This design comes from an exercise in tuning for small area on the open sky130 flow, not from production work.
Where RTL was checked, it was by simulation tests only, not by an equivalence proof against the original.
Not every run is shown, and edits may drop behaviour that the tests do not exercise.
Function not checked in run 2: the RTL went through the layout flow alone.

### design.v
module top#(
		parameter CORDIC_PIPE_STAGE = 8,
        parameter C_IWL = 5,
        parameter C_FWL = 15,
        parameter B_IWL = 5,
        parameter B_FWL = 15
)(
		input Clk,
		input Reset,  
		input InValid,
		input signed[C_IWL+C_FWL-1:0]InData1, 
		input signed[C_IWL+C_FWL-1:0]InData2, 
		input signed[C_IWL+C_FWL-1:0]InData3, 
		input signed[C_IWL+C_FWL-1:0]InData4, 
		output OutValid,
		output signed[C_IWL+C_FWL-1:0]OutData1, 
		output signed[C_IWL+C_FWL-1:0]OutData2, 
		output signed[C_IWL+C_FWL-1:0]OutData3, 
		output signed[C_IWL+C_FWL-1:0]OutData4
);
integer i;
localparam SKEW2 = 1;
localparam SKEW3 = 2 + CORDIC_PIPE_STAGE;
localparam SKEW4 = 3 + 2*CORDIC_PIPE_STAGE;
reg signed[C_IWL+C_FWL-1:0]skew2_r[0:SKEW2-1];
reg signed[C_IWL+C_FWL-1:0]skew3_r[0:SKEW3-1];
reg signed[C_IWL+C_FWL-1:0]skew4_r[0:SKEW4-1];
reg InValid_FF1_r, InValid_FF2_r;
reg signed[C_IWL+C_FWL-1:0]InData1_FF_r; 
reg signed[C_IWL+C_FWL-1:0]InData2_FF_r; 
reg signed[C_IWL+C_FWL-1:0]InData3_FF_r; 
reg signed[C_IWL+C_FWL-1:0]InData4_FF_r; 
wire vectoring_mode;
reg vectoring_mode_FF[0:(5*CORDIC_PIPE_STAGE + 4) - 1];  
wire signed[C_IWL+C_FWL-1:0]w_data_cordic_array[0:3]; 
wire w_in_valid_backsub;
wire w_out_valid_backsub;
wire signed[B_IWL+B_FWL-1:0]w_data_backsub[0:3]; 
assign vectoring_mode = (InValid_FF1_r==1) && (InValid_FF2_r==0);  
always@(posedge Clk or negedge Reset)begin
	if(!Reset)begin
		for(i = 0; i < (5*CORDIC_PIPE_STAGE + 4); i = i + 1)begin
			vectoring_mode_FF[i] <= 0;
		end
	end
	else begin
		vectoring_mode_FF[0] <= vectoring_mode;
		for(i = 1; i < (5*CORDIC_PIPE_STAGE + 4); i = i + 1)begin
			vectoring_mode_FF[i] <= vectoring_mode_FF[i - 1];
		end
	end	
end
CORDIC_ARRAY  #(.PIPE_STAGE(CORDIC_PIPE_STAGE), .C_IWL(C_IWL), .C_FWL(C_FWL)) CORDIC_ARRAY_u0(
	.Clk(Clk),
	.Reset(Reset),
	.i_vectoring_mode(vectoring_mode),
	.i_data_1(InData1_FF_r), 
	.i_data_2(skew2_r[SKEW2-1]), 
	.i_data_3(skew3_r[SKEW3-1]), 
	.i_data_4(skew4_r[SKEW4-1]), 
	.o_data_1(w_data_cordic_array[0]), 
	.o_data_2(w_data_cordic_array[1]), 
	.o_data_3(w_data_cordic_array[2]), 
	.o_data_4(w_data_cordic_array[3])
);
BACK_SUBSTITUTION #(
	.C_IWL(C_IWL),
	.C_FWL(C_FWL),
	.B_IWL(B_IWL),
	.B_FWL(B_FWL)
)BACK_SUBSTITUTION_u0 (
        .clk(Clk),
        .rst_n(Reset),
        .in_valid(w_in_valid_backsub), 
        .c3_x(w_data_cordic_array[0]), 
        .c5_x(w_data_cordic_array[1]),
        .c6_x(w_data_cordic_array[2]),
        .c6_y(w_data_cordic_array[3]),
        .out_valid(w_out_valid_backsub),
        .OutData1(w_data_backsub[0]),
        .OutData2(w_data_backsub[1]),
        .OutData3(w_data_backsub[2]),
        .OutData4(w_data_backsub[3]),
        .reciprocal()
);
assign w_in_valid_backsub = vectoring_mode_FF[(5*CORDIC_PIPE_STAGE + 4) - 1];
assign OutValid = w_out_valid_backsub;
assign OutData1 = w_data_backsub[0];
assign OutData2 = w_data_backsub[1];
assign OutData3 = w_data_backsub[2];
assign OutData4 = w_data_backsub[3];
always@(posedge Clk or negedge Reset)begin
	if(!Reset)begin
		InValid_FF1_r <= 0;
		InValid_FF2_r <= 0;
		InData1_FF_r <= 0;
		InData2_FF_r <= 0;
		InData3_FF_r <= 0;
		InData4_FF_r <= 0;
	end
	else begin
		InValid_FF1_r <= InValid;
		InValid_FF2_r <= InValid_FF1_r;
		InData1_FF_r <= InData1;
		InData2_FF_r <= InData2;
		InData3_FF_r <= InData3;
		InData4_FF_r <= InData4;
	end	
end
always@(posedge Clk or negedge Reset)begin
	if(!Reset)begin
		for(i = 0; i < SKEW2; i = i + 1) skew2_r[i] <= 0;
		for(i = 0; i < SKEW3; i = i + 1) skew3_r[i] <= 0;
		for(i = 0; i < SKEW4; i = i + 1) skew4_r[i] <= 0;
	end
	else begin
		skew2_r[0] <= InData2_FF_r;
		for(i = 1; i < SKEW2; i = i + 1) skew2_r[i] <= skew2_r[i - 1];
		skew3_r[0] <= InData3_FF_r;
		for(i = 1; i < SKEW3; i = i + 1) skew3_r[i] <= skew3_r[i - 1];
		skew4_r[0] <= InData4_FF_r;
		for(i = 1; i < SKEW4; i = i + 1) skew4_r[i] <= skew4_r[i - 1];
	end
end
endmodule
module DU_0#(
        parameter C_IWL = 5,
        parameter C_FWL = 15
)(
		input Clk,
		input Reset,  
		input i_vectoring_mode,
		input signed[C_IWL+C_FWL-1:0]i_data,   
		output reg o_vectoring_mode,
		output reg signed[C_IWL+C_FWL-1:0]o_data   
);
always@(posedge Clk or negedge Reset)begin
	if(!Reset)begin
		o_vectoring_mode <= 0;
		o_data <= 0;
	end
	else begin
		o_vectoring_mode <= i_vectoring_mode;
		o_data <= i_data;
	end
end
endmodule
module DU_1_2#(
		parameter PIPE_STAGE = 8,  
        parameter C_IWL = 5,
        parameter C_FWL = 15
)(
		input Clk,
		input Reset,  
		input i_vectoring_mode,
		input signed[C_IWL+C_FWL-1:0]i_data,   
		output reg o_vectoring_mode,
		output reg signed[C_IWL+C_FWL-1:0]o_data   
);
integer i;
reg vectoring_mode_FF_r;
reg pipe_reg_vectoring_mode_r[0:PIPE_STAGE-1];
reg signed[C_IWL+C_FWL-1:0]pipe_reg_data_r[0:PIPE_STAGE-1];
always@(posedge Clk or negedge Reset)begin
	if(!Reset)begin
		vectoring_mode_FF_r <= 0;
		for (i=0; i<PIPE_STAGE; i=i+1)begin
			pipe_reg_vectoring_mode_r[i] <= 0;
		end
		o_vectoring_mode <= 0;
		for (i=0; i<PIPE_STAGE; i=i+1)begin
			pipe_reg_data_r[i] <= 0;
		end
		o_data <= 0;
	end
	else begin
		vectoring_mode_FF_r <= i_vectoring_mode;
		pipe_reg_vectoring_mode_r[0] <= vectoring_mode_FF_r;
		for (i=1; i<PIPE_STAGE; i=i+1)begin
			pipe_reg_vectoring_mode_r[i] <= pipe_reg_vectoring_mode_r[i - 1];
		end
		o_vectoring_mode <= pipe_reg_vectoring_mode_r[PIPE_STAGE-1];
		pipe_reg_data_r[0] <= i_data;
		for (i=1; i<PIPE_STAGE; i=i+1)begin
			pipe_reg_data_r[i] <= pipe_reg_data_r[i - 1];
		end
		o_data <= pipe_reg_data_r[PIPE_STAGE-1];
	end
end
endmodule
module DU_3#(
        parameter C_IWL = 5,
        parameter C_FWL = 15
)(
		input Clk,
		input Reset,  
		input i_vectoring_mode,
		input signed[C_IWL+C_FWL-1:0]i_data,   
		output reg o_vectoring_mode,
		output reg signed[C_IWL+C_FWL-1:0]o_data   
);
reg vectoring_mode_FF_r;
always@(posedge Clk or negedge Reset)begin
	if(!Reset)begin
		o_vectoring_mode <= 0;
		vectoring_mode_FF_r <= 0;
		o_data <= 0;
	end
	else begin
		vectoring_mode_FF_r <= i_vectoring_mode;
		o_vectoring_mode <= vectoring_mode_FF_r;
		o_data <= i_data;
	end
end
endmodule
module CORDIC#(
        parameter C_IWL = 5,
        parameter C_FWL = 15
)(
		input Clk,
		input Reset,  
		input i_vectoring_mode,
		input signed[C_IWL+C_FWL-1:0]i_X, 
		input signed[C_IWL+C_FWL-1:0]i_Y, 
		output o_vectoring_mode,
		output signed[C_IWL+C_FWL-1:0]o_X,
		output signed[C_IWL+C_FWL-1:0]o_Y
);
integer i;
wire signed [C_IWL+C_FWL-1:0]wire_X [0:16];
wire signed [C_IWL+C_FWL-1:0]wire_Y [0:16];
wire wire_vectoring_mode[0:16];
reg signed [C_IWL+C_FWL-1:0]i_X_FF_r, i_Y_FF_r;
reg i_vectoring_mode_FF_r;
reg signed [C_IWL+C_FWL-1:0]o_X_FF_r, o_Y_FF_r;
reg o_vectoring_mode_FF_r;
wire o_vectoring_mode_FF_w;
reg rotate_180_mem_r;  
assign o_X = o_X_FF_r;
assign o_Y = o_Y_FF_r;
assign o_vectoring_mode = o_vectoring_mode_FF_r;
wire signed[C_IWL+C_FWL-1:0]neg_X = (~i_X_FF_r) + 1;  
wire signed[C_IWL+C_FWL-1:0]neg_Y = (~i_Y_FF_r) + 1;  
wire rotate_180_vector_mode = (i_X_FF_r < 0);  
wire current_rotate_180 = (i_vectoring_mode_FF_r)? rotate_180_vector_mode:rotate_180_mem_r;
assign wire_X[0] = (current_rotate_180)? neg_X:i_X_FF_r;
assign wire_Y[0] = (current_rotate_180)? neg_Y:i_Y_FF_r;
assign wire_vectoring_mode[0] = i_vectoring_mode_FF_r;
single_stage #(.STAGE_IDX( 0), .PIPE_FLAG(1), .C_IWL(C_IWL), .C_FWL(C_FWL)) single_stage_u0 (Clk, Reset, wire_vectoring_mode[ 0],  wire_X[ 0], wire_Y[ 0], wire_vectoring_mode[ 1], wire_X[ 1], wire_Y[ 1]);
single_stage #(.STAGE_IDX( 1), .PIPE_FLAG(0), .C_IWL(C_IWL), .C_FWL(C_FWL)) single_stage_u1 (Clk, Reset, wire_vectoring_mode[ 1],  wire_X[ 1], wire_Y[ 1], wire_vectoring_mode[ 2], wire_X[ 2], wire_Y[ 2]);
single_stage #(.STAGE_IDX( 2), .PIPE_FLAG(1), .C_IWL(C_IWL), .C_FWL(C_FWL)) single_stage_u2 (Clk, Reset, wire_vectoring_mode[ 2],  wire_X[ 2], wire_Y[ 2], wire_vectoring_mode[ 3], wire_X[ 3], wire_Y[ 3]);
single_stage #(.STAGE_IDX( 3), .PIPE_FLAG(0), .C_IWL(C_IWL), .C_FWL(C_FWL)) single_stage_u3 (Clk, Reset, wire_vectoring_mode[ 3],  wire_X[ 3], wire_Y[ 3], wire_vectoring_mode[ 4], wire_X[ 4], wire_Y[ 4]);
single_stage #(.STAGE_IDX( 4), .PIPE_FLAG(1), .C_IWL(C_IWL), .C_FWL(C_FWL)) single_stage_u4 (Clk, Reset, wire_vectoring_mode[ 4],  wire_X[ 4], wire_Y[ 4], wire_vectoring_mode[ 5], wire_X[ 5], wire_Y[ 5]);
single_stage #(.STAGE_IDX( 5), .PIPE_FLAG(0), .C_IWL(C_IWL), .C_FWL(C_FWL)) single_stage_u5 (Clk, Reset, wire_vectoring_mode[ 5],  wire_X[ 5], wire_Y[ 5], wire_vectoring_mode[ 6], wire_X[ 6], wire_Y[ 6]);
single_stage #(.STAGE_IDX( 6), .PIPE_FLAG(1), .C_IWL(C_IWL), .C_FWL(C_FWL)) single_stage_u6 (Clk, Reset, wire_vectoring_mode[ 6],  wire_X[ 6], wire_Y[ 6], wire_vectoring_mode[ 7], wire_X[ 7], wire_Y[ 7]);
single_stage #(.STAGE_IDX( 7), .PIPE_FLAG(0), .C_IWL(C_IWL), .C_FWL(C_FWL)) single_stage_u7 (Clk, Reset, wire_vectoring_mode[ 7],  wire_X[ 7], wire_Y[ 7], wire_vectoring_mode[ 8], wire_X[ 8], wire_Y[ 8]);
single_stage #(.STAGE_IDX( 8), .PIPE_FLAG(1), .C_IWL(C_IWL), .C_FWL(C_FWL)) single_stage_u8 (Clk, Reset, wire_vectoring_mode[ 8],  wire_X[ 8], wire_Y[ 8], wire_vectoring_mode[ 9], wire_X[ 9], wire_Y[ 9]);
single_stage #(.STAGE_IDX( 9), .PIPE_FLAG(0), .C_IWL(C_IWL), .C_FWL(C_FWL)) single_stage_u9 (Clk, Reset, wire_vectoring_mode[ 9],  wire_X[ 9], wire_Y[ 9], wire_vectoring_mode[10], wire_X[10], wire_Y[10]);
single_stage #(.STAGE_IDX(10), .PIPE_FLAG(1), .C_IWL(C_IWL), .C_FWL(C_FWL)) single_stage_u10(Clk, Reset, wire_vectoring_mode[10],  wire_X[10], wire_Y[10], wire_vectoring_mode[11], wire_X[11], wire_Y[11]);
single_stage #(.STAGE_IDX(11), .PIPE_FLAG(0), .C_IWL(C_IWL), .C_FWL(C_FWL)) single_stage_u11(Clk, Reset, wire_vectoring_mode[11],  wire_X[11], wire_Y[11], wire_vectoring_mode[12], wire_X[12], wire_Y[12]);
single_stage #(.STAGE_IDX(12), .PIPE_FLAG(1), .C_IWL(C_IWL), .C_FWL(C_FWL)) single_stage_u12(Clk, Reset, wire_vectoring_mode[12],  wire_X[12], wire_Y[12], wire_vectoring_mode[13], wire_X[13], wire_Y[13]);
single_stage #(.STAGE_IDX(13), .PIPE_FLAG(0), .C_IWL(C_IWL), .C_FWL(C_FWL)) single_stage_u13(Clk, Reset, wire_vectoring_mode[13],  wire_X[13], wire_Y[13], wire_vectoring_mode[14], wire_X[14], wire_Y[14]);
single_stage #(.STAGE_IDX(14), .PIPE_FLAG(1), .C_IWL(C_IWL), .C_FWL(C_FWL)) single_stage_u14(Clk, Reset, wire_vectoring_mode[14],  wire_X[14], wire_Y[14], wire_vectoring_mode[15], wire_X[15], wire_Y[15]); 
wire signed [C_IWL+C_FWL-1:0]csd_X_in = wire_X[15];
wire signed [C_IWL+C_FWL-1:0]csd_Y_in = wire_Y[15];
assign o_vectoring_mode_FF_w = wire_vectoring_mode[15];  
wire signed [C_IWL+C_FWL-1:0]X_shift_1 = csd_X_in >>> 1;
wire signed [C_IWL+C_FWL-1:0]X_shift_3 = csd_X_in >>> 3;
wire signed [C_IWL+C_FWL-1:0]X_shift_6 = csd_X_in >>> 6;
wire signed [C_IWL+C_FWL-1:0]X_shift_9 = csd_X_in >>> 9;
wire signed [C_IWL+C_FWL-1:0]X_shift_12 = csd_X_in >>> 12;
wire signed [C_IWL+C_FWL-1:0]X_shift_14 = csd_X_in >>> 14;
wire signed [C_IWL+C_FWL-1:0]X_sum_1_3 = X_shift_1 + X_shift_3;
wire signed [C_IWL+C_FWL-1:0]X_sum_1_3_14 = X_sum_1_3 + X_shift_14;
wire signed [C_IWL+C_FWL-1:0]X_sum_6_9 = X_shift_6 + X_shift_9;
wire signed [C_IWL+C_FWL-1:0]X_sum_6_9_12 = X_sum_6_9 + X_shift_12;
wire signed [C_IWL+C_FWL-1:0]X_sum = X_sum_1_3_14 - X_sum_6_9_12;
wire signed [C_IWL+C_FWL-1:0]Y_shift_1 = csd_Y_in >>> 1;
wire signed [C_IWL+C_FWL-1:0]Y_shift_3 = csd_Y_in >>> 3;
wire signed [C_IWL+C_FWL-1:0]Y_shift_6 = csd_Y_in >>> 6;
wire signed [C_IWL+C_FWL-1:0]Y_shift_9 = csd_Y_in >>> 9;
wire signed [C_IWL+C_FWL-1:0]Y_shift_12 = csd_Y_in >>> 12;
wire signed [C_IWL+C_FWL-1:0]Y_shift_14 = csd_Y_in >>> 14;
wire signed [C_IWL+C_FWL-1:0]Y_sum_1_3 = Y_shift_1 + Y_shift_3;
wire signed [C_IWL+C_FWL-1:0]Y_sum_1_3_14 = Y_sum_1_3 + Y_shift_14;
wire signed [C_IWL+C_FWL-1:0]Y_sum_6_9 = Y_shift_6 + Y_shift_9;
wire signed [C_IWL+C_FWL-1:0]Y_sum_6_9_12 = Y_sum_6_9 + Y_shift_12;
wire signed [C_IWL+C_FWL-1:0]Y_sum = Y_sum_1_3_14 - Y_sum_6_9_12;
wire signed [C_IWL+C_FWL-1:0]X_sum_set = X_sum;
wire signed [C_IWL+C_FWL-1:0]Y_sum_set = (o_vectoring_mode_FF_w)? 0:Y_sum;
always@(posedge Clk or negedge Reset)begin
	if(!Reset)begin
		rotate_180_mem_r <= 0;
	end
	else if(i_vectoring_mode_FF_r)begin
		rotate_180_mem_r <= rotate_180_vector_mode;
	end
end
always@(*)begin
	i_X_FF_r = i_X;
	i_Y_FF_r = i_Y;
	i_vectoring_mode_FF_r = i_vectoring_mode;
end
always@(posedge Clk or negedge Reset)begin
	if(!Reset)begin
		o_X_FF_r <= 0;
		o_Y_FF_r <= 0;
		o_vectoring_mode_FF_r <= 0;
	end
	else begin
		o_X_FF_r <= X_sum_set;
		o_Y_FF_r <= Y_sum_set;
		o_vectoring_mode_FF_r <= o_vectoring_mode_FF_w;
	end
end
endmodule
module single_stage #(
		parameter STAGE_IDX = 0,
		parameter PIPE_FLAG = 0,  
        parameter C_IWL = 5,
        parameter C_FWL = 15
)(
		input Clk,
		input Reset,
		input i_vectoring_mode,
		input signed [C_IWL+C_FWL-1:0]i_X, 
		input signed [C_IWL+C_FWL-1:0]i_Y, 
		output o_vectoring_mode,
		output signed [C_IWL+C_FWL-1:0]o_X,
		output signed [C_IWL+C_FWL-1:0]o_Y
);
wire signed[C_IWL+C_FWL-1:0]x_shift = i_X >>> STAGE_IDX;
wire signed[C_IWL+C_FWL-1:0]y_shift = i_Y >>> STAGE_IDX;
wire signed[C_IWL+C_FWL-1:0]neg_x_shift = (~x_shift) + 1;  
wire signed[C_IWL+C_FWL-1:0]neg_y_shift = (~y_shift) + 1;  
reg [1:0]ui_vector_mode;
reg [1:0]ui_mem_r; 
always@(*)begin
	if(i_Y > 0)begin
		ui_vector_mode = 'b11;  
	end
	else if(i_Y == 0)begin
		ui_vector_mode = 'b00;  
	end
	else begin  
		ui_vector_mode = 'b01;  
	end
end
wire [1:0]current_ui = (i_vectoring_mode)? ui_vector_mode:ui_mem_r;
always@(posedge Clk or negedge Reset)begin
	if(!Reset)begin
		ui_mem_r <= 0;
	end
	else if(i_vectoring_mode)begin
		ui_mem_r <= ui_vector_mode;
	end
end
reg signed[C_IWL+C_FWL-1:0]ui_X; 
reg signed[C_IWL+C_FWL-1:0]ui_Y; 
always@(*)begin
	if(current_ui=='b01)begin  
		ui_X = x_shift;
		ui_Y = neg_y_shift;
	end
	else if(current_ui=='b11)begin  
		ui_X = neg_x_shift;
		ui_Y = y_shift;
	end
	else begin  
		ui_X = 0;
		ui_Y = 0;
	end
end
wire signed[C_IWL+C_FWL-1:0]sum_X = i_X + ui_Y;
wire signed[C_IWL+C_FWL-1:0]sum_Y = i_Y + ui_X;
wire signed[C_IWL+C_FWL-1:0]tuncate_X;
wire signed[C_IWL+C_FWL-1:0]tuncate_Y;
wire w_vectoring_mode;
generate
	if(PIPE_FLAG)begin  
		reg signed[C_IWL+C_FWL-1:0]pipe_reg_X_r;
		reg signed[C_IWL+C_FWL-1:0]pipe_reg_Y_r;
		reg pipe_reg_vectoring_mode_r;
		always@(posedge Clk or negedge Reset)begin
			if(!Reset)begin
				pipe_reg_X_r <= 0;
				pipe_reg_Y_r <= 0;
				pipe_reg_vectoring_mode_r <= 0;
			end
			else begin
				pipe_reg_X_r <= sum_X[C_IWL+C_FWL-1:0];
				pipe_reg_Y_r <= sum_Y[C_IWL+C_FWL-1:0];
				pipe_reg_vectoring_mode_r <= i_vectoring_mode;
			end
		end
		assign tuncate_X = pipe_reg_X_r;
		assign tuncate_Y = pipe_reg_Y_r;
		assign w_vectoring_mode = pipe_reg_vectoring_mode_r;
	end
	else begin  
		assign tuncate_X = sum_X[C_IWL+C_FWL-1:0];
		assign tuncate_Y = sum_Y[C_IWL+C_FWL-1:0];
		assign w_vectoring_mode = i_vectoring_mode;
	end
endgenerate
assign o_X = tuncate_X;
assign o_Y = tuncate_Y;
assign o_vectoring_mode = w_vectoring_mode;
endmodule
module CORDIC_ARRAY#(
		parameter PIPE_STAGE = 8,  
        parameter C_IWL = 5,
        parameter C_FWL = 15
)(
		input Clk,
		input Reset,  
		input i_vectoring_mode,
		input signed[C_IWL+C_FWL-1:0]i_data_1, 
		input signed[C_IWL+C_FWL-1:0]i_data_2, 
		input signed[C_IWL+C_FWL-1:0]i_data_3, 
		input signed[C_IWL+C_FWL-1:0]i_data_4, 
		output signed[C_IWL+C_FWL-1:0]o_data_1, 
		output signed[C_IWL+C_FWL-1:0]o_data_2, 
		output signed[C_IWL+C_FWL-1:0]o_data_3, 
		output signed[C_IWL+C_FWL-1:0]o_data_4
);
integer i;
wire w_vectoring_mode_cordic[1:6];
wire w_vectoring_mode_du[0:3];
wire signed [C_IWL+C_FWL-1:0] w_X[1:6];
wire signed [C_IWL+C_FWL-1:0] w_Y[1:6];
wire signed [C_IWL+C_FWL-1:0] w_data_du[0:3];
wire signed[C_IWL+C_FWL-1:0] w_cordic_in_data_1, w_cordic_in_data_2, w_cordic_in_data_3, w_cordic_in_data_4;
wire signed[C_IWL+C_FWL-1:0] w_cordic_out_data_1, w_cordic_out_data_2, w_cordic_out_data_3, w_cordic_out_data_4;
reg signed[C_IWL+C_FWL-1:0]pipe_reg_o_data_1_r[0:PIPE_STAGE*2-1];
reg signed[C_IWL+C_FWL-1:0]pipe_reg_o_data_2_r[0:PIPE_STAGE-1]; 
assign o_data_1 = pipe_reg_o_data_1_r[PIPE_STAGE*2-1];
assign o_data_2 = pipe_reg_o_data_2_r[PIPE_STAGE-1];
assign o_data_3 = w_cordic_out_data_3;
assign o_data_4 = w_cordic_out_data_4;
always@(posedge Clk or negedge Reset)begin
	if(!Reset)begin
		for (i = 0; i < PIPE_STAGE; i = i + 1)begin
			pipe_reg_o_data_2_r[i] <= 0;
		end
		for (i = 0; i < PIPE_STAGE*2; i = i + 1)begin
			pipe_reg_o_data_1_r[i] <= 0;
		end
	end
	else begin
		pipe_reg_o_data_1_r[0] <= w_cordic_out_data_1;  
		for (i = 1; i < PIPE_STAGE*2; i = i + 1)begin
			pipe_reg_o_data_1_r[i] <= pipe_reg_o_data_1_r[i - 1];
		end
		pipe_reg_o_data_2_r[0] <= w_cordic_out_data_2;  
		for (i = 1; i < PIPE_STAGE; i = i + 1)begin
			pipe_reg_o_data_2_r[i] <= pipe_reg_o_data_2_r[i - 1];
		end
	end
end
assign w_cordic_in_data_1 = i_data_1;
assign w_cordic_in_data_2 = i_data_2;
assign w_cordic_in_data_3 = i_data_3;
assign w_cordic_in_data_4 = i_data_4;
assign w_cordic_out_data_1 = w_X[3];
assign w_cordic_out_data_2 = w_X[5];
assign w_cordic_out_data_3 = w_X[6];
assign w_cordic_out_data_4 = w_data_du[3];
DU_0 #(.C_IWL(C_IWL), .C_FWL(C_FWL)) DU_u0(
		.Clk(Clk),
		.Reset(Reset),
		.i_vectoring_mode(i_vectoring_mode),
		.i_data(w_cordic_in_data_1),   
		.o_vectoring_mode(w_vectoring_mode_du[0]),
		.o_data(w_data_du[0])   
);
CORDIC #(.C_IWL(C_IWL), .C_FWL(C_FWL))  CORDIC_u1(
		.Clk(Clk),
		.Reset(Reset),
		.i_vectoring_mode(w_vectoring_mode_du[0]),
		.i_X(w_data_du[0]), 
		.i_Y(w_cordic_in_data_2), 
		.o_vectoring_mode(w_vectoring_mode_cordic[1]),
		.o_X(w_X[1]),
		.o_Y(w_Y[1])
);
CORDIC #(.C_IWL(C_IWL), .C_FWL(C_FWL))  CORDIC_u2(
		.Clk(Clk),
		.Reset(Reset),
		.i_vectoring_mode(w_vectoring_mode_cordic[1]),
		.i_X(w_X[1]), 
		.i_Y(w_cordic_in_data_3), 
		.o_vectoring_mode(w_vectoring_mode_cordic[2]),
		.o_X(w_X[2]),
		.o_Y(w_Y[2])
);
CORDIC #(.C_IWL(C_IWL), .C_FWL(C_FWL))  CORDIC_u3(
		.Clk(Clk),
		.Reset(Reset),
		.i_vectoring_mode(w_vectoring_mode_cordic[2]),
		.i_X(w_X[2]), 
		.i_Y(w_cordic_in_data_4), 
		.o_vectoring_mode(w_vectoring_mode_cordic[3]),
		.o_X(w_X[3]),
		.o_Y(w_Y[3])
);
DU_1_2 #(.PIPE_STAGE(PIPE_STAGE), .C_IWL(C_IWL), .C_FWL(C_FWL))  DU_u1(
		.Clk(Clk),
		.Reset(Reset),
		.i_vectoring_mode(w_vectoring_mode_cordic[1]),
		.i_data(w_Y[1]),   
		.o_vectoring_mode(w_vectoring_mode_du[1]),
		.o_data(w_data_du[1])   
);
CORDIC #(.C_IWL(C_IWL), .C_FWL(C_FWL))  CORDIC_u4(
		.Clk(Clk),
		.Reset(Reset),
		.i_vectoring_mode(w_vectoring_mode_du[1]),
		.i_X(w_data_du[1]), 
		.i_Y(w_Y[2]), 
		.o_vectoring_mode(w_vectoring_mode_cordic[4]),
		.o_X(w_X[4]),
		.o_Y(w_Y[4])
);
CORDIC #(.C_IWL(C_IWL), .C_FWL(C_FWL))  CORDIC_u5(
		.Clk(Clk),
		.Reset(Reset),
		.i_vectoring_mode(w_vectoring_mode_cordic[4]),
		.i_X(w_X[4]), 
		.i_Y(w_Y[3]), 
		.o_vectoring_mode(w_vectoring_mode_cordic[5]),
		.o_X(w_X[5]),
		.o_Y(w_Y[5])
);
DU_1_2 #(.PIPE_STAGE(PIPE_STAGE), .C_IWL(C_IWL), .C_FWL(C_FWL))  DU_u2(
		.Clk(Clk),
		.Reset(Reset),
		.i_vectoring_mode(w_vectoring_mode_cordic[4]),
		.i_data(w_Y[4]),   
		.o_vectoring_mode(w_vectoring_mode_du[2]),
		.o_data(w_data_du[2])   
);
CORDIC #(.C_IWL(C_IWL), .C_FWL(C_FWL))  CORDIC_u6(
		.Clk(Clk),
		.Reset(Reset),
		.i_vectoring_mode(w_vectoring_mode_du[2]),
		.i_X(w_data_du[2]), 
		.i_Y(w_Y[5]), 
		.o_vectoring_mode(w_vectoring_mode_cordic[6]),
		.o_X(w_X[6]),
		.o_Y(w_Y[6])
);
DU_3 #(.C_IWL(C_IWL), .C_FWL(C_FWL))  DU_u3( 
		.Clk(Clk),
		.Reset(Reset),
		.i_vectoring_mode(w_vectoring_mode_cordic[6]),
		.i_data(w_Y[6]),   
		.o_vectoring_mode(w_vectoring_mode_du[3]),
		.o_data(w_data_du[3])   
);
endmodule
module BACK_SUBSTITUTION #(
        parameter C_IWL = 5,
        parameter C_FWL = 15,
        parameter B_IWL = 5,
        parameter B_FWL = 15
    ) (
        input clk,
        input rst_n,
        input in_valid, 
        input signed  [ C_IWL + C_FWL - 1 : 0]  c3_x, 
        input signed  [ C_IWL + C_FWL - 1 : 0]  c5_x,
        input signed  [ C_IWL + C_FWL - 1 : 0]  c6_x,
        input signed  [ C_IWL + C_FWL - 1 : 0]  c6_y,
        output                                  out_valid,
        output signed [ B_IWL + B_FWL - 1 : 0]  OutData1,
        output signed [ B_IWL + B_FWL - 1 : 0]  OutData2,
        output signed [ B_IWL + B_FWL - 1 : 0]  OutData3,
        output signed [ B_IWL + B_FWL - 1 : 0]  OutData4,
        output signed [ B_IWL + B_FWL - 1 : 0]  reciprocal
    );
    wire signed [ B_IWL + B_FWL - 1 : 0] c3_x_adjust_6 = fixed_resize(c3_x);
    wire signed [ B_IWL + B_FWL - 1 : 0] c5_x_adjust_6 = fixed_resize(c5_x);
    wire signed [ B_IWL + B_FWL - 1 : 0] c6_x_adjust_6 = fixed_resize(c6_x);
    wire signed [ B_IWL + B_FWL - 1 : 0] c6_y_adjust_6 = fixed_resize(c6_y);
    reg signed [ B_IWL + B_FWL - 1 : 0] c3_x_adjust_5, c5_x_adjust_5, c6_x_adjust_5, c6_y_adjust_5;
    reg signed [ B_IWL + B_FWL - 1 : 0] c3_x_adjust_4, c5_x_adjust_4, c6_x_adjust_4, c6_y_adjust_4;
    reg signed [ B_IWL + B_FWL - 1 : 0] c3_x_adjust_3, c5_x_adjust_3, c6_x_adjust_3, c6_y_adjust_3;
    reg signed [ B_IWL + B_FWL - 1 : 0] c3_x_adjust_2, c5_x_adjust_2, c6_x_adjust_2, c6_y_adjust_2;
    reg signed [ B_IWL + B_FWL - 1 : 0] c3_x_adjust_1, c5_x_adjust_1, c6_x_adjust_1, c6_y_adjust_1;
    reg signed [ B_IWL + B_FWL - 1 : 0] c3_x_adjust, c5_x_adjust, c6_x_adjust, c6_y_adjust;
    always @(posedge clk , negedge rst_n) begin
        if(!rst_n)begin
            {c3_x_adjust , c3_x_adjust_1, c3_x_adjust_2, c3_x_adjust_3, c3_x_adjust_4, c3_x_adjust_5} <= 0;
            {c5_x_adjust , c5_x_adjust_1, c5_x_adjust_2, c5_x_adjust_3, c5_x_adjust_4, c5_x_adjust_5} <= 0;
            {c6_x_adjust , c6_x_adjust_1, c6_x_adjust_2, c6_x_adjust_3, c6_x_adjust_4, c6_x_adjust_5} <= 0;
            {c6_y_adjust , c6_y_adjust_1, c6_y_adjust_2, c6_y_adjust_3, c6_y_adjust_4, c6_y_adjust_5} <= 0;
        end
        else begin 
            {c3_x_adjust , c3_x_adjust_1, c3_x_adjust_2, c3_x_adjust_3, c3_x_adjust_4, c3_x_adjust_5} <= {c3_x_adjust_1, c3_x_adjust_2, c3_x_adjust_3, c3_x_adjust_4, c3_x_adjust_5, c3_x_adjust_6};
            {c5_x_adjust , c5_x_adjust_1, c5_x_adjust_2, c5_x_adjust_3, c5_x_adjust_4, c5_x_adjust_5} <= {c5_x_adjust_1, c5_x_adjust_2, c5_x_adjust_3, c5_x_adjust_4, c5_x_adjust_5, c5_x_adjust_6};
            {c6_x_adjust , c6_x_adjust_1, c6_x_adjust_2, c6_x_adjust_3, c6_x_adjust_4, c6_x_adjust_5} <= {c6_x_adjust_1, c6_x_adjust_2, c6_x_adjust_3, c6_x_adjust_4, c6_x_adjust_5, c6_x_adjust_6};
            {c6_y_adjust , c6_y_adjust_1, c6_y_adjust_2, c6_y_adjust_3, c6_y_adjust_4, c6_y_adjust_5} <= {c6_y_adjust_1, c6_y_adjust_2, c6_y_adjust_3, c6_y_adjust_4, c6_y_adjust_5, c6_y_adjust_6};
        end
    end
    reg       in_valid1,in_valid2,in_valid3,in_valid4,in_valid5,in_valid6;
    reg       bankid_6, bankid_5, bankid_4, bankid_3, bankid_2, bankid_1;
    reg [2:0] in_cnt_bank1_6, in_cnt_bank1_5, in_cnt_bank1_4, in_cnt_bank1_3, in_cnt_bank1_2, in_cnt_bank1_1;
    reg [2:0] in_cnt_bank2_6, in_cnt_bank2_5, in_cnt_bank2_4, in_cnt_bank2_3, in_cnt_bank2_2, in_cnt_bank2_1;
    reg signed [ B_IWL + B_FWL - 1 : 0] recip_in;
    wire signed [ B_IWL + B_FWL - 1 : 0] recip_out;
    reg       bankid;
    reg [2:0] in_cnt_bank1,in_cnt_bank2;
    reg signed [ B_IWL + B_FWL - 1 : 0] R11_recip_bank1, R22_recip_bank1, R33_recip_bank1, R44_recip_bank1;
    reg signed [ B_IWL + B_FWL - 1 : 0] R12_bank1, R13_bank1, R14_bank1, R23_bank1, R24_bank1, R34_bank1;
    reg signed [ B_IWL + B_FWL - 1 : 0] z1_bank1, z2_bank1, z3_bank1, z4_bank1;
    reg signed [ B_IWL + B_FWL - 1 : 0] R11_recip_bank2, R22_recip_bank2, R33_recip_bank2, R44_recip_bank2;
    reg signed [ B_IWL + B_FWL - 1 : 0] R12_bank2, R13_bank2, R14_bank2, R23_bank2, R24_bank2, R34_bank2;
    reg signed [ B_IWL + B_FWL - 1 : 0] z1_bank2, z2_bank2, z3_bank2, z4_bank2;
    always @(posedge clk , negedge rst_n) begin
        if( !rst_n )begin
            {bankid_6, bankid_5, bankid_4, bankid_3, bankid_2, bankid_1} <= 0;
            bankid <= 0;
            {in_valid1,in_valid2,in_valid3,in_valid4,in_valid5,in_valid6} <= 0;
            {in_cnt_bank1_6, in_cnt_bank1_5, in_cnt_bank1_4, in_cnt_bank1_3, in_cnt_bank1_2, in_cnt_bank1_1} <= 0;
            in_cnt_bank1 <= 0;
            {in_cnt_bank2_6, in_cnt_bank2_5, in_cnt_bank2_4, in_cnt_bank2_3, in_cnt_bank2_2, in_cnt_bank2_1} <= 0;
            in_cnt_bank2   <= 0;
        end
        else begin
            if(in_valid)begin
                bankid_6 <= ~bankid_6;
                if(bankid_6 == 0)begin
                    in_cnt_bank1_6 <= 1;
                    if(in_cnt_bank2_6 != 0)begin
                        in_cnt_bank2_6 <= in_cnt_bank2_6+1;
                    end
                end
                else begin
                    in_cnt_bank2_6 <= 1;
                    if(in_cnt_bank1_6 != 0)begin
                        in_cnt_bank1_6 <= in_cnt_bank1_6+1;
                    end
                end                
            end
            else begin
                bankid_6 <= bankid_6;
                if (in_cnt_bank1_6 > 0 )begin
                    in_cnt_bank1_6 <= in_cnt_bank1_6 + 1;
                end 
                else begin
                    in_cnt_bank1_6 <= 0;
                end
                if (in_cnt_bank2_6 > 0 )begin
                    in_cnt_bank2_6 <= in_cnt_bank2_6 + 1;
                end 
                else begin
                    in_cnt_bank2_6 <= 0;
                end
            end 
            {bankid_5, bankid_4, bankid_3, bankid_2, bankid_1, bankid} <= {bankid_6, bankid_5, bankid_4, bankid_3, bankid_2, bankid_1};
            {in_cnt_bank1_5, in_cnt_bank1_4, in_cnt_bank1_3, in_cnt_bank1_2, in_cnt_bank1_1, in_cnt_bank1}  <= {in_cnt_bank1_6, in_cnt_bank1_5, in_cnt_bank1_4, in_cnt_bank1_3, in_cnt_bank1_2, in_cnt_bank1_1}; 
            {in_cnt_bank2_5, in_cnt_bank2_4, in_cnt_bank2_3, in_cnt_bank2_2, in_cnt_bank2_1, in_cnt_bank2}  <= {in_cnt_bank2_6, in_cnt_bank2_5, in_cnt_bank2_4, in_cnt_bank2_3, in_cnt_bank2_2, in_cnt_bank2_1} ;
            {in_valid1,in_valid2,in_valid3,in_valid4,in_valid5,in_valid6} <= {in_valid, in_valid1,in_valid2,in_valid3,in_valid4,in_valid5} ;
        end
    end
    reciprocal #(.IWL(B_IWL), .FWL(B_FWL)) u_recip (.clk(clk), .rst_n(rst_n), .in(recip_in), .out(recip_out));
    always @(*) begin
        recip_in = 0;
        if(in_valid)begin
            recip_in = c3_x_adjust_6;
        end
        else begin
            if (in_cnt_bank1_6 == 2 || in_cnt_bank2_6 == 2) begin
                recip_in = c5_x_adjust_6;
            end
            else if (in_cnt_bank1_6 == 4 || in_cnt_bank2_6 == 4) begin
                recip_in = c6_x_adjust_6;
            end
            else if(in_cnt_bank1_6 == 6 || in_cnt_bank2_6 == 6) begin
                recip_in = c6_y_adjust_6;
            end
        end
    end
    always @(posedge clk , negedge rst_n) begin
        if(!rst_n) begin
            R11_recip_bank1 <= 0; R22_recip_bank1 <= 0; R33_recip_bank1 <= 0; R44_recip_bank1 <= 0;
            R12_bank1 <= 0; R13_bank1 <= 0; R14_bank1 <= 0; R23_bank1 <= 0; R24_bank1 <= 0;R34_bank1 <= 0;
            z1_bank1 <= 0; z2_bank1 <= 0; z3_bank1 <= 0; z4_bank1 <= 0;
            R11_recip_bank2 <= 0;R22_recip_bank2 <= 0; R33_recip_bank2 <= 0;  R44_recip_bank2 <= 0;
            R12_bank2 <= 0; R13_bank2 <= 0; R14_bank2 <= 0; R23_bank2 <= 0;  R24_bank2 <= 0; R34_bank2 <= 0;
            z1_bank2 <= 0; z2_bank2 <= 0; z3_bank2 <= 0; z4_bank2 <= 0;
        end
        else begin
            R11_recip_bank1 <= R11_recip_bank1;R22_recip_bank1 <= R22_recip_bank1;
            R33_recip_bank1 <= R33_recip_bank1;R44_recip_bank1 <= R44_recip_bank1;
            R12_bank1 <= R12_bank1;R13_bank1 <= R13_bank1;
            R14_bank1 <= R14_bank1;R23_bank1 <= R23_bank1;
            R24_bank1 <= R24_bank1;R34_bank1 <= R34_bank1;
            z1_bank1 <= z1_bank1;z2_bank1 <= z2_bank1;z3_bank1 <= z3_bank1;z4_bank1 <= z4_bank1;
            R11_recip_bank2 <= R11_recip_bank2;R22_recip_bank2 <= R22_recip_bank2;
            R33_recip_bank2 <= R33_recip_bank2;R44_recip_bank2 <= R44_recip_bank2;
            R12_bank2 <= R12_bank2;R13_bank2 <= R13_bank2;
            R14_bank2 <= R14_bank2;R23_bank2 <= R23_bank2;
            R24_bank2 <= R24_bank2;R34_bank2 <= R34_bank2;
            z1_bank2 <= z1_bank2;z2_bank2 <= z2_bank2;z3_bank2 <= z3_bank2;z4_bank2 <= z4_bank2;
            case (in_cnt_bank1)
                0:begin
                    if(in_valid6 && bankid == 0)begin
                        R11_recip_bank1 <= recip_out;
                    end
                end
                1:begin
                    R12_bank1 <= c3_x_adjust;
                end
                2:begin
                    R13_bank1 <= c3_x_adjust;
                    R22_recip_bank1 <= recip_out;
                end
                3:begin
                    R14_bank1 <= c3_x_adjust;
                    R23_bank1 <= c5_x_adjust;
                end
                4:begin
                    z1_bank1 <= c3_x_adjust;
                    R24_bank1 <= c5_x_adjust;
                    R33_recip_bank1 <= recip_out;
                end
                5:begin
                    z2_bank1 <= c5_x_adjust;
                    R34_bank1 <= c6_x_adjust;
                end
                6:begin
                    z3_bank1 <= c6_x_adjust;
                    R44_recip_bank1 <= recip_out;
                end
                7:begin
                    z4_bank1 <= c6_y_adjust;
                end
            endcase
            case (in_cnt_bank2)
                0:begin
                    if(in_valid6 && bankid == 1)begin
                        R11_recip_bank2 <= recip_out;
                    end
                end
                1:begin
                    R12_bank2 <= c3_x_adjust;
                end
                2:begin
                    R13_bank2 <= c3_x_adjust;
                    R22_recip_bank2 <= recip_out;
                end
                3:begin
                    R14_bank2 <= c3_x_adjust;
                    R23_bank2 <= c5_x_adjust;
                end
                4:begin
                    z1_bank2 <= c3_x_adjust;
                    R24_bank2 <= c5_x_adjust;
                    R33_recip_bank2 <= recip_out;
                end
                5:begin
                    z2_bank2 <= c5_x_adjust;
                    R34_bank2 <= c6_x_adjust;
                end
                6:begin
                    z3_bank2 <= c6_x_adjust;
                    R44_recip_bank2 <= recip_out;
                end
                7:begin
                    z4_bank2 <= c6_y_adjust;
                end
            endcase
        end
    end
    reg signed [ B_IWL + B_FWL - 1 : 0] R11_recip, R22_recip, R33_recip, R44_recip; 
    reg signed [ B_IWL + B_FWL - 1 : 0] R12, R13, R14, R23, R24, R34;
    reg signed [ B_IWL + B_FWL - 1 : 0] z1_, z2_, z3_, z4_;
    reg back_sub_invalid;
    always @(*) begin
        back_sub_invalid = 0;
        {R11_recip, R22_recip, R33_recip, R44_recip} = 0;
        {R12, R13, R14, R23, R24, R34} = 0;
        {z1_, z2_, z3_, z4_} = 0;
        if(in_cnt_bank1 == 7)begin
            back_sub_invalid = 1;
            R11_recip = R11_recip_bank1; R22_recip = R22_recip_bank1;
            R33_recip = R33_recip_bank1; R44_recip = R44_recip_bank1;
            R12 = R12_bank1; R13 = R13_bank1; R14 = R14_bank1; 
            R23 = R23_bank1; R24 = R24_bank1; R34 = R34_bank1;
            z1_ = z1_bank1; z2_ = z2_bank1; z3_ = z3_bank1; 
            z4_ = c6_y_adjust;   
        end
        else if(in_cnt_bank2 == 7)begin
            back_sub_invalid = 1;
            R11_recip = R11_recip_bank2; R22_recip = R22_recip_bank2;
            R33_recip = R33_recip_bank2; R44_recip = R44_recip_bank2;
            R12 = R12_bank2; R13 = R13_bank2; R14 = R14_bank2; 
            R23 = R23_bank2; R24 = R24_bank2; R34 = R34_bank2;
            z1_ = z1_bank2; z2_ = z2_bank2; z3_ = z3_bank2;
            z4_ = c6_y_adjust;   
        end
    end
    back_sub_main #(.IWL(B_IWL), .FWL(B_FWL)) u_back_sub_main(
        .R11_recip(R11_recip), .R22_recip(R22_recip), 
        .R33_recip(R33_recip), .R44_recip(R44_recip),
        .R12(R12), .R13(R13), .R14(R14), .R23(R23), .R24(R24), .R34(R34),
        .z1_(z1_), .z2_(z2_), .z3_(z3_), .z4_(z4_),
        .in_valid(back_sub_invalid),
        .out_valid(out_valid),
        .clk(clk),
        .rst_n(rst_n),
        .x1_(OutData1),
        .x2_(OutData2),
        .x3_(OutData3),
        .x4_(OutData4)
    );
    function signed [B_IWL + B_FWL - 1 : 0] fixed_resize;
        input signed [C_IWL + C_FWL - 1 : 0] in;
        reg signed [B_IWL + B_FWL - 1 : 0] result;
        begin
            if (C_FWL - B_FWL > 0)
                result = in >>> (C_FWL - B_FWL);   
            else
                result = in <<< (B_FWL - C_FWL);   
            fixed_resize = result;
        end
    endfunction
endmodule
module reciprocal #(
        parameter IWL = 5, 
        parameter FWL = 15
    ) 
    (
        input signed[IWL+FWL-1:0] in,
        input clk,
        input rst_n,
        output reg signed[IWL+FWL-1:0] out
    );
    localparam [IWL+FWL-1:0] IN_MIN    = 1 << (FWL-IWL+1);
    localparam WL = IWL+FWL;
    wire sign_s1 ;
    reg  sign_s2, sign_s3, sign_s4, sign_s5, sign_s6, sign_s7;
    wire saturate_s1;
    reg saturate_s2, saturate_s3,saturate_s4, saturate_s5, saturate_s6, saturate_s7;
    wire [WL-1:0] divisor_s1 ;  
    reg  [WL-1:0] divisor_s2, divisor_s3, divisor_s4, divisor_s5, divisor_s6, divisor_s7;
    reg [WL-1:0] dividend_s1, dividend_s1_r, dividend_s2, dividend_s2_r, dividend_s3, dividend_s3_r, dividend_s4, dividend_s4_r, dividend_s5, dividend_s5_r, dividend_s6, dividend_s6_r, dividend_s7;
    reg [WL-2:0] quotient_s1, quotient_s1_r, quotient_s2, quotient_s2_r, quotient_s3, quotient_s3_r, quotient_s4, quotient_s4_r, quotient_s5, quotient_s5_r, quotient_s6, quotient_s6_r, quotient_s7; 
    assign saturate_s1 = (divisor_s1 <= IN_MIN );
    assign sign_s1 = (in < 0);
    assign divisor_s1 = (in >= 0)? in : -in ;
    integer i;
    always @(posedge clk, negedge rst_n) begin
        if(!rst_n) begin
            {sign_s2, sign_s3, sign_s4, sign_s5, sign_s6, sign_s7} <= 0;
            {saturate_s2, saturate_s3,saturate_s4, saturate_s5, saturate_s6, saturate_s7} <= 0;
            {divisor_s2, divisor_s3, divisor_s4, divisor_s5, divisor_s6, divisor_s7} <=0;
            {dividend_s1_r, dividend_s2_r, dividend_s3_r ,dividend_s4_r, dividend_s5_r, dividend_s6_r} <= 0;
            {quotient_s1_r, quotient_s2_r, quotient_s3_r, quotient_s4_r, quotient_s5_r, quotient_s6_r} <= 0;
        end
        else begin
            {sign_s2, sign_s3, sign_s4, sign_s5, sign_s6, sign_s7} <= {sign_s1, sign_s2, sign_s3, sign_s4, sign_s5, sign_s6}; 
            {saturate_s2, saturate_s3,saturate_s4, saturate_s5, saturate_s6, saturate_s7} <= {saturate_s1 ,saturate_s2, saturate_s3,saturate_s4, saturate_s5, saturate_s6};
            {divisor_s2, divisor_s3, divisor_s4, divisor_s5, divisor_s6, divisor_s7} <= {divisor_s1, divisor_s2, divisor_s3, divisor_s4, divisor_s5, divisor_s6};
            dividend_s1_r <= dividend_s1; dividend_s2_r <= dividend_s2; dividend_s3_r <= dividend_s3; 
            dividend_s4_r <= dividend_s4; dividend_s5_r <= dividend_s5; dividend_s6_r <= dividend_s6; 
            quotient_s1_r <= quotient_s1; quotient_s2_r <= quotient_s2; quotient_s3_r <= quotient_s3; 
            quotient_s4_r <= quotient_s4; quotient_s5_r <= quotient_s5; quotient_s6_r <= quotient_s6; 
        end
    end
    always @(*) begin
        dividend_s1 = 1 << (FWL-IWL+2);
        quotient_s1 = 0;
        for (i = WL-2; i >= 17; i = i-1)begin
            if (dividend_s1 >= divisor_s1)begin
                dividend_s1 = dividend_s1 - divisor_s1;
                quotient_s1[i] = 1;
            end
            dividend_s1 = dividend_s1<<1;
        end
    end
    always @(*) begin
        dividend_s2 = dividend_s1_r;
        quotient_s2 = quotient_s1_r;
        for (i = 16; i >= 14; i = i-1)begin
            if (dividend_s2 >= divisor_s2)begin
                dividend_s2 = dividend_s2 - divisor_s2;
                quotient_s2[i] = 1;
            end
            dividend_s2 = dividend_s2<<1;
        end
    end
    always @(*) begin
        dividend_s3 = dividend_s2_r;
        quotient_s3 = quotient_s2_r;
        for (i = 13; i >= 11; i = i-1)begin
            if (dividend_s3 >= divisor_s3)begin
                dividend_s3 = dividend_s3 - divisor_s3;
                quotient_s3[i] = 1;
            end
            dividend_s3 = dividend_s3<<1;
        end
    end
    always @(*) begin
        dividend_s4 = dividend_s3_r;
        quotient_s4 = quotient_s3_r;
        for (i = 10; i >= 8; i = i-1)begin
            if (dividend_s4 >= divisor_s4)begin
                dividend_s4 = dividend_s4 - divisor_s4;
                quotient_s4[i] = 1;
            end
            dividend_s4 = dividend_s4<<1;
        end
    end
    always @(*) begin
        dividend_s5 = dividend_s4_r;
        quotient_s5 = quotient_s4_r;
        for (i = 7; i >= 5; i = i-1)begin
            if (dividend_s5 >= divisor_s5)begin
                dividend_s5 = dividend_s5 - divisor_s5;
                quotient_s5[i] = 1;
            end
            dividend_s5 = dividend_s5<<1;
        end
    end
    always @(*) begin
        dividend_s6 = dividend_s5_r;
        quotient_s6 = quotient_s5_r;
        for (i = 4; i >= 2; i = i-1)begin
            if (dividend_s6 >= divisor_s6)begin
                dividend_s6 = dividend_s6 - divisor_s6;
                quotient_s6[i] = 1;
            end
            dividend_s6 = dividend_s6<<1;
        end
    end
    always @(*) begin
        dividend_s7 = dividend_s6_r;
        quotient_s7 = quotient_s6_r;
        for (i =1 ; i >= 0; i = i-1)begin
            if (dividend_s7 >= divisor_s7)begin
                dividend_s7 = dividend_s7 - divisor_s7;
                quotient_s7[i] = 1;
            end
            dividend_s7 = dividend_s7<<1;
        end
        case({saturate_s7,sign_s7})
            2'b00:out = quotient_s7;
            2'b01:out = -quotient_s7;
            2'b10:out = {1'b0, {(FWL+IWL-1){1'b1}}};
            2'b11:out = 1<<(FWL+IWL-1);
        endcase
    end
endmodule
module back_sub_main #(
        parameter IWL = 5,
        parameter FWL = 15
    )(
        input  wire                         clk,
        input  wire                         rst_n,
        input  wire signed [IWL+FWL-1:0]    R11_recip,
        input  wire signed [IWL+FWL-1:0]    R22_recip,
        input  wire signed [IWL+FWL-1:0]    R33_recip,
        input  wire signed [IWL+FWL-1:0]    R44_recip,
        input  wire signed [IWL+FWL-1:0]    R12,
        input  wire signed [IWL+FWL-1:0]    R13,
        input  wire signed [IWL+FWL-1:0]    R14,
        input  wire signed [IWL+FWL-1:0]    R23,
        input  wire signed [IWL+FWL-1:0]    R24,
        input  wire signed [IWL+FWL-1:0]    R34,
        input  wire signed [IWL+FWL-1:0]    z1_,
        input  wire signed [IWL+FWL-1:0]    z2_,
        input  wire signed [IWL+FWL-1:0]    z3_,
        input  wire signed [IWL+FWL-1:0]    z4_,
        input  wire                         in_valid,
        output                              out_valid,
        output reg  signed [IWL+FWL-1:0]    x1_,
        output reg  signed [IWL+FWL-1:0]    x2_,
        output reg  signed [IWL+FWL-1:0]    x3_,
        output reg  signed [IWL+FWL-1:0]    x4_
    );
    localparam WL = IWL + FWL;
    reg [7:1]in_v; 
    always @(posedge clk , negedge rst_n) begin
        if(!rst_n)begin
            in_v <= 0;
        end
        else begin
            in_v <= {in_v[6:1], in_valid};
        end
    end
    assign out_valid = in_v[7];
    reg signed [WL-1:0] R11_s0,R22_s0,R33_s0, R12_s0, R13_s0, R14_s0, R23_s0, R24_s0, R34_s0, z1_s0, z2_s0, z3_s0,x4_s0;
    wire signed [WL-1:0] prod_R44z4;
    fi_mul #(.IWL(IWL), .FWL(FWL)) mul_R44z4 ( .in1(R44_recip), .in2(z4_), .out(prod_R44z4) );
    always @(posedge clk, negedge rst_n ) begin
        if(!rst_n)begin
            {R11_s0,R22_s0,R33_s0, R12_s0, R13_s0, R14_s0, R23_s0, R24_s0, R34_s0, z1_s0, z2_s0, z3_s0,x4_s0} <= 0;
        end 
        else begin
            R11_s0 <= R11_recip;
            R22_s0 <= R22_recip;
            R33_s0 <= R33_recip;
            R12_s0 <= R12;
            R13_s0 <= R13;
            R14_s0 <= R14;
            R23_s0 <= R23;
            R24_s0 <= R24;
            R34_s0 <= R34;
            z1_s0 <= z1_;
            z2_s0 <= z2_;
            z3_s0 <= z3_;
            x4_s0 <= prod_R44z4;
        end
    end
    reg signed [WL-1:0]  R11_s1,R22_s1,R33_s1, R12_s1, R13_s1, x4R14_s1, R23_s1, x4R24_s1,  z1_s1, z2_s1, z3_diff_x4R34_s1, x4_s1;
    wire signed [WL-1:0] prod_x4R14, prod_x4R24, prod_x4R34;
    fi_mul #(.IWL(IWL), .FWL(FWL)) mul_x4R14 ( .in1(x4_s0), .in2(R14_s0), .out(prod_x4R14) );
    fi_mul #(.IWL(IWL), .FWL(FWL)) mul_x4R24 ( .in1(x4_s0), .in2(R24_s0), .out(prod_x4R24) );
    fi_mul #(.IWL(IWL), .FWL(FWL)) mul_x4R34 ( .in1(x4_s0), .in2(R34_s0), .out(prod_x4R34) );
    always @(posedge clk, negedge rst_n ) begin
        if(!rst_n)begin
            {R11_s1, R22_s1, R33_s1, R12_s1, R13_s1, x4R14_s1, R23_s1, x4R24_s1,  z1_s1, z2_s1, z3_diff_x4R34_s1, x4_s1} <= 0;
        end 
        else begin
            R11_s1 <= R11_s0;
            R22_s1 <= R22_s0;
            R33_s1 <= R33_s0;
            R12_s1 <= R12_s0;
            R13_s1 <= R13_s0;
            x4R14_s1 <= prod_x4R14;
            R23_s1 <= R23_s0;
            x4R24_s1 <= prod_x4R24;
            z1_s1 <= z1_s0;
            z2_s1 <= z2_s0;
            z3_diff_x4R34_s1 <= z3_s0 - prod_x4R34;
            x4_s1 <= x4_s0;
        end
    end
    reg signed [WL-1:0]  R11_s2, R22_s2, R12_s2, R13_s2, x4R14_s2, R23_s2, x4R24_s2,  z1_s2, z2_s2, x4_s2, x3_s2;
    wire signed[WL-1:0] prod_x3;
    fi_mul #(.IWL(IWL), .FWL(FWL)) mul_x3 ( .in1(R33_s1), .in2(z3_diff_x4R34_s1), .out(prod_x3) );
    always @(posedge clk, negedge rst_n ) begin
        if(!rst_n)begin
            {R11_s2, R22_s2, R12_s2, R13_s2, x4R14_s2, R23_s2, x4R24_s2,  z1_s2, z2_s2, x4_s2, x3_s2} <= 0; 
        end 
        else begin
            R11_s2 <= R11_s1;
            R22_s2 <= R22_s1;
            R12_s2 <= R12_s1;
            R13_s2 <= R13_s1;
            x4R14_s2 <= x4R14_s1;
            R23_s2 <= R23_s1;
            x4R24_s2 <= x4R24_s1;
            z1_s2 <= z1_s1;
            z2_s2 <= z2_s1;
            x4_s2 <= x4_s1;
            x3_s2 <= prod_x3;
        end
    end
    reg signed [WL-1:0] R11_s3, R22_s3, R12_s3, x3R13_s3, x4R14_s3, x4R24_s3, z1_s3, z2_diff_x3R23_s3, x4_s3, x3_s3;
    wire signed [WL-1:0] prod_x3R23, prod_x3R13;
    fi_mul #(.IWL(IWL), .FWL(FWL)) mul_x3R13 (.in1(x3_s2), .in2(R13_s2), .out(prod_x3R13));
    fi_mul #(.IWL(IWL), .FWL(FWL)) mul_x3R23 (.in1(x3_s2), .in2(R23_s2), .out(prod_x3R23));
    always @(posedge clk, negedge rst_n) begin
        if(!rst_n) begin
            {R11_s3, R22_s3, R12_s3, x3R13_s3, x4R14_s3, x4R24_s3, z1_s3, z2_diff_x3R23_s3, x4_s3, x3_s3} <= 0;
        end else begin
            R11_s3 <= R11_s2;
            R22_s3 <= R22_s2;
            R12_s3<= R12_s2;
            x3R13_s3 <= prod_x3R13;
            x4R14_s3 <= x4R14_s2;
            x4R24_s3 <= x4R24_s2;
            z1_s3 <= z1_s2;
            z2_diff_x3R23_s3 <= z2_s2 - prod_x3R23;
            x4_s3 <= x4_s2;
            x3_s3 <= x3_s2;
        end
    end
    reg  signed [WL-1:0] R11_s4, R12_s4, x3R13_s4, x4R14_s4,  z1_s4,  x4_s4, x3_s4, x2_s4;
    wire signed [WL-1:0] prod_x2, x2_diff_tmp;
    assign x2_diff_tmp = z2_diff_x3R23_s3 - x4R24_s3;
    fi_mul #(.IWL(IWL), .FWL(FWL)) mul_x2 (.in1(R22_s3), .in2(x2_diff_tmp), .out(prod_x2));
    always @(posedge clk, negedge rst_n) begin
        if(!rst_n) begin
            {R11_s4, R12_s4, x3R13_s4, x4R14_s4,  z1_s4,  x4_s4, x3_s4, x2_s4} <= 0;
        end else begin
            R11_s4 <= R11_s3;
            R12_s4 <= R12_s3;
            x3R13_s4 <= x3R13_s3;
            x4R14_s4 <= x4R14_s3;
            z1_s4 <= z1_s3;
            x4_s4 <= x4_s3;
            x3_s4 <= x3_s3;
            x2_s4 <= prod_x2;
        end
    end
    reg  signed [WL-1:0] R11_s5,  x4R14_s5,  z1_diff_x3R13_x2R12_s5,  x4_s5, x3_s5, x2_s5;
    wire signed [WL-1:0] prod_x2R12;
    fi_mul #(.IWL(IWL), .FWL(FWL)) mul_x2R12 (.in1(x2_s4), .in2(R12_s4), .out(prod_x2R12));
    always @(posedge clk, negedge rst_n) begin
        if(!rst_n) begin
            {R11_s5,  x4R14_s5,  z1_diff_x3R13_x2R12_s5,  x4_s5, x3_s5, x2_s5} <= 0;
        end else begin
            R11_s5 <= R11_s4;
            x4R14_s5 <= x4R14_s4;
            z1_diff_x3R13_x2R12_s5 <= z1_s4 - x3R13_s4 - prod_x2R12;
            x4_s5 <= x4_s4;
            x3_s5 <= x3_s4;
            x2_s5 <= x2_s4;
        end
    end
    reg  signed [WL-1:0] x4_s6, x3_s6, x2_s6, x1_s6;
    wire signed [WL-1:0] x1_diff_tmp, prod_x1;
    assign x1_diff_tmp = z1_diff_x3R13_x2R12_s5 - x4R14_s5;
    fi_mul #(.IWL(IWL), .FWL(FWL)) mul_x1 (.in1(x1_diff_tmp), .in2(R11_s5), .out(prod_x1));
    always @(posedge clk, negedge rst_n) begin
        if(!rst_n) begin
            {x4_s6, x3_s6, x2_s6, x1_s6} <= 0;
        end else begin
            x4_s6 <= x4_s5;
            x3_s6 <= x3_s5;
            x2_s6 <= x2_s5;
            x1_s6 <= prod_x1;
        end
    end
    always @(*) begin
        x1_ = x1_s6;
        x2_ = x2_s6;
        x3_ = x3_s6;
        x4_ = x4_s6;
    end
endmodule
module fi_mul #(
        parameter IWL = 5,
        parameter FWL = 15
    )(
        input  wire signed [IWL+FWL-1:0] in1,
        input  wire signed [IWL+FWL-1:0] in2,
        output wire signed [IWL+FWL-1:0] out
    );
    localparam WIDTH = IWL + FWL;
    wire signed [2*WIDTH-1:0] prod_tmp = in1 * in2;
    assign out = prod_tmp[WIDTH+FWL-1 : FWL];
endmodule
### run.sh
#!/bin/bash
# synth_recipe.tcl (not shown) runs the flow's synth.tcl, then flattens the netlist and writes it again
# the make line also repeats each setting of config.mk as NAME=value (left out here)
make -C /OpenROAD-flow-scripts/flow DESIGN_CONFIG=/design/flow/config.mk WORK_HOME=/design/flow/orfs CLKGATE_MAP_FILE= SYNTH_SCRIPT=/design/flow/synth_recipe.tcl finish
### config.mk
export PLATFORM = sky130hd
export DESIGN_NAME = top
export DESIGN_NICKNAME = top
export VERILOG_FILES = /design/flow/design.v
export SDC_FILE = /design/flow/constraint.sdc
export NUM_CORES = 8
export LEC_CHECK = 0
export CAP_MARGIN = 20
export CORE_MARGIN = 2
export CORE_UTILIZATION = 40
export SLEW_MARGIN = 20
### constraint.sdc
create_clock -name core_clock -period 11.0 [get_ports {Clk}]
set_input_delay 2.2000 -clock core_clock [delete_from_list [all_inputs] [get_ports {Clk}]]
set_output_delay 2.2000 -clock core_clock [all_outputs]
set_load 0.01 [all_outputs]
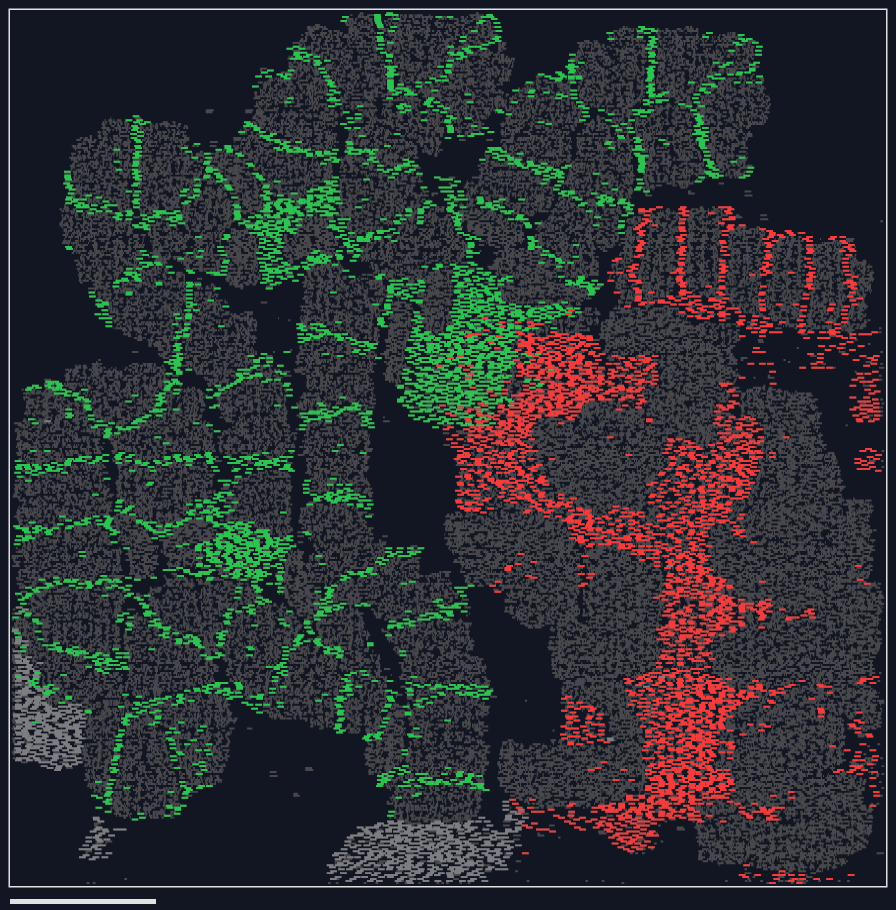
*Flops by top-level scope, run 1*
The bar under the picture is 200 um long.
legend:
  CORDIC_ARRAY_u0:
    colour: green
    placed_flops: 3260
  BACK_SUBSTITUTION_u0:
    colour: red
    placed_flops: 2642
Die Footprint: 1450000 sq um
utilization after layout: 0.438
Final Non-Filler Cells: 82299

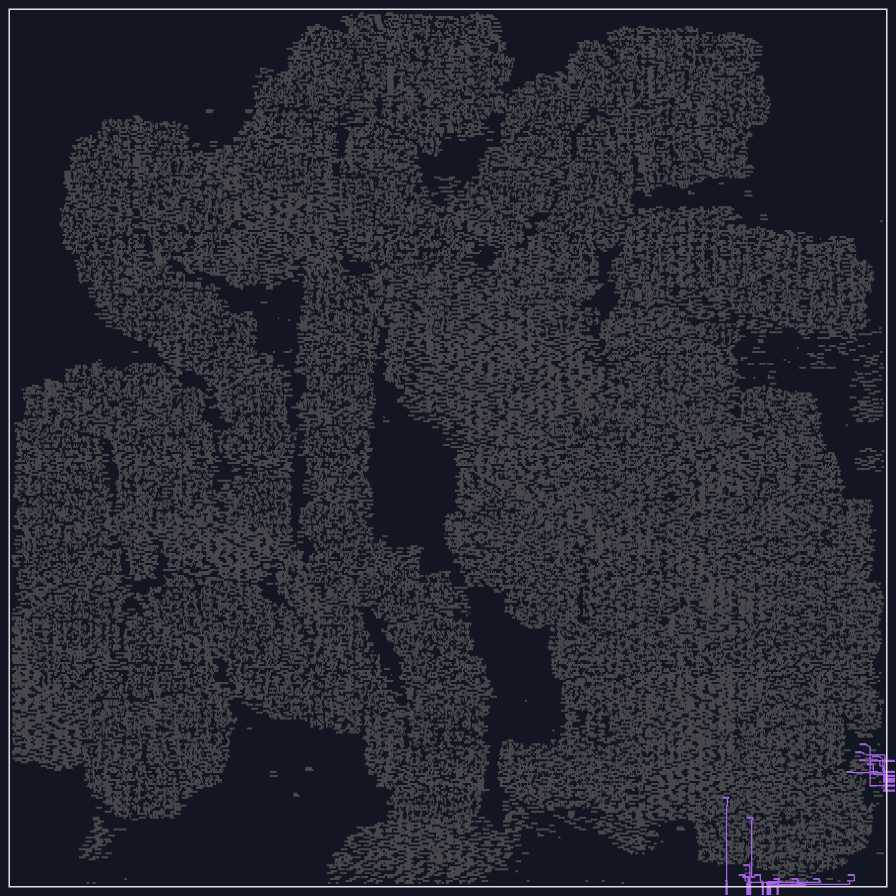
*Wires at chosen ports, followed through buffers, run 1*
legend:
  OutData2:
    colour: purple
    bits: 20
    direction: output
    end_cells: 20
    buffers: 20
    wire: 1020 um
port bufs: 163
IO Count: 164

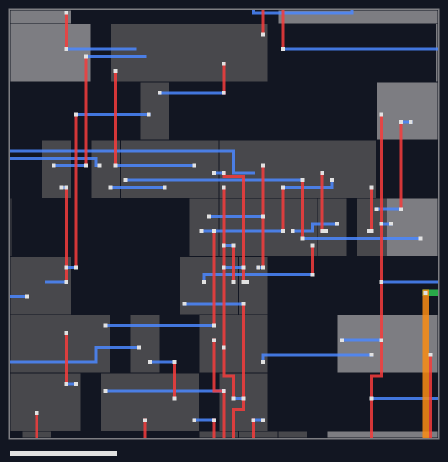
*A small window of the routed layout, run 1*
The bar under the picture is 5 um long. Region (591, 832) to (611, 852) um. Cells in grey, sequential cells in the stronger grey; small squares are vias.
legend:
  M3:
    colour: green
  M1:
    colour: blue
  M2:
    colour: red
  M4:
    colour: orange
most frequent: inv_1 (8), fa_1 (3), ha_1 (3)
sequential cells in the window: 1
netlist names of flops here include: CORDIC_ARRAY_u0.CORDIC_u5.o_X_FF_r (1)
cells with their middle in the window: 18

==> flow_summary_export.csv, run 1 <==
group,metric,value,unit
final_layout,buf_share,0.0133,
synthesis,synth.area.top_cells,"dfrtp_1, fa_1, ha_1, xnor2_1, inv_1",
worst_setup_path,crit_arrival,11540,ps
clocking,clock_latency,1240,ps
run,cap_violations,0,
timing,worstMarginPinSlew,1200,ps
final_layout,final_nets,72714,
final_layout,seq-cell-share,0.262,
synthesis,yosys_register_bits,6585,
worst_setup_path,crit_required,12100,ps
synthesis,yosys.area.top_type,"dfrtp_1",
worst_setup_path,cp_top_family,"simple AND/OR/NAND/NOR gates",
timing,drv_slew,0,
final_layout,multi_input_area,376000,sq um
synthesis,yosysMostFrequentCell,"inv_1",
worst_setup_path,path_buf_inv,5,
worst_setup_path,cp_slowest_cell,"or4b_4",
drt,wire_per_inst,17.9,um
worst_setup_path,path_common_cell,"a21oi_2",
synthesis,synthFlopType,"dfrtp_1",
timing,clock.fmax,95.8,MHz
drt,dr.first_iter.drc_count,27413,
timing,setup_violations,0,
floorplan,die_h,1200,um
timing,period_minus_slack,10440,ps
drt,ant_nets,0,
min_path,hold_depth,0,
synthesis,synth_edf_count,0,
timing,fin_crit_sh,0.949,
synthesis,synth.avg_cell_area,9.18,sq um
final_layout,multi_input_cells,46815,
final_layout,multi_input_area_share,0.599,
status,outcome,"finished clean",
synthesis,netlist_area,575000,sq um
final_layout,n_fill_cell,139002,
grt,grt_first_pass_wirelength,2370000,um
drt,vias_per_cell,5.19,
min_path,hold_path.class,"reg -> reg",
floorplan,tapCellCount,19006,
placement,gp_congestion,0.892,
grt,grt_max_degree,181,
floorplan,rows,440,
final_layout,largest_cell_class,"multi-input gates",
worst_setup_path,crit_path_max_fanout,28,
clocking,htree_num_levels,6,
timing,hold_viol_final,0,
synthesis,ys_types,106,
synthesis,ys_warn_count,38,
worst_setup_path,r2r.worst_path.cells,43,
grt,antenna_found_initial,62,
placement,hpwlAfterDp,1160000,um
clocking,cts_sinks,6585,
grt,grt_pass1_vias,425094,
min_path,hold_start,"CORDIC_ARRAY_u0.pipe_reg_o_data_2_r[3][1]",
synthesis,async_flop_share,1.00,
floorplan,start_util,0.401,
-- run 1: cells by family after synthesis --
family                     share of synthesized area
AOI/OAI and AO/OA                              0.126
xor gates and xnor gates                      0.0832
adders and majority gates                      0.277
buffers and inverters                         0.0601
DFF                                            0.287
muxes                                         0.0150
other                                     0.00000653
and+or+nand+nor                                0.152
-- run 1: layer usage --
metal	wire length [um]	up-vias	global-route usage
li1	-	207237	-
met1	676000	209168	0.280
met2	692000	8624	0.337
met3	65900	1791	0.0216
met4	39900	20	0.0502
met5	131	-	0
-- run 1: how the worst max path moves through the flow --
stage,start,to,slack (ps),cells past startpoint
finish,flip-flop,flip-flop,560,43
global route,flip-flop,flip-flop,-10,42
CTS,flip-flop,flip-flop,120,41
detailed placement,flip-flop,flip-flop,190,41
global placement,flip-flop,flip-flop,20,41
floorplan,flip-flop,flip-flop,230,43
-- run 1: through the flow --
| step | cells | instance area, sq um | util | setup WS (ps) |
|---|---|---|---|---|
| floorplan | 62593 | 575000 | - | 229 |
| global placement | 80868 | 601000 | 0.419 | 18.2 |
| detailed placement | 80868 | 601000 | 0.419 | 189 |
| CTS | 82247 | 628000 | 0.438 | 122 |
| global route | 82284 | 628000 | 0.438 | -13.8 |
| finish | 82299 | 628000 | 0.438 | 559 |
-- run 1: layout by cell type, fill, tap and decap left out, drive strengths merged, types with 496 or more instances in the layout --
| cell | Yosys | routed |
|---|---|---|
| clkbuf | 1546 | 1025 |
| nand2b | 582 | 582 |
| fa | 4530 | 4530 |
| nor3 | 1222 | 1222 |
| a21oi | 4358 | 4358 |
| buf | 162 | 829 |
| nand3 | 675 | 675 |
| nor2 | 5960 | 5960 |
| ha | 5466 | 5466 |
| mux2 | 580 | 580 |
| a21boi | 581 | 581 |
| or3 | 792 | 792 |
| a21o | 862 | 862 |
| and2 | 1586 | 1586 |
| nor2b | 712 | 712 |
| o21a | 496 | 496 |
| xnor2 | 3676 | 3676 |
| xor2 | 1764 | 1764 |
| inv | 7454 | 7515 |
| dfrtp | 6585 | 6585 |
| o21ai | 2819 | 2819 |
| nand2 | 5532 | 5532 |
-- run 1: timing repair --
action                                  in CTS  in global routing
endpoints found under the setup margin       0                132
gates resized for setup                      0                 80
buffers inserted                             0                 14
### The worst timing path, run 1

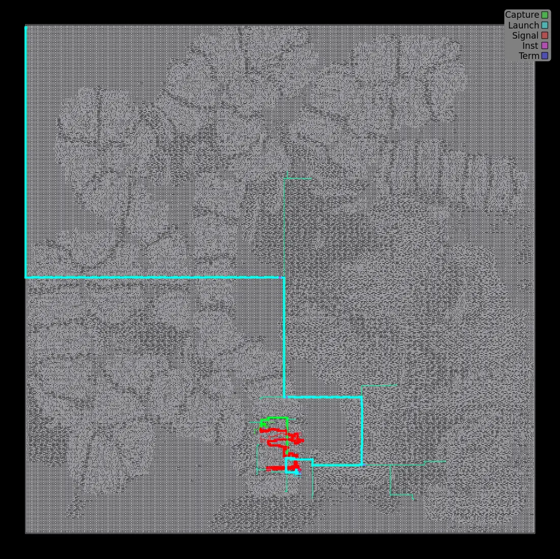

--- run 2 (changed files replaced; the others as in run 1) ---
==> design.v <==
module top (
  input         Clk,
  input         Reset,   
  input         InValid,
  input  [19:0] InData1,
  input  [19:0] InData2,
  input  [19:0] InData3,
  input  [19:0] InData4,
  output        OutValid,
  output [19:0] OutData1,
  output [19:0] OutData2,
  output [19:0] OutData3,
  output [19:0] OutData4
);
  localparam [16:0] PR1 = 17'b10100100100100100;
  localparam [16:0] PR2 = 17'b10100100100100100;
  localparam [16:0] PR3 = 17'b10100100100100100;
  localparam [16:0] PR4 = 17'b10100100100100100;
  localparam [16:0] PR5 = 17'b10100100100100100;
  localparam [16:0] PR6 = 17'b10100100100100100;
  localparam D = 5;
  function integer pc(input [16:0] v);
    integer i;
    begin
      pc = 0;
      for (i = 0; i < 17; i = i + 1) if (v[i]) pc = pc + 1;
    end
  endfunction
  localparam T1 = pc(PR1);
  localparam T2 = T1 + pc(PR2);
  localparam T3 = T2 + pc(PR3);
  localparam T4 = T2 + pc(PR4);
  localparam IN5 = (T3 > T4) ? T3 : T4;
  localparam T5 = IN5 + pc(PR5);
  localparam T6 = T5 + pc(PR6);
  localparam TL = T6 + 3 + D + 8;
  reg          inv_q;
  reg [TL-1:1] tl;
  wire [TL-1:0] vt = {tl, InValid & ~inv_q};
  always @(posedge Clk or negedge Reset) begin
    if (!Reset) begin
      inv_q <= 1'b0;
      tl    <= 0;
    end else begin
      inv_q <= InValid;
      tl    <= vt[TL-2:0];
    end
  end
  wire [19:0] r1, r2, r3, r4;
  CORDIC_ARRAY #(.PR1(PR1), .PR2(PR2), .PR3(PR3), .PR4(PR4), .PR5(PR5), .PR6(PR6), .TL(TL)) arr (
    .Clk(Clk), .vt(vt),
    .a1(InData1), .a2(InData2), .a3(InData3), .a4(InData4),
    .r1(r1), .r2(r2), .r3(r3), .r4(r4));
  BACKSUB #(.T3(T3), .T5(T5), .T6(T6), .D(D), .TL(TL)) bs (
    .Clk(Clk), .vt(vt), .r1(r1), .r2(r2), .r3(r3), .r4(r4),
    .OutValid(OutValid), .OutData1(OutData1), .OutData2(OutData2),
    .OutData3(OutData3), .OutData4(OutData4));
endmodule
module dly #(parameter W = 20, parameter N = 1) (
  input          Clk,
  input  [W-1:0] d,
  output [W-1:0] q
);
  generate
    if (N == 0) begin : z
      assign q = d;
    end else begin : s
      reg [W-1:0] r [0:N-1];
      integer i;
      always @(posedge Clk) begin
        r[0] <= d;
        for (i = 1; i < N; i = i + 1) r[i] <= r[i-1];
      end
      assign q = r[N-1];
    end
  endgenerate
endmodule
module hchain #(parameter W = 20, parameter K = 1) (
  input          Clk,
  input  [K-1:0] en,
  input  [W-1:0] d,
  output [W-1:0] q
);
  reg [W-1:0] r [0:K-1];
  genvar k;
  generate for (k = 0; k < K; k = k + 1) begin : s
    if (k == 0) begin : f
      always @(posedge Clk) if (en[0]) r[0] <= d;
    end else begin : n
      always @(posedge Clk) if (en[k]) r[k] <= r[k-1];
    end
  end endgenerate
  assign q = r[K-1];
endmodule
module cu #(
  parameter [16:0] PR = 17'h10000,
  parameter NS = 2
) (
  input             Clk,
  input  [NS-1:0]   vs,
  input  [19:0]     xi,
  input  [19:0]     yi,
  output [19:0]     xo,
  output [19:0]     yo
);
  function integer nreg(input integer p);
    integer i;
    begin
      nreg = 0;
      for (i = 0; i < p; i = i + 1) if (PR[i]) nreg = nreg + 1;
    end
  endfunction
  wire [19:0] x [0:17];
  wire [19:0] y [0:17];
  wire [19:0] px [0:16];
  wire [19:0] py [0:16];
  assign x[0] = xi;
  assign y[0] = yi;
  wire v0 = vs[nreg(0)];
  reg  r_mem;
  wire r = v0 ? x[0][19] : r_mem;
  always @(posedge Clk) if (v0) r_mem <= x[0][19];
  assign px[0] = r ? -x[0] : x[0];
  assign py[0] = r ? -y[0] : y[0];
  genvar p;
  generate for (p = 1; p <= 15; p = p + 1) begin : st
    localparam S = p - 1;
    wire v = vs[nreg(p)];
    wire signed [19:0] xx = x[p];
    wire signed [19:0] yy = y[p];
    wire signed [19:0] xsh = xx >>> S;
    wire signed [19:0] ysh = yy >>> S;
    reg  en_mem, d_mem;
    wire yz  = (yy == 20'd0);
    wire en  = v | en_mem;              
    wire d   = v ? ~yy[19] : d_mem;
    always @(posedge Clk) if (v) begin en_mem <= ~yz; d_mem <= ~yy[19]; end
    wire [19:0] opx = {20{en}} & (ysh ^ {20{~d}});
    wire [19:0] opy = {20{en}} & (xsh ^ {20{d}});
    wire [20:0] sx = {xx, 1'b1} + {opx, en & ~d};
    wire [20:0] sy = {yy, 1'b1} + {opy, en & d};
    assign px[p] = sx[20:1];
    assign py[p] = sy[20:1] & {20{~(v & yz)}};
  end endgenerate
  function [19:0] gk(input [19:0] a);
    reg signed [19:0] s;
    begin
      s = a;
      gk = (s >>> 1) + (s >>> 3) + (s >>> 14) - (s >>> 6) - (s >>> 9) - (s >>> 12);
    end
  endfunction
  assign px[16] = gk(x[16]);
  assign py[16] = gk(y[16]);
  generate for (p = 0; p <= 16; p = p + 1) begin : pr
    if (PR[p]) begin : r
      reg [19:0] rx, ry;
      always @(posedge Clk) begin rx <= px[p]; ry <= py[p]; end
      assign x[p+1] = rx;
      assign y[p+1] = ry;
    end else begin : w
      assign x[p+1] = px[p];
      assign y[p+1] = py[p];
    end
  end endgenerate
  assign xo = x[17];
  assign yo = y[17];
endmodule
module CORDIC_ARRAY #(
  parameter [16:0] PR1 = 17'h0, PR2 = 17'h0, PR3 = 17'h0,
  parameter [16:0] PR4 = 17'h0, PR5 = 17'h0, PR6 = 17'h0,
  parameter TL = 64
) (
  input          Clk,
  input  [TL-1:0] vt,
  input  [19:0]  a1, a2, a3, a4,      
  output [19:0]  r1,                  
  output [19:0]  r2,                  
  output [19:0]  r3,                  
  output [19:0]  r4                   
);
  function integer pc(input [16:0] v);
    integer i;
    begin
      pc = 0;
      for (i = 0; i < 17; i = i + 1) if (v[i]) pc = pc + 1;
    end
  endfunction
  localparam L1 = pc(PR1), L2 = pc(PR2), L3 = pc(PR3), L4 = pc(PR4), L5 = pc(PR5), L6 = pc(PR6);
  localparam T1 = L1;
  localparam T2 = T1 + L2;
  localparam T3 = T2 + L3;
  localparam T4 = T2 + L4;
  localparam IN5 = (T3 > T4) ? T3 : T4;
  localparam T5 = IN5 + L5;
  localparam T6 = T5 + L6;
  localparam E1 = 0, E2 = T1, E3 = T2, E4 = T2 + 1, E5 = IN5 + 1, E6 = T5 + 2;
  wire [19:0] x1, y1, x2, y2, x3, y3, x4, y4, x5, y5, x6, y6;
  wire [19:0] a3d, a4d, y1d, x4d, y3d, y4d;
  dly #(20, T1) d_a3 (Clk, a3, a3d);
  dly #(20, T2) d_a4 (Clk, a4, a4d);
  dly #(20, L2) d_y1 (Clk, y1, y1d);
  dly #(20, IN5 - T4) d_x4 (Clk, x4, x4d);
  dly #(20, IN5 - T3) d_y3 (Clk, y3, y3d);
  dly #(20, T5 - T4) d_y4 (Clk, y4, y4d);
  cu #(.PR(PR1), .NS(L1+1)) u1 (.Clk(Clk), .vs(vt[E1 +: L1+1]), .xi(a1),  .yi(a2),  .xo(x1), .yo(y1));
  cu #(.PR(PR2), .NS(L2+1)) u2 (.Clk(Clk), .vs(vt[E2 +: L2+1]), .xi(x1),  .yi(a3d), .xo(x2), .yo(y2));
  cu #(.PR(PR3), .NS(L3+1)) u3 (.Clk(Clk), .vs(vt[E3 +: L3+1]), .xi(x2),  .yi(a4d), .xo(x3), .yo(y3));
  cu #(.PR(PR4), .NS(L4+1)) u4 (.Clk(Clk), .vs(vt[E4 +: L4+1]), .xi(y1d), .yi(y2),  .xo(x4), .yo(y4));
  cu #(.PR(PR5), .NS(L5+1)) u5 (.Clk(Clk), .vs(vt[E5 +: L5+1]), .xi(x4d), .yi(y3d), .xo(x5), .yo(y5));
  cu #(.PR(PR6), .NS(L6+1)) u6 (.Clk(Clk), .vs(vt[E6 +: L6+1]), .xi(y4d), .yi(y5),  .xo(x6), .yo(y6));
  assign r1 = x3;
  assign r2 = x5;
  assign r3 = x6;
  assign r4 = y6;
endmodule
module BACKSUB #(
  parameter T3 = 0, T5 = 0, T6 = 0, D = 4, TL = 64
) (
  input           Clk,
  input  [TL-1:0] vt,
  input  [19:0]   r1, r2, r3, r4,
  output          OutValid,
  output [19:0]   OutData1, OutData2, OutData3, OutData4
);
  localparam TA = T6 + 3 + D;           
    wire [19:0] z4; 
    generate if ((TA) == (T6+4)) begin : g_z4 assign z4 = r4; end 
    else begin : g_z4 
      localparam K = ((TA) - (T6+4) + 4) / 5; 
      wire [K-1:0] e; 
      genvar k; 
      for (k = 0; k < K; k = k + 1) begin : ee assign e[k] = vt[(T6+4) + 5*k]; end 
      hchain #(20, K) h (Clk, e, r4, z4); 
    end endgenerate
    wire [19:0] R34; 
    generate if ((TA+1) == (T6+3)) begin : g_R34 assign R34 = r3; end 
    else begin : g_R34 
      localparam K = ((TA+1) - (T6+3) + 4) / 5; 
      wire [K-1:0] e; 
      genvar k; 
      for (k = 0; k < K; k = k + 1) begin : ee assign e[k] = vt[(T6+3) + 5*k]; end 
      hchain #(20, K) h (Clk, e, r3, R34); 
    end endgenerate
    wire [19:0] z3; 
    generate if ((TA+1) == (T6+4)) begin : g_z3 assign z3 = r3; end 
    else begin : g_z3 
      localparam K = ((TA+1) - (T6+4) + 4) / 5; 
      wire [K-1:0] e; 
      genvar k; 
      for (k = 0; k < K; k = k + 1) begin : ee assign e[k] = vt[(T6+4) + 5*k]; end 
      hchain #(20, K) h (Clk, e, r3, z3); 
    end endgenerate
    wire [19:0] R14; 
    generate if ((TA+2) == (T3+3)) begin : g_R14 assign R14 = r1; end 
    else begin : g_R14 
      localparam K = ((TA+2) - (T3+3) + 4) / 5; 
      wire [K-1:0] e; 
      genvar k; 
      for (k = 0; k < K; k = k + 1) begin : ee assign e[k] = vt[(T3+3) + 5*k]; end 
      hchain #(20, K) h (Clk, e, r1, R14); 
    end endgenerate
    wire [19:0] z1; 
    generate if ((TA+2) == (T3+4)) begin : g_z1 assign z1 = r1; end 
    else begin : g_z1 
      localparam K = ((TA+2) - (T3+4) + 4) / 5; 
      wire [K-1:0] e; 
      genvar k; 
      for (k = 0; k < K; k = k + 1) begin : ee assign e[k] = vt[(T3+4) + 5*k]; end 
      hchain #(20, K) h (Clk, e, r1, z1); 
    end endgenerate
    wire [19:0] R24; 
    generate if ((TA+3) == (T5+3)) begin : g_R24 assign R24 = r2; end 
    else begin : g_R24 
      localparam K = ((TA+3) - (T5+3) + 4) / 5; 
      wire [K-1:0] e; 
      genvar k; 
      for (k = 0; k < K; k = k + 1) begin : ee assign e[k] = vt[(T5+3) + 5*k]; end 
      hchain #(20, K) h (Clk, e, r2, R24); 
    end endgenerate
    wire [19:0] R23; 
    generate if ((TA+3) == (T5+2)) begin : g_R23 assign R23 = r2; end 
    else begin : g_R23 
      localparam K = ((TA+3) - (T5+2) + 4) / 5; 
      wire [K-1:0] e; 
      genvar k; 
      for (k = 0; k < K; k = k + 1) begin : ee assign e[k] = vt[(T5+2) + 5*k]; end 
      hchain #(20, K) h (Clk, e, r2, R23); 
    end endgenerate
    wire [19:0] z2; 
    generate if ((TA+3) == (T5+4)) begin : g_z2 assign z2 = r2; end 
    else begin : g_z2 
      localparam K = ((TA+3) - (T5+4) + 4) / 5; 
      wire [K-1:0] e; 
      genvar k; 
      for (k = 0; k < K; k = k + 1) begin : ee assign e[k] = vt[(T5+4) + 5*k]; end 
      hchain #(20, K) h (Clk, e, r2, z2); 
    end endgenerate
    wire [19:0] R13; 
    generate if ((TA+4) == (T3+2)) begin : g_R13 assign R13 = r1; end 
    else begin : g_R13 
      localparam K = ((TA+4) - (T3+2) + 4) / 5; 
      wire [K-1:0] e; 
      genvar k; 
      for (k = 0; k < K; k = k + 1) begin : ee assign e[k] = vt[(T3+2) + 5*k]; end 
      hchain #(20, K) h (Clk, e, r1, R13); 
    end endgenerate
    wire [19:0] R12; 
    generate if ((TA+5) == (T3+1)) begin : g_R12 assign R12 = r1; end 
    else begin : g_R12 
      localparam K = ((TA+5) - (T3+1) + 4) / 5; 
      wire [K-1:0] e; 
      genvar k; 
      for (k = 0; k < K; k = k + 1) begin : ee assign e[k] = vt[(T3+1) + 5*k]; end 
      hchain #(20, K) h (Clk, e, r1, R12); 
    end endgenerate
    wire [19:0] R33; 
    generate if ((T6+5) == (T6+2)) begin : g_R33 assign R33 = r3; end 
    else begin : g_R33 
      localparam K = ((T6+5) - (T6+2) + 4) / 5; 
      wire [K-1:0] e; 
      genvar k; 
      for (k = 0; k < K; k = k + 1) begin : ee assign e[k] = vt[(T6+2) + 5*k]; end 
      hchain #(20, K) h (Clk, e, r3, R33); 
    end endgenerate
    wire [19:0] R22; 
    generate if ((T6+7) == (T5+1)) begin : g_R22 assign R22 = r2; end 
    else begin : g_R22 
      localparam K = ((T6+7) - (T5+1) + 4) / 5; 
      wire [K-1:0] e; 
      genvar k; 
      for (k = 0; k < K; k = k + 1) begin : ee assign e[k] = vt[(T5+1) + 5*k]; end 
      hchain #(20, K) h (Clk, e, r2, R22); 
    end endgenerate
    wire [19:0] R11; 
    generate if ((T6+9) == (T3)) begin : g_R11 assign R11 = r1; end 
    else begin : g_R11 
      localparam K = ((T6+9) - (T3) + 4) / 5; 
      wire [K-1:0] e; 
      genvar k; 
      for (k = 0; k < K; k = k + 1) begin : ee assign e[k] = vt[(T3) + 5*k]; end 
      hchain #(20, K) h (Clk, e, r1, R11); 
    end endgenerate
  wire s_r44 = vt[T6+3], s_r33 = vt[T6+5], s_r22 = vt[T6+7];
  wire [19:0] rin = s_r44 ? r4 : s_r33 ? R33 : s_r22 ? R22 : R11;
  wire [19:0] rout;
  rcp #(D) u_rcp (.Clk(Clk), .in(rin), .out(rout));
  wire t0 = vt[TA], t1 = vt[TA+1], t2 = vt[TA+2], t3 = vt[TA+3];
  wire t4 = vt[TA+4], t5 = vt[TA+5], t6 = vt[TA+6];
  reg [19:0] x4r, x3r, x2r, x1r, x4o, tr, acc;
  wire [19:0] ma1 = t3 ? x4r : rout;
  wire [19:0] ma2 = t0 ? z4 : t3 ? R24 : (t2 | t4) ? tr : acc;
  wire [19:0] mb1 = (t1 | t2) ? x4r : (t3 | t4) ? x3r : x2r;
  wire [19:0] mb2 = t1 ? R34 : t2 ? R14 : t3 ? R23 : t4 ? R13 : R12;
  wire [19:0] pa, pb;
  fmul ua (.a(ma1), .b(ma2), .p(pa));
  fmul ub (.a(mb1), .b(mb2), .p(pb));
  wire [19:0] base = t1 ? z3 : t2 ? z1 : t3 ? z2 : acc;
  wire [19:0] sub  = base - pb - (t3 ? pa : 20'd0);
  always @(posedge Clk) begin
    if (t0) x4r <= pa;
    if (t2) x3r <= pa;
    if (t4) x2r <= pa;
    if (t6) x1r <= pa;
    if (t5) x4o <= x4r;
    if (t1 | t3) tr <= sub;
    if (t2 | t4 | t5) acc <= sub;
  end
  assign OutValid = vt[TA+7];
  assign OutData1 = x1r;
  assign OutData2 = x2r;
  assign OutData3 = x3r;
  assign OutData4 = x4o;
endmodule
module fmul (
  input  [19:0] a,
  input  [19:0] b,
  output [19:0] p
);
  wire signed [39:0] m = $signed(a) * $signed(b);
  assign p = m[34:15];
endmodule
module rcp #(parameter D = 4) (
  input         Clk,
  input  [19:0] in,
  output [19:0] out
);
  localparam NI = 19;                   
  wire [19:0] rem  [0:D];
  wire [18:0] quo  [0:D];
  wire [19:0] dvs  [0:D];
  wire        sgn  [0:D];
  wire        sat  [0:D];
  wire [19:0] ab = in[19] ? -in : in;
  assign rem[0] = 20'd4096;
  assign quo[0] = 19'd0;
  assign dvs[0] = ab;
  assign sgn[0] = in[19];
  assign sat[0] = (ab <= 20'd2048);
  genvar s;
  generate for (s = 0; s < D; s = s + 1) begin : sg
    localparam I0 = (s * NI) / D;
    localparam I1 = ((s + 1) * NI) / D;
    reg [19:0] rm;
    reg [18:0] qq;
    integer i;
    always @(*) begin
      rm = rem[s];
      qq = quo[s];
      for (i = I0; i < I1; i = i + 1) begin
        if (rm >= dvs[s]) begin
          rm = rm - dvs[s];
          qq[18 - i] = 1'b1;
        end
        rm = rm << 1;
      end
    end
    reg [19:0] r_rem, r_dvs;
    reg [18:0] r_quo;
    reg        r_sgn, r_sat;
    if (s < D - 1) begin : mid
      always @(posedge Clk) begin
        r_rem <= rm; r_quo <= qq; r_dvs <= dvs[s]; r_sgn <= sgn[s]; r_sat <= sat[s];
      end
      assign rem[s+1] = r_rem; assign quo[s+1] = r_quo; assign dvs[s+1] = r_dvs;
      assign sgn[s+1] = r_sgn; assign sat[s+1] = r_sat;
    end else begin : last
      reg [19:0] o;
      always @(posedge Clk)
        o <= sat[s] ? (sgn[s] ? 20'h80000 : 20'h7FFFF) : (sgn[s] ? -{1'b0, qq} : {1'b0, qq});
      assign out = o;
    end
  end endgenerate
endmodule
==> config.mk <==
export PLATFORM = sky130hd
export DESIGN_NAME = top
export DESIGN_NICKNAME = top
export VERILOG_FILES = /design/flow/design.v
export SDC_FILE = /design/flow/constraint.sdc
export NUM_CORES = 8
export LEC_CHECK = 0
export ABC_AREA = 1
export CAP_MARGIN = 20
export CORE_MARGIN = 2
export CORE_UTILIZATION = 40
export SLEW_MARGIN = 20
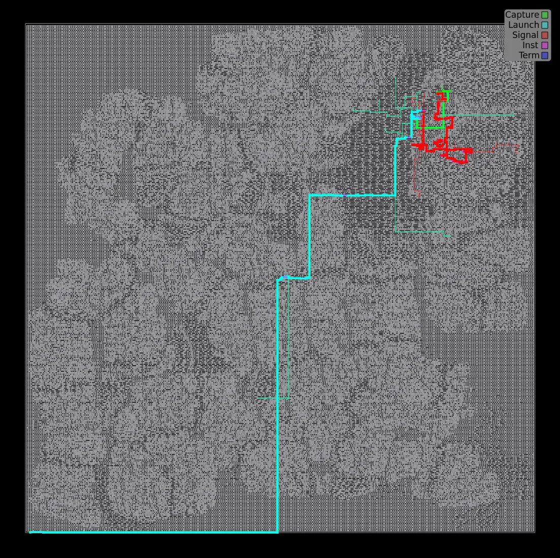
*The worst timing path, run 2*
Final Non-Filler Cells: 68480
Period minus WS final: 10400 ps
setup_tns: 0 ps
fin worst setup slack: 598 ps

==> run 2 against run 1 <==
Effect of this change:
- first-iteration DRC count fell by 3.5%
- routed wire length decreased by 21%
- flip-flop and latch count shrank 3153
- register-to-register slack improved by 40 ps
- sequential share of layout area down 7.1 points
- hold slack better by 27 ps
- clock-buffer cell count shrank 496
- highest routed layer unchanged
==> flow_summary_export.csv, run 2 <==
group,metric,value,unit
synthesis,muxShareOfSynthArea,0.00473,
synthesis,synthSimpleGateAreaFrac,0.255,
drt,dr.first_iter.drc_count,26460,
final_layout,final_util,0.434,
placement,gp_congestion,0.946,
floorplan,dieArea,966000,sq um
floorplan,rows,359,
min_path,hold_start,"arr.d_y1.s.r[2][14]",
synthesis,async_flop_share,0.0134,
worst_setup_path,reg2reg_from,"tl[40]",
synthesis,synth_compound_area_frac,0.152,
floorplan,die_h,983,um
drt,wire_per_inst,16.9,um
synthesis,synthAdderAreaFrac,0.222,
placement,hpwlAfterDp,965000,um
drt,vias_per_cell,5.15,
worst_setup_path,cp-startpoint,"tl[40]",
clocking,htree_num_levels,5,
min_path,hold_path.class,"reg -> reg",
timing,holdWs,256,ps
timing,clock.fmax,96.1,MHz
placement,post-place-ws,420,ps
synthesis,ys_warn_count,18,
final_layout,final-seq-area,79300,sq um
timing,drv_slew,0,
grt,grt_usage,0.232,
drt,ant_nets,0,
synthesis,synth.avg_cell_area,6.94,sq um
clocking,cts_tree,"done",
final_layout,multi_input_area,271000,sq um
final_layout,final_common_cell,"nand2_1",
final_layout,n_fill_cell,99695,
synthesis,yosys.area.top_type,"ha_1",
timing,setup_violations,0,
synthesis,ys_types,84,
placement,io_buffers,163,
clocking,cts_sinks,3432,
worst_setup_path,cp_slowest_cell,"fa_1",
worst_setup_path,crit_path_max_fanout,20,
synthesis,yosysMostFrequentCell,"nand2_1",
run,cap_violations,0,
floorplan,io_pins,164,
worst_setup_path,crit_arrival,11260,ps
grt,grt_pass1_vias,333253,
placement,dp.cells,67715,
synthesis,synthFlopType,"dfxtp_1",
timing,worstMarginPinSlew,1060,ps
final_layout,final_nets,61446,
timing,rsz0062_at_grt,"false",
grt,grt_first_pass_wirelength,1840000,um
synthesis,netlist_area,383000,sq um
worst_setup_path,crit_required,11860,ps
status,outcome,"finished clean",
final_layout,layout-drive-gt1-share,0.0385,
timing,fin_crit_sh,0.946,
worst_setup_path,path_buf_inv,11,
floorplan,start_util,0.401,
worst_setup_path,cp_top_family,"adder cells",
synthesis,synth.area.top_cells,"ha_1, nand2_1, dfxtp_1, fa_1, edfxtp_1",
clocking,clock_latency,1140,ps
worst_setup_path,critPathLaunchType,"flip-flop",
synthesis,yosys_register_bits,3432,
grt,grt_max_degree,55,
final_layout,final_cell_mix,"nand2_1, inv_1, a21oi_1, nor2_1, ha_1",
timing,hold_viol_final,0,
clocking,cts_buffers,418,
clocking,clk_pin_slew,70,ps
floorplan,fp.coreArea,955000,sq um
grt,antenna_found_initial,10,
synthesis,synth_xor_area_frac,0.0716,
synthesis,synth_top_family_by_area,"simple AND/OR/NAND/NOR gates",
drt,wl,1160000,um
synthesis,synth_edf_count,1030,
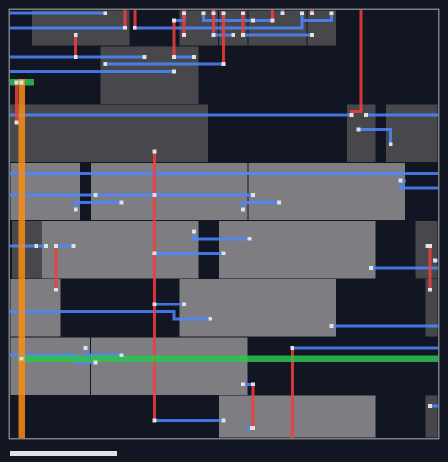
*A small window of the routed layout, run 2*
The bar under the picture is 5 um long. Region (482, 678) to (502, 698) um. Cells in grey, sequential cells in the stronger grey; small squares are vias.
legend:
  M2:
    colour: red
  M4:
    colour: orange
  M1:
    colour: blue
  M3:
    colour: green
sequential cells in the window: 8
netlist names of flops here include: arr.d_y4.s.r (7), arr.u4.pr.r.ry (1)
most frequent: dfxtp_1 (8), inv_1 (2), ha_1 (2)
cells with their middle in the window: 18

-- run 2: path summary, 6_finish.rpt --
check	endpoint	cells after the start
setup / recovery	bs.acc[16]	42
setup reg to reg	bs.acc[16]	42
max in group asynchronous	tl[33]	2
hold reg to reg	arr.d_y1.s.r[3][14]	0
hold / removal	arr.d_y1.s.r[3][14]	0
min in group asynchronous	tl[14]	1
-- run 2: layer usage --
metal  wire, um  global-route usage
met1     558000               0.330
met2     510000               0.378
met3      56600              0.0209
met4      35500              0.0636
met5         23                   0
-- run 2: cell families after synthesis --
kind of cell	Yosys count
fa+ha+maj	5858
flops	3432
xor+xnor	3122
other cells	1
buf+inv	8844
mux	181
simple gates	23109
compound gates	10742
-- run 2: cell type report --
type,count,share of cell area
Multi-Input combinational cell,43016,0.652
Sequential cell,3432,0.191
Inverter,8034,0.0727
Tap cell,12635,0.0381
Clock buffer,529,0.0277
Timing Repair Buffer,603,0.0123
Clock inverter,225,0.00573
Antenna cell,6,0.0000362
-- run 2: stage by stage --
stage / cell area (sq um)
2_1_floorplan: 383000
3_5_place_dp: 401000
5_1_grt: 415000
6_report: 415000
4_1_cts: 415000
3_3_place_gp: 401000
-- run 2: what timing repair did --
action                     CTS  global route
resized for setup            0            43
hold buffers                 0             0
setup endpoints to repair    0            30
setup buffers                0             2
### Wires at chosen ports, followed through buffers, run 2

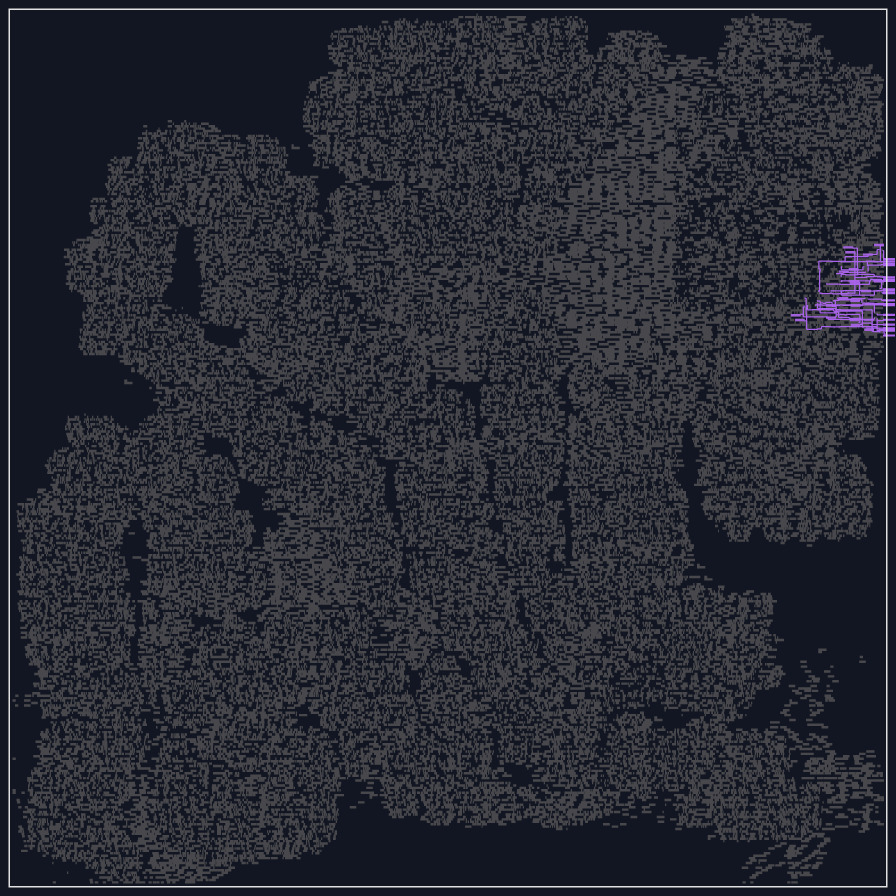

## Run 3: files that changed since run 2, shown whole
==> design.v <==
module top (
  input         Clk,
  input         Reset,   
  input         InValid,
  input  [19:0] InData1,
  input  [19:0] InData2,
  input  [19:0] InData3,
  input  [19:0] InData4,
  output        OutValid,
  output [19:0] OutData1,
  output [19:0] OutData2,
  output [19:0] OutData3,
  output [19:0] OutData4
);
  localparam [15:0] PR1 = 16'b1010010010010010;
  localparam [15:0] PR2 = 16'b1100100100100100;
  localparam [15:0] PR3 = 16'b1100100100100100;
  localparam [15:0] PR4 = 16'b1100100100100100;
  localparam [15:0] PR5 = 16'b1100100100100100;
  localparam [15:0] PR6 = 16'b1100100100100100;
  localparam D = 5;
  function integer pc(input [15:0] v);
    integer i;
    begin
      pc = 0;
      for (i = 0; i < 16; i = i + 1) if (v[i]) pc = pc + 1;
    end
  endfunction
  localparam T1 = pc(PR1);
  localparam T2 = T1 + pc(PR2);
  localparam T3 = T2 + pc(PR3);
  localparam T4 = T2 + pc(PR4);
  localparam IN5 = (T3 > T4) ? T3 : T4;
  localparam T5 = IN5 + pc(PR5);
  localparam T6 = T5 + pc(PR6);
  localparam TL = T6 + 3 + D + 8;
  reg          inv_q;
  reg [TL-1:1] tl;
  wire [TL-1:0] vt = {tl, InValid & ~inv_q};
  always @(posedge Clk or negedge Reset) begin
    if (!Reset) begin
      inv_q <= 1'b0;
      tl    <= 0;
    end else begin
      inv_q <= InValid;
      tl    <= vt[TL-2:0];
    end
  end
  wire [19:0] r1, r2, r3, r4;
  CORDIC_ARRAY #(.PR1(PR1), .PR2(PR2), .PR3(PR3), .PR4(PR4), .PR5(PR5), .PR6(PR6), .TL(TL)) arr (
    .Clk(Clk), .vt(vt),
    .a1(InData1), .a2(InData2), .a3(InData3), .a4(InData4),
    .r1(r1), .r2(r2), .r3(r3), .r4(r4));
  BACKSUB #(.T3(T3), .T5(T5), .T6(T6), .D(D), .TL(TL)) bs (
    .Clk(Clk), .vt(vt), .r1(r1), .r2(r2), .r3(r3), .r4(r4),
    .OutValid(OutValid), .OutData1(OutData1), .OutData2(OutData2),
    .OutData3(OutData3), .OutData4(OutData4));
endmodule
module dly #(parameter W = 20, parameter N = 1) (
  input          Clk,
  input  [W-1:0] d,
  output [W-1:0] q
);
  generate
    if (N == 0) begin : z
      assign q = d;
    end else begin : s
      reg [W-1:0] r [0:N-1];
      integer i;
      always @(posedge Clk) begin
        r[0] <= d;
        for (i = 1; i < N; i = i + 1) r[i] <= r[i-1];
      end
      assign q = r[N-1];
    end
  endgenerate
endmodule
module hchain #(parameter W = 20, parameter K = 1) (
  input          Clk,
  input  [K-1:0] en,
  input  [W-1:0] d,
  output [W-1:0] q
);
  reg [W-1:0] r [0:K-1];
  genvar k;
  generate for (k = 0; k < K; k = k + 1) begin : s
    if (k == 0) begin : f
      always @(posedge Clk) if (en[0]) r[0] <= d;
    end else begin : n
      always @(posedge Clk) if (en[k]) r[k] <= r[k-1];
    end
  end endgenerate
  assign q = r[K-1];
endmodule
module fmul (input [19:0] a, input [19:0] b, output [19:0] p);
  wire neg0 = b[1];
  wire one0 = b[0] ^ 1'b0;
  wire two0 = (b[1] & ~b[0] & ~1'b0) | (~b[1] & b[0] & 1'b0);
  wire pp0_0 = ((one0 & a[0]) | (two0 & 1'b0)) ^ neg0;
  wire pp0_1 = ((one0 & a[1]) | (two0 & a[0])) ^ neg0;
  wire pp0_2 = ((one0 & a[2]) | (two0 & a[1])) ^ neg0;
  wire pp0_3 = ((one0 & a[3]) | (two0 & a[2])) ^ neg0;
  wire pp0_4 = ((one0 & a[4]) | (two0 & a[3])) ^ neg0;
  wire pp0_5 = ((one0 & a[5]) | (two0 & a[4])) ^ neg0;
  wire pp0_6 = ((one0 & a[6]) | (two0 & a[5])) ^ neg0;
  wire pp0_7 = ((one0 & a[7]) | (two0 & a[6])) ^ neg0;
  wire pp0_8 = ((one0 & a[8]) | (two0 & a[7])) ^ neg0;
  wire pp0_9 = ((one0 & a[9]) | (two0 & a[8])) ^ neg0;
  wire pp0_10 = ((one0 & a[10]) | (two0 & a[9])) ^ neg0;
  wire pp0_11 = ((one0 & a[11]) | (two0 & a[10])) ^ neg0;
  wire pp0_12 = ((one0 & a[12]) | (two0 & a[11])) ^ neg0;
  wire pp0_13 = ((one0 & a[13]) | (two0 & a[12])) ^ neg0;
  wire pp0_14 = ((one0 & a[14]) | (two0 & a[13])) ^ neg0;
  wire pp0_15 = ((one0 & a[15]) | (two0 & a[14])) ^ neg0;
  wire pp0_16 = ((one0 & a[16]) | (two0 & a[15])) ^ neg0;
  wire pp0_17 = ((one0 & a[17]) | (two0 & a[16])) ^ neg0;
  wire pp0_18 = ((one0 & a[18]) | (two0 & a[17])) ^ neg0;
  wire pp0_19 = ((one0 & a[19]) | (two0 & a[18])) ^ neg0;
  wire pp0_20 = ~(((one0 & a[19]) | (two0 & a[19])) ^ neg0);
  wire neg1 = b[3];
  wire one1 = b[2] ^ b[1];
  wire two1 = (b[3] & ~b[2] & ~b[1]) | (~b[3] & b[2] & b[1]);
  wire pp1_0 = ((one1 & a[0]) | (two1 & 1'b0)) ^ neg1;
  wire pp1_1 = ((one1 & a[1]) | (two1 & a[0])) ^ neg1;
  wire pp1_2 = ((one1 & a[2]) | (two1 & a[1])) ^ neg1;
  wire pp1_3 = ((one1 & a[3]) | (two1 & a[2])) ^ neg1;
  wire pp1_4 = ((one1 & a[4]) | (two1 & a[3])) ^ neg1;
  wire pp1_5 = ((one1 & a[5]) | (two1 & a[4])) ^ neg1;
  wire pp1_6 = ((one1 & a[6]) | (two1 & a[5])) ^ neg1;
  wire pp1_7 = ((one1 & a[7]) | (two1 & a[6])) ^ neg1;
  wire pp1_8 = ((one1 & a[8]) | (two1 & a[7])) ^ neg1;
  wire pp1_9 = ((one1 & a[9]) | (two1 & a[8])) ^ neg1;
  wire pp1_10 = ((one1 & a[10]) | (two1 & a[9])) ^ neg1;
  wire pp1_11 = ((one1 & a[11]) | (two1 & a[10])) ^ neg1;
  wire pp1_12 = ((one1 & a[12]) | (two1 & a[11])) ^ neg1;
  wire pp1_13 = ((one1 & a[13]) | (two1 & a[12])) ^ neg1;
  wire pp1_14 = ((one1 & a[14]) | (two1 & a[13])) ^ neg1;
  wire pp1_15 = ((one1 & a[15]) | (two1 & a[14])) ^ neg1;
  wire pp1_16 = ((one1 & a[16]) | (two1 & a[15])) ^ neg1;
  wire pp1_17 = ((one1 & a[17]) | (two1 & a[16])) ^ neg1;
  wire pp1_18 = ((one1 & a[18]) | (two1 & a[17])) ^ neg1;
  wire pp1_19 = ((one1 & a[19]) | (two1 & a[18])) ^ neg1;
  wire pp1_20 = ~(((one1 & a[19]) | (two1 & a[19])) ^ neg1);
  wire neg2 = b[5];
  wire one2 = b[4] ^ b[3];
  wire two2 = (b[5] & ~b[4] & ~b[3]) | (~b[5] & b[4] & b[3]);
  wire pp2_0 = ((one2 & a[0]) | (two2 & 1'b0)) ^ neg2;
  wire pp2_1 = ((one2 & a[1]) | (two2 & a[0])) ^ neg2;
  wire pp2_2 = ((one2 & a[2]) | (two2 & a[1])) ^ neg2;
  wire pp2_3 = ((one2 & a[3]) | (two2 & a[2])) ^ neg2;
  wire pp2_4 = ((one2 & a[4]) | (two2 & a[3])) ^ neg2;
  wire pp2_5 = ((one2 & a[5]) | (two2 & a[4])) ^ neg2;
  wire pp2_6 = ((one2 & a[6]) | (two2 & a[5])) ^ neg2;
  wire pp2_7 = ((one2 & a[7]) | (two2 & a[6])) ^ neg2;
  wire pp2_8 = ((one2 & a[8]) | (two2 & a[7])) ^ neg2;
  wire pp2_9 = ((one2 & a[9]) | (two2 & a[8])) ^ neg2;
  wire pp2_10 = ((one2 & a[10]) | (two2 & a[9])) ^ neg2;
  wire pp2_11 = ((one2 & a[11]) | (two2 & a[10])) ^ neg2;
  wire pp2_12 = ((one2 & a[12]) | (two2 & a[11])) ^ neg2;
  wire pp2_13 = ((one2 & a[13]) | (two2 & a[12])) ^ neg2;
  wire pp2_14 = ((one2 & a[14]) | (two2 & a[13])) ^ neg2;
  wire pp2_15 = ((one2 & a[15]) | (two2 & a[14])) ^ neg2;
  wire pp2_16 = ((one2 & a[16]) | (two2 & a[15])) ^ neg2;
  wire pp2_17 = ((one2 & a[17]) | (two2 & a[16])) ^ neg2;
  wire pp2_18 = ((one2 & a[18]) | (two2 & a[17])) ^ neg2;
  wire pp2_19 = ((one2 & a[19]) | (two2 & a[18])) ^ neg2;
  wire pp2_20 = ~(((one2 & a[19]) | (two2 & a[19])) ^ neg2);
  wire neg3 = b[7];
  wire one3 = b[6] ^ b[5];
  wire two3 = (b[7] & ~b[6] & ~b[5]) | (~b[7] & b[6] & b[5]);
  wire pp3_0 = ((one3 & a[0]) | (two3 & 1'b0)) ^ neg3;
  wire pp3_1 = ((one3 & a[1]) | (two3 & a[0])) ^ neg3;
  wire pp3_2 = ((one3 & a[2]) | (two3 & a[1])) ^ neg3;
  wire pp3_3 = ((one3 & a[3]) | (two3 & a[2])) ^ neg3;
  wire pp3_4 = ((one3 & a[4]) | (two3 & a[3])) ^ neg3;
  wire pp3_5 = ((one3 & a[5]) | (two3 & a[4])) ^ neg3;
  wire pp3_6 = ((one3 & a[6]) | (two3 & a[5])) ^ neg3;
  wire pp3_7 = ((one3 & a[7]) | (two3 & a[6])) ^ neg3;
  wire pp3_8 = ((one3 & a[8]) | (two3 & a[7])) ^ neg3;
  wire pp3_9 = ((one3 & a[9]) | (two3 & a[8])) ^ neg3;
  wire pp3_10 = ((one3 & a[10]) | (two3 & a[9])) ^ neg3;
  wire pp3_11 = ((one3 & a[11]) | (two3 & a[10])) ^ neg3;
  wire pp3_12 = ((one3 & a[12]) | (two3 & a[11])) ^ neg3;
  wire pp3_13 = ((one3 & a[13]) | (two3 & a[12])) ^ neg3;
  wire pp3_14 = ((one3 & a[14]) | (two3 & a[13])) ^ neg3;
  wire pp3_15 = ((one3 & a[15]) | (two3 & a[14])) ^ neg3;
  wire pp3_16 = ((one3 & a[16]) | (two3 & a[15])) ^ neg3;
  wire pp3_17 = ((one3 & a[17]) | (two3 & a[16])) ^ neg3;
  wire pp3_18 = ((one3 & a[18]) | (two3 & a[17])) ^ neg3;
  wire pp3_19 = ((one3 & a[19]) | (two3 & a[18])) ^ neg3;
  wire pp3_20 = ~(((one3 & a[19]) | (two3 & a[19])) ^ neg3);
  wire neg4 = b[9];
  wire one4 = b[8] ^ b[7];
  wire two4 = (b[9] & ~b[8] & ~b[7]) | (~b[9] & b[8] & b[7]);
  wire pp4_0 = ((one4 & a[0]) | (two4 & 1'b0)) ^ neg4;
  wire pp4_1 = ((one4 & a[1]) | (two4 & a[0])) ^ neg4;
  wire pp4_2 = ((one4 & a[2]) | (two4 & a[1])) ^ neg4;
  wire pp4_3 = ((one4 & a[3]) | (two4 & a[2])) ^ neg4;
  wire pp4_4 = ((one4 & a[4]) | (two4 & a[3])) ^ neg4;
  wire pp4_5 = ((one4 & a[5]) | (two4 & a[4])) ^ neg4;
  wire pp4_6 = ((one4 & a[6]) | (two4 & a[5])) ^ neg4;
  wire pp4_7 = ((one4 & a[7]) | (two4 & a[6])) ^ neg4;
  wire pp4_8 = ((one4 & a[8]) | (two4 & a[7])) ^ neg4;
  wire pp4_9 = ((one4 & a[9]) | (two4 & a[8])) ^ neg4;
  wire pp4_10 = ((one4 & a[10]) | (two4 & a[9])) ^ neg4;
  wire pp4_11 = ((one4 & a[11]) | (two4 & a[10])) ^ neg4;
  wire pp4_12 = ((one4 & a[12]) | (two4 & a[11])) ^ neg4;
  wire pp4_13 = ((one4 & a[13]) | (two4 & a[12])) ^ neg4;
  wire pp4_14 = ((one4 & a[14]) | (two4 & a[13])) ^ neg4;
  wire pp4_15 = ((one4 & a[15]) | (two4 & a[14])) ^ neg4;
  wire pp4_16 = ((one4 & a[16]) | (two4 & a[15])) ^ neg4;
  wire pp4_17 = ((one4 & a[17]) | (two4 & a[16])) ^ neg4;
  wire pp4_18 = ((one4 & a[18]) | (two4 & a[17])) ^ neg4;
  wire pp4_19 = ((one4 & a[19]) | (two4 & a[18])) ^ neg4;
  wire pp4_20 = ~(((one4 & a[19]) | (two4 & a[19])) ^ neg4);
  wire neg5 = b[11];
  wire one5 = b[10] ^ b[9];
  wire two5 = (b[11] & ~b[10] & ~b[9]) | (~b[11] & b[10] & b[9]);
  wire pp5_0 = ((one5 & a[0]) | (two5 & 1'b0)) ^ neg5;
  wire pp5_1 = ((one5 & a[1]) | (two5 & a[0])) ^ neg5;
  wire pp5_2 = ((one5 & a[2]) | (two5 & a[1])) ^ neg5;
  wire pp5_3 = ((one5 & a[3]) | (two5 & a[2])) ^ neg5;
  wire pp5_4 = ((one5 & a[4]) | (two5 & a[3])) ^ neg5;
  wire pp5_5 = ((one5 & a[5]) | (two5 & a[4])) ^ neg5;
  wire pp5_6 = ((one5 & a[6]) | (two5 & a[5])) ^ neg5;
  wire pp5_7 = ((one5 & a[7]) | (two5 & a[6])) ^ neg5;
  wire pp5_8 = ((one5 & a[8]) | (two5 & a[7])) ^ neg5;
  wire pp5_9 = ((one5 & a[9]) | (two5 & a[8])) ^ neg5;
  wire pp5_10 = ((one5 & a[10]) | (two5 & a[9])) ^ neg5;
  wire pp5_11 = ((one5 & a[11]) | (two5 & a[10])) ^ neg5;
  wire pp5_12 = ((one5 & a[12]) | (two5 & a[11])) ^ neg5;
  wire pp5_13 = ((one5 & a[13]) | (two5 & a[12])) ^ neg5;
  wire pp5_14 = ((one5 & a[14]) | (two5 & a[13])) ^ neg5;
  wire pp5_15 = ((one5 & a[15]) | (two5 & a[14])) ^ neg5;
  wire pp5_16 = ((one5 & a[16]) | (two5 & a[15])) ^ neg5;
  wire pp5_17 = ((one5 & a[17]) | (two5 & a[16])) ^ neg5;
  wire pp5_18 = ((one5 & a[18]) | (two5 & a[17])) ^ neg5;
  wire pp5_19 = ((one5 & a[19]) | (two5 & a[18])) ^ neg5;
  wire pp5_20 = ~(((one5 & a[19]) | (two5 & a[19])) ^ neg5);
  wire neg6 = b[13];
  wire one6 = b[12] ^ b[11];
  wire two6 = (b[13] & ~b[12] & ~b[11]) | (~b[13] & b[12] & b[11]);
  wire pp6_0 = ((one6 & a[0]) | (two6 & 1'b0)) ^ neg6;
  wire pp6_1 = ((one6 & a[1]) | (two6 & a[0])) ^ neg6;
  wire pp6_2 = ((one6 & a[2]) | (two6 & a[1])) ^ neg6;
  wire pp6_3 = ((one6 & a[3]) | (two6 & a[2])) ^ neg6;
  wire pp6_4 = ((one6 & a[4]) | (two6 & a[3])) ^ neg6;
  wire pp6_5 = ((one6 & a[5]) | (two6 & a[4])) ^ neg6;
  wire pp6_6 = ((one6 & a[6]) | (two6 & a[5])) ^ neg6;
  wire pp6_7 = ((one6 & a[7]) | (two6 & a[6])) ^ neg6;
  wire pp6_8 = ((one6 & a[8]) | (two6 & a[7])) ^ neg6;
  wire pp6_9 = ((one6 & a[9]) | (two6 & a[8])) ^ neg6;
  wire pp6_10 = ((one6 & a[10]) | (two6 & a[9])) ^ neg6;
  wire pp6_11 = ((one6 & a[11]) | (two6 & a[10])) ^ neg6;
  wire pp6_12 = ((one6 & a[12]) | (two6 & a[11])) ^ neg6;
  wire pp6_13 = ((one6 & a[13]) | (two6 & a[12])) ^ neg6;
  wire pp6_14 = ((one6 & a[14]) | (two6 & a[13])) ^ neg6;
  wire pp6_15 = ((one6 & a[15]) | (two6 & a[14])) ^ neg6;
  wire pp6_16 = ((one6 & a[16]) | (two6 & a[15])) ^ neg6;
  wire pp6_17 = ((one6 & a[17]) | (two6 & a[16])) ^ neg6;
  wire pp6_18 = ((one6 & a[18]) | (two6 & a[17])) ^ neg6;
  wire pp6_19 = ((one6 & a[19]) | (two6 & a[18])) ^ neg6;
  wire pp6_20 = ~(((one6 & a[19]) | (two6 & a[19])) ^ neg6);
  wire neg7 = b[15];
  wire one7 = b[14] ^ b[13];
  wire two7 = (b[15] & ~b[14] & ~b[13]) | (~b[15] & b[14] & b[13]);
  wire pp7_0 = ((one7 & a[0]) | (two7 & 1'b0)) ^ neg7;
  wire pp7_1 = ((one7 & a[1]) | (two7 & a[0])) ^ neg7;
  wire pp7_2 = ((one7 & a[2]) | (two7 & a[1])) ^ neg7;
  wire pp7_3 = ((one7 & a[3]) | (two7 & a[2])) ^ neg7;
  wire pp7_4 = ((one7 & a[4]) | (two7 & a[3])) ^ neg7;
  wire pp7_5 = ((one7 & a[5]) | (two7 & a[4])) ^ neg7;
  wire pp7_6 = ((one7 & a[6]) | (two7 & a[5])) ^ neg7;
  wire pp7_7 = ((one7 & a[7]) | (two7 & a[6])) ^ neg7;
  wire pp7_8 = ((one7 & a[8]) | (two7 & a[7])) ^ neg7;
  wire pp7_9 = ((one7 & a[9]) | (two7 & a[8])) ^ neg7;
  wire pp7_10 = ((one7 & a[10]) | (two7 & a[9])) ^ neg7;
  wire pp7_11 = ((one7 & a[11]) | (two7 & a[10])) ^ neg7;
  wire pp7_12 = ((one7 & a[12]) | (two7 & a[11])) ^ neg7;
  wire pp7_13 = ((one7 & a[13]) | (two7 & a[12])) ^ neg7;
  wire pp7_14 = ((one7 & a[14]) | (two7 & a[13])) ^ neg7;
  wire pp7_15 = ((one7 & a[15]) | (two7 & a[14])) ^ neg7;
  wire pp7_16 = ((one7 & a[16]) | (two7 & a[15])) ^ neg7;
  wire pp7_17 = ((one7 & a[17]) | (two7 & a[16])) ^ neg7;
  wire pp7_18 = ((one7 & a[18]) | (two7 & a[17])) ^ neg7;
  wire pp7_19 = ((one7 & a[19]) | (two7 & a[18])) ^ neg7;
  wire pp7_20 = ~(((one7 & a[19]) | (two7 & a[19])) ^ neg7);
  wire neg8 = b[17];
  wire one8 = b[16] ^ b[15];
  wire two8 = (b[17] & ~b[16] & ~b[15]) | (~b[17] & b[16] & b[15]);
  wire pp8_0 = ((one8 & a[0]) | (two8 & 1'b0)) ^ neg8;
  wire pp8_1 = ((one8 & a[1]) | (two8 & a[0])) ^ neg8;
  wire pp8_2 = ((one8 & a[2]) | (two8 & a[1])) ^ neg8;
  wire pp8_3 = ((one8 & a[3]) | (two8 & a[2])) ^ neg8;
  wire pp8_4 = ((one8 & a[4]) | (two8 & a[3])) ^ neg8;
  wire pp8_5 = ((one8 & a[5]) | (two8 & a[4])) ^ neg8;
  wire pp8_6 = ((one8 & a[6]) | (two8 & a[5])) ^ neg8;
  wire pp8_7 = ((one8 & a[7]) | (two8 & a[6])) ^ neg8;
  wire pp8_8 = ((one8 & a[8]) | (two8 & a[7])) ^ neg8;
  wire pp8_9 = ((one8 & a[9]) | (two8 & a[8])) ^ neg8;
  wire pp8_10 = ((one8 & a[10]) | (two8 & a[9])) ^ neg8;
  wire pp8_11 = ((one8 & a[11]) | (two8 & a[10])) ^ neg8;
  wire pp8_12 = ((one8 & a[12]) | (two8 & a[11])) ^ neg8;
  wire pp8_13 = ((one8 & a[13]) | (two8 & a[12])) ^ neg8;
  wire pp8_14 = ((one8 & a[14]) | (two8 & a[13])) ^ neg8;
  wire pp8_15 = ((one8 & a[15]) | (two8 & a[14])) ^ neg8;
  wire pp8_16 = ((one8 & a[16]) | (two8 & a[15])) ^ neg8;
  wire pp8_17 = ((one8 & a[17]) | (two8 & a[16])) ^ neg8;
  wire pp8_18 = ((one8 & a[18]) | (two8 & a[17])) ^ neg8;
  wire pp8_19 = ((one8 & a[19]) | (two8 & a[18])) ^ neg8;
  wire pp8_20 = ~(((one8 & a[19]) | (two8 & a[19])) ^ neg8);
  wire neg9 = b[19];
  wire one9 = b[18] ^ b[17];
  wire two9 = (b[19] & ~b[18] & ~b[17]) | (~b[19] & b[18] & b[17]);
  wire pp9_0 = ((one9 & a[0]) | (two9 & 1'b0)) ^ neg9;
  wire pp9_1 = ((one9 & a[1]) | (two9 & a[0])) ^ neg9;
  wire pp9_2 = ((one9 & a[2]) | (two9 & a[1])) ^ neg9;
  wire pp9_3 = ((one9 & a[3]) | (two9 & a[2])) ^ neg9;
  wire pp9_4 = ((one9 & a[4]) | (two9 & a[3])) ^ neg9;
  wire pp9_5 = ((one9 & a[5]) | (two9 & a[4])) ^ neg9;
  wire pp9_6 = ((one9 & a[6]) | (two9 & a[5])) ^ neg9;
  wire pp9_7 = ((one9 & a[7]) | (two9 & a[6])) ^ neg9;
  wire pp9_8 = ((one9 & a[8]) | (two9 & a[7])) ^ neg9;
  wire pp9_9 = ((one9 & a[9]) | (two9 & a[8])) ^ neg9;
  wire pp9_10 = ((one9 & a[10]) | (two9 & a[9])) ^ neg9;
  wire pp9_11 = ((one9 & a[11]) | (two9 & a[10])) ^ neg9;
  wire pp9_12 = ((one9 & a[12]) | (two9 & a[11])) ^ neg9;
  wire pp9_13 = ((one9 & a[13]) | (two9 & a[12])) ^ neg9;
  wire pp9_14 = ((one9 & a[14]) | (two9 & a[13])) ^ neg9;
  wire pp9_15 = ((one9 & a[15]) | (two9 & a[14])) ^ neg9;
  wire pp9_16 = ((one9 & a[16]) | (two9 & a[15])) ^ neg9;
  wire pp9_17 = ((one9 & a[17]) | (two9 & a[16])) ^ neg9;
  wire pp9_18 = ((one9 & a[18]) | (two9 & a[17])) ^ neg9;
  wire pp9_19 = ((one9 & a[19]) | (two9 & a[18])) ^ neg9;
  wire pp9_20 = ~(((one9 & a[19]) | (two9 & a[19])) ^ neg9);
  wire m_1 = pp0_16 ^ pp1_14;
  wire m_2 = pp0_16 & pp1_14;
  wire m_3 = pp0_17 ^ pp1_15;
  wire m_4 = pp0_17 & pp1_15;
  wire m_5 = pp0_18 ^ pp1_16 ^ pp2_14;
  wire m_6 = (pp0_18 & pp1_16) | (pp0_18 & pp2_14) | (pp1_16 & pp2_14);
  wire m_7 = pp3_12 ^ pp4_10;
  wire m_8 = pp3_12 & pp4_10;
  wire m_9 = pp0_19 ^ pp1_17 ^ pp2_15;
  wire m_10 = (pp0_19 & pp1_17) | (pp0_19 & pp2_15) | (pp1_17 & pp2_15);
  wire m_11 = pp3_13 ^ pp4_11;
  wire m_12 = pp3_13 & pp4_11;
  wire m_13 = pp0_20 ^ pp1_18 ^ pp2_16;
  wire m_14 = (pp0_20 & pp1_18) | (pp0_20 & pp2_16) | (pp1_18 & pp2_16);
  wire m_15 = pp3_14 ^ pp4_12 ^ pp5_10;
  wire m_16 = (pp3_14 & pp4_12) | (pp3_14 & pp5_10) | (pp4_12 & pp5_10);
  wire m_17 = pp1_19 ^ pp2_17 ^ pp3_15;
  wire m_18 = (pp1_19 & pp2_17) | (pp1_19 & pp3_15) | (pp2_17 & pp3_15);
  wire m_19 = pp4_13 ^ pp5_11;
  wire m_20 = pp4_13 & pp5_11;
  wire m_21 = pp1_20 ^ pp2_18 ^ pp3_16;
  wire m_22 = (pp1_20 & pp2_18) | (pp1_20 & pp3_16) | (pp2_18 & pp3_16);
  wire m_23 = pp2_19 ^ pp3_17;
  wire m_24 = pp2_19 & pp3_17;
  wire m_25 = pp0_10 ^ pp1_8;
  wire m_26 = pp0_10 & pp1_8;
  wire m_27 = pp0_11 ^ pp1_9;
  wire m_28 = pp0_11 & pp1_9;
  wire m_29 = pp0_12 ^ pp1_10 ^ pp2_8;
  wire m_30 = (pp0_12 & pp1_10) | (pp0_12 & pp2_8) | (pp1_10 & pp2_8);
  wire m_31 = pp3_6 ^ pp4_4;
  wire m_32 = pp3_6 & pp4_4;
  wire m_33 = pp0_13 ^ pp1_11 ^ pp2_9;
  wire m_34 = (pp0_13 & pp1_11) | (pp0_13 & pp2_9) | (pp1_11 & pp2_9);
  wire m_35 = pp3_7 ^ pp4_5;
  wire m_36 = pp3_7 & pp4_5;
  wire m_37 = pp0_14 ^ pp1_12 ^ pp2_10;
  wire m_38 = (pp0_14 & pp1_12) | (pp0_14 & pp2_10) | (pp1_12 & pp2_10);
  wire m_39 = pp3_8 ^ pp4_6 ^ pp5_4;
  wire m_40 = (pp3_8 & pp4_6) | (pp3_8 & pp5_4) | (pp4_6 & pp5_4);
  wire m_41 = pp6_2 ^ pp7_0;
  wire m_42 = pp6_2 & pp7_0;
  wire m_43 = pp0_15 ^ pp1_13 ^ pp2_11;
  wire m_44 = (pp0_15 & pp1_13) | (pp0_15 & pp2_11) | (pp1_13 & pp2_11);
  wire m_45 = pp3_9 ^ pp4_7 ^ pp5_5;
  wire m_46 = (pp3_9 & pp4_7) | (pp3_9 & pp5_5) | (pp4_7 & pp5_5);
  wire m_47 = pp6_3 ^ pp7_1;
  wire m_48 = pp6_3 & pp7_1;
  wire m_49 = pp2_12 ^ pp3_10 ^ pp4_8;
  wire m_50 = (pp2_12 & pp3_10) | (pp2_12 & pp4_8) | (pp3_10 & pp4_8);
  wire m_51 = pp5_6 ^ pp6_4 ^ pp7_2;
  wire m_52 = (pp5_6 & pp6_4) | (pp5_6 & pp7_2) | (pp6_4 & pp7_2);
  wire m_53 = pp8_0 ^ neg8 ^ m_1;
  wire m_54 = (pp8_0 & neg8) | (pp8_0 & m_1) | (neg8 & m_1);
  wire m_55 = pp2_13 ^ pp3_11 ^ pp4_9;
  wire m_56 = (pp2_13 & pp3_11) | (pp2_13 & pp4_9) | (pp3_11 & pp4_9);
  wire m_57 = pp5_7 ^ pp6_5 ^ pp7_3;
  wire m_58 = (pp5_7 & pp6_5) | (pp5_7 & pp7_3) | (pp6_5 & pp7_3);
  wire m_59 = pp8_1 ^ m_2 ^ m_3;
  wire m_60 = (pp8_1 & m_2) | (pp8_1 & m_3) | (m_2 & m_3);
  wire m_61 = pp5_8 ^ pp6_6 ^ pp7_4;
  wire m_62 = (pp5_8 & pp6_6) | (pp5_8 & pp7_4) | (pp6_6 & pp7_4);
  wire m_63 = pp8_2 ^ pp9_0 ^ neg9;
  wire m_64 = (pp8_2 & pp9_0) | (pp8_2 & neg9) | (pp9_0 & neg9);
  wire m_65 = m_4 ^ m_5 ^ m_7;
  wire m_66 = (m_4 & m_5) | (m_4 & m_7) | (m_5 & m_7);
  wire m_67 = pp5_9 ^ pp6_7 ^ pp7_5;
  wire m_68 = (pp5_9 & pp6_7) | (pp5_9 & pp7_5) | (pp6_7 & pp7_5);
  wire m_69 = pp8_3 ^ pp9_1 ^ m_6;
  wire m_70 = (pp8_3 & pp9_1) | (pp8_3 & m_6) | (pp9_1 & m_6);
  wire m_71 = m_8 ^ m_9 ^ m_11;
  wire m_72 = (m_8 & m_9) | (m_8 & m_11) | (m_9 & m_11);
  wire m_73 = pp6_8 ^ pp7_6 ^ pp8_4;
  wire m_74 = (pp6_8 & pp7_6) | (pp6_8 & pp8_4) | (pp7_6 & pp8_4);
  wire m_75 = pp9_2 ^ 1'b1 ^ m_10;
  wire m_76 = (pp9_2 & 1'b1) | (pp9_2 & m_10) | (1'b1 & m_10);
  wire m_77 = m_12 ^ m_13 ^ m_15;
  wire m_78 = (m_12 & m_13) | (m_12 & m_15) | (m_13 & m_15);
  wire m_79 = pp6_9 ^ pp7_7 ^ pp8_5;
  wire m_80 = (pp6_9 & pp7_7) | (pp6_9 & pp8_5) | (pp7_7 & pp8_5);
  wire m_81 = pp9_3 ^ 1'b1 ^ m_14;
  wire m_82 = (pp9_3 & 1'b1) | (pp9_3 & m_14) | (1'b1 & m_14);
  wire m_83 = m_16 ^ m_17 ^ m_19;
  wire m_84 = (m_16 & m_17) | (m_16 & m_19) | (m_17 & m_19);
  wire m_85 = pp4_14 ^ pp5_12 ^ pp6_10;
  wire m_86 = (pp4_14 & pp5_12) | (pp4_14 & pp6_10) | (pp5_12 & pp6_10);
  wire m_87 = pp7_8 ^ pp8_6 ^ pp9_4;
  wire m_88 = (pp7_8 & pp8_6) | (pp7_8 & pp9_4) | (pp8_6 & pp9_4);
  wire m_89 = m_18 ^ m_20 ^ m_21;
  wire m_90 = (m_18 & m_20) | (m_18 & m_21) | (m_20 & m_21);
  wire m_91 = pp4_15 ^ pp5_13 ^ pp6_11;
  wire m_92 = (pp4_15 & pp5_13) | (pp4_15 & pp6_11) | (pp5_13 & pp6_11);
  wire m_93 = pp7_9 ^ pp8_7 ^ pp9_5;
  wire m_94 = (pp7_9 & pp8_7) | (pp7_9 & pp9_5) | (pp8_7 & pp9_5);
  wire m_95 = 1'b1 ^ m_22 ^ m_23;
  wire m_96 = (1'b1 & m_22) | (1'b1 & m_23) | (m_22 & m_23);
  wire m_97 = pp2_20 ^ pp3_18 ^ pp4_16;
  wire m_98 = (pp2_20 & pp3_18) | (pp2_20 & pp4_16) | (pp3_18 & pp4_16);
  wire m_99 = pp5_14 ^ pp6_12 ^ pp7_10;
  wire m_100 = (pp5_14 & pp6_12) | (pp5_14 & pp7_10) | (pp6_12 & pp7_10);
  wire m_101 = pp8_8 ^ pp9_6 ^ m_24;
  wire m_102 = (pp8_8 & pp9_6) | (pp8_8 & m_24) | (pp9_6 & m_24);
  wire m_103 = pp3_19 ^ pp4_17 ^ pp5_15;
  wire m_104 = (pp3_19 & pp4_17) | (pp3_19 & pp5_15) | (pp4_17 & pp5_15);
  wire m_105 = pp6_13 ^ pp7_11 ^ pp8_9;
  wire m_106 = (pp6_13 & pp7_11) | (pp6_13 & pp8_9) | (pp7_11 & pp8_9);
  wire m_107 = pp9_7 ^ 1'b1;
  wire m_108 = pp9_7 & 1'b1;
  wire m_109 = pp3_20 ^ pp4_18 ^ pp5_16;
  wire m_110 = (pp3_20 & pp4_18) | (pp3_20 & pp5_16) | (pp4_18 & pp5_16);
  wire m_111 = pp6_14 ^ pp7_12 ^ pp8_10;
  wire m_112 = (pp6_14 & pp7_12) | (pp6_14 & pp8_10) | (pp7_12 & pp8_10);
  wire m_113 = pp4_19 ^ pp5_17 ^ pp6_15;
  wire m_114 = (pp4_19 & pp5_17) | (pp4_19 & pp6_15) | (pp5_17 & pp6_15);
  wire m_115 = pp7_13 ^ pp8_11;
  wire m_116 = pp7_13 & pp8_11;
  wire m_117 = pp4_20 ^ pp5_18 ^ pp6_16;
  wire m_118 = (pp4_20 & pp5_18) | (pp4_20 & pp6_16) | (pp5_18 & pp6_16);
  wire m_119 = pp5_19 ^ pp6_17;
  wire m_120 = pp5_19 & pp6_17;
  wire m_121 = pp0_6 ^ pp1_4;
  wire m_122 = pp0_6 & pp1_4;
  wire m_123 = pp0_7 ^ pp1_5;
  wire m_124 = pp0_7 & pp1_5;
  wire m_125 = pp0_8 ^ pp1_6 ^ pp2_4;
  wire m_126 = (pp0_8 & pp1_6) | (pp0_8 & pp2_4) | (pp1_6 & pp2_4);
  wire m_127 = pp3_2 ^ pp4_0;
  wire m_128 = pp3_2 & pp4_0;
  wire m_129 = pp0_9 ^ pp1_7 ^ pp2_5;
  wire m_130 = (pp0_9 & pp1_7) | (pp0_9 & pp2_5) | (pp1_7 & pp2_5);
  wire m_131 = pp3_3 ^ pp4_1;
  wire m_132 = pp3_3 & pp4_1;
  wire m_133 = pp2_6 ^ pp3_4 ^ pp4_2;
  wire m_134 = (pp2_6 & pp3_4) | (pp2_6 & pp4_2) | (pp3_4 & pp4_2);
  wire m_135 = pp5_0 ^ neg5 ^ m_25;
  wire m_136 = (pp5_0 & neg5) | (pp5_0 & m_25) | (neg5 & m_25);
  wire m_137 = pp2_7 ^ pp3_5 ^ pp4_3;
  wire m_138 = (pp2_7 & pp3_5) | (pp2_7 & pp4_3) | (pp3_5 & pp4_3);
  wire m_139 = pp5_1 ^ m_26 ^ m_27;
  wire m_140 = (pp5_1 & m_26) | (pp5_1 & m_27) | (m_26 & m_27);
  wire m_141 = pp5_2 ^ pp6_0 ^ neg6;
  wire m_142 = (pp5_2 & pp6_0) | (pp5_2 & neg6) | (pp6_0 & neg6);
  wire m_143 = m_28 ^ m_29 ^ m_31;
  wire m_144 = (m_28 & m_29) | (m_28 & m_31) | (m_29 & m_31);
  wire m_145 = pp5_3 ^ pp6_1 ^ m_30;
  wire m_146 = (pp5_3 & pp6_1) | (pp5_3 & m_30) | (pp6_1 & m_30);
  wire m_147 = m_32 ^ m_33 ^ m_35;
  wire m_148 = (m_32 & m_33) | (m_32 & m_35) | (m_33 & m_35);
  wire m_149 = neg7 ^ m_34 ^ m_36;
  wire m_150 = (neg7 & m_34) | (neg7 & m_36) | (m_34 & m_36);
  wire m_151 = m_37 ^ m_39 ^ m_41;
  wire m_152 = (m_37 & m_39) | (m_37 & m_41) | (m_39 & m_41);
  wire m_153 = m_38 ^ m_40 ^ m_42;
  wire m_154 = (m_38 & m_40) | (m_38 & m_42) | (m_40 & m_42);
  wire m_155 = m_43 ^ m_45 ^ m_47;
  wire m_156 = (m_43 & m_45) | (m_43 & m_47) | (m_45 & m_47);
  wire m_157 = m_44 ^ m_46 ^ m_48;
  wire m_158 = (m_44 & m_46) | (m_44 & m_48) | (m_46 & m_48);
  wire m_159 = m_49 ^ m_51 ^ m_53;
  wire m_160 = (m_49 & m_51) | (m_49 & m_53) | (m_51 & m_53);
  wire m_161 = m_50 ^ m_52 ^ m_54;
  wire m_162 = (m_50 & m_52) | (m_50 & m_54) | (m_52 & m_54);
  wire m_163 = m_55 ^ m_57 ^ m_59;
  wire m_164 = (m_55 & m_57) | (m_55 & m_59) | (m_57 & m_59);
  wire m_165 = m_56 ^ m_58 ^ m_60;
  wire m_166 = (m_56 & m_58) | (m_56 & m_60) | (m_58 & m_60);
  wire m_167 = m_61 ^ m_63 ^ m_65;
  wire m_168 = (m_61 & m_63) | (m_61 & m_65) | (m_63 & m_65);
  wire m_169 = m_62 ^ m_64 ^ m_66;
  wire m_170 = (m_62 & m_64) | (m_62 & m_66) | (m_64 & m_66);
  wire m_171 = m_67 ^ m_69 ^ m_71;
  wire m_172 = (m_67 & m_69) | (m_67 & m_71) | (m_69 & m_71);
  wire m_173 = m_68 ^ m_70 ^ m_72;
  wire m_174 = (m_68 & m_70) | (m_68 & m_72) | (m_70 & m_72);
  wire m_175 = m_73 ^ m_75 ^ m_77;
  wire m_176 = (m_73 & m_75) | (m_73 & m_77) | (m_75 & m_77);
  wire m_177 = m_74 ^ m_76 ^ m_78;
  wire m_178 = (m_74 & m_76) | (m_74 & m_78) | (m_76 & m_78);
  wire m_179 = m_79 ^ m_81 ^ m_83;
  wire m_180 = (m_79 & m_81) | (m_79 & m_83) | (m_81 & m_83);
  wire m_181 = m_80 ^ m_82 ^ m_84;
  wire m_182 = (m_80 & m_82) | (m_80 & m_84) | (m_82 & m_84);
  wire m_183 = m_85 ^ m_87 ^ m_89;
  wire m_184 = (m_85 & m_87) | (m_85 & m_89) | (m_87 & m_89);
  wire m_185 = m_86 ^ m_88 ^ m_90;
  wire m_186 = (m_86 & m_88) | (m_86 & m_90) | (m_88 & m_90);
  wire m_187 = m_91 ^ m_93 ^ m_95;
  wire m_188 = (m_91 & m_93) | (m_91 & m_95) | (m_93 & m_95);
  wire m_189 = m_92 ^ m_94 ^ m_96;
  wire m_190 = (m_92 & m_94) | (m_92 & m_96) | (m_94 & m_96);
  wire m_191 = m_97 ^ m_99 ^ m_101;
  wire m_192 = (m_97 & m_99) | (m_97 & m_101) | (m_99 & m_101);
  wire m_193 = m_98 ^ m_100 ^ m_102;
  wire m_194 = (m_98 & m_100) | (m_98 & m_102) | (m_100 & m_102);
  wire m_195 = m_103 ^ m_105 ^ m_107;
  wire m_196 = (m_103 & m_105) | (m_103 & m_107) | (m_105 & m_107);
  wire m_197 = pp9_8 ^ m_104 ^ m_106;
  wire m_198 = (pp9_8 & m_104) | (pp9_8 & m_106) | (m_104 & m_106);
  wire m_199 = m_108 ^ m_109 ^ m_111;
  wire m_200 = (m_108 & m_109) | (m_108 & m_111) | (m_109 & m_111);
  wire m_201 = pp9_9 ^ 1'b1 ^ m_110;
  wire m_202 = (pp9_9 & 1'b1) | (pp9_9 & m_110) | (1'b1 & m_110);
  wire m_203 = m_112 ^ m_113 ^ m_115;
  wire m_204 = (m_112 & m_113) | (m_112 & m_115) | (m_113 & m_115);
  wire m_205 = pp7_14 ^ pp8_12 ^ pp9_10;
  wire m_206 = (pp7_14 & pp8_12) | (pp7_14 & pp9_10) | (pp8_12 & pp9_10);
  wire m_207 = m_114 ^ m_116 ^ m_117;
  wire m_208 = (m_114 & m_116) | (m_114 & m_117) | (m_116 & m_117);
  wire m_209 = pp7_15 ^ pp8_13 ^ pp9_11;
  wire m_210 = (pp7_15 & pp8_13) | (pp7_15 & pp9_11) | (pp8_13 & pp9_11);
  wire m_211 = 1'b1 ^ m_118 ^ m_119;
  wire m_212 = (1'b1 & m_118) | (1'b1 & m_119) | (m_118 & m_119);
  wire m_213 = pp5_20 ^ pp6_18 ^ pp7_16;
  wire m_214 = (pp5_20 & pp6_18) | (pp5_20 & pp7_16) | (pp6_18 & pp7_16);
  wire m_215 = pp8_14 ^ pp9_12 ^ m_120;
  wire m_216 = (pp8_14 & pp9_12) | (pp8_14 & m_120) | (pp9_12 & m_120);
  wire m_217 = pp6_19 ^ pp7_17 ^ pp8_15;
  wire m_218 = (pp6_19 & pp7_17) | (pp6_19 & pp8_15) | (pp7_17 & pp8_15);
  wire m_219 = pp9_13 ^ 1'b1;
  wire m_220 = pp9_13 & 1'b1;
  wire m_221 = pp6_20 ^ pp7_18 ^ pp8_16;
  wire m_222 = (pp6_20 & pp7_18) | (pp6_20 & pp8_16) | (pp7_18 & pp8_16);
  wire m_223 = pp7_19 ^ pp8_17;
  wire m_224 = pp7_19 & pp8_17;
  wire m_225 = pp0_4 ^ pp1_2;
  wire m_226 = pp0_4 & pp1_2;
  wire m_227 = pp0_5 ^ pp1_3;
  wire m_228 = pp0_5 & pp1_3;
  wire m_229 = pp2_2 ^ pp3_0 ^ neg3;
  wire m_230 = (pp2_2 & pp3_0) | (pp2_2 & neg3) | (pp3_0 & neg3);
  wire m_231 = pp2_3 ^ pp3_1 ^ m_122;
  wire m_232 = (pp2_3 & pp3_1) | (pp2_3 & m_122) | (pp3_1 & m_122);
  wire m_233 = neg4 ^ m_124 ^ m_125;
  wire m_234 = (neg4 & m_124) | (neg4 & m_125) | (m_124 & m_125);
  wire m_235 = m_126 ^ m_128 ^ m_129;
  wire m_236 = (m_126 & m_128) | (m_126 & m_129) | (m_128 & m_129);
  wire m_237 = m_130 ^ m_132 ^ m_133;
  wire m_238 = (m_130 & m_132) | (m_130 & m_133) | (m_132 & m_133);
  wire m_239 = m_134 ^ m_136 ^ m_137;
  wire m_240 = (m_134 & m_136) | (m_134 & m_137) | (m_136 & m_137);
  wire m_241 = m_138 ^ m_140 ^ m_141;
  wire m_242 = (m_138 & m_140) | (m_138 & m_141) | (m_140 & m_141);
  wire m_243 = m_142 ^ m_144 ^ m_145;
  wire m_244 = (m_142 & m_144) | (m_142 & m_145) | (m_144 & m_145);
  wire m_245 = m_146 ^ m_148 ^ m_149;
  wire m_246 = (m_146 & m_148) | (m_146 & m_149) | (m_148 & m_149);
  wire m_247 = m_150 ^ m_152 ^ m_153;
  wire m_248 = (m_150 & m_152) | (m_150 & m_153) | (m_152 & m_153);
  wire m_249 = m_154 ^ m_156 ^ m_157;
  wire m_250 = (m_154 & m_156) | (m_154 & m_157) | (m_156 & m_157);
  wire m_251 = m_158 ^ m_160 ^ m_161;
  wire m_252 = (m_158 & m_160) | (m_158 & m_161) | (m_160 & m_161);
  wire m_253 = m_162 ^ m_164 ^ m_165;
  wire m_254 = (m_162 & m_164) | (m_162 & m_165) | (m_164 & m_165);
  wire m_255 = m_166 ^ m_168 ^ m_169;
  wire m_256 = (m_166 & m_168) | (m_166 & m_169) | (m_168 & m_169);
  wire m_257 = m_170 ^ m_172 ^ m_173;
  wire m_258 = (m_170 & m_172) | (m_170 & m_173) | (m_172 & m_173);
  wire m_259 = m_174 ^ m_176 ^ m_177;
  wire m_260 = (m_174 & m_176) | (m_174 & m_177) | (m_176 & m_177);
  wire m_261 = m_178 ^ m_180 ^ m_181;
  wire m_262 = (m_178 & m_180) | (m_178 & m_181) | (m_180 & m_181);
  wire m_263 = m_182 ^ m_184 ^ m_185;
  wire m_264 = (m_182 & m_184) | (m_182 & m_185) | (m_184 & m_185);
  wire m_265 = m_186 ^ m_188 ^ m_189;
  wire m_266 = (m_186 & m_188) | (m_186 & m_189) | (m_188 & m_189);
  wire m_267 = m_190 ^ m_192 ^ m_193;
  wire m_268 = (m_190 & m_192) | (m_190 & m_193) | (m_192 & m_193);
  wire m_269 = m_194 ^ m_196 ^ m_197;
  wire m_270 = (m_194 & m_196) | (m_194 & m_197) | (m_196 & m_197);
  wire m_271 = m_198 ^ m_200 ^ m_201;
  wire m_272 = (m_198 & m_200) | (m_198 & m_201) | (m_200 & m_201);
  wire m_273 = m_202 ^ m_204 ^ m_205;
  wire m_274 = (m_202 & m_204) | (m_202 & m_205) | (m_204 & m_205);
  wire m_275 = m_206 ^ m_208 ^ m_209;
  wire m_276 = (m_206 & m_208) | (m_206 & m_209) | (m_208 & m_209);
  wire m_277 = m_210 ^ m_212 ^ m_213;
  wire m_278 = (m_210 & m_212) | (m_210 & m_213) | (m_212 & m_213);
  wire m_279 = m_214 ^ m_216 ^ m_217;
  wire m_280 = (m_214 & m_216) | (m_214 & m_217) | (m_216 & m_217);
  wire m_281 = pp9_14 ^ m_218 ^ m_220;
  wire m_282 = (pp9_14 & m_218) | (pp9_14 & m_220) | (m_218 & m_220);
  wire m_283 = pp9_15 ^ 1'b1 ^ m_222;
  wire m_284 = (pp9_15 & 1'b1) | (pp9_15 & m_222) | (1'b1 & m_222);
  wire m_285 = pp7_20 ^ pp8_18 ^ pp9_16;
  wire m_286 = (pp7_20 & pp8_18) | (pp7_20 & pp9_16) | (pp8_18 & pp9_16);
  wire m_287 = pp0_2 ^ pp1_0;
  wire m_288 = pp0_2 & pp1_0;
  wire m_289 = pp0_3 ^ pp1_1;
  wire m_290 = pp0_3 & pp1_1;
  wire m_291 = pp2_0 ^ neg2 ^ m_225;
  wire m_292 = (pp2_0 & neg2) | (pp2_0 & m_225) | (neg2 & m_225);
  wire m_293 = pp2_1 ^ m_226 ^ m_227;
  wire m_294 = (pp2_1 & m_226) | (pp2_1 & m_227) | (m_226 & m_227);
  wire m_295 = m_121 ^ m_228 ^ m_229;
  wire m_296 = (m_121 & m_228) | (m_121 & m_229) | (m_228 & m_229);
  wire m_297 = m_123 ^ m_230 ^ m_231;
  wire m_298 = (m_123 & m_230) | (m_123 & m_231) | (m_230 & m_231);
  wire m_299 = m_127 ^ m_232 ^ m_233;
  wire m_300 = (m_127 & m_232) | (m_127 & m_233) | (m_232 & m_233);
  wire m_301 = m_131 ^ m_234 ^ m_235;
  wire m_302 = (m_131 & m_234) | (m_131 & m_235) | (m_234 & m_235);
  wire m_303 = m_135 ^ m_236 ^ m_237;
  wire m_304 = (m_135 & m_236) | (m_135 & m_237) | (m_236 & m_237);
  wire m_305 = m_139 ^ m_238 ^ m_239;
  wire m_306 = (m_139 & m_238) | (m_139 & m_239) | (m_238 & m_239);
  wire m_307 = m_143 ^ m_240 ^ m_241;
  wire m_308 = (m_143 & m_240) | (m_143 & m_241) | (m_240 & m_241);
  wire m_309 = m_147 ^ m_242 ^ m_243;
  wire m_310 = (m_147 & m_242) | (m_147 & m_243) | (m_242 & m_243);
  wire m_311 = m_151 ^ m_244 ^ m_245;
  wire m_312 = (m_151 & m_244) | (m_151 & m_245) | (m_244 & m_245);
  wire m_313 = m_155 ^ m_246 ^ m_247;
  wire m_314 = (m_155 & m_246) | (m_155 & m_247) | (m_246 & m_247);
  wire m_315 = m_159 ^ m_248 ^ m_249;
  wire m_316 = (m_159 & m_248) | (m_159 & m_249) | (m_248 & m_249);
  wire m_317 = m_163 ^ m_250 ^ m_251;
  wire m_318 = (m_163 & m_250) | (m_163 & m_251) | (m_250 & m_251);
  wire m_319 = m_167 ^ m_252 ^ m_253;
  wire m_320 = (m_167 & m_252) | (m_167 & m_253) | (m_252 & m_253);
  wire m_321 = m_171 ^ m_254 ^ m_255;
  wire m_322 = (m_171 & m_254) | (m_171 & m_255) | (m_254 & m_255);
  wire m_323 = m_175 ^ m_256 ^ m_257;
  wire m_324 = (m_175 & m_256) | (m_175 & m_257) | (m_256 & m_257);
  wire m_325 = m_179 ^ m_258 ^ m_259;
  wire m_326 = (m_179 & m_258) | (m_179 & m_259) | (m_258 & m_259);
  wire m_327 = m_183 ^ m_260 ^ m_261;
  wire m_328 = (m_183 & m_260) | (m_183 & m_261) | (m_260 & m_261);
  wire m_329 = m_187 ^ m_262 ^ m_263;
  wire m_330 = (m_187 & m_262) | (m_187 & m_263) | (m_262 & m_263);
  wire m_331 = m_191 ^ m_264 ^ m_265;
  wire m_332 = (m_191 & m_264) | (m_191 & m_265) | (m_264 & m_265);
  wire m_333 = m_195 ^ m_266 ^ m_267;
  wire m_334 = (m_195 & m_266) | (m_195 & m_267) | (m_266 & m_267);
  wire m_335 = m_199 ^ m_268 ^ m_269;
  wire m_336 = (m_199 & m_268) | (m_199 & m_269) | (m_268 & m_269);
  wire m_337 = m_203 ^ m_270 ^ m_271;
  wire m_338 = (m_203 & m_270) | (m_203 & m_271) | (m_270 & m_271);
  wire m_339 = m_207 ^ m_272 ^ m_273;
  wire m_340 = (m_207 & m_272) | (m_207 & m_273) | (m_272 & m_273);
  wire m_341 = m_211 ^ m_274 ^ m_275;
  wire m_342 = (m_211 & m_274) | (m_211 & m_275) | (m_274 & m_275);
  wire m_343 = m_215 ^ m_276 ^ m_277;
  wire m_344 = (m_215 & m_276) | (m_215 & m_277) | (m_276 & m_277);
  wire m_345 = m_219 ^ m_278 ^ m_279;
  wire m_346 = (m_219 & m_278) | (m_219 & m_279) | (m_278 & m_279);
  wire m_347 = m_221 ^ m_280 ^ m_281;
  wire m_348 = (m_221 & m_280) | (m_221 & m_281) | (m_280 & m_281);
  wire m_349 = m_223 ^ m_282 ^ m_283;
  wire m_350 = (m_223 & m_282) | (m_223 & m_283) | (m_282 & m_283);
  wire m_351 = m_224 ^ m_284 ^ m_285;
  wire m_352 = (m_224 & m_284) | (m_224 & m_285) | (m_284 & m_285);
  wire [34:0] s = {m_350, m_348, m_346, m_344, m_342, m_340, m_338, m_336, m_334, m_332, m_330, m_328, m_326, m_324, m_322, m_320, m_318, m_316, m_314, m_312, m_310, m_308, m_306, m_304, m_302, m_300, m_298, m_296, m_294, m_292, m_290, m_288, neg1, pp0_1, pp0_0} + {m_351, m_349, m_347, m_345, m_343, m_341, m_339, m_337, m_335, m_333, m_331, m_329, m_327, m_325, m_323, m_321, m_319, m_317, m_315, m_313, m_311, m_309, m_307, m_305, m_303, m_301, m_299, m_297, m_295, m_293, m_291, m_289, m_287, 1'b0, neg0};
  assign p = s[34:15];
endmodule
module cu #(
  parameter [15:0] PR = 16'h8000,
  parameter NS = 2
) (
  input             Clk,
  input  [NS-1:0]   vs,
  input  [19:0]     xi,
  input  [19:0]     yi,
  output [19:0]     xo,
  output [19:0]     yo
);
  function integer nreg(input integer p);
    integer i;
    begin
      nreg = 0;
      for (i = 0; i < p; i = i + 1) if (PR[i]) nreg = nreg + 1;
    end
  endfunction
  wire [19:0] x [0:16];
  wire [19:0] y [0:16];
  wire [19:0] px [0:15];
  wire [19:0] py [0:15];
  assign x[0] = xi;
  assign y[0] = yi;
  wire v0 = vs[nreg(0)];
  wire [19:0] X = x[0];
  wire [19:0] Y = y[0];
  reg  r_mem, en0_mem, d0_mem;
  wire yz0   = (Y == 20'd0);
  wire ymin0 = Y[19] & (Y[18:0] == 19'd0);
  wire r     = v0 ? X[19] : r_mem;
  wire d0v   = X[19] ? (Y[19] & ~ymin0) : ~Y[19];    
  wire en0   = v0 | en0_mem;
  wire d0    = v0 ? d0v : d0_mem;
  always @(posedge Clk) if (v0) begin r_mem <= X[19]; en0_mem <= ~yz0; d0_mem <= d0v; end
  wire n1 = r ^ ~d0;                  
  wire n2 = r ^ d0;                   
  wire [19:0] ox = {20{en0}} & (Y ^ {20{n1}});
  wire [19:0] oy = {20{en0}} & (X ^ {20{n2}});
  assign px[0] = (X ^ {20{r}}) + ox + r + (en0 & n1);
  assign py[0] = ((Y ^ {20{r}}) + oy + r + (en0 & n2)) & {20{~(v0 & yz0)}};
  genvar p;
  generate for (p = 1; p <= 14; p = p + 1) begin : st
    localparam S = p;
    wire v = vs[nreg(p)];
    wire signed [19:0] xx = x[p];
    wire signed [19:0] yy = y[p];
    wire signed [19:0] xsh = xx >>> S;
    wire signed [19:0] ysh = yy >>> S;
    reg  en_mem, d_mem;
    wire yz  = (yy == 20'd0);
    wire en  = v | en_mem;
    wire d   = v ? ~yy[19] : d_mem;
    always @(posedge Clk) if (v) begin en_mem <= ~yz; d_mem <= ~yy[19]; end
    wire [19:0] opx = {20{en}} & (ysh ^ {20{~d}});
    wire [19:0] opy = {20{en}} & (xsh ^ {20{d}});
    wire [20:0] sx = {xx, 1'b1} + {opx, en & ~d};
    wire [20:0] sy = {yy, 1'b1} + {opy, en & d};
    assign px[p] = sx[20:1];
    assign py[p] = sy[20:1] & {20{~(v & yz)}};
  end endgenerate
  function [19:0] gk(input [19:0] a);
    reg signed [19:0] s;
    begin
      s = a;
      gk = (s >>> 1) + (s >>> 3) + (s >>> 14) - (s >>> 6) - (s >>> 9) - (s >>> 12);
    end
  endfunction
  assign px[15] = gk(x[15]);
  assign py[15] = gk(y[15]);
  generate for (p = 0; p <= 15; p = p + 1) begin : pr
    if (PR[p]) begin : r
      reg [19:0] rx, ry;
      always @(posedge Clk) begin rx <= px[p]; ry <= py[p]; end
      assign x[p+1] = rx;
      assign y[p+1] = ry;
    end else begin : w
      assign x[p+1] = px[p];
      assign y[p+1] = py[p];
    end
  end endgenerate
  assign xo = x[16];
  assign yo = y[16];
endmodule
module CORDIC_ARRAY #(
  parameter [15:0] PR1 = 16'h0, PR2 = 16'h0, PR3 = 16'h0,
  parameter [15:0] PR4 = 16'h0, PR5 = 16'h0, PR6 = 16'h0,
  parameter TL = 64
) (
  input          Clk,
  input  [TL-1:0] vt,
  input  [19:0]  a1, a2, a3, a4,      
  output [19:0]  r1,                  
  output [19:0]  r2,                  
  output [19:0]  r3,                  
  output [19:0]  r4                   
);
  function integer pc(input [15:0] v);
    integer i;
    begin
      pc = 0;
      for (i = 0; i < 16; i = i + 1) if (v[i]) pc = pc + 1;
    end
  endfunction
  localparam L1 = pc(PR1), L2 = pc(PR2), L3 = pc(PR3), L4 = pc(PR4), L5 = pc(PR5), L6 = pc(PR6);
  localparam T1 = L1;
  localparam T2 = T1 + L2;
  localparam T3 = T2 + L3;
  localparam T4 = T2 + L4;
  localparam IN5 = (T3 > T4) ? T3 : T4;
  localparam T5 = IN5 + L5;
  localparam T6 = T5 + L6;
  localparam E1 = 0, E2 = T1, E3 = T2, E4 = T2 + 1, E5 = IN5 + 1, E6 = T5 + 2;
  wire [19:0] x1, y1, x2, y2, x3, y3, x4, y4, x5, y5, x6, y6;
  wire [19:0] a3d, a4d, y1d, x4d, y3d, y4d;
  dly #(20, T1) d_a3 (Clk, a3, a3d);
  dly #(20, T2) d_a4 (Clk, a4, a4d);
  dly #(20, L2) d_y1 (Clk, y1, y1d);
  dly #(20, IN5 - T4) d_x4 (Clk, x4, x4d);
  dly #(20, IN5 - T3) d_y3 (Clk, y3, y3d);
  dly #(20, T5 - T4) d_y4 (Clk, y4, y4d);
  cu #(.PR(PR1), .NS(L1+1)) u1 (.Clk(Clk), .vs(vt[E1 +: L1+1]), .xi(a1),  .yi(a2),  .xo(x1), .yo(y1));
  cu #(.PR(PR2), .NS(L2+1)) u2 (.Clk(Clk), .vs(vt[E2 +: L2+1]), .xi(x1),  .yi(a3d), .xo(x2), .yo(y2));
  cu #(.PR(PR3), .NS(L3+1)) u3 (.Clk(Clk), .vs(vt[E3 +: L3+1]), .xi(x2),  .yi(a4d), .xo(x3), .yo(y3));
  cu #(.PR(PR4), .NS(L4+1)) u4 (.Clk(Clk), .vs(vt[E4 +: L4+1]), .xi(y1d), .yi(y2),  .xo(x4), .yo(y4));
  cu #(.PR(PR5), .NS(L5+1)) u5 (.Clk(Clk), .vs(vt[E5 +: L5+1]), .xi(x4d), .yi(y3d), .xo(x5), .yo(y5));
  cu #(.PR(PR6), .NS(L6+1)) u6 (.Clk(Clk), .vs(vt[E6 +: L6+1]), .xi(y4d), .yi(y5),  .xo(x6), .yo(y6));
  assign r1 = x3;
  assign r2 = x5;
  assign r3 = x6;
  assign r4 = y6;
endmodule
module BACKSUB #(
  parameter T3 = 0, T5 = 0, T6 = 0, D = 4, TL = 64
) (
  input           Clk,
  input  [TL-1:0] vt,
  input  [19:0]   r1, r2, r3, r4,
  output          OutValid,
  output [19:0]   OutData1, OutData2, OutData3, OutData4
);
  localparam TA = T6 + 3 + D;           
    wire [19:0] z4; 
    generate if ((TA) == (T6+4)) begin : g_z4 assign z4 = r4; end 
    else begin : g_z4 
      localparam K = ((TA) - (T6+4) + 4) / 5; 
      wire [K-1:0] e; 
      genvar k; 
      for (k = 0; k < K; k = k + 1) begin : ee assign e[k] = vt[(T6+4) + 5*k]; end 
      hchain #(20, K) h (Clk, e, r4, z4); 
    end endgenerate
    wire [19:0] R34; 
    generate if ((TA+1) == (T6+3)) begin : g_R34 assign R34 = r3; end 
    else begin : g_R34 
      localparam K = ((TA+1) - (T6+3) + 4) / 5; 
      wire [K-1:0] e; 
      genvar k; 
      for (k = 0; k < K; k = k + 1) begin : ee assign e[k] = vt[(T6+3) + 5*k]; end 
      hchain #(20, K) h (Clk, e, r3, R34); 
    end endgenerate
    wire [19:0] z3; 
    generate if ((TA+1) == (T6+4)) begin : g_z3 assign z3 = r3; end 
    else begin : g_z3 
      localparam K = ((TA+1) - (T6+4) + 4) / 5; 
      wire [K-1:0] e; 
      genvar k; 
      for (k = 0; k < K; k = k + 1) begin : ee assign e[k] = vt[(T6+4) + 5*k]; end 
      hchain #(20, K) h (Clk, e, r3, z3); 
    end endgenerate
    wire [19:0] R14; 
    generate if ((TA+2) == (T3+3)) begin : g_R14 assign R14 = r1; end 
    else begin : g_R14 
      localparam K = ((TA+2) - (T3+3) + 4) / 5; 
      wire [K-1:0] e; 
      genvar k; 
      for (k = 0; k < K; k = k + 1) begin : ee assign e[k] = vt[(T3+3) + 5*k]; end 
      hchain #(20, K) h (Clk, e, r1, R14); 
    end endgenerate
    wire [19:0] z1; 
    generate if ((TA+2) == (T3+4)) begin : g_z1 assign z1 = r1; end 
    else begin : g_z1 
      localparam K = ((TA+2) - (T3+4) + 4) / 5; 
      wire [K-1:0] e; 
      genvar k; 
      for (k = 0; k < K; k = k + 1) begin : ee assign e[k] = vt[(T3+4) + 5*k]; end 
      hchain #(20, K) h (Clk, e, r1, z1); 
    end endgenerate
    wire [19:0] R24; 
    generate if ((TA+3) == (T5+3)) begin : g_R24 assign R24 = r2; end 
    else begin : g_R24 
      localparam K = ((TA+3) - (T5+3) + 4) / 5; 
      wire [K-1:0] e; 
      genvar k; 
      for (k = 0; k < K; k = k + 1) begin : ee assign e[k] = vt[(T5+3) + 5*k]; end 
      hchain #(20, K) h (Clk, e, r2, R24); 
    end endgenerate
    wire [19:0] R23; 
    generate if ((TA+3) == (T5+2)) begin : g_R23 assign R23 = r2; end 
    else begin : g_R23 
      localparam K = ((TA+3) - (T5+2) + 4) / 5; 
      wire [K-1:0] e; 
      genvar k; 
      for (k = 0; k < K; k = k + 1) begin : ee assign e[k] = vt[(T5+2) + 5*k]; end 
      hchain #(20, K) h (Clk, e, r2, R23); 
    end endgenerate
    wire [19:0] z2; 
    generate if ((TA+3) == (T5+4)) begin : g_z2 assign z2 = r2; end 
    else begin : g_z2 
      localparam K = ((TA+3) - (T5+4) + 4) / 5; 
      wire [K-1:0] e; 
      genvar k; 
      for (k = 0; k < K; k = k + 1) begin : ee assign e[k] = vt[(T5+4) + 5*k]; end 
      hchain #(20, K) h (Clk, e, r2, z2); 
    end endgenerate
    wire [19:0] R13; 
    generate if ((TA+4) == (T3+2)) begin : g_R13 assign R13 = r1; end 
    else begin : g_R13 
      localparam K = ((TA+4) - (T3+2) + 4) / 5; 
      wire [K-1:0] e; 
      genvar k; 
      for (k = 0; k < K; k = k + 1) begin : ee assign e[k] = vt[(T3+2) + 5*k]; end 
      hchain #(20, K) h (Clk, e, r1, R13); 
    end endgenerate
    wire [19:0] R12; 
    generate if ((TA+5) == (T3+1)) begin : g_R12 assign R12 = r1; end 
    else begin : g_R12 
      localparam K = ((TA+5) - (T3+1) + 4) / 5; 
      wire [K-1:0] e; 
      genvar k; 
      for (k = 0; k < K; k = k + 1) begin : ee assign e[k] = vt[(T3+1) + 5*k]; end 
      hchain #(20, K) h (Clk, e, r1, R12); 
    end endgenerate
    wire [19:0] R33; 
    generate if ((T6+5) == (T6+2)) begin : g_R33 assign R33 = r3; end 
    else begin : g_R33 
      localparam K = ((T6+5) - (T6+2) + 4) / 5; 
      wire [K-1:0] e; 
      genvar k; 
      for (k = 0; k < K; k = k + 1) begin : ee assign e[k] = vt[(T6+2) + 5*k]; end 
      hchain #(20, K) h (Clk, e, r3, R33); 
    end endgenerate
    wire [19:0] R22; 
    generate if ((T6+7) == (T5+1)) begin : g_R22 assign R22 = r2; end 
    else begin : g_R22 
      localparam K = ((T6+7) - (T5+1) + 4) / 5; 
      wire [K-1:0] e; 
      genvar k; 
      for (k = 0; k < K; k = k + 1) begin : ee assign e[k] = vt[(T5+1) + 5*k]; end 
      hchain #(20, K) h (Clk, e, r2, R22); 
    end endgenerate
    wire [19:0] R11; 
    generate if ((T6+9) == (T3)) begin : g_R11 assign R11 = r1; end 
    else begin : g_R11 
      localparam K = ((T6+9) - (T3) + 4) / 5; 
      wire [K-1:0] e; 
      genvar k; 
      for (k = 0; k < K; k = k + 1) begin : ee assign e[k] = vt[(T3) + 5*k]; end 
      hchain #(20, K) h (Clk, e, r1, R11); 
    end endgenerate
  wire s_r44 = vt[T6+3], s_r33 = vt[T6+5], s_r22 = vt[T6+7];
  wire [19:0] rin = s_r44 ? r4 : s_r33 ? R33 : s_r22 ? R22 : R11;
  wire [19:0] rout;
  rcp #(D) u_rcp (.Clk(Clk), .in(rin), .out(rout));
  wire t0 = vt[TA], t1 = vt[TA+1], t2 = vt[TA+2], t3 = vt[TA+3];
  wire t4 = vt[TA+4], t5 = vt[TA+5], t6 = vt[TA+6];
  reg [19:0] x4r, x3r, x2r, x1r, x4o, tr, acc;
  wire [19:0] ma1 = t3 ? x4r : rout;
  wire [19:0] ma2 = t0 ? z4 : t3 ? R24 : (t2 | t4) ? tr : acc;
  wire [19:0] mb1 = (t1 | t2) ? x4r : (t3 | t4) ? x3r : x2r;
  wire [19:0] mb2 = t1 ? R34 : t2 ? R14 : t3 ? R23 : t4 ? R13 : R12;
  wire [19:0] pa, pb;
  fmul ua (.a(ma1), .b(ma2), .p(pa));
  fmul ub (.a(mb1), .b(mb2), .p(pb));
  wire [19:0] base = t1 ? z3 : t2 ? z1 : t3 ? z2 : acc;
  wire [19:0] sub  = base - pb - (t3 ? pa : 20'd0);
  always @(posedge Clk) begin
    if (t0) x4r <= pa;
    if (t2) x3r <= pa;
    if (t4) x2r <= pa;
    if (t6) x1r <= pa;
    if (t5) x4o <= x4r;
    if (t1 | t3) tr <= sub;
    if (t2 | t4 | t5) acc <= sub;
  end
  assign OutValid = vt[TA+7];
  assign OutData1 = x1r;
  assign OutData2 = x2r;
  assign OutData3 = x3r;
  assign OutData4 = x4o;
endmodule
module rcp #(parameter D = 4) (
  input         Clk,
  input  [19:0] in,
  output [19:0] out
);
  localparam NI = 19;                   
  function integer seg0(input integer s); seg0 = (s * NI) / D; endfunction
  wire [19:0] rem [0:D];
  wire [18:0] quo [0:D];
  wire [19:0] dvs [0:D];
  wire        sgn [0:D];
  wire        sat [0:D];
  wire [19:0] ab = in[19] ? -in : in;
  assign rem[0] = 20'd4096;
  assign quo[0] = 19'd0;
  assign dvs[0] = ab;
  assign sgn[0] = in[19];
  assign sat[0] = (ab <= 20'd2048);
  genvar s, k;
  generate for (s = 0; s < D; s = s + 1) begin : sg
    localparam I0 = seg0(s);
    localparam I1 = seg0(s + 1);
    wire [19:0] r [I0:I1];
    wire [18:0] q [I0:I1];
    assign r[I0] = rem[s];
    assign q[I0] = quo[s];
    wire [19:0] dv = dvs[s];
    for (k = I0; k < I1; k = k + 1) begin : it
      localparam WK = (13 + k < 20) ? 13 + k : 20;
      wire [WK:0] t = {1'b0, r[k][WK-1:0]} - {1'b0, dv[WK-1:0]};
      wire hz = (WK < 20) ? ~|(dv >> WK) : 1'b1;
      wire qb = hz & ~t[WK];
      wire [19:0] rn = qb ? t[WK-1:0] : r[k][WK-1:0];
      assign r[k+1] = {rn[18:0], 1'b0};
      assign q[k+1] = q[k] | ({18'd0, qb} << (18 - k));
    end
    if (s < D - 1) begin : mid
      reg [19:0] r_rem, r_dvs;
      reg [18:0] r_quo;
      reg        r_sgn, r_sat;
      always @(posedge Clk) begin
        r_rem <= r[I1]; r_quo <= q[I1]; r_dvs <= dv; r_sgn <= sgn[s]; r_sat <= sat[s];
      end
      assign rem[s+1] = r_rem; assign quo[s+1] = r_quo; assign dvs[s+1] = r_dvs;
      assign sgn[s+1] = r_sgn; assign sat[s+1] = r_sat;
    end else begin : last
      reg [19:0] o;
      always @(posedge Clk)
        o <= sat[s] ? (sgn[s] ? 20'h80000 : 20'h7FFFF) : (sgn[s] ? -{1'b0, q[I1]} : {1'b0, q[I1]});
      assign out = o;
    end
  end endgenerate
endmodule
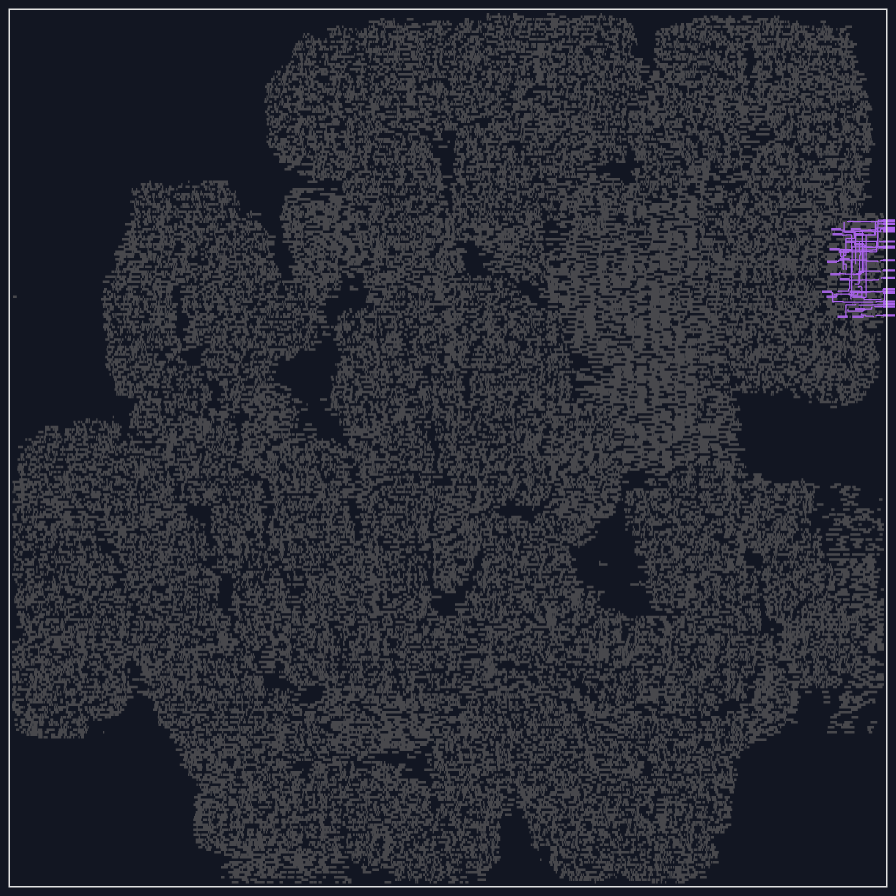
*Wires at chosen ports, followed through buffers, run 3*
legend:
  OutData2:
    colour: purple
    bits: 20
    direction: output
    end_cells: 20
    buffers: 20
    wire: 1410 um

==> run 3 against run 2 <==
Effect of this change:
- still clean
- flip-flop and latch count down 14
- clock skew shrank 52 ps
- die area fell by 6.1%
- fmax rose by 1.0%
- synthesized cell count decreased by 9.7%
- hold slack gained 0.91 ps
- area after synthesis shrank 6.2%
- global-route usage fell by 0.86 points
- critical path depth rose by 22
- critical path type unchanged
==> flow_summary_export.csv, run 3 <==
group,metric,value,unit
status,outcome,"finished clean",
clocking,clock_latency,1090,ps
drt,wl_met1,512000,um
final_layout,final_nets,55732,
worst_setup_path,path_common_cell,"nand2_1",
timing,hold_viol_final,0,
final_layout,stdcell_area,391000,sq um
worst_setup_path,crit_arrival,11180,ps
floorplan,io_pins,164,
placement,hpwlAfterDp,873000,um
grt,gr-usage-met3,0.0175,
floorplan,rows,348,
grt,antenna_found_initial,31,
final_layout,layout-drive-gt1-share,0.0471,
timing,period_minus_slack,10300,ps
final_layout,final_common_cell,"nand2_1",
timing,clock.fmax,97.1,MHz
synthesis,ys_warn_count,19,
synthesis,yosysMostFrequentCell,"nand2_1",
final_layout,n_fill_cell,92478,
worst_setup_path,critPathLaunchType,"flip-flop",
worst_setup_path,cp_slowest_cell,"fa_1",
placement,gp_congestion,0.948,
final_layout,final-seq-area,79000,sq um
grt,grt_max_degree,63,
grt,grt_first_pass_wirelength,1680000,um
synthesis,async_flop_share,0.0135,
final_layout,final_cell_mix,"nand2_1, inv_1, a21oi_1, ha_1, nor2_1",
grt,grt_pass1_vias,306371,
synthesis,netlist_area,360000,sq um
clocking,cts_sinks,3418,
grt,grt_usage,0.224,
clocking,cts_tree,"done",
timing,setup_violations,0,
drt,num_vias,325136,
drt,ant_nets,0,
clocking,htree_num_levels,5,
timing,drv_slew,0,
drt,wire_per_inst,17.0,um
floorplan,fp.coreArea,897000,sq um
synthesis,synth.area.top_cells,"ha_1, dfxtp_1, nand2_1, edfxtp_1, a21oi_1",
floorplan,die_h,952,um
grt,met2_usage,0.369,
final_layout,finalNonFillerCells,62373,
grt,overflow,0,
synthesis,ys_types,97,
synthesis,yosys_register_bits,3418,
timing,worstMarginPinSlew,1110,ps
clocking,clk_pin_slew,60,ps
grt,grt_util_met1,0.320,
drt,dr.first_iter.drc_count,24736,
drt,wl,1060000,um
worst_setup_path,path_buf_inv,11,
synthesis,synth.avg_cell_area,7.21,sq um
run,cap_violations,0,
min_path,hold_path.class,"reg -> reg",
timing,fin_crit_sh,0.936,
synthesis,synth_edf_count,1030,
synthesis,yosys.area.top_type,"ha_1",
clocking,ctsHoldBuffers,0,
floorplan,dieArea,907000,sq um
synthesis,synthFlopType,"dfxtp_1",
worst_setup_path,cp_top_family,"compound AO/OA/AOI/OAI gates",
drt,vias_per_cell,5.21,
placement,postPlaceCellArea,376000,sq um
worst_setup_path,crit_path_max_fanout,7,
placement,dp.cells,61556,
worst_setup_path,crit_required,11890,ps
floorplan,start_util,0.401,
final_layout,multi_input_area,254000,sq um
grt,grt_busiest_layer,"met2",
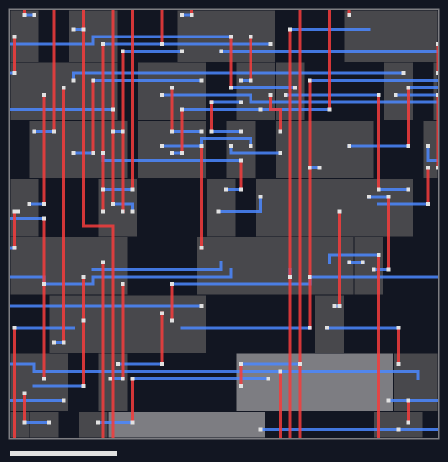
*A small window of the routed layout, run 3*
The bar under the picture is 5 um long. Region (466, 657) to (486, 677) um. Cells in grey, sequential cells in the stronger grey; small squares are vias.
legend:
  M2:
    colour: red
  M1:
    colour: blue
cells with their middle in the window: 23
most frequent: inv_1 (7), fa_1 (6), ha_1 (3)
netlist names of flops here include: arr.u5.pr.r.ry (1)
sequential cells in the window: 1

## run 3: cell families after synthesis
logic type | count (synthesis) | synth area share
AOI/OAI and AO/OA | 11426 | 0.174
xor gates and xnor gates | 3822 | 0.0933
adders and majority gates | 5519 | 0.215
buffers and inverters | 7095 | 0.0754
DFF | 3418 | 0.219
muxes | 208 | 0.00582
and+or+nand+nor | 18418 | 0.217
## run 3: per-stage QoR
step	hold slack, ps	util	TNS [ps]	worst slack [ps]
after CTS	248	0.435	0	21.7
after floorplan	310	-	0	246
after global routing	274	0.436	-705	-64.7
after global placement	310	0.419	0	28.3
final	257	0.436	0	704
after detailed placement	312	0.419	0	17.9
## run 3: area by class of cell
class                           count  area share
Multi-Input combinational cell  39394       0.650
Inverter                         6271      0.0604
Antenna cell                        4   0.0000256
Clock buffer                      489      0.0278
Tap cell                        11900      0.0380
Sequential cell                  3418       0.202
Timing Repair inverter              7    0.000115
Timing Repair Buffer              638      0.0135
Clock inverter                    252     0.00811
## run 3: final timing paths
| kind | start | endpoint | slack (ps) | cells past startpoint |
|---|---|---|---|---|
| max in group asynchronous | Reset | tl[13] | 8140 | 2 |
| min reg2reg | arr.d_a4.s.r[5][2] | arr.d_a4.s.r[6][2] | 260 | 0 |
| min in group asynchronous | Reset | tl[26] | 1190 | 1 |
| max | bs.u_rcp.sg[3].mid.r_dvs[0] | bs.u_rcp.sg[4].last.o[18] | 700 | 64 |
| min | arr.d_a4.s.r[5][2] | arr.d_a4.s.r[6][2] | 260 | 0 |
| max reg2reg | bs.u_rcp.sg[3].mid.r_dvs[0] | bs.u_rcp.sg[4].last.o[18] | 700 | 64 |
## run 3: timing repair
| action | in CTS | in global routing |
|---|---|---|
| gates resized for setup | 2 | 236 |
| setup endpoints to repair | 2 | 179 |
| pin swaps | 0 | 22 |
| buffers inserted | 0 | 64 |
| gates cloned | 0 | 8 |
### The worst timing path, run 3

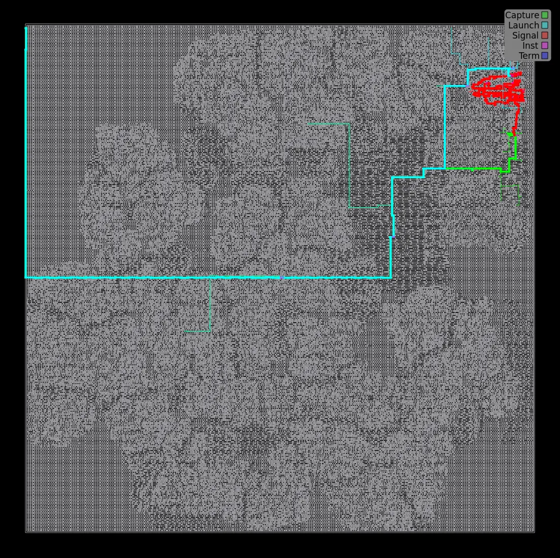

## Run 4: large edit since run 3, in outline
design.v: 1033 -> 1242 lines; modules unchanged: 4
  tdl: new, 15 lines
  gk_fast: new, 131 lines
  gk_small: new, 137 lines
  cu: edited, 84 -> 86 lines
  padd: new, 35 lines
  CORDIC_ARRAY: edited, 48 -> 48 lines
  BACKSUB: edited, 158 -> 64 lines
  removed: hchain
==> module BACKSUB as of run 4 <==
module BACKSUB #(
  parameter T3 = 0, T5 = 0, T6 = 0, D = 4, TL = 64
) (
  input           Clk,
  input  [TL-1:0] vt,
  input  [19:0]   r1, r2, r3, r4,
  output          OutValid,
  output [19:0]   OutData1, OutData2, OutData3, OutData4
);
  localparam TA = T6 + 3 + D;           
  localparam N1 = TA + 5 - (T3 + 1);    
  localparam N2 = TA + 3 - (T5 + 2);    
  localparam N3 = TA + 1 - (T6 + 3);    
  wire [20*N1-1:0] d1;
  wire [20*N2-1:0] d2;
  wire [20*N3-1:0] d3;
  tdl #(20, N1) l1 (Clk, r1, d1);
  tdl #(20, N2) l2 (Clk, r2, d2);
  tdl #(20, N3) l3 (Clk, r3, d3);
  wire [19:0] R11 = d1[20*((T6+9)-(T3))-1 -: 20];
  wire [19:0] R12 = d1[20*((TA+5)-(T3+1))-1 -: 20];
  wire [19:0] R13 = d1[20*((TA+4)-(T3+2))-1 -: 20];
  wire [19:0] R14 = d1[20*((TA+2)-(T3+3))-1 -: 20];
  wire [19:0] z1  = d1[20*((TA+2)-(T3+4))-1 -: 20];
  wire [19:0] R22 = d2[20*((T6+7)-(T5+1))-1 -: 20];
  wire [19:0] R23 = d2[20*((TA+3)-(T5+2))-1 -: 20];
  wire [19:0] R24 = d2[20*((TA+3)-(T5+3))-1 -: 20];
  wire [19:0] z2  = d2[20*((TA+3)-(T5+4))-1 -: 20];
  wire [19:0] R33 = d3[20*((T6+5)-(T6+2))-1 -: 20];
  wire [19:0] R34 = d3[20*((TA+1)-(T6+3))-1 -: 20];
  wire [19:0] z3  = d3[20*((TA+1)-(T6+4))-1 -: 20];
  reg  [19:0] z4;
  always @(posedge Clk) if (vt[T6+4]) z4 <= r4;    
  wire s_r44 = vt[T6+3], s_r33 = vt[T6+5], s_r22 = vt[T6+7];
  wire [19:0] rin = s_r44 ? r4 : s_r33 ? R33 : s_r22 ? R22 : R11;
  wire [19:0] rout;
  rcp #(D) u_rcp (.Clk(Clk), .in(rin), .out(rout));
  wire t0 = vt[TA], t1 = vt[TA+1], t2 = vt[TA+2], t3 = vt[TA+3];
  wire t4 = vt[TA+4], t5 = vt[TA+5], t6 = vt[TA+6];
  reg [19:0] x4r, x3r, x2r, x1r, x4o, tr, acc;
  wire [19:0] ma1 = t3 ? x4r : rout;
  wire [19:0] ma2 = t0 ? z4 : t3 ? R24 : (t2 | t4) ? tr : acc;
  wire [19:0] mb1 = (t1 | t2) ? x4r : (t3 | t4) ? x3r : x2r;
  wire [19:0] mb2 = t1 ? R34 : t2 ? R14 : t3 ? R23 : t4 ? R13 : R12;
  wire [19:0] pa, pb;
  fmul ua (.a(ma1), .b(ma2), .p(pa));
  fmul ub (.a(mb1), .b(mb2), .p(pb));
  wire [19:0] base = t1 ? z3 : t2 ? z1 : t3 ? z2 : acc;
  wire [19:0] sub  = base - pb - (t3 ? pa : 20'd0);
  always @(posedge Clk) begin
    if (t0) x4r <= pa;
    if (t2) x3r <= pa;
    if (t4) x2r <= pa;
    if (t6) x1r <= pa;
    if (t5) x4o <= x4r;
    if (t1 | t3) tr <= sub;
    if (t2 | t4 | t5) acc <= sub;
  end
  assign OutValid = vt[TA+7];
  assign OutData1 = x1r;
  assign OutData2 = x2r;
  assign OutData3 = x3r;
  assign OutData4 = x4o;
endmodule
==> module gk_small as of run 4 <==
module gk_small (input [19:0] v, output [19:0] g);
  wire gk_small_1 = v[1] ^ v[3];
  wire gk_small_2 = v[1] & v[3];
  wire gk_small_3 = v[2] ^ v[4] ^ v[15];
  wire gk_small_4 = (v[2] & v[4]) | (v[2] & v[15]) | (v[4] & v[15]);
  wire gk_small_5 = v[3] ^ v[5];
  wire gk_small_6 = v[3] & v[5];
  wire gk_small_7 = v[4] ^ v[6];
  wire gk_small_8 = v[4] & v[6];
  wire gk_small_9 = v[5] ^ v[7];
  wire gk_small_10 = v[5] & v[7];
  wire gk_small_11 = v[6] ^ v[8] ^ ~v[19];
  wire gk_small_12 = (v[6] & v[8]) | (v[6] & ~v[19]) | (v[8] & ~v[19]);
  wire gk_small_13 = v[7] ^ v[9];
  wire gk_small_14 = v[7] & v[9];
  wire gk_small_15 = v[14] ^ ~v[6] ^ ~v[9];
  wire gk_small_16 = (v[14] & ~v[6]) | (v[14] & ~v[9]) | (~v[6] & ~v[9]);
  wire gk_small_17 = ~v[7] ^ ~v[10] ^ ~v[13];
  wire gk_small_18 = (~v[7] & ~v[10]) | (~v[7] & ~v[13]) | (~v[10] & ~v[13]);
  wire gk_small_19 = 1'b1 ^ gk_small_2;
  wire gk_small_20 = 1'b1 & gk_small_2;
  wire gk_small_21 = v[16] ^ ~v[8] ^ ~v[11];
  wire gk_small_22 = (v[16] & ~v[8]) | (v[16] & ~v[11]) | (~v[8] & ~v[11]);
  wire gk_small_23 = ~v[14] ^ gk_small_4 ^ gk_small_5;
  wire gk_small_24 = (~v[14] & gk_small_4) | (~v[14] & gk_small_5) | (gk_small_4 & gk_small_5);
  wire gk_small_25 = v[17] ^ ~v[9] ^ ~v[12];
  wire gk_small_26 = (v[17] & ~v[9]) | (v[17] & ~v[12]) | (~v[9] & ~v[12]);
  wire gk_small_27 = ~v[15] ^ gk_small_6 ^ gk_small_7;
  wire gk_small_28 = (~v[15] & gk_small_6) | (~v[15] & gk_small_7) | (gk_small_6 & gk_small_7);
  wire gk_small_29 = v[18] ^ ~v[10] ^ ~v[13];
  wire gk_small_30 = (v[18] & ~v[10]) | (v[18] & ~v[13]) | (~v[10] & ~v[13]);
  wire gk_small_31 = ~v[16] ^ gk_small_8 ^ gk_small_9;
  wire gk_small_32 = (~v[16] & gk_small_8) | (~v[16] & gk_small_9) | (gk_small_8 & gk_small_9);
  wire gk_small_33 = ~v[11] ^ ~v[14] ^ ~v[17];
  wire gk_small_34 = (~v[11] & ~v[14]) | (~v[11] & ~v[17]) | (~v[14] & ~v[17]);
  wire gk_small_35 = 1'b1 ^ gk_small_10 ^ gk_small_11;
  wire gk_small_36 = (1'b1 & gk_small_10) | (1'b1 & gk_small_11) | (gk_small_10 & gk_small_11);
  wire gk_small_37 = ~v[12] ^ ~v[15] ^ ~v[18];
  wire gk_small_38 = (~v[12] & ~v[15]) | (~v[12] & ~v[18]) | (~v[15] & ~v[18]);
  wire gk_small_39 = 1'b1 ^ gk_small_12 ^ gk_small_13;
  wire gk_small_40 = (1'b1 & gk_small_12) | (1'b1 & gk_small_13) | (gk_small_12 & gk_small_13);
  wire gk_small_41 = v[8] ^ v[10] ^ ~v[13];
  wire gk_small_42 = (v[8] & v[10]) | (v[8] & ~v[13]) | (v[10] & ~v[13]);
  wire gk_small_43 = ~v[16] ^ v[19] ^ gk_small_14;
  wire gk_small_44 = (~v[16] & v[19]) | (~v[16] & gk_small_14) | (v[19] & gk_small_14);
  wire gk_small_45 = v[9] ^ v[11] ^ ~v[14];
  wire gk_small_46 = (v[9] & v[11]) | (v[9] & ~v[14]) | (v[11] & ~v[14]);
  wire gk_small_47 = ~v[17] ^ 1'b1;
  wire gk_small_48 = ~v[17] & 1'b1;
  wire gk_small_49 = v[10] ^ v[12] ^ ~v[15];
  wire gk_small_50 = (v[10] & v[12]) | (v[10] & ~v[15]) | (v[12] & ~v[15]);
  wire gk_small_51 = ~v[18] ^ 1'b1;
  wire gk_small_52 = ~v[18] & 1'b1;
  wire gk_small_53 = v[11] ^ v[13] ^ ~v[16];
  wire gk_small_54 = (v[11] & v[13]) | (v[11] & ~v[16]) | (v[13] & ~v[16]);
  wire gk_small_55 = v[12] ^ v[14];
  wire gk_small_56 = v[12] & v[14];
  wire gk_small_57 = v[13] ^ v[15];
  wire gk_small_58 = v[13] & v[15];
  wire gk_small_59 = ~v[12] ^ 1'b1;
  wire gk_small_60 = ~v[12] & 1'b1;
  wire gk_small_61 = gk_small_3 ^ gk_small_16 ^ gk_small_17;
  wire gk_small_62 = (gk_small_3 & gk_small_16) | (gk_small_3 & gk_small_17) | (gk_small_16 & gk_small_17);
  wire gk_small_63 = gk_small_18 ^ gk_small_20 ^ gk_small_21;
  wire gk_small_64 = (gk_small_18 & gk_small_20) | (gk_small_18 & gk_small_21) | (gk_small_20 & gk_small_21);
  wire gk_small_65 = gk_small_22 ^ gk_small_24 ^ gk_small_25;
  wire gk_small_66 = (gk_small_22 & gk_small_24) | (gk_small_22 & gk_small_25) | (gk_small_24 & gk_small_25);
  wire gk_small_67 = gk_small_26 ^ gk_small_28 ^ gk_small_29;
  wire gk_small_68 = (gk_small_26 & gk_small_28) | (gk_small_26 & gk_small_29) | (gk_small_28 & gk_small_29);
  wire gk_small_69 = gk_small_30 ^ gk_small_32 ^ gk_small_33;
  wire gk_small_70 = (gk_small_30 & gk_small_32) | (gk_small_30 & gk_small_33) | (gk_small_32 & gk_small_33);
  wire gk_small_71 = gk_small_34 ^ gk_small_36 ^ gk_small_37;
  wire gk_small_72 = (gk_small_34 & gk_small_36) | (gk_small_34 & gk_small_37) | (gk_small_36 & gk_small_37);
  wire gk_small_73 = gk_small_38 ^ gk_small_40 ^ gk_small_41;
  wire gk_small_74 = (gk_small_38 & gk_small_40) | (gk_small_38 & gk_small_41) | (gk_small_40 & gk_small_41);
  wire gk_small_75 = gk_small_42 ^ gk_small_44 ^ gk_small_45;
  wire gk_small_76 = (gk_small_42 & gk_small_44) | (gk_small_42 & gk_small_45) | (gk_small_44 & gk_small_45);
  wire gk_small_77 = gk_small_46 ^ gk_small_48 ^ gk_small_49;
  wire gk_small_78 = (gk_small_46 & gk_small_48) | (gk_small_46 & gk_small_49) | (gk_small_48 & gk_small_49);
  wire gk_small_79 = v[19] ^ gk_small_50 ^ gk_small_52;
  wire gk_small_80 = (v[19] & gk_small_50) | (v[19] & gk_small_52) | (gk_small_50 & gk_small_52);
  wire gk_small_81 = ~v[17] ^ 1'b1 ^ gk_small_54;
  wire gk_small_82 = (~v[17] & 1'b1) | (~v[17] & gk_small_54) | (1'b1 & gk_small_54);
  wire gk_small_83 = ~v[18] ^ 1'b1 ^ gk_small_56;
  wire gk_small_84 = (~v[18] & 1'b1) | (~v[18] & gk_small_56) | (1'b1 & gk_small_56);
  wire gk_small_85 = v[14] ^ v[16] ^ v[19];
  wire gk_small_86 = (v[14] & v[16]) | (v[14] & v[19]) | (v[16] & v[19]);
  wire gk_small_87 = v[15] ^ v[17];
  wire gk_small_88 = v[15] & v[17];
  wire gk_small_89 = v[16] ^ v[18];
  wire gk_small_90 = v[16] & v[18];
  wire gk_small_91 = gk_small_1 ^ gk_small_15;
  wire gk_small_92 = gk_small_1 & gk_small_15;
  wire gk_small_93 = gk_small_19 ^ gk_small_60 ^ gk_small_61;
  wire gk_small_94 = (gk_small_19 & gk_small_60) | (gk_small_19 & gk_small_61) | (gk_small_60 & gk_small_61);
  wire gk_small_95 = gk_small_23 ^ gk_small_62 ^ gk_small_63;
  wire gk_small_96 = (gk_small_23 & gk_small_62) | (gk_small_23 & gk_small_63) | (gk_small_62 & gk_small_63);
  wire gk_small_97 = gk_small_27 ^ gk_small_64 ^ gk_small_65;
  wire gk_small_98 = (gk_small_27 & gk_small_64) | (gk_small_27 & gk_small_65) | (gk_small_64 & gk_small_65);
  wire gk_small_99 = gk_small_31 ^ gk_small_66 ^ gk_small_67;
  wire gk_small_100 = (gk_small_31 & gk_small_66) | (gk_small_31 & gk_small_67) | (gk_small_66 & gk_small_67);
  wire gk_small_101 = gk_small_35 ^ gk_small_68 ^ gk_small_69;
  wire gk_small_102 = (gk_small_35 & gk_small_68) | (gk_small_35 & gk_small_69) | (gk_small_68 & gk_small_69);
  wire gk_small_103 = gk_small_39 ^ gk_small_70 ^ gk_small_71;
  wire gk_small_104 = (gk_small_39 & gk_small_70) | (gk_small_39 & gk_small_71) | (gk_small_70 & gk_small_71);
  wire gk_small_105 = gk_small_43 ^ gk_small_72 ^ gk_small_73;
  wire gk_small_106 = (gk_small_43 & gk_small_72) | (gk_small_43 & gk_small_73) | (gk_small_72 & gk_small_73);
  wire gk_small_107 = gk_small_47 ^ gk_small_74 ^ gk_small_75;
  wire gk_small_108 = (gk_small_47 & gk_small_74) | (gk_small_47 & gk_small_75) | (gk_small_74 & gk_small_75);
  wire gk_small_109 = gk_small_51 ^ gk_small_76 ^ gk_small_77;
  wire gk_small_110 = (gk_small_51 & gk_small_76) | (gk_small_51 & gk_small_77) | (gk_small_76 & gk_small_77);
  wire gk_small_111 = gk_small_53 ^ gk_small_78 ^ gk_small_79;
  wire gk_small_112 = (gk_small_53 & gk_small_78) | (gk_small_53 & gk_small_79) | (gk_small_78 & gk_small_79);
  wire gk_small_113 = gk_small_55 ^ gk_small_80 ^ gk_small_81;
  wire gk_small_114 = (gk_small_55 & gk_small_80) | (gk_small_55 & gk_small_81) | (gk_small_80 & gk_small_81);
  wire gk_small_115 = gk_small_57 ^ gk_small_82 ^ gk_small_83;
  wire gk_small_116 = (gk_small_57 & gk_small_82) | (gk_small_57 & gk_small_83) | (gk_small_82 & gk_small_83);
  wire gk_small_117 = gk_small_58 ^ gk_small_84 ^ gk_small_85;
  wire gk_small_118 = (gk_small_58 & gk_small_84) | (gk_small_58 & gk_small_85) | (gk_small_84 & gk_small_85);
  wire gk_small_119 = 1'b1 ^ gk_small_86 ^ gk_small_87;
  wire gk_small_120 = (1'b1 & gk_small_86) | (1'b1 & gk_small_87) | (gk_small_86 & gk_small_87);
  wire gk_small_121 = 1'b1 ^ gk_small_88 ^ gk_small_89;
  wire gk_small_122 = (1'b1 & gk_small_88) | (1'b1 & gk_small_89) | (gk_small_88 & gk_small_89);
  wire gk_small_123 = v[17] ^ ~v[19] ^ gk_small_90;
  wire gk_small_124 = (v[17] & ~v[19]) | (v[17] & gk_small_90) | (~v[19] & gk_small_90);
  wire gk_small_125 = v[18] ^ 1'b1;
  wire gk_small_126 = v[18] & 1'b1;
  wire [19:0] ra = {1'b1, ~v[19], gk_small_124, gk_small_122, gk_small_120, gk_small_118, gk_small_116, gk_small_114, gk_small_112, gk_small_110, gk_small_108, gk_small_106, gk_small_104, gk_small_102, gk_small_100, gk_small_98, gk_small_96, gk_small_94, gk_small_92, gk_small_59};
  wire [19:0] rb = {1'b0, gk_small_126, gk_small_125, gk_small_123, gk_small_121, gk_small_119, gk_small_117, gk_small_115, gk_small_113, gk_small_111, gk_small_109, gk_small_107, gk_small_105, gk_small_103, gk_small_101, gk_small_99, gk_small_97, gk_small_95, gk_small_93, gk_small_91};
  wire [20:0] rc;
  assign rc[0] = 1'b0;
  genvar i;
  generate for (i = 0; i < 20; i = i + 1) begin : rp
    assign g[i] = ra[i] ^ rb[i] ^ rc[i];
    assign rc[i+1] = (ra[i] & rb[i]) | (ra[i] & rc[i]) | (rb[i] & rc[i]);
  end endgenerate
endmodule
==> module tdl as of run 4 <==
module tdl #(parameter W = 20, parameter N = 1) (
  input            Clk,
  input  [W-1:0]   d,
  output [W*N-1:0] q
);
  reg [W*N-1:0] r;
  generate
    if (N == 1) begin : one
      always @(posedge Clk) r <= d;
    end else begin : many
      always @(posedge Clk) r <= {r[W*(N-1)-1:0], d};
    end
  endgenerate
  assign q = r;
endmodule
==> module padd as of run 4 <==
module padd #(parameter W = 20) (
  input  [W-1:0] a,
  input  [W-1:0] b,
  input          ci,
  output [W-1:0] s
);
  function integer lg2(input integer n);
    integer k;
    begin
      lg2 = 0;
      for (k = 1; k < n; k = k * 2) lg2 = lg2 + 1;
    end
  endfunction
  localparam LV = lg2(W);
  wire [W-1:0] p = a ^ b;
  wire [W-1:0] g = a & b;
  wire [W-1:0] G [0:LV];
  wire [W-1:0] P [0:LV];
  assign G[0] = {g[W-1:1], g[0] | (p[0] & ci)};
  assign P[0] = p;
  genvar i, l;
  generate for (l = 0; l < LV; l = l + 1) begin : lv
    for (i = 0; i < W; i = i + 1) begin : b
      if ((i >> l) & 1) begin : m
        localparam J = ((i >> l) << l) - 1;
        assign G[l+1][i] = G[l][i] | (P[l][i] & G[l][J]);
        assign P[l+1][i] = P[l][i] & P[l][J];
      end else begin : k
        assign G[l+1][i] = G[l][i];
        assign P[l+1][i] = P[l][i];
      end
    end
  end endgenerate
  assign s = p ^ {G[LV][W-2:0], ci};
endmodule
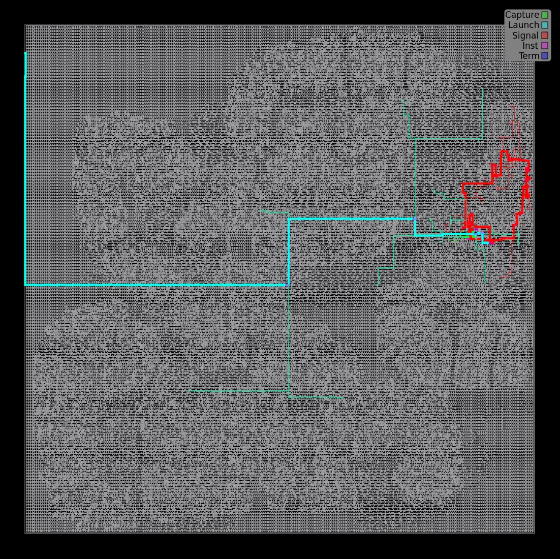
*The worst timing path, run 4*
Final Non-Filler Cells: 53096
fin worst setup slack: 583 ps
utilization after layout: 0.440

==> run 4 against run 3 <==
Effect of this change:
- cell count is 15% lower
- design area shrank 9.8%
- highest routed layer is now met4
- critical path type unchanged
==> flow_summary_export.csv, run 4 <==
group,metric,value,unit
status,outcome,"finished clean",
synthesis,yosysMostFrequentCell,"nand2_1",
placement,gp_congestion,0.916,
synthesis,ys_warn_count,13,
synthesis,yosys.area.top_type,"dfxtp_1",
synthesis,synthFlopType,"dfxtp_1",
drt,num_vias,266208,
clocking,ctsHoldBuffers,0,
worst_setup_path,cp_top_family,"adder cells",
placement,io_buffers,163,
timing,setup_violations,0,
floorplan,die_h,900,um
worst_setup_path,cp_slowest_cell,"xor2_1",
timing,drv_slew,0,
final_layout,final_cell_mix,"nand2_1, inv_1, ha_1, dfxtp_1, a21oi_1",
placement,post-place-ws,-64.9,ps
final_layout,layout-drive-gt1-share,0.0640,
clocking,clk_pin_slew,70,ps
timing,worstMarginPinSlew,1220,ps
floorplan,fp.coreArea,801000,sq um
timing,fin_crit_sh,0.947,
floorplan,rows,329,
final_layout,final_common_cell,"nand2_1",
synthesis,synth.area.top_cells,"dfxtp_1, ha_1, fa_1, nand2_1, inv_1",
worst_setup_path,crit_required,11840,ps
worst_setup_path,crit_path_max_fanout,34,
worst_setup_path,crit_arrival,11260,ps
synthesis,netlist_area,321000,sq um
worst_setup_path,critPathLaunchType,"flip-flop",
clocking,cts_buffers,400,
worst_setup_path,path_common_cell,"nand2_1",
floorplan,io_pins,164,
clocking,cts_sinks,3538,
drt,wire_per_inst,16.3,um
floorplan,start_util,0.401,
drt,wl,864000,um
placement,hpwlAfterDp,715000,um
grt,grt_max_degree,81,
synthesis,async_flop_share,0.0130,
drt,dr.first_iter.drc_count,16379,
timing,clock.fmax,96.0,MHz
grt,grt_pass1_vias,262607,
clocking,cts_tree,"done",
clocking,clock_latency,1110,ps
synthesis,ys_types,94,
synthesis,synth_edf_count,250,
drt,ant_nets,0,
run,cap_violations,0,
drt,vias_per_cell,5.01,
timing,hold_viol_final,0,
timing,holdWs,236,ps
clocking,htree_num_levels,5,
worst_setup_path,path_buf_inv,6,
min_path,hold_path.class,"reg -> reg",
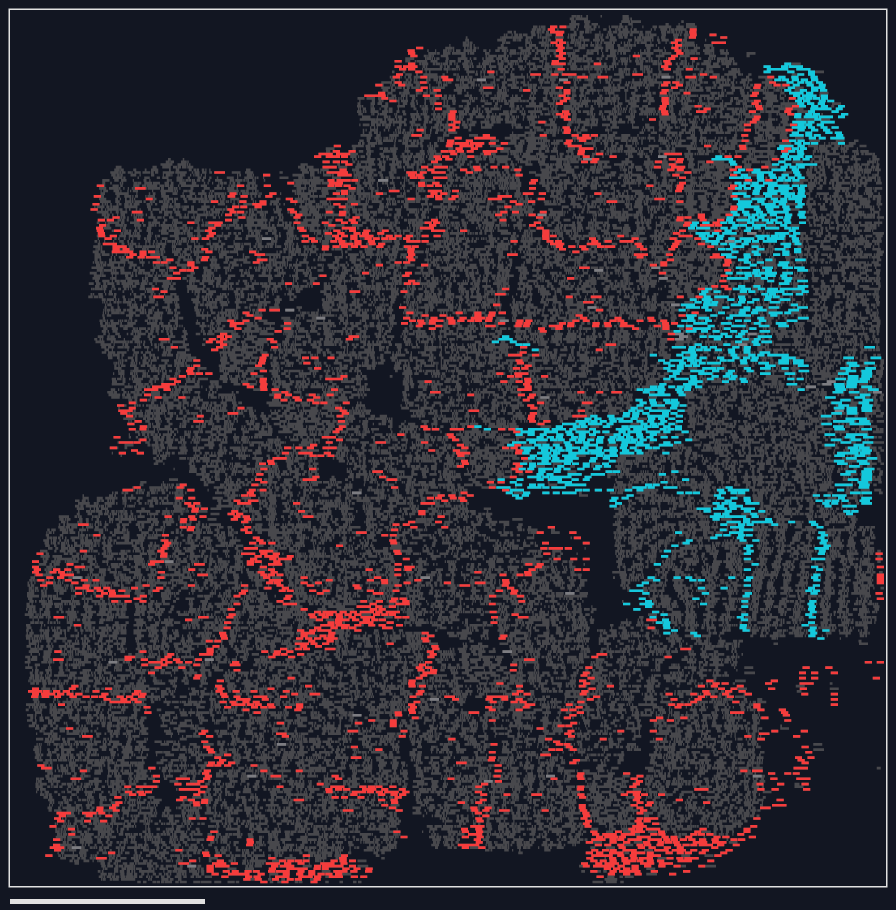
*Flops by top-level scope, run 4*
The bar under the picture is 200 um long.
legend:
  bs:
    colour: cyan
    placed_flops: 1276
  arr:
    colour: red
    placed_flops: 2216
    where: widely spread
Die Footprint: 810000 sq um

[run 4: cell types whose count changed in the layout (fill, tap and decap cells not counted), moves of 780 or more]
cell	change
fa_1	+885
nand2_1	-2076
nor2_1	-1529
o21ai_0	-1536
inv_1	+1462
xor2_1	-971
a21oi_1	-2560
dfxtp_1	+897
edfxtp_1	-780
[run 4: cells by family after synthesis]
kind of cell               count (synthesis)  synth area share
and+or+nand+nor                        13806             0.185
DFF                                     3538             0.229
muxes                                    218           0.00680
AOI/OAI and AO/OA                       7006             0.122
adders and majority gates               6014             0.281
xor gates and xnor gates                2677            0.0731
buffers and inverters                   8541             0.102
[run 4: path summary, 6_finish.rpt]
path | cells past startpoint | from | end
worst max-delay path | 38 | tl[41] | bs.acc[19]
worst min-delay path | 0 | bs.l1.r[68] | bs.l1.r[88]
worst max register to register | 38 | tl[41] | bs.acc[19]
worst min register to register | 0 | bs.l1.r[68] | bs.l1.r[88]
max in group asynchronous | 2 | Reset | tl[20]
min in group asynchronous | 1 | Reset | tl[43]
[run 4: metrics by stage]
| step | area, sq um | utilization | std cells | setup TNS [ps] |
|---|---|---|---|---|
| after CTS | 351000 | 0.438 | 53004 | 0 |
| after global routing | 353000 | 0.440 | 53089 | -1200 |
| after detailed placement | 336000 | 0.420 | 52265 | -141 |
| after global placement | 336000 | 0.420 | 52265 | -220 |
| final | 353000 | 0.440 | 53096 | 0 |
| after floorplan | 321000 | - | 41800 | 0 |
[run 4: layout make-up]
cell class              count  area, sq um
fillers                 79519       448000
multi-input cells       29722       216000
flip-flops and latches   3538        73600
inverters                7743        29200
well taps               10592        13300
clock buffers             521        11400
repair buffers            745         6220
clock inverters           218         2930
repair inverters            7         47.5
diodes                     10         25.0
[run 4: repair_timing]
action	4_1_cts	5_1_grt
resized for setup	4	598
cloned	0	9
pin swaps	0	49
setup buffers	0	73
endpoints found under the setup margin	3	571
[run 4: routing by layer]
metal | vias to the layer above | part of all wire | global-route usage | routed length (um)
met5 | - | 0 | 0 | 0
met3 | 1232 | 0.042 | 0.0178 | 36400
li1 | 135127 | - | - | -
met2 | 5494 | 0.47 | 0.357 | 402000
met4 | 0 | 0.029 | 0.0526 | 24900
met1 | 124355 | 0.46 | 0.280 | 400000
### Wires at chosen ports, followed through buffers, run 4

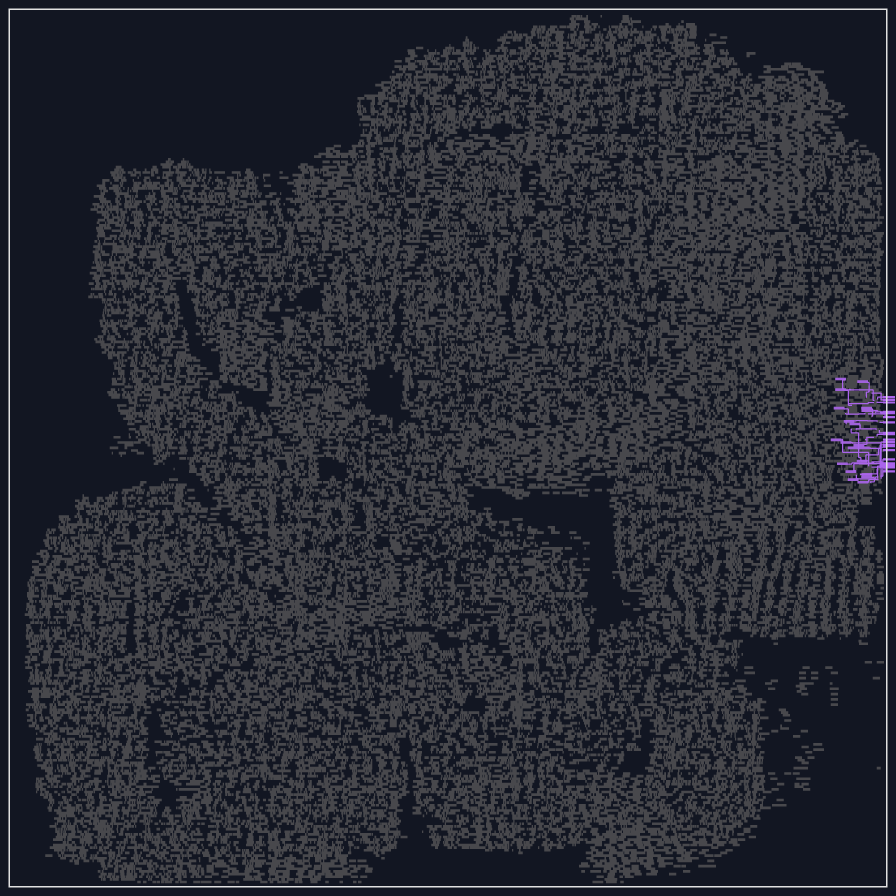

## Run 5: what changed since run 4
--- a/design.v
+++ b/design.v
@@ -684,5 +684,6 @@
   wire m_351 = m_224 ^ m_284 ^ m_285;
   wire m_352 = (m_224 & m_284) | (m_224 & m_285) | (m_284 & m_285);
-  wire [34:0] s = {m_350, m_348, m_346, m_344, m_342, m_340, m_338, m_336, m_334, m_332, m_330, m_328, m_326, m_324, m_322, m_320, m_318, m_316, m_314, m_312, m_310, m_308, m_306, m_304, m_302, m_300, m_298, m_296, m_294, m_292, m_290, m_288, neg1, pp0_1, pp0_0} + {m_351, m_349, m_347, m_345, m_343, m_341, m_339, m_337, m_335, m_333, m_331, m_329, m_327, m_325, m_323, m_321, m_319, m_317, m_315, m_313, m_311, m_309, m_307, m_305, m_303, m_301, m_299, m_297, m_295, m_293, m_291, m_289, m_287, 1'b0, neg0};
+  wire [34:0] s;
+  padd #(35) fa ({m_350, m_348, m_346, m_344, m_342, m_340, m_338, m_336, m_334, m_332, m_330, m_328, m_326, m_324, m_322, m_320, m_318, m_316, m_314, m_312, m_310, m_308, m_306, m_304, m_302, m_300, m_298, m_296, m_294, m_292, m_290, m_288, neg1, pp0_1, pp0_0}, {m_351, m_349, m_347, m_345, m_343, m_341, m_339, m_337, m_335, m_333, m_331, m_329, m_327, m_325, m_323, m_321, m_319, m_317, m_315, m_313, m_311, m_309, m_307, m_305, m_303, m_301, m_299, m_297, m_295, m_293, m_291, m_289, m_287, 1'b0, neg0}, 1'b0, s);
   assign p = s[34:15];
 endmodule
@@ -1172,5 +1173,10 @@
   fmul ub (.a(mb1), .b(mb2), .p(pb));
   wire [19:0] base = t1 ? z3 : t2 ? z1 : t3 ? z2 : acc;
-  wire [19:0] sub  = base - pb - (t3 ? pa : 20'd0);
+  wire [19:0] npa = ~(t3 ? pa : 20'd0);
+  wire [19:0] npb = ~pb;
+  wire [19:0] cs_s = base ^ npa ^ npb;
+  wire [19:0] cs_c = (base & npa) | (base & npb) | (npa & npb);
+  wire [19:0] sub;
+  padd #(20) u_sub (cs_s, {cs_c[18:0], 1'b1}, 1'b1, sub);
   always @(posedge Clk) begin
     if (t0) x4r <= pa;
@@ -1217,5 +1223,6 @@
     for (k = I0; k < I1; k = k + 1) begin : it
       localparam WK = (13 + k < 20) ? 13 + k : 20;
-      wire [WK:0] t = {1'b0, r[k][WK-1:0]} - {1'b0, dv[WK-1:0]};
+      wire [WK:0] t;
+      padd #(WK+1) sb ({1'b0, r[k][WK-1:0]}, ~{1'b0, dv[WK-1:0]}, 1'b1, t);
       wire hz = (WK < 20) ? ~|(dv >> WK) : 1'b1;
       wire qb = hz & ~t[WK];
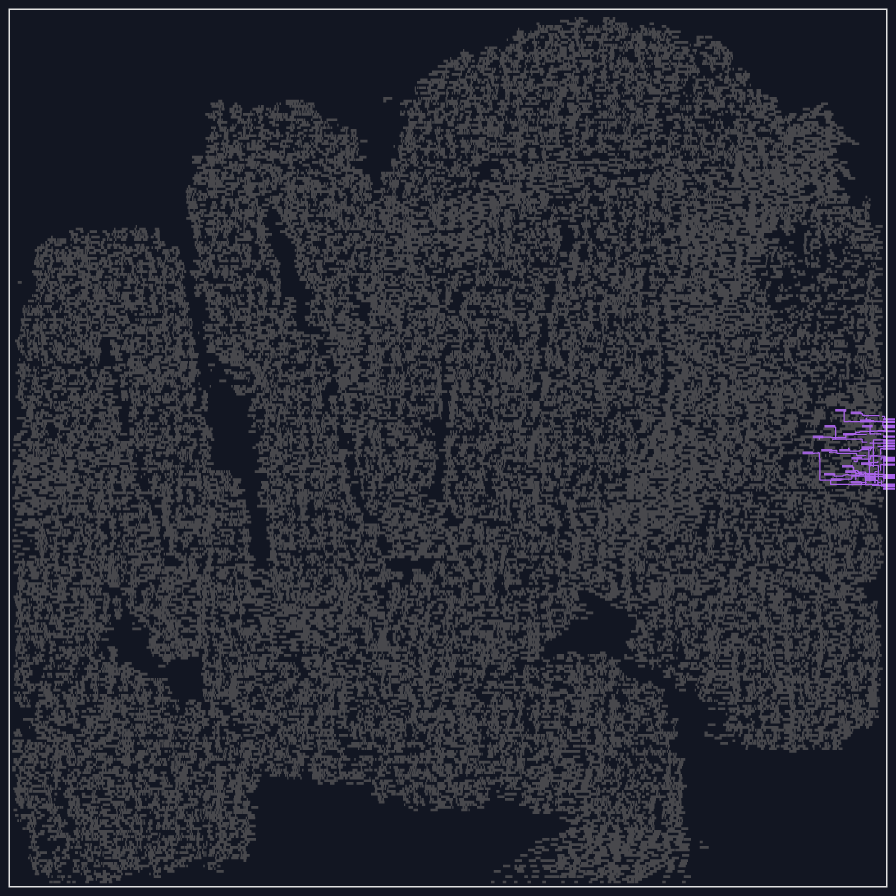
*Wires at chosen ports, followed through buffers, run 5*
legend:
  OutData2:
    colour: purple
    bits: 20
    direction: output
    end_cells: 20
    buffers: 20
    wire: 963 um

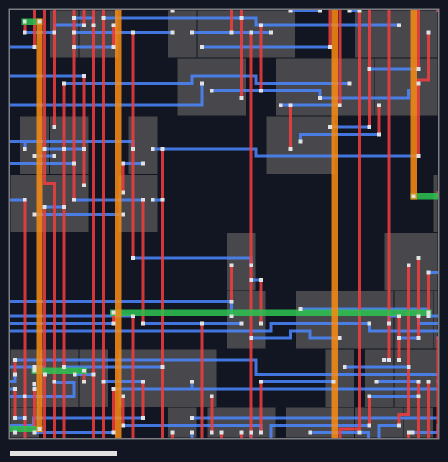
*A small window of the routed layout, run 5*
The bar under the picture is 5 um long. Region (437, 616) to (457, 636) um. Cells in grey, sequential cells in the stronger grey; small squares are vias.
legend:
  M4:
    colour: orange
  M2:
    colour: red
  M3:
    colour: green
  M1:
    colour: blue
sequential cells in the window: 0
most frequent: ha_1 (6)
cells with their middle in the window: 31

==> run 5 against run 4 <==
Effect of this change:
- flip-flop and latch count is the same
- synthesized cell count down 1.8%
- worst setup slack better by 79 ps
- critical path depth rose by 5
==> flow_summary_export.csv, run 5 <==
group,metric,value,unit
clocking,cts_buffer_depth,4,
clocking,cts_buffers,393,
run,cap_violations,0,
synthesis,yosys_register_bits,3538,
timing,hold_viol_final,0,
drt,wire_per_inst,16.2,um
placement,dp.cells,51753,
drt,drc,0,
floorplan,dieArea,799000,sq um
grt,grt_pass1_vias,259546,
drt,vias_per_cell,4.96,
synthesis,ys_seq_area_frac,0.232,
final_layout,syn2layout_area_growth,11.3,%
grt,grt_first_pass_wirelength,1370000,um
synthesis,async_flop_share,0.0130,
timing,period_minus_slack,10340,ps
worst_setup_path,crit_path_max_fanout,19,
worst_setup_path,r2r_slack,660,ps
clocking,clk_pin_slew,60,ps
worst_setup_path,crit_arrival,11170,ps
floorplan,io_pins,164,
synthesis,synth.avg_cell_area,7.72,sq um
status,outcome,"finished clean",
timing,setup_violations,0,
worst_setup_path,r2r.worst_path.cells,43,
worst_setup_path,crit_path_end,"bs.acc[15]",
final_layout,final_common_cell,"nand2_1",
timing,rsz0062_at_grt,"true",
grt,grt_max_degree,54,
floorplan,die_h,894,um
min_path,hold_start,"arr.u3.pr[15].r.rx[9]",
worst_setup_path,max_stage_delay,590,ps
drt,dr.pass1.iters,9,
final_layout,final_util,0.447,
worst_setup_path,critPathLaunchType,"flip-flop",
clocking,htree_num_levels,5,
drt,dr.first_iter.drc_count,14469,
drt,wl,851000,um
timing,fin_crit_sh,0.940,
grt,grt_usage,0.207,
grt,antenna_found_initial,17,
drt,ant_nets,0,
synthesis,synth_edf_count,250,
grt,overflow,0,
timing,worstMarginPinSlew,1040,ps
synthesis,yosysMostFrequentCell,"nand2_1",
floorplan,fp.coreArea,789000,sq um
timing,setup_ws,662,ps
synthesis,synthTopCellsByCount,"nand2_1, inv_1, ha_1",
floorplan,die_width,894,um
synthesis,yosys.area.top_type,"dfxtp_1",
placement,gp_congestion,0.915,
worst_setup_path,reg2reg_from,"tl[40]",
clocking,cts_sinks,3538,
clocking,ctsHoldBuffers,0,
final_layout,finalNonFillerCells,52629,
worst_setup_path,reg2reg_to,"bs.acc[15]",
timing,drv_slew,0,
final_layout,final_nets,47965,
placement,hpwlAfterDp,707000,um
clocking,root_buffer,"clkbuf_16",
min_path,hold_path.class,"reg -> reg",
clocking,cts_tree,"done",
drt,num_vias,260787,
floorplan,start_util,0.402,
final_layout,reg.largest.list,"bs.l1.r: 480 flops, bs.l2.r: 300 flops, arr.d_a4.s.r: 240 flops",
final_layout,final_cell_mix,"nand2_1, inv_1, ha_1, dfxtp_1, nor2_1",
worst_setup_path,path_common_cell,"a21oi_1",
synthesis,ys_types,86,
worst_setup_path,cp-startpoint,"tl[40]",
synthesis,ys_warn_count,21,
synthesis,netlist_area,317000,sq um
clocking,clock_latency,1100,ps
placement,io_buffers,163,
synthesis,synthFlopType,"dfxtp_1",
worst_setup_path,crit_required,11830,ps
synthesis,synth.area.top_cells,"dfxtp_1, ha_1, fa_1, nand2_1, inv_1",
worst_setup_path,end_kind,"flip-flop",
floorplan,rows,326,
final_layout,layout-drive-gt1-share,0.0732,
timing,clock.fmax,96.7,MHz
timing,tns,0,ps
placement,post-place-ws,-277,ps
worst_setup_path,cp_slowest_cell,"fa_1",
timing,relSlewSlack,0.297,
-- run 5: worst max-delay path, delay by kind of cell (launching register included) --
family | cells | cell delay [ps]
compound gates | 14 | 2740
xor+xnor | 2 | 460
fa+ha+maj | 8 | 3420
buf+inv | 7 | 1290
flops | 1 | 400
simple gates | 12 | 1760
-- run 5: how the worst min path moves through the flow --
stage / endpoint / cells after the start
detailed placement: arr.d_a4.s.r[5][6] / 0
CTS: bs.l1.r[9] / 0
floorplan: arr.d_a3.s.r[1][0] / 0
global placement: arr.d_y4.s.r[5][15] / 0
global route: bs.l1.r[9] / 0
finish: bs.l1.r[9] / 0
-- run 5: area by class of cell --
class | count | area [sq um]
multi-input cells | 29041 | 214000
fillers | 78532 | 436000
clock buffers | 537 | 11400
well taps | 10496 | 13100
flip-flops and latches | 3538 | 73600
repair inverters | 3 | 22.5
clock inverters | 189 | 2420
repair buffers | 1159 | 9410
diodes | 4 | 10.0
inverters | 7662 | 28900
-- run 5: through the flow --
step / hold slack, ps / cell area [sq um]
after floorplan: 310 / 317000
after global placement: 310 / 335000
after detailed placement: 312 / 335000
after CTS: 235 / 349000
after global routing: 252 / 353000
final: 240 / 353000
-- run 5: repair_timing --
action / in CTS / in global routing
pin swaps: 1 / 112
setup endpoints to repair: 40 / 702
gates cloned: 0 / 9
buffers inserted: 2 / 135
resized for setup: 15 / 914
-- run 5: cells by family (layout without fill, tap and decap cells) --
| kind of cell | Yosys count | count (layout) | share of synthesized area |
|---|---|---|---|
| AOI/OAI and AO/OA | 6583 | 6583 | 0.116 |
| xor gates and xnor gates | 2608 | 2608 | 0.0721 |
| adders and majority gates | 6084 | 6084 | 0.289 |
| buffers and inverters | 8450 | 9550 | 0.102 |
| DFF | 3538 | 3538 | 0.232 |
| muxes | 193 | 193 | 0.00610 |
| other | 0 | 4 | 0 |
| and+or+nand+nor | 13572 | 13573 | 0.183 |
-- run 5: layer usage --
layer,routed length (um),up-vias,GRT usage
met2,421000,4638,0.378
met5,36,-,0
met4,27600,6,0.0585
li1,-,132982,-
met3,31800,1212,0.0193
met1,371000,121949,0.260
### The worst timing path, run 5

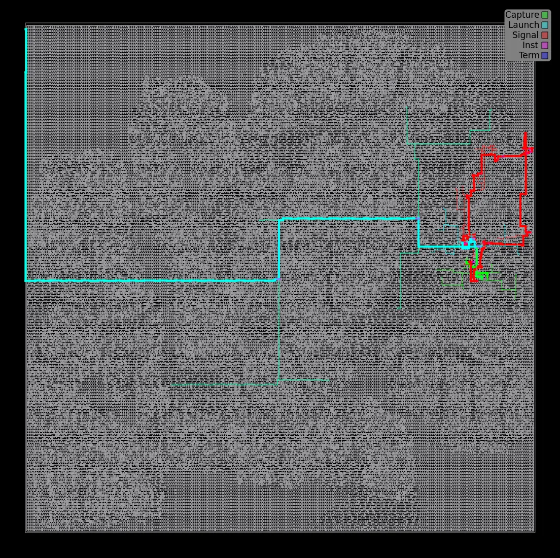

## Run 6: what changed since run 5
--- a/design.v
+++ b/design.v
@@ -979,6 +979,9 @@
   wire [19:0] px [0:15];
   wire [19:0] py [0:15];
+  wire fz [0:16];
+  wire pfz [0:15];
   assign x[0] = xi;
   assign y[0] = yi;
+  assign fz[0] = 1'b0;
   wire v0 = vs[nreg(0)];
   wire [19:0] X = x[0];
@@ -997,5 +1000,6 @@
   wire [19:0] oy = {20{en0}} & (X ^ {20{n2}});
   assign px[0] = (X ^ {20{r}}) + ox + r + (en0 & n1);
-  assign py[0] = ((Y ^ {20{r}}) + oy + r + (en0 & n2)) & {20{~(v0 & yz0)}};
+  assign py[0] = (Y ^ {20{r}}) + oy + r + (en0 & n2);
+  assign pfz[0] = yz0;
   genvar p;
   generate for (p = 1; p <= 14; p = p + 1) begin : st
@@ -1008,7 +1012,8 @@
     reg  en_mem, d_mem;
     wire yz  = (yy == 20'd0);
-    wire en  = v | en_mem;
+    wire en  = v ? ~fz[p] : en_mem;
     wire d   = v ? ~yy[19] : d_mem;
-    always @(posedge Clk) if (v) begin en_mem <= ~yz; d_mem <= ~yy[19]; end
+    always @(posedge Clk) if (v) begin en_mem <= ~(fz[p] | yz); d_mem <= ~yy[19]; end
+    assign pfz[p] = fz[p] | yz;
     wire [19:0] opx = {20{en}} & (ysh ^ {20{~d}});
     wire [19:0] opy = {20{en}} & (xsh ^ {20{d}});
@@ -1017,5 +1022,5 @@
     padd #(20) ay (yy, opy, en & d, sy);
     assign px[p] = sx;
-    assign py[p] = sy & {20{~(v & yz)}};
+    assign py[p] = sy;
   end endgenerate
   generate
@@ -1028,13 +1033,17 @@
     end
   endgenerate
+  assign pfz[15] = fz[15];
   generate for (p = 0; p <= 15; p = p + 1) begin : pr
     if (PR[p]) begin : r
       reg [19:0] rx, ry;
-      always @(posedge Clk) begin rx <= px[p]; ry <= py[p]; end
+      reg        rz;
+      always @(posedge Clk) begin rx <= px[p]; ry <= py[p]; rz <= pfz[p]; end
       assign x[p+1] = rx;
       assign y[p+1] = ry;
+      assign fz[p+1] = rz;
     end else begin : w
       assign x[p+1] = px[p];
       assign y[p+1] = py[p];
+      assign fz[p+1] = pfz[p];
     end
   end endgenerate
--- a/config.mk
+++ b/config.mk
@@ -10,3 +10,5 @@
 export CORE_MARGIN = 2
 export CORE_UTILIZATION = 40
+export CTS_BUF_LIST = sky130_fd_sc_hd__clkbuf_4 sky130_fd_sc_hd__clkbuf_8
+export GPL_TIMING_DRIVEN = 0
 export SLEW_MARGIN = 20
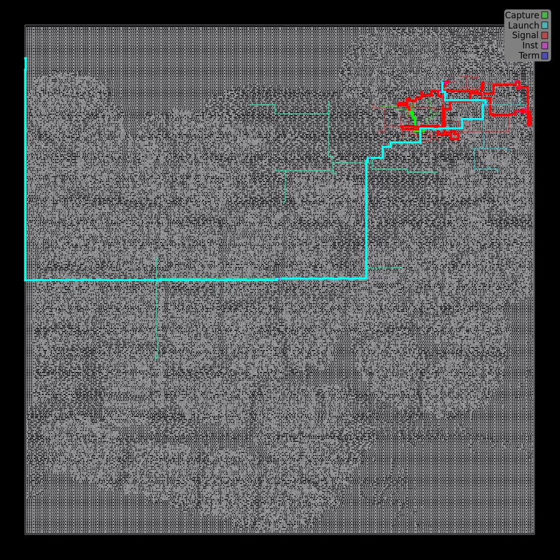
*The worst timing path, run 6*
fin worst setup slack: 338 ps
Period minus WS final: 10660 ps

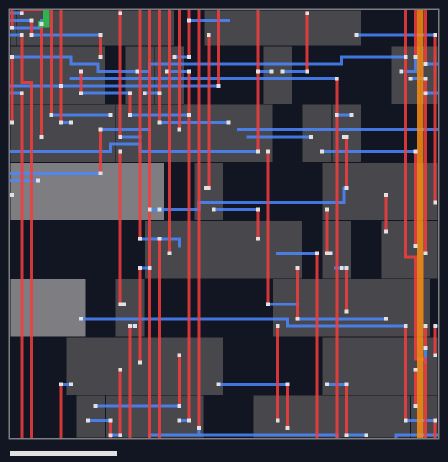
*A small window of the routed layout, run 6*
The bar under the picture is 5 um long. Region (433, 610) to (453, 630) um. Cells in grey, sequential cells in the stronger grey; small squares are vias.
legend:
  M2:
    colour: red
  M4:
    colour: orange
  M1:
    colour: blue
  M3:
    colour: green
sequential cells in the window: 1
most frequent: fa_1 (11), inv_1 (10)
netlist names of flops here include: arr.u3.pr.r.ry (1)
cells with their middle in the window: 23

==> run 6 against run 5 <==
Effect of this change:
- core utilization barely moved
- clock skew fell by 46 ps
- critical path depth did not move
- synthesized cell count fell by 5.6%
- flip-flop and latch count rose by 25
- cell count fell by 4.0%
- critical endpoint unchanged
- via count fell by 2.7%
- still clean
==> flow_summary_export.csv, run 6 <==
group,metric,value,unit
grt,antenna_found_initial,18,
drt,vias_per_cell,5.02,
grt,grt_busiest_layer,"met2",
clocking,cts_buffer_depth,4,
final_layout,multi_input_area,211000,sq um
synthesis,yosys.area.top_type,"dfxtp_1",
final_layout,largest_register_ffs,480,
worst_setup_path,reg2reg_from,"tl[41]",
status,outcome,"finished clean",
drt,route.met2.wl,405000,um
drt,dr.pass1.iters,9,
final_layout,syn2layout_area_growth,11.4,%
synthesis,synth.avg_cell_area,8.02,sq um
timing,rsz0062_at_grt,"true",
drt,wire_per_inst,16.8,um
clocking,clock_latency,1280,ps
timing,worstMarginPinSlew,1250,ps
floorplan,die_h,885,um
floorplan,die_width,885,um
clocking,htree_num_levels,6,
grt,grt_first_pass_wirelength,1350000,um
worst_setup_path,crit_path_max_fanout,10,
drt,wl_met1,378000,um
synthesis,synth_cells,38733,
placement,gp_congestion,0.928,
worst_setup_path,crit_required,12090,ps
final_layout,final_common_cell,"nand2_1",
drt,maxUsedRoutingLayer,"met5",
synthesis,netlist_area,311000,sq um
grt,met2_usage,0.368,
synthesis,ys_warn_count,21,
timing,fin_crit_sh,0.969,
timing,clock.fmax,93.8,MHz
min_path,hold_depth,0,
drt,wl,849000,um
grt,gr-usage-met3,0.0238,
drt,num_vias,253772,
final_layout,regMostFlops,"bs.l1.r",
worst_setup_path,end_kind,"flip-flop",
synthesis,synth.area.top_cells,"dfxtp_1, ha_1, fa_1, nand2_1, inv_1",
synthesis,async_flop_share,0.0129,
min_path,hold_end,"bs.u_rcp.sg[2].mid.r_quo[18]",
min_path,hold_path.class,"reg -> reg",
final_layout,reg.largest.list,"bs.l1.r: 480 flops, bs.l2.r: 300 flops, arr.d_a4.s.r: 240 flops",
final_layout,n_fill_cell,76286,
final_layout,layout-drive-gt1-share,0.0791,
drt,dr.first_iter.drc_count,15167,
timing,hold_viol_final,0,
floorplan,fp.coreArea,774000,sq um
synthesis,ys_types,83,
worst_setup_path,cp_slowest_cell,"clkbuf_1",
drt,wl_met3,39100,um
synthesis,ys_seq_area_frac,0.238,
synthesis,synthTopCellsByCount,"nand2_1, inv_1, ha_1",
synthesis,yosysMostFrequentCell,"nand2_1",
clocking,cts_sinks,3563,
floorplan,start_util,0.401,
timing,drv_slew,0,
drt,ant_nets,0,
placement,post-place-ws,-2520,ps
grt,overflow,0,
worst_setup_path,crit_arrival,11750,ps
run,cap_violations,0,
floorplan,io_pins,164,
synthesis,synthFlopType,"dfxtp_1",
timing,setup_violations,0,
clocking,clk_pin_slew,70,ps
floorplan,rows,323,
worst_setup_path,path_common_cell,"fa_1",
timing,fin_skew,84.6,ps
clocking,cts_tree,"done",
final_layout,final_util,0.447,
grt,grt_util_met1,0.273,
clocking,cts_buffers,617,
final_layout,final-seq-area,74100,sq um
worst_setup_path,criticalPathCategory,"reg -> reg",
final_layout,final_nets,45925,
clocking,ctsHoldBuffers,0,
timing,relSlewSlack,0.167,
worst_setup_path,r2r.worst_path.cells,43,
drt,drc,0,
timing,tns,0,ps
placement,postPlaceCellArea,325000,sq um
synthesis,yosys_register_bits,3563,
clocking,root_buffer,"clkbuf_8",
worst_setup_path,max_stage_delay,580,ps
grt,grt_usage,0.210,
grt,grt_pass1_vias,254081,
min_path,hold_start,"bs.u_rcp.sg[1].mid.r_quo[18]",
worst_setup_path,critPathLaunchType,"flip-flop",
worst_setup_path,r2r_slack,340,ps
placement,hpwlAfterDp,702000,um
final_layout,stdcell_area,346000,sq um
synthesis,synth_edf_count,250,
final_layout,final_cell_mix,"nand2_1, inv_1, ha_1, dfxtp_1, o21ai_0",
grt,grt_max_degree,25,
floorplan,dieArea,784000,sq um
synthesis,synth_top_area_frac,0.211,
worst_setup_path,reg2reg_to,"bs.acc[15]",
placement,io_buffers,163,
## run 6: changes by cell type in the layout (fill, tap and decap cells not counted), moves of 522 or more
cell	before	now
buf_4	937	342
inv_1	7464	6887
nor2_1	2351	1227
clkbuf_8	62	739
xor2_1	1485	2007
nand2_1	7617	7066
## run 6: worst max-delay path by stage
stage	startpoint	to	depth (start not counted)
floorplan	arr.d_a4.s.r[11][1]	arr.u3.pr[2].r.rx[15]	72
global placement	tl[40]	bs.tr[15]	45
detailed placement	tl[40]	bs.acc[15]	45
CTS	arr.u5.pr[15].r.ry[1]	arr.u6.pr[2].r.rx[15]	66
global route	tl[41]	bs.tr[15]	43
finish	tl[41]	bs.acc[15]	43
## run 6: cell type report
cell class,count,share of cell area
timing repair buffer,429,0.0107
multi-input combinational,27433,0.609
tap,10237,0.0370
sequential,3563,0.214
antenna,17,0.000123
buffer,615,0.0102
clock buffer,868,0.0321
inverter,7100,0.0775
clock inverter,240,0.00916
## run 6: timing repair
item / in CTS / in global routing
buffers inserted: 36 / 229
resized for setup: 519 / 1260
pin swaps: 24 / 172
endpoints found under the setup margin: 608 / 789
## run 6: through the flow
step,hold slack (ps),std cells
2_1_floorplan,310,38733
3_3_place_gp,310,49133
3_5_place_dp,312,49134
4_1_cts,240,50260
5_1_grt,244,50487
6_report,249,50502
## run 6: cell families after synthesis
| family | share of synthesized area |
|---|---|
| mux | 0.00168 |
| xor+xnor | 0.0906 |
| compound gates | 0.127 |
| fa+ha+maj | 0.295 |
| flops | 0.238 |
| buf+inv | 0.0950 |
| simple gates | 0.152 |
## run 6: critical path, delay by kind of cell, from the launching register on
family / cells / cell delay, ps
XOR/XNOR: 2 / 450
flip-flops: 1 / 340
adder cells (fa/ha/maj): 8 / 3380
AO/OA/AOI/OAI: 11 / 2240
buffers and inverters: 11 / 2640
AND/OR/NAND/NOR: 11 / 1340
### Flops by top-level scope, run 6

The bar under the picture is 200 um long.
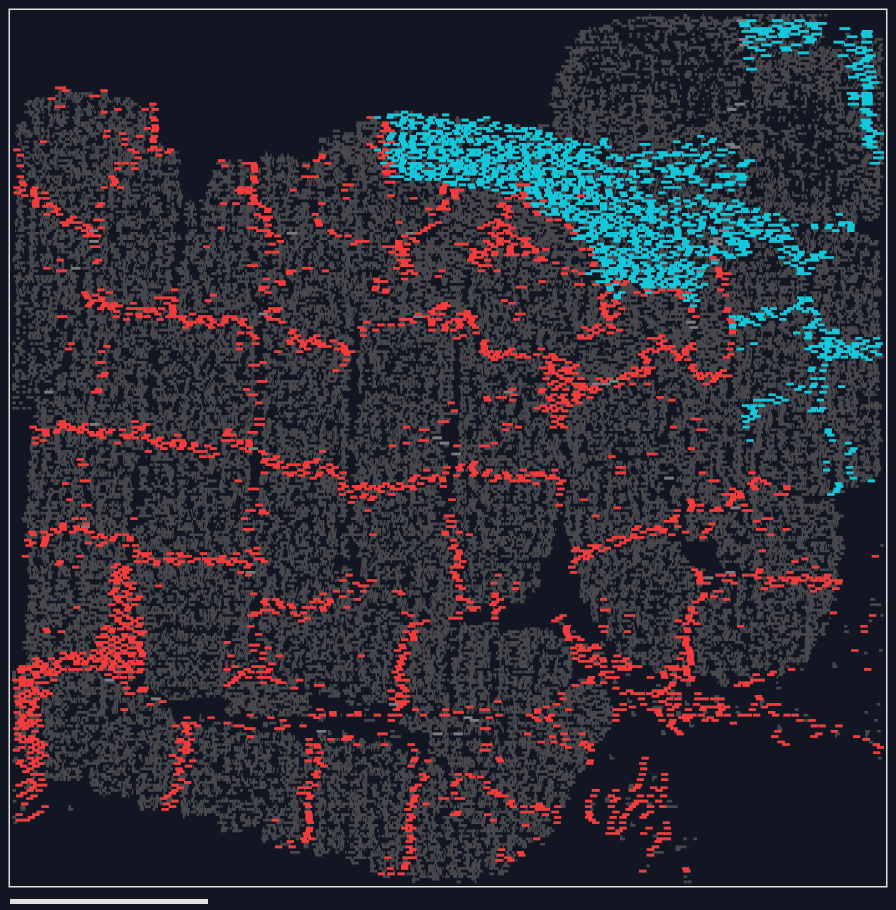

## Run 7: what changed since run 6
--- a/config.mk
+++ b/config.mk
@@ -10,5 +10,3 @@
 export CORE_MARGIN = 2
 export CORE_UTILIZATION = 40
-export CTS_BUF_LIST = sky130_fd_sc_hd__clkbuf_4 sky130_fd_sc_hd__clkbuf_8
-export GPL_TIMING_DRIVEN = 0
 export SLEW_MARGIN = 20
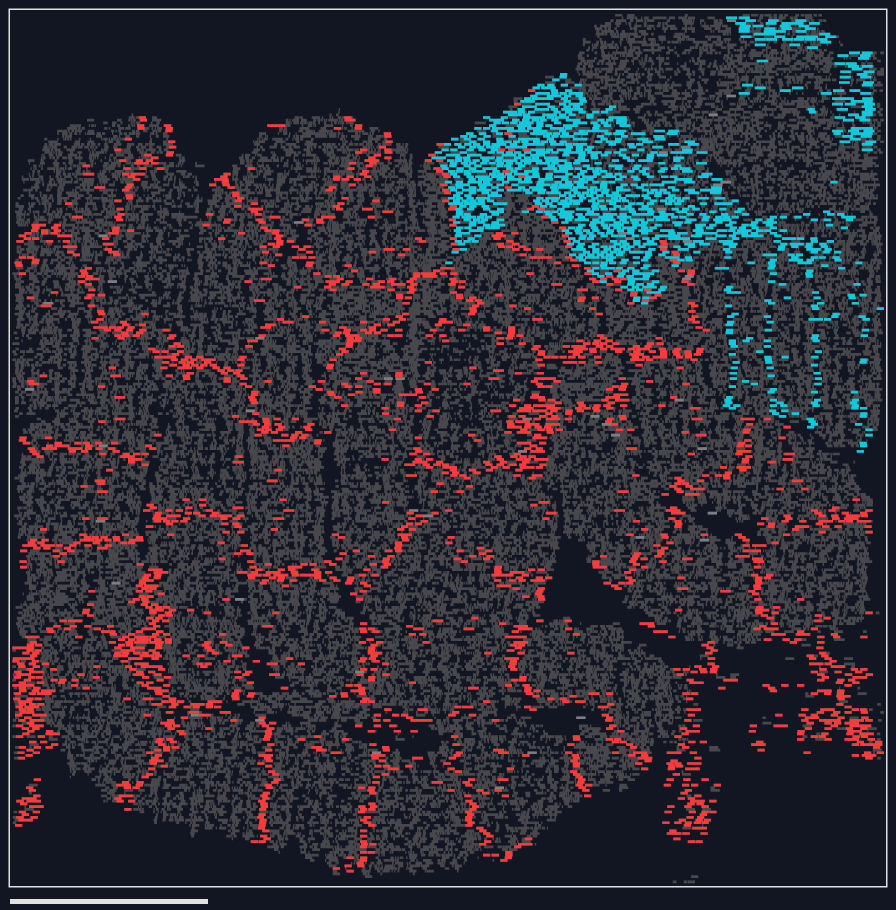
*Flops by top-level scope, run 7*
The bar under the picture is 200 um long.
legend:
  arr:
    colour: red
    placed_flops: 2241
  bs:
    colour: cyan
    placed_flops: 1276
not coloured: 46

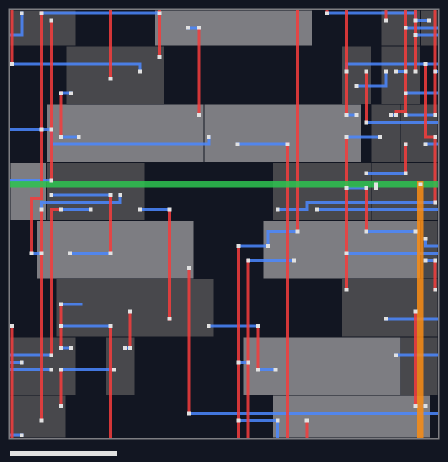
*A small window of the routed layout, run 7*
The bar under the picture is 5 um long. Region (433, 610) to (453, 630) um. Cells in grey, sequential cells in the stronger grey; small squares are vias.
legend:
  M2:
    colour: red
  M4:
    colour: orange
  M3:
    colour: green
  M1:
    colour: blue
cells with their middle in the window: 22
sequential cells in the window: 7
netlist names of flops here include: arr.u5.pr.r.rx (3), arr.u4.pr.r.ry (2)
most frequent: dfxtp_1 (7), ha_1 (6), inv_1 (3)

==> run 7 against run 6 <==
Effect of this change:
- critical endpoint is now bs.tr[15]
- still clean on timing, DRC and antenna
- core utilization shrank 0.39 points
- clock-buffer cell count shrank 362
- via count shrank 1.3%
- die area is the same
- synthesized cell count is the same
==> flow_summary_export.csv, run 7 <==
group,metric,value,unit
placement,io_buffers,163,
timing,holdWs,262,ps
drt,drc,0,
synthesis,synthTopCellsByCount,"nand2_1, inv_1, ha_1",
floorplan,die_h,885,um
clocking,root_buffer,"clkbuf_16",
synthesis,yosys_register_bits,3563,
final_layout,n_fill_cell,76508,
drt,vias_per_cell,5.02,
placement,gp_congestion,0.916,
final_layout,reg.largest.list,"bs.l1.r: 480 flops, bs.l2.r: 300 flops, arr.d_a4.s.r: 240 flops",
clocking,ctsHoldBuffers,0,
worst_setup_path,crit_required,11820,ps
status,outcome,"finished clean",
timing,setup_violations,0,
clocking,cts_tree,"done",
worst_setup_path,crit_arrival,11210,ps
clocking,post-cts-setup-buffers,1,
clocking,post_cts_resized,12,
synthesis,yosys.area.top_type,"dfxtp_1",
floorplan,die_width,885,um
placement,hpwlAfterDp,691000,um
min_path,hold_path.class,"reg -> reg",
final_layout,final_cell_mix,"nand2_1, inv_1, ha_1, dfxtp_1, o21ai_0",
grt,grt_pass1_vias,250845,
worst_setup_path,max_stage_delay,760,ps
worst_setup_path,cp_slowest_cell,"inv_1",
timing,clock.fmax,96.3,MHz
drt,dr.pass1.iters,6,
floorplan,dieArea,784000,sq um
grt,grt_usage,0.206,
floorplan,fp.coreArea,774000,sq um
grt,antenna_found_initial,15,
timing,hold_viol_final,0,
grt,grt_max_degree,42,
timing,relSlewSlack,0.294,
synthesis,async_flop_share,0.0129,
worst_setup_path,path_buf_inv,10,
synthesis,synthFlopType,"dfxtp_1",
clocking,clk_pin_slew,60,ps
timing,worstMarginPinSlew,1060,ps
drt,dr.first_iter.drc_count,14930,
run,cap_violations,0,
final_layout,syn2layout_area_growth,10.5,%
synthesis,synth_top_area_frac,0.211,
worst_setup_path,cp_top_family,"adder cells",
synthesis,synth_edf_count,250,
synthesis,synth.avg_cell_area,8.02,sq um
drt,wire_per_inst,16.6,um
final_layout,largest_register_ffs,480,
floorplan,rows,323,
grt,grt_first_pass_wirelength,1330000,um
drt,num_vias,250593,
synthesis,ys_seq_area_frac,0.238,
timing,fin_crit_sh,0.944,
clocking,cts_buffer_depth,4,
clocking,htree_num_levels,5,
synthesis,yosysMostFrequentCell,"nand2_1",
worst_setup_path,critPathLaunchType,"flip-flop",
final_layout,finalNonFillerCells,49887,
synthesis,synth_cells,38733,
final_layout,final_util,0.443,
drt,ant_nets,0,
synthesis,ys_warn_count,21,
placement,dp.cells,49021,
synthesis,netlist_area,311000,sq um
final_layout,final_common_cell,"nand2_1",
[run 7: cell counts after synthesis]
Identical to the previous run, type by type.
[run 7: worst paths after layout]
kind,startpoint,end,slack (ps),depth (start not counted)
setup / recovery,tl[42],bs.tr[15],610,44
hold / removal,bs.l1.r[380],bs.l1.r[400],260,0
setup reg to reg,tl[42],bs.tr[15],610,44
hold reg to reg,bs.l1.r[380],bs.l1.r[400],260,0
max in group asynchronous,Reset,tl[21],8810,2
min in group asynchronous,Reset,tl[45],1110,1
[run 7: worst register-to-register path: cells and delay by family, from the launching register on]
kind / cells / cell delay, ps
and+or+nand+nor: 12 / 1740
xor gates and xnor gates: 3 / 550
AOI/OAI and AO/OA: 11 / 2000
DFF: 1 / 540
adders and majority gates: 8 / 3380
buffers and inverters: 10 / 1990
[run 7: cell families after synthesis]
kind of cell             count (synthesis)  synth area share
AND/OR/NAND/NOR                      11190             0.152
buffers and inverters                 7737            0.0950
AO/OA/AOI/OAI                         6902             0.127
adder cells (fa/ha/maj)               6083             0.295
flip-flops                            3563             0.238
XOR/XNOR                              3206            0.0906
multiplexers                            52           0.00168
[run 7: layout make-up]
cell class	instances	area, sq um	share of cell area
clock inverters	243	3200	0.00932
diodes	6	15.0	0.0000438
inverters	7100	26700	0.0779
repair buffers	797	6570	0.0192
flip-flops and latches	3563	74100	0.216
well taps	10237	12800	0.0373
multi-input cells	27435	209000	0.608
clock buffers	506	11200	0.0327
[run 7: stage by stage]
stage	TNS (ps)	setup slack, ps	cell area [sq um]
6_report	0	615	343000
5_1_grt	-396	-72.6	343000
4_1_cts	0	5.02	341000
3_5_place_dp	-12740	-825	326000
3_3_place_gp	-9340	-652	326000
2_1_floorplan	0	1090	311000
[run 7: metal layers]
layer | up-vias | track usage | share of wire
met1 | 117713 | 0.269 | 0.45
met2 | 5058 | 0.366 | 0.48
met4 | 2 | 0.0580 | 0.032
li1 | 126481 | - | -
met5 | - | 0 | 0.000014
met3 | 1339 | 0.0175 | 0.039
### The worst timing path, run 7

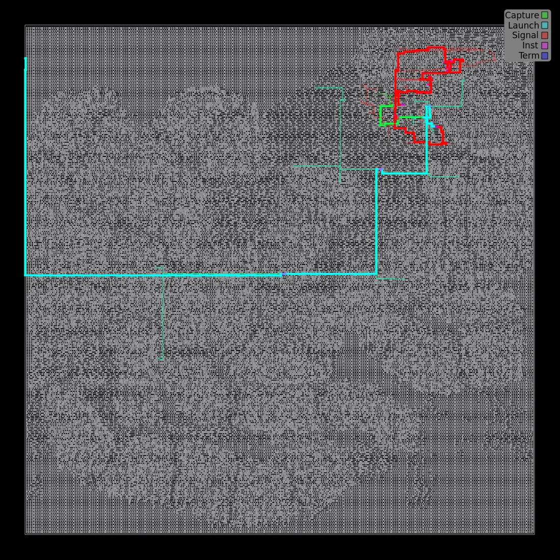

## Run 8: what changed since run 7
--- a/design.v
+++ b/design.v
@@ -34,5 +34,5 @@
   localparam T5 = IN5 + pc(PR5);
   localparam T6 = T5 + pc(PR6);
-  localparam TL = T6 + 3 + D + 8;
+  localparam TL = T6 + 3 + D + 7;
   reg          inv_q;
   reg [TL-1:1] tl;
@@ -1173,5 +1173,5 @@
   wire t0 = vt[TA], t1 = vt[TA+1], t2 = vt[TA+2], t3 = vt[TA+3];
   wire t4 = vt[TA+4], t5 = vt[TA+5], t6 = vt[TA+6];
-  reg [19:0] x4r, x3r, x2r, x1r, x4o, tr, acc;
+  reg [19:0] x4r, x3r, x2r, x4o, tr, acc;
   wire [19:0] ma1 = t3 ? x4r : rout;
   wire [19:0] ma2 = t0 ? z4 : t3 ? R24 : (t2 | t4) ? tr : acc;
@@ -1192,11 +1192,10 @@
     if (t2) x3r <= pa;
     if (t4) x2r <= pa;
-    if (t6) x1r <= pa;
     if (t5) x4o <= x4r;
     if (t1 | t3) tr <= sub;
     if (t2 | t4 | t5) acc <= sub;
   end
-  assign OutValid = vt[TA+7];
-  assign OutData1 = x1r;
+  assign OutValid = t6;
+  assign OutData1 = pa;
   assign OutData2 = x2r;
   assign OutData3 = x3r;
--- a/config.mk
+++ b/config.mk
@@ -10,3 +10,6 @@
 export CORE_MARGIN = 2
 export CORE_UTILIZATION = 40
+export CTS_CLUSTER_DIAMETER = 120
+export CTS_CLUSTER_SIZE = 22
+export GPL_TIMING_DRIVEN = 0
 export SLEW_MARGIN = 20
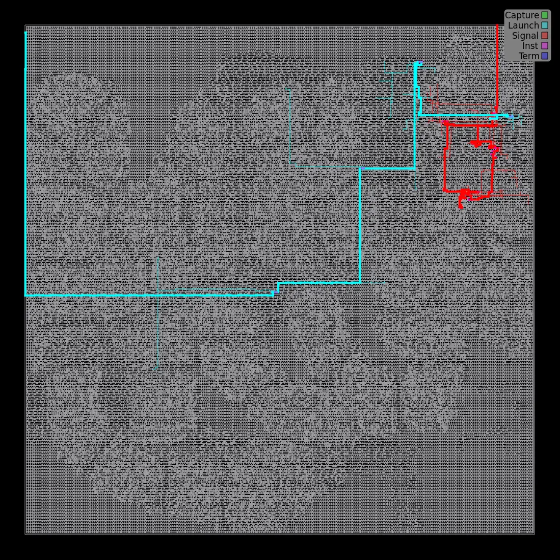
*The worst timing path, run 8*
utilization after layout: 0.439
Period minus WS final: 10860 ps

==> run 8 against run 7 <==
Effect of this change:
- routed wire length up 0.79%
- still clean
- highest routed layer unchanged
- via count up 0.18%
- fmax down 4.4%
- largest cell class unchanged
- register-to-register slack worse by 320 ps
- critical endpoint is now OutData1[12]
- hold slack worse by 11 ps
==> flow_summary_export.csv, run 8 <==
group,metric,value,unit
status,outcome,"finished clean",
timing,drv_slew,0,
synthesis,netlist_area,310000,sq um
clocking,htree_num_levels,4,
clocking,clk_pin_slew,90,ps
placement,gp_congestion,0.943,
clocking,ctsHoldBuffers,0,
floorplan,start_util,0.401,
worst_setup_path,cp_slowest_cell,"fa_1",
final_layout,final_cell_mix,"nand2_1, inv_1, ha_1, dfxtp_1, o21ai_0",
floorplan,io_pins,164,
worst_setup_path,criticalPathCategory,"reg -> out",
min_path,hold_start,"arr.d_y4.s.r[1][5]",
worst_setup_path,crit_arrival,8660,ps
clocking,cts_sinks,3542,
clocking,cts_buffers,209,
drt,num_vias,251050,
final_layout,final_nets,45507,
synthesis,ys_seq_area_frac,0.237,
synthesis,ys_warn_count,21,
final_layout,final_common_cell,"nand2_1",
clocking,root_buffer,"clkbuf_16",
placement,dp.cells,49071,
final_layout,regMostFlops,"bs.l1.r",
worst_setup_path,r2r.worst_path.cells,41,
run,cap_violations,0,
timing,setup_violations,0,
drt,ant_nets,0,
drt,wl,836000,um
timing,fin_skew,131,ps
synthesis,yosys_register_bits,3542,
worst_setup_path,crit_path_max_fanout,10,
timing,fin_crit_sh,0.988,
synthesis,synthTopCellsByCount,"nand2_1, inv_1, ha_1",
synthesis,async_flop_share,0.0127,
worst_setup_path,critPathLaunchType,"flip-flop",
worst_setup_path,path_common_cell,"fa_1",
floorplan,dieArea,781000,sq um
synthesis,synth_edf_count,230,
floorplan,rows,323,
synthesis,ys_types,85,
synthesis,yosysMostFrequentCell,"nand2_1",
floorplan,fp.coreArea,773000,sq um
min_path,hold_depth,0,
grt,grt_first_pass_wirelength,1330000,um
worst_setup_path,reg2reg_from,"tl[40]",
timing,clock.fmax,92.1,MHz
synthesis,synth.area.top_cells,"dfxtp_1, ha_1, fa_1, nand2_1, inv_1",
final_layout,layout-drive-gt1-share,0.0648,
clocking,clock_latency,1060,ps
min_path,hold_end,"arr.d_y4.s.r[2][5]",
timing,hold_viol_final,0,
final_layout,largest_register_ffs,480,
grt,grt_pass1_vias,248533,
placement,post-place-ws,-2210,ps
worst_setup_path,end_kind,"output port",
worst_setup_path,max_stage_delay,560,ps
timing,tns,0,ps
min_path,hold_path.class,"reg -> reg",
drt,vias_per_cell,5.05,
clocking,cts_buffer_depth,4,
grt,overflow,0,
grt,antenna_found_initial,20,
final_layout,syn2layout_area_growth,9.45,%
drt,dr.pass1.iters,6,
timing,setup_ws,137,ps
placement,io_buffers,162,
synthesis,yosys.area.top_type,"dfxtp_1",
grt,grt_max_degree,29,
synthesis,synthFlopType,"dfxtp_1",
drt,wire_per_inst,16.8,um
drt,drc,0,
grt,grt_usage,0.207,
synthesis,synth_cells,38669,
drt,dr.first_iter.drc_count,15040,
placement,hpwlAfterDp,700000,um
clocking,cts_tree,"done",
final_layout,reg.largest.list,"bs.l1.r: 480 flops, bs.l2.r: 300 flops, arr.d_a4.s.r: 240 flops",
timing,worstMarginPinSlew,1070,ps
synthesis,synth.avg_cell_area,8.01,sq um
worst_setup_path,crit_required,8800,ps
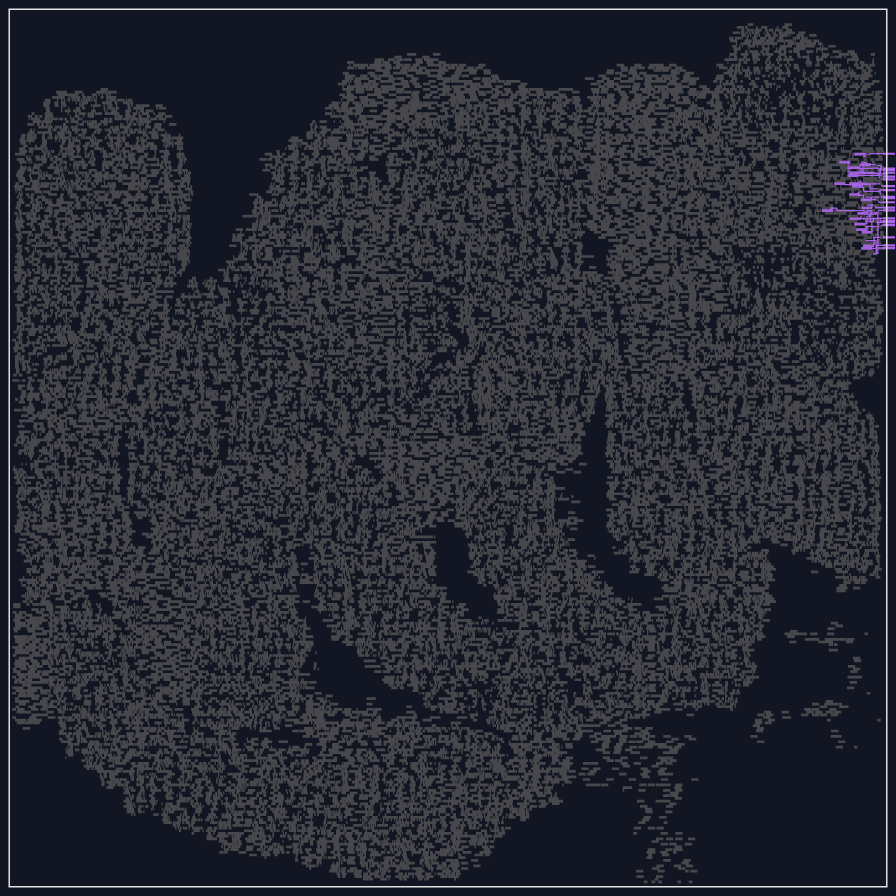
*Wires at chosen ports, followed through buffers, run 8*
legend:
  OutData2:
    colour: purple
    bits: 20
    direction: output
    end_cells: 20
    buffers: 20
    wire: 692 um

run 8: final cells by class:
class | instances | area (sq um)
Sequential cell | 3542 | 73500
Inverter | 7078 | 26700
Clock buffer | 252 | 5490
Tap cell | 10237 | 12800
Clock inverter | 67 | 990
Timing Repair Buffer | 477 | 4060
Fill cell | 76541 | 434000
Antenna cell | 9 | 22.5
Buffer | 614 | 3840
Multi-Input combinational cell | 27418 | 211000
Timing Repair inverter | 1 | 5.00
run 8: metrics by stage:
stage | hold WS, ps | util | instance area (sq um)
2_1_floorplan | 310 | - | 310000
3_3_place_gp | 310 | 0.419 | 324000
3_5_place_dp | 312 | 0.419 | 324000
4_1_cts | 241 | 0.431 | 333000
5_1_grt | 254 | 0.439 | 339000
6_report | 251 | 0.439 | 339000
run 8: worst max-delay path by stage:
stage                                startpoint                    end  depth (start not counted)
after floorplan           arr.u3.pr[15].r.ry[1]  arr.u5.pr[2].r.rx[15]                         74
after global placement                   tl[40]             bs.acc[19]                         39
after detailed placement                 tl[19]  arr.u5.pr[2].r.rx[15]                         69
after CTS                 arr.u5.pr[15].r.ry[1]  arr.u6.pr[2].r.rx[15]                         69
after global routing      arr.u5.pr[15].r.ry[1]  arr.u6.pr[2].r.rx[19]                         71
final                                    tl[41]           OutData1[12]                         31
run 8: cell families after synthesis:
kind of cell,after synthesis,share of synthesized area
AO/OA/AOI/OAI,6900,0.127
XOR/XNOR,3176,0.0899
adder cells (fa/ha/maj),6083,0.296
buffers and inverters,7709,0.0951
flip-flops,3542,0.237
multiplexers,60,0.00194
AND/OR/NAND/NOR,11199,0.153
run 8: critical path, delay by kind of cell, from the launching register on:
kind	cells	cell delay, ps
AOI/OAI and AO/OA	9	1610
and+or+nand+nor	4	480
xor gates and xnor gates	2	420
DFF	1	520
buffers and inverters	10	1810
adders and majority gates	6	2740
run 8: per-layer routing:
layer  wire length (um)  share of wire  global-route usage  vias to the layer above
li1                   -              -                   -                   126293
met1             369000           0.44               0.268                   118250
met2             400000           0.48               0.365                     5278
met3              34800          0.042              0.0177                     1227
met4              31500          0.038              0.0676                        2
met5                 12       0.000014                   0                        -
run 8: timing repair:
action                                 in CTS  in global routing
endpoints found under the hold margin       0                  0
pin swaps                                  43                243
setup buffers                              59                253
setup endpoints to repair                 726                790
gates cloned                                0                  1
resized for setup                         738               1410
### A small window of the routed layout, run 8

The bar under the picture is 5 um long. Region (432, 609) to (452, 629) um. Cells in grey, sequential cells in the stronger grey; small squares are vias.
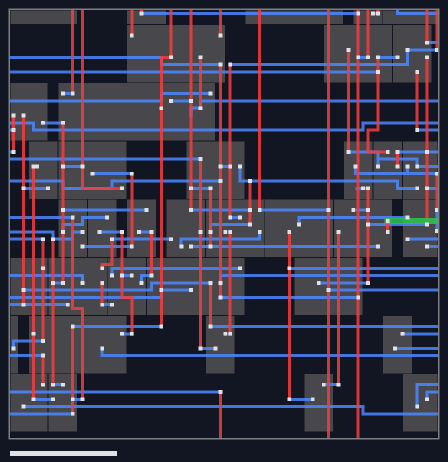

## Run 9: what changed since run 8
--- a/config.mk
+++ b/config.mk
@@ -12,4 +12,3 @@
 export CTS_CLUSTER_DIAMETER = 120
 export CTS_CLUSTER_SIZE = 22
-export GPL_TIMING_DRIVEN = 0
 export SLEW_MARGIN = 20
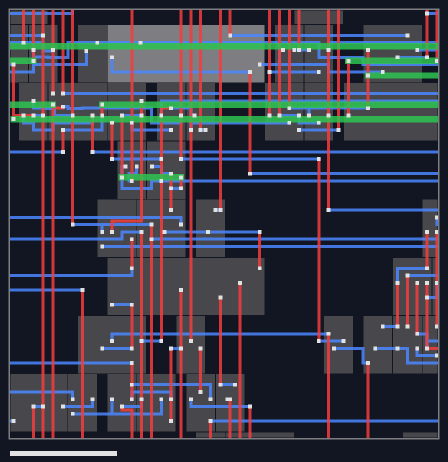
*A small window of the routed layout, run 9*
The bar under the picture is 5 um long. Region (432, 609) to (452, 629) um. Cells in grey, sequential cells in the stronger grey; small squares are vias.
legend:
  M1:
    colour: blue
  M2:
    colour: red
  M3:
    colour: green
most frequent: nand2_1 (9), inv_1 (8), nand3_1 (4)
sequential cells in the window: 1
cells with their middle in the window: 33
netlist names of flops here include: arr.u5.st.d_mem (1)

==> run 9 against run 8 <==
Effect of this change:
- still clean
- first-iteration DRC count shrank 1.4%
- fmax grew 2.6%
- core utilization shrank 0.49 points
- critical path type unchanged
- design area shrank 1.1%
==> flow_summary_export.csv, run 9 <==
group,metric,value,unit
status,outcome,"finished clean",
drt,ant_nets,0,
final_layout,final-seq-area,73400,sq um
placement,postPlaceCellArea,326000,sq um
placement,gp_congestion,0.929,
clocking,cts_sinks,3542,
drt,num_vias,248495,
synthesis,synth.avg_cell_area,8.01,sq um
synthesis,synth_top_area_frac,0.211,
grt,grt_util_met1,0.266,
synthesis,yosys_register_bits,3542,
drt,wire_per_inst,16.8,um
grt,grt_first_pass_wirelength,1320000,um
grt,met2_usage,0.372,
min_path,hold_path.class,"reg -> reg",
clocking,cts_buffers,214,
final_layout,layout-drive-gt1-share,0.0508,
clocking,post-cts-setup-buffers,6,
worst_setup_path,end_kind,"output port",
drt,wl,830000,um
drt,dr.first_iter.drc_count,14833,
synthesis,ys_types,85,
floorplan,die_width,884,um
grt,grt_busiest_layer,"met2",
grt,antenna_found_initial,15,
floorplan,io_pins,164,
synthesis,netlist_area,310000,sq um
drt,vias_per_cell,5.02,
placement,io_buffers,163,
drt,dr.pass1.iters,9,
worst_setup_path,crit_arrival,8390,ps
clocking,clk_pin_slew,90,ps
synthesis,ys_seq_area_frac,0.237,
placement,hpwlAfterDp,696000,um
final_layout,regMostFlops,"bs.l1.r",
clocking,root_buffer,"clkbuf_16",
final_layout,final_common_cell,"nand2_1",
timing,drv_slew,0,
worst_setup_path,crit_required,8800,ps
drt,maxUsedRoutingLayer,"met5",
drt,wl_met3,32000,um
drt,drc,0,
timing,hold_viol_final,0,
timing,holdWs,272,ps
synthesis,yosysMostFrequentCell,"nand2_1",
synthesis,synth.area.top_cells,"dfxtp_1, ha_1, fa_1, nand2_1, inv_1",
final_layout,reg.largest.list,"bs.l1.r: 480 flops, bs.l2.r: 300 flops, arr.d_a4.s.r: 240 flops",
final_layout,multi_input_area,209000,sq um
final_layout,final_cell_mix,"nand2_1, inv_1, ha_1, dfxtp_1, o21ai_0",
grt,gr-usage-met3,0.0163,
timing,setup_violations,0,
clocking,htree_num_levels,4,
worst_setup_path,cp_slowest_cell,"dfrtp_4",
placement,dp.cells,48992,
final_layout,n_fill_cell,76821,
run,cap_violations,0,
timing,fin_crit_sh,0.963,
synthesis,async_flop_share,0.0127,
worst_setup_path,path_common_cell,"fa_1",
final_layout,stdcell_area,335000,sq um
timing,tns,0,ps
timing,rsz0062_at_grt,"true",
grt,grt_usage,0.206,
synthesis,synthFlopType,"dfxtp_1",
placement,post-place-ws,-949,ps
drt,route.met2.wl,406000,um
final_layout,finalNonFillerCells,49455,
worst_setup_path,crit_path_max_fanout,34,
synthesis,synth_cells,38669,
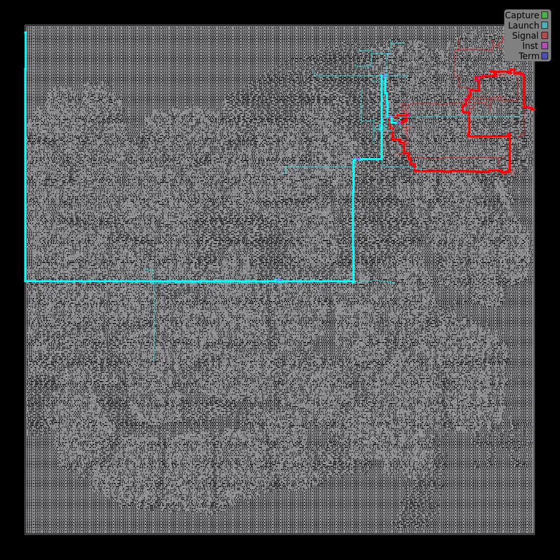
*The worst timing path, run 9*
Period minus WS final: 10590 ps
fin worst setup slack: 408 ps

## run 9: cell types whose count changed in the layout (fill, tap and decap cells not counted), moves of 50 or more
cell	before	now
nor2_1	1260	1312
buf_6	68	18
o21ai_0	2338	2472
o21ai_2	162	101
clkbuf_2	125	1
buf_2	69	0
o21ai_1	549	487
a21oi_2	149	95
nand2_1	7005	7060
buf_4	394	637
a21oi_1	1903	1993
clkbuf_1	200	43
clkbuf_4	59	0
## run 9: kinds of logic (layout without fill, tap and decap cells)
family | after synthesis | in the layout | share of synthesized area
buffers and inverters | 7709 | 8250 | 0.0951
xor gates and xnor gates | 3176 | 3176 | 0.0899
adders and majority gates | 6083 | 6083 | 0.296
other | 0 | 6 | 0
AOI/OAI and AO/OA | 6900 | 6901 | 0.127
and+or+nand+nor | 11199 | 11200 | 0.153
DFF | 3542 | 3542 | 0.237
muxes | 60 | 60 | 0.00194
## run 9: area by class of cell
| cell class | count | area share |
|---|---|---|
| multi-input combinational | 27420 | 0.622 |
| sequential | 3542 | 0.219 |
| inverter | 7078 | 0.0796 |
| tap | 10237 | 0.0382 |
| timing repair buffer | 834 | 0.0206 |
| clock buffer | 263 | 0.0168 |
| clock inverter | 72 | 0.00316 |
| timing repair inverter | 3 | 0.0000597 |
| antenna | 6 | 0.0000448 |
## run 9: worst max-delay path, delay by kind of cell (launching register included)
family,cells,cell delay (ps)
and+or+nand+nor,6,790
buffers and inverters,8,1730
xor gates and xnor gates,1,230
adders and majority gates,7,3050
AOI/OAI and AO/OA,4,830
DFF,1,620
## run 9: worst paths after layout
| check | startpoint | endpoint | cells past startpoint |
|---|---|---|---|
| max in group asynchronous | Reset | tl[22] | 3 |
| min reg2reg | bs.l2.r[188] | bs.l2.r[208] | 0 |
| min | bs.l2.r[188] | bs.l2.r[208] | 0 |
| min in group asynchronous | Reset | tl[12] | 1 |
| max reg2reg | tl[40] | bs.tr[15] | 43 |
| max | tl[41] | OutData1[17] | 26 |
## run 9: stage by stage
step            util
5_1_grt        0.434
4_1_cts        0.430
3_5_place_dp   0.421
2_1_floorplan      -
3_3_place_gp   0.421
6_report       0.434

==> screenshots <==
Flops by top-level scope.
The bar under the picture is 200 um long.
Plate I
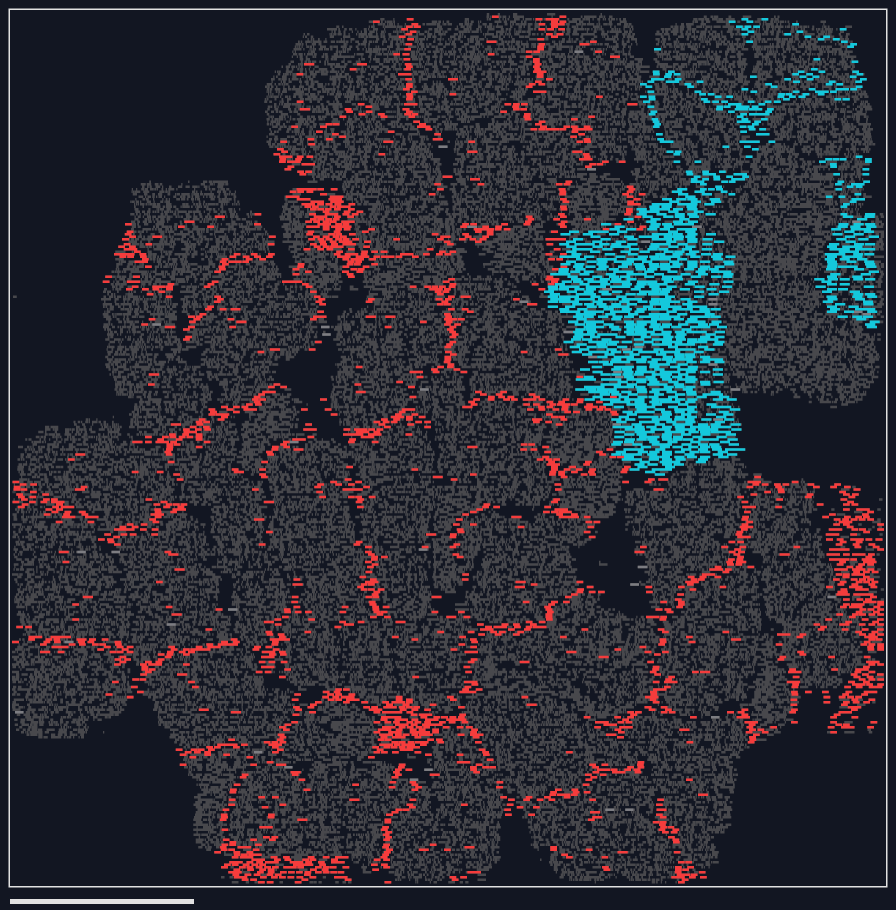
Plate II
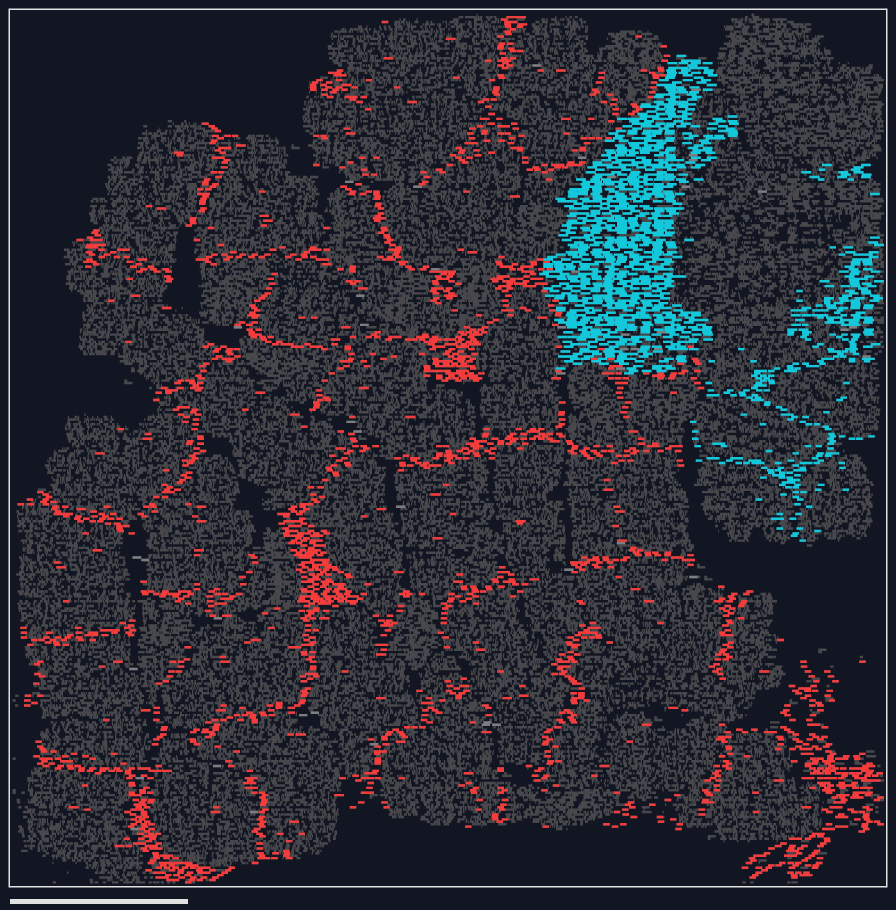
Plate III
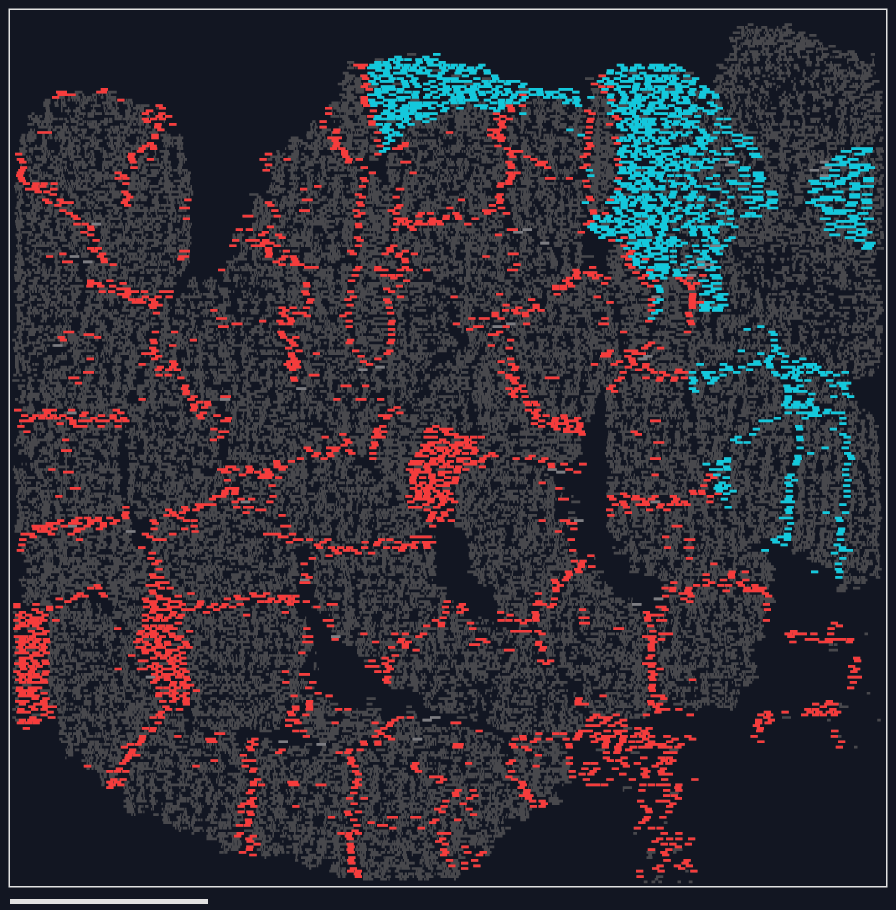
Plate IV
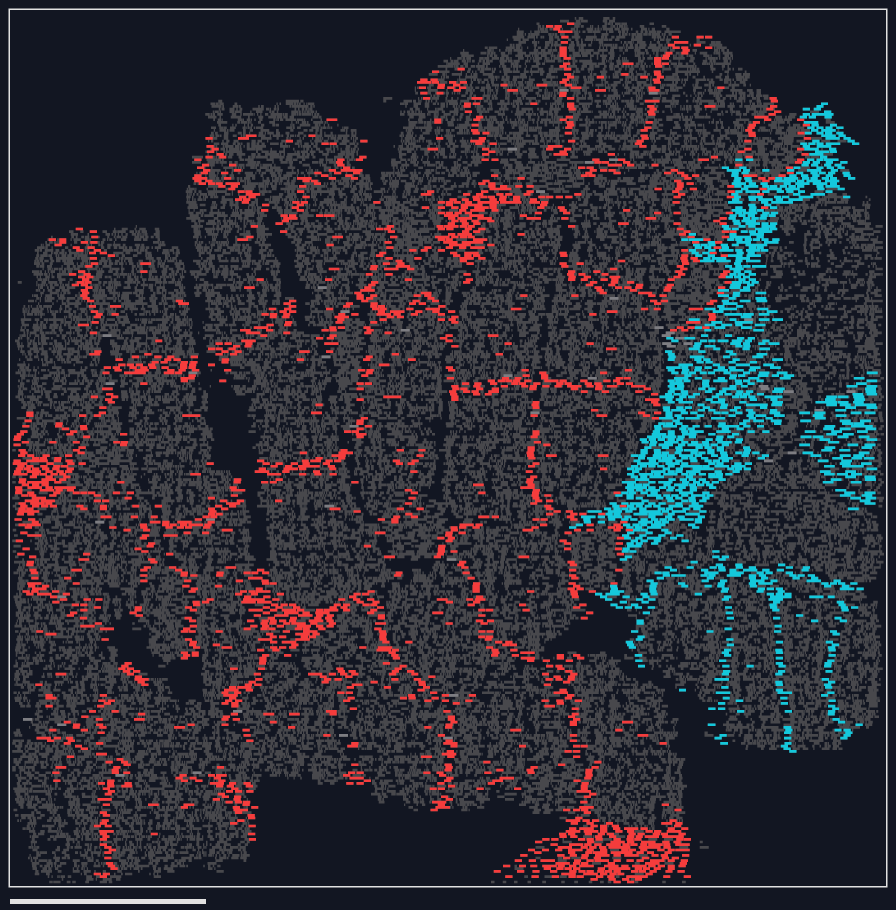
Plate III comes from run 8.
Plate IV comes from run 5.
Plate I comes from run 3.
Plate II comes from run 2.

Key to Plate IV:
legend:
  arr:
    colour: red
    placed_flops: 2216
    where: widely spread
  bs:
    colour: cyan
    placed_flops: 1276


## Gallery

Wires at chosen ports, followed through buffers.
(a)
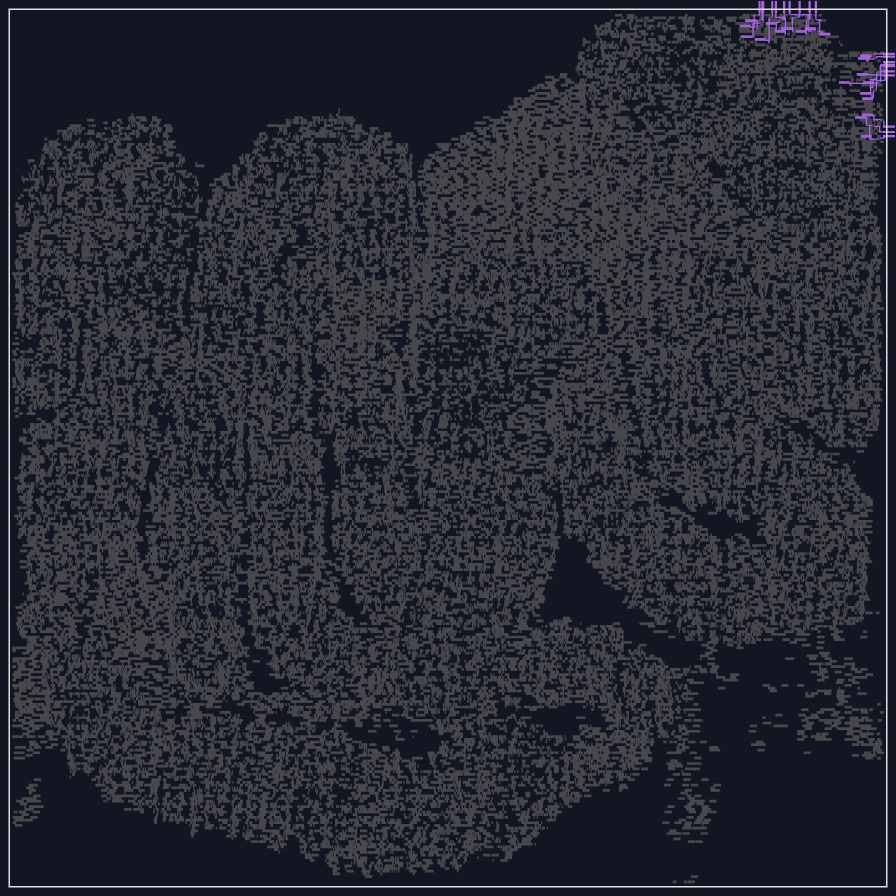
(b)
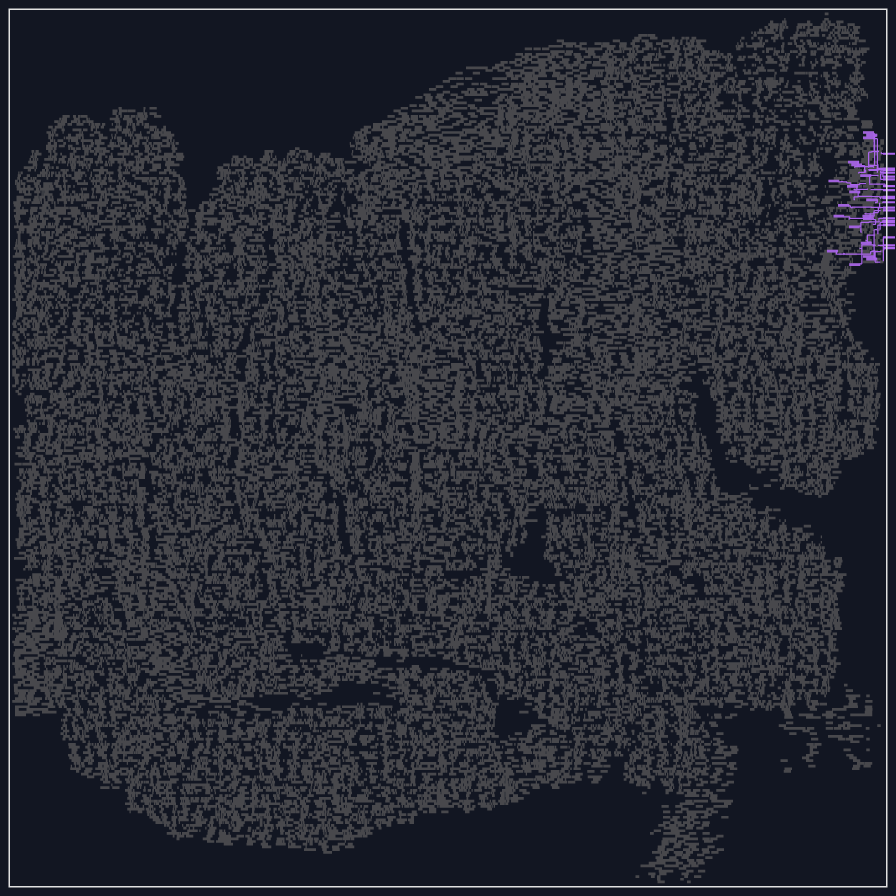
(a) comes from run 7.
(b) comes from run 9.

Key to (a):
legend:
  OutData2:
    colour: purple
    bits: 20
    direction: output
    end_cells: 20
    buffers: 20
    wire: 630 um

## what the ideal ports hide
The results above use ideal ports. As a check the final layouts listed here were re-extracted and re-timed, cells and wires unchanged.
Step 1 assumes that a clkbuf_16 drives the clock port and a buf_2 every other input.
Step 2 also shifts input and output timing later by t, the mid clock arrival at the registers, as if the neighbouring blocks saw the same clock.
a / b / c = no drivers / after step 1 / after step 2; a / b = the first two.
run | t, ns | setup slack, ns | worst register clock-pin slew, ns | worst slew at a driven data input, ns | cell pins on the clock port's net
run 1 | 1.329 | 0.559 / 0.559 / 0.559 | 0.08 / 0.08 | 0.32 | 1
run 2 | 1.178 | 0.598 / 0.598 / 0.598 | 0.08 / 0.08 | 0.08 | 1
run 3 | 1.153 | 0.704 / 0.704 / 0.559 | 0.08 / 0.08 | 0.21 | 1
run 4 | 1.169 | 0.583 / 0.583 / 0.128 | 0.08 / 0.08 | 0.11 | 1
run 5 | 1.175 | 0.662 / 0.662 / 0.132 | 0.08 / 0.08 | 0.12 | 1
run 6 | 1.374 | 0.338 / 0.338 / -0.490 | 0.08 / 0.08 | 0.08 | 1
run 7 | 1.140 | 0.615 / 0.615 / 0.240 | 0.08 / 0.08 | 0.15 | 1
run 8 | 1.129 | 0.137 / 0.001 / 0.056 | 0.11 / 0.11 | 0.07 | 1
run 9 | 1.153 | 0.408 / 0.266 / 0.276 | 0.11 / 0.11 | 0.08 | 1
Met with ideal ports but missed after step 2: setup timing in run 6. For run 6, which loses most, drivers alone change the setup slack by 0.000 ns; drivers and shift together by -0.828 ns.
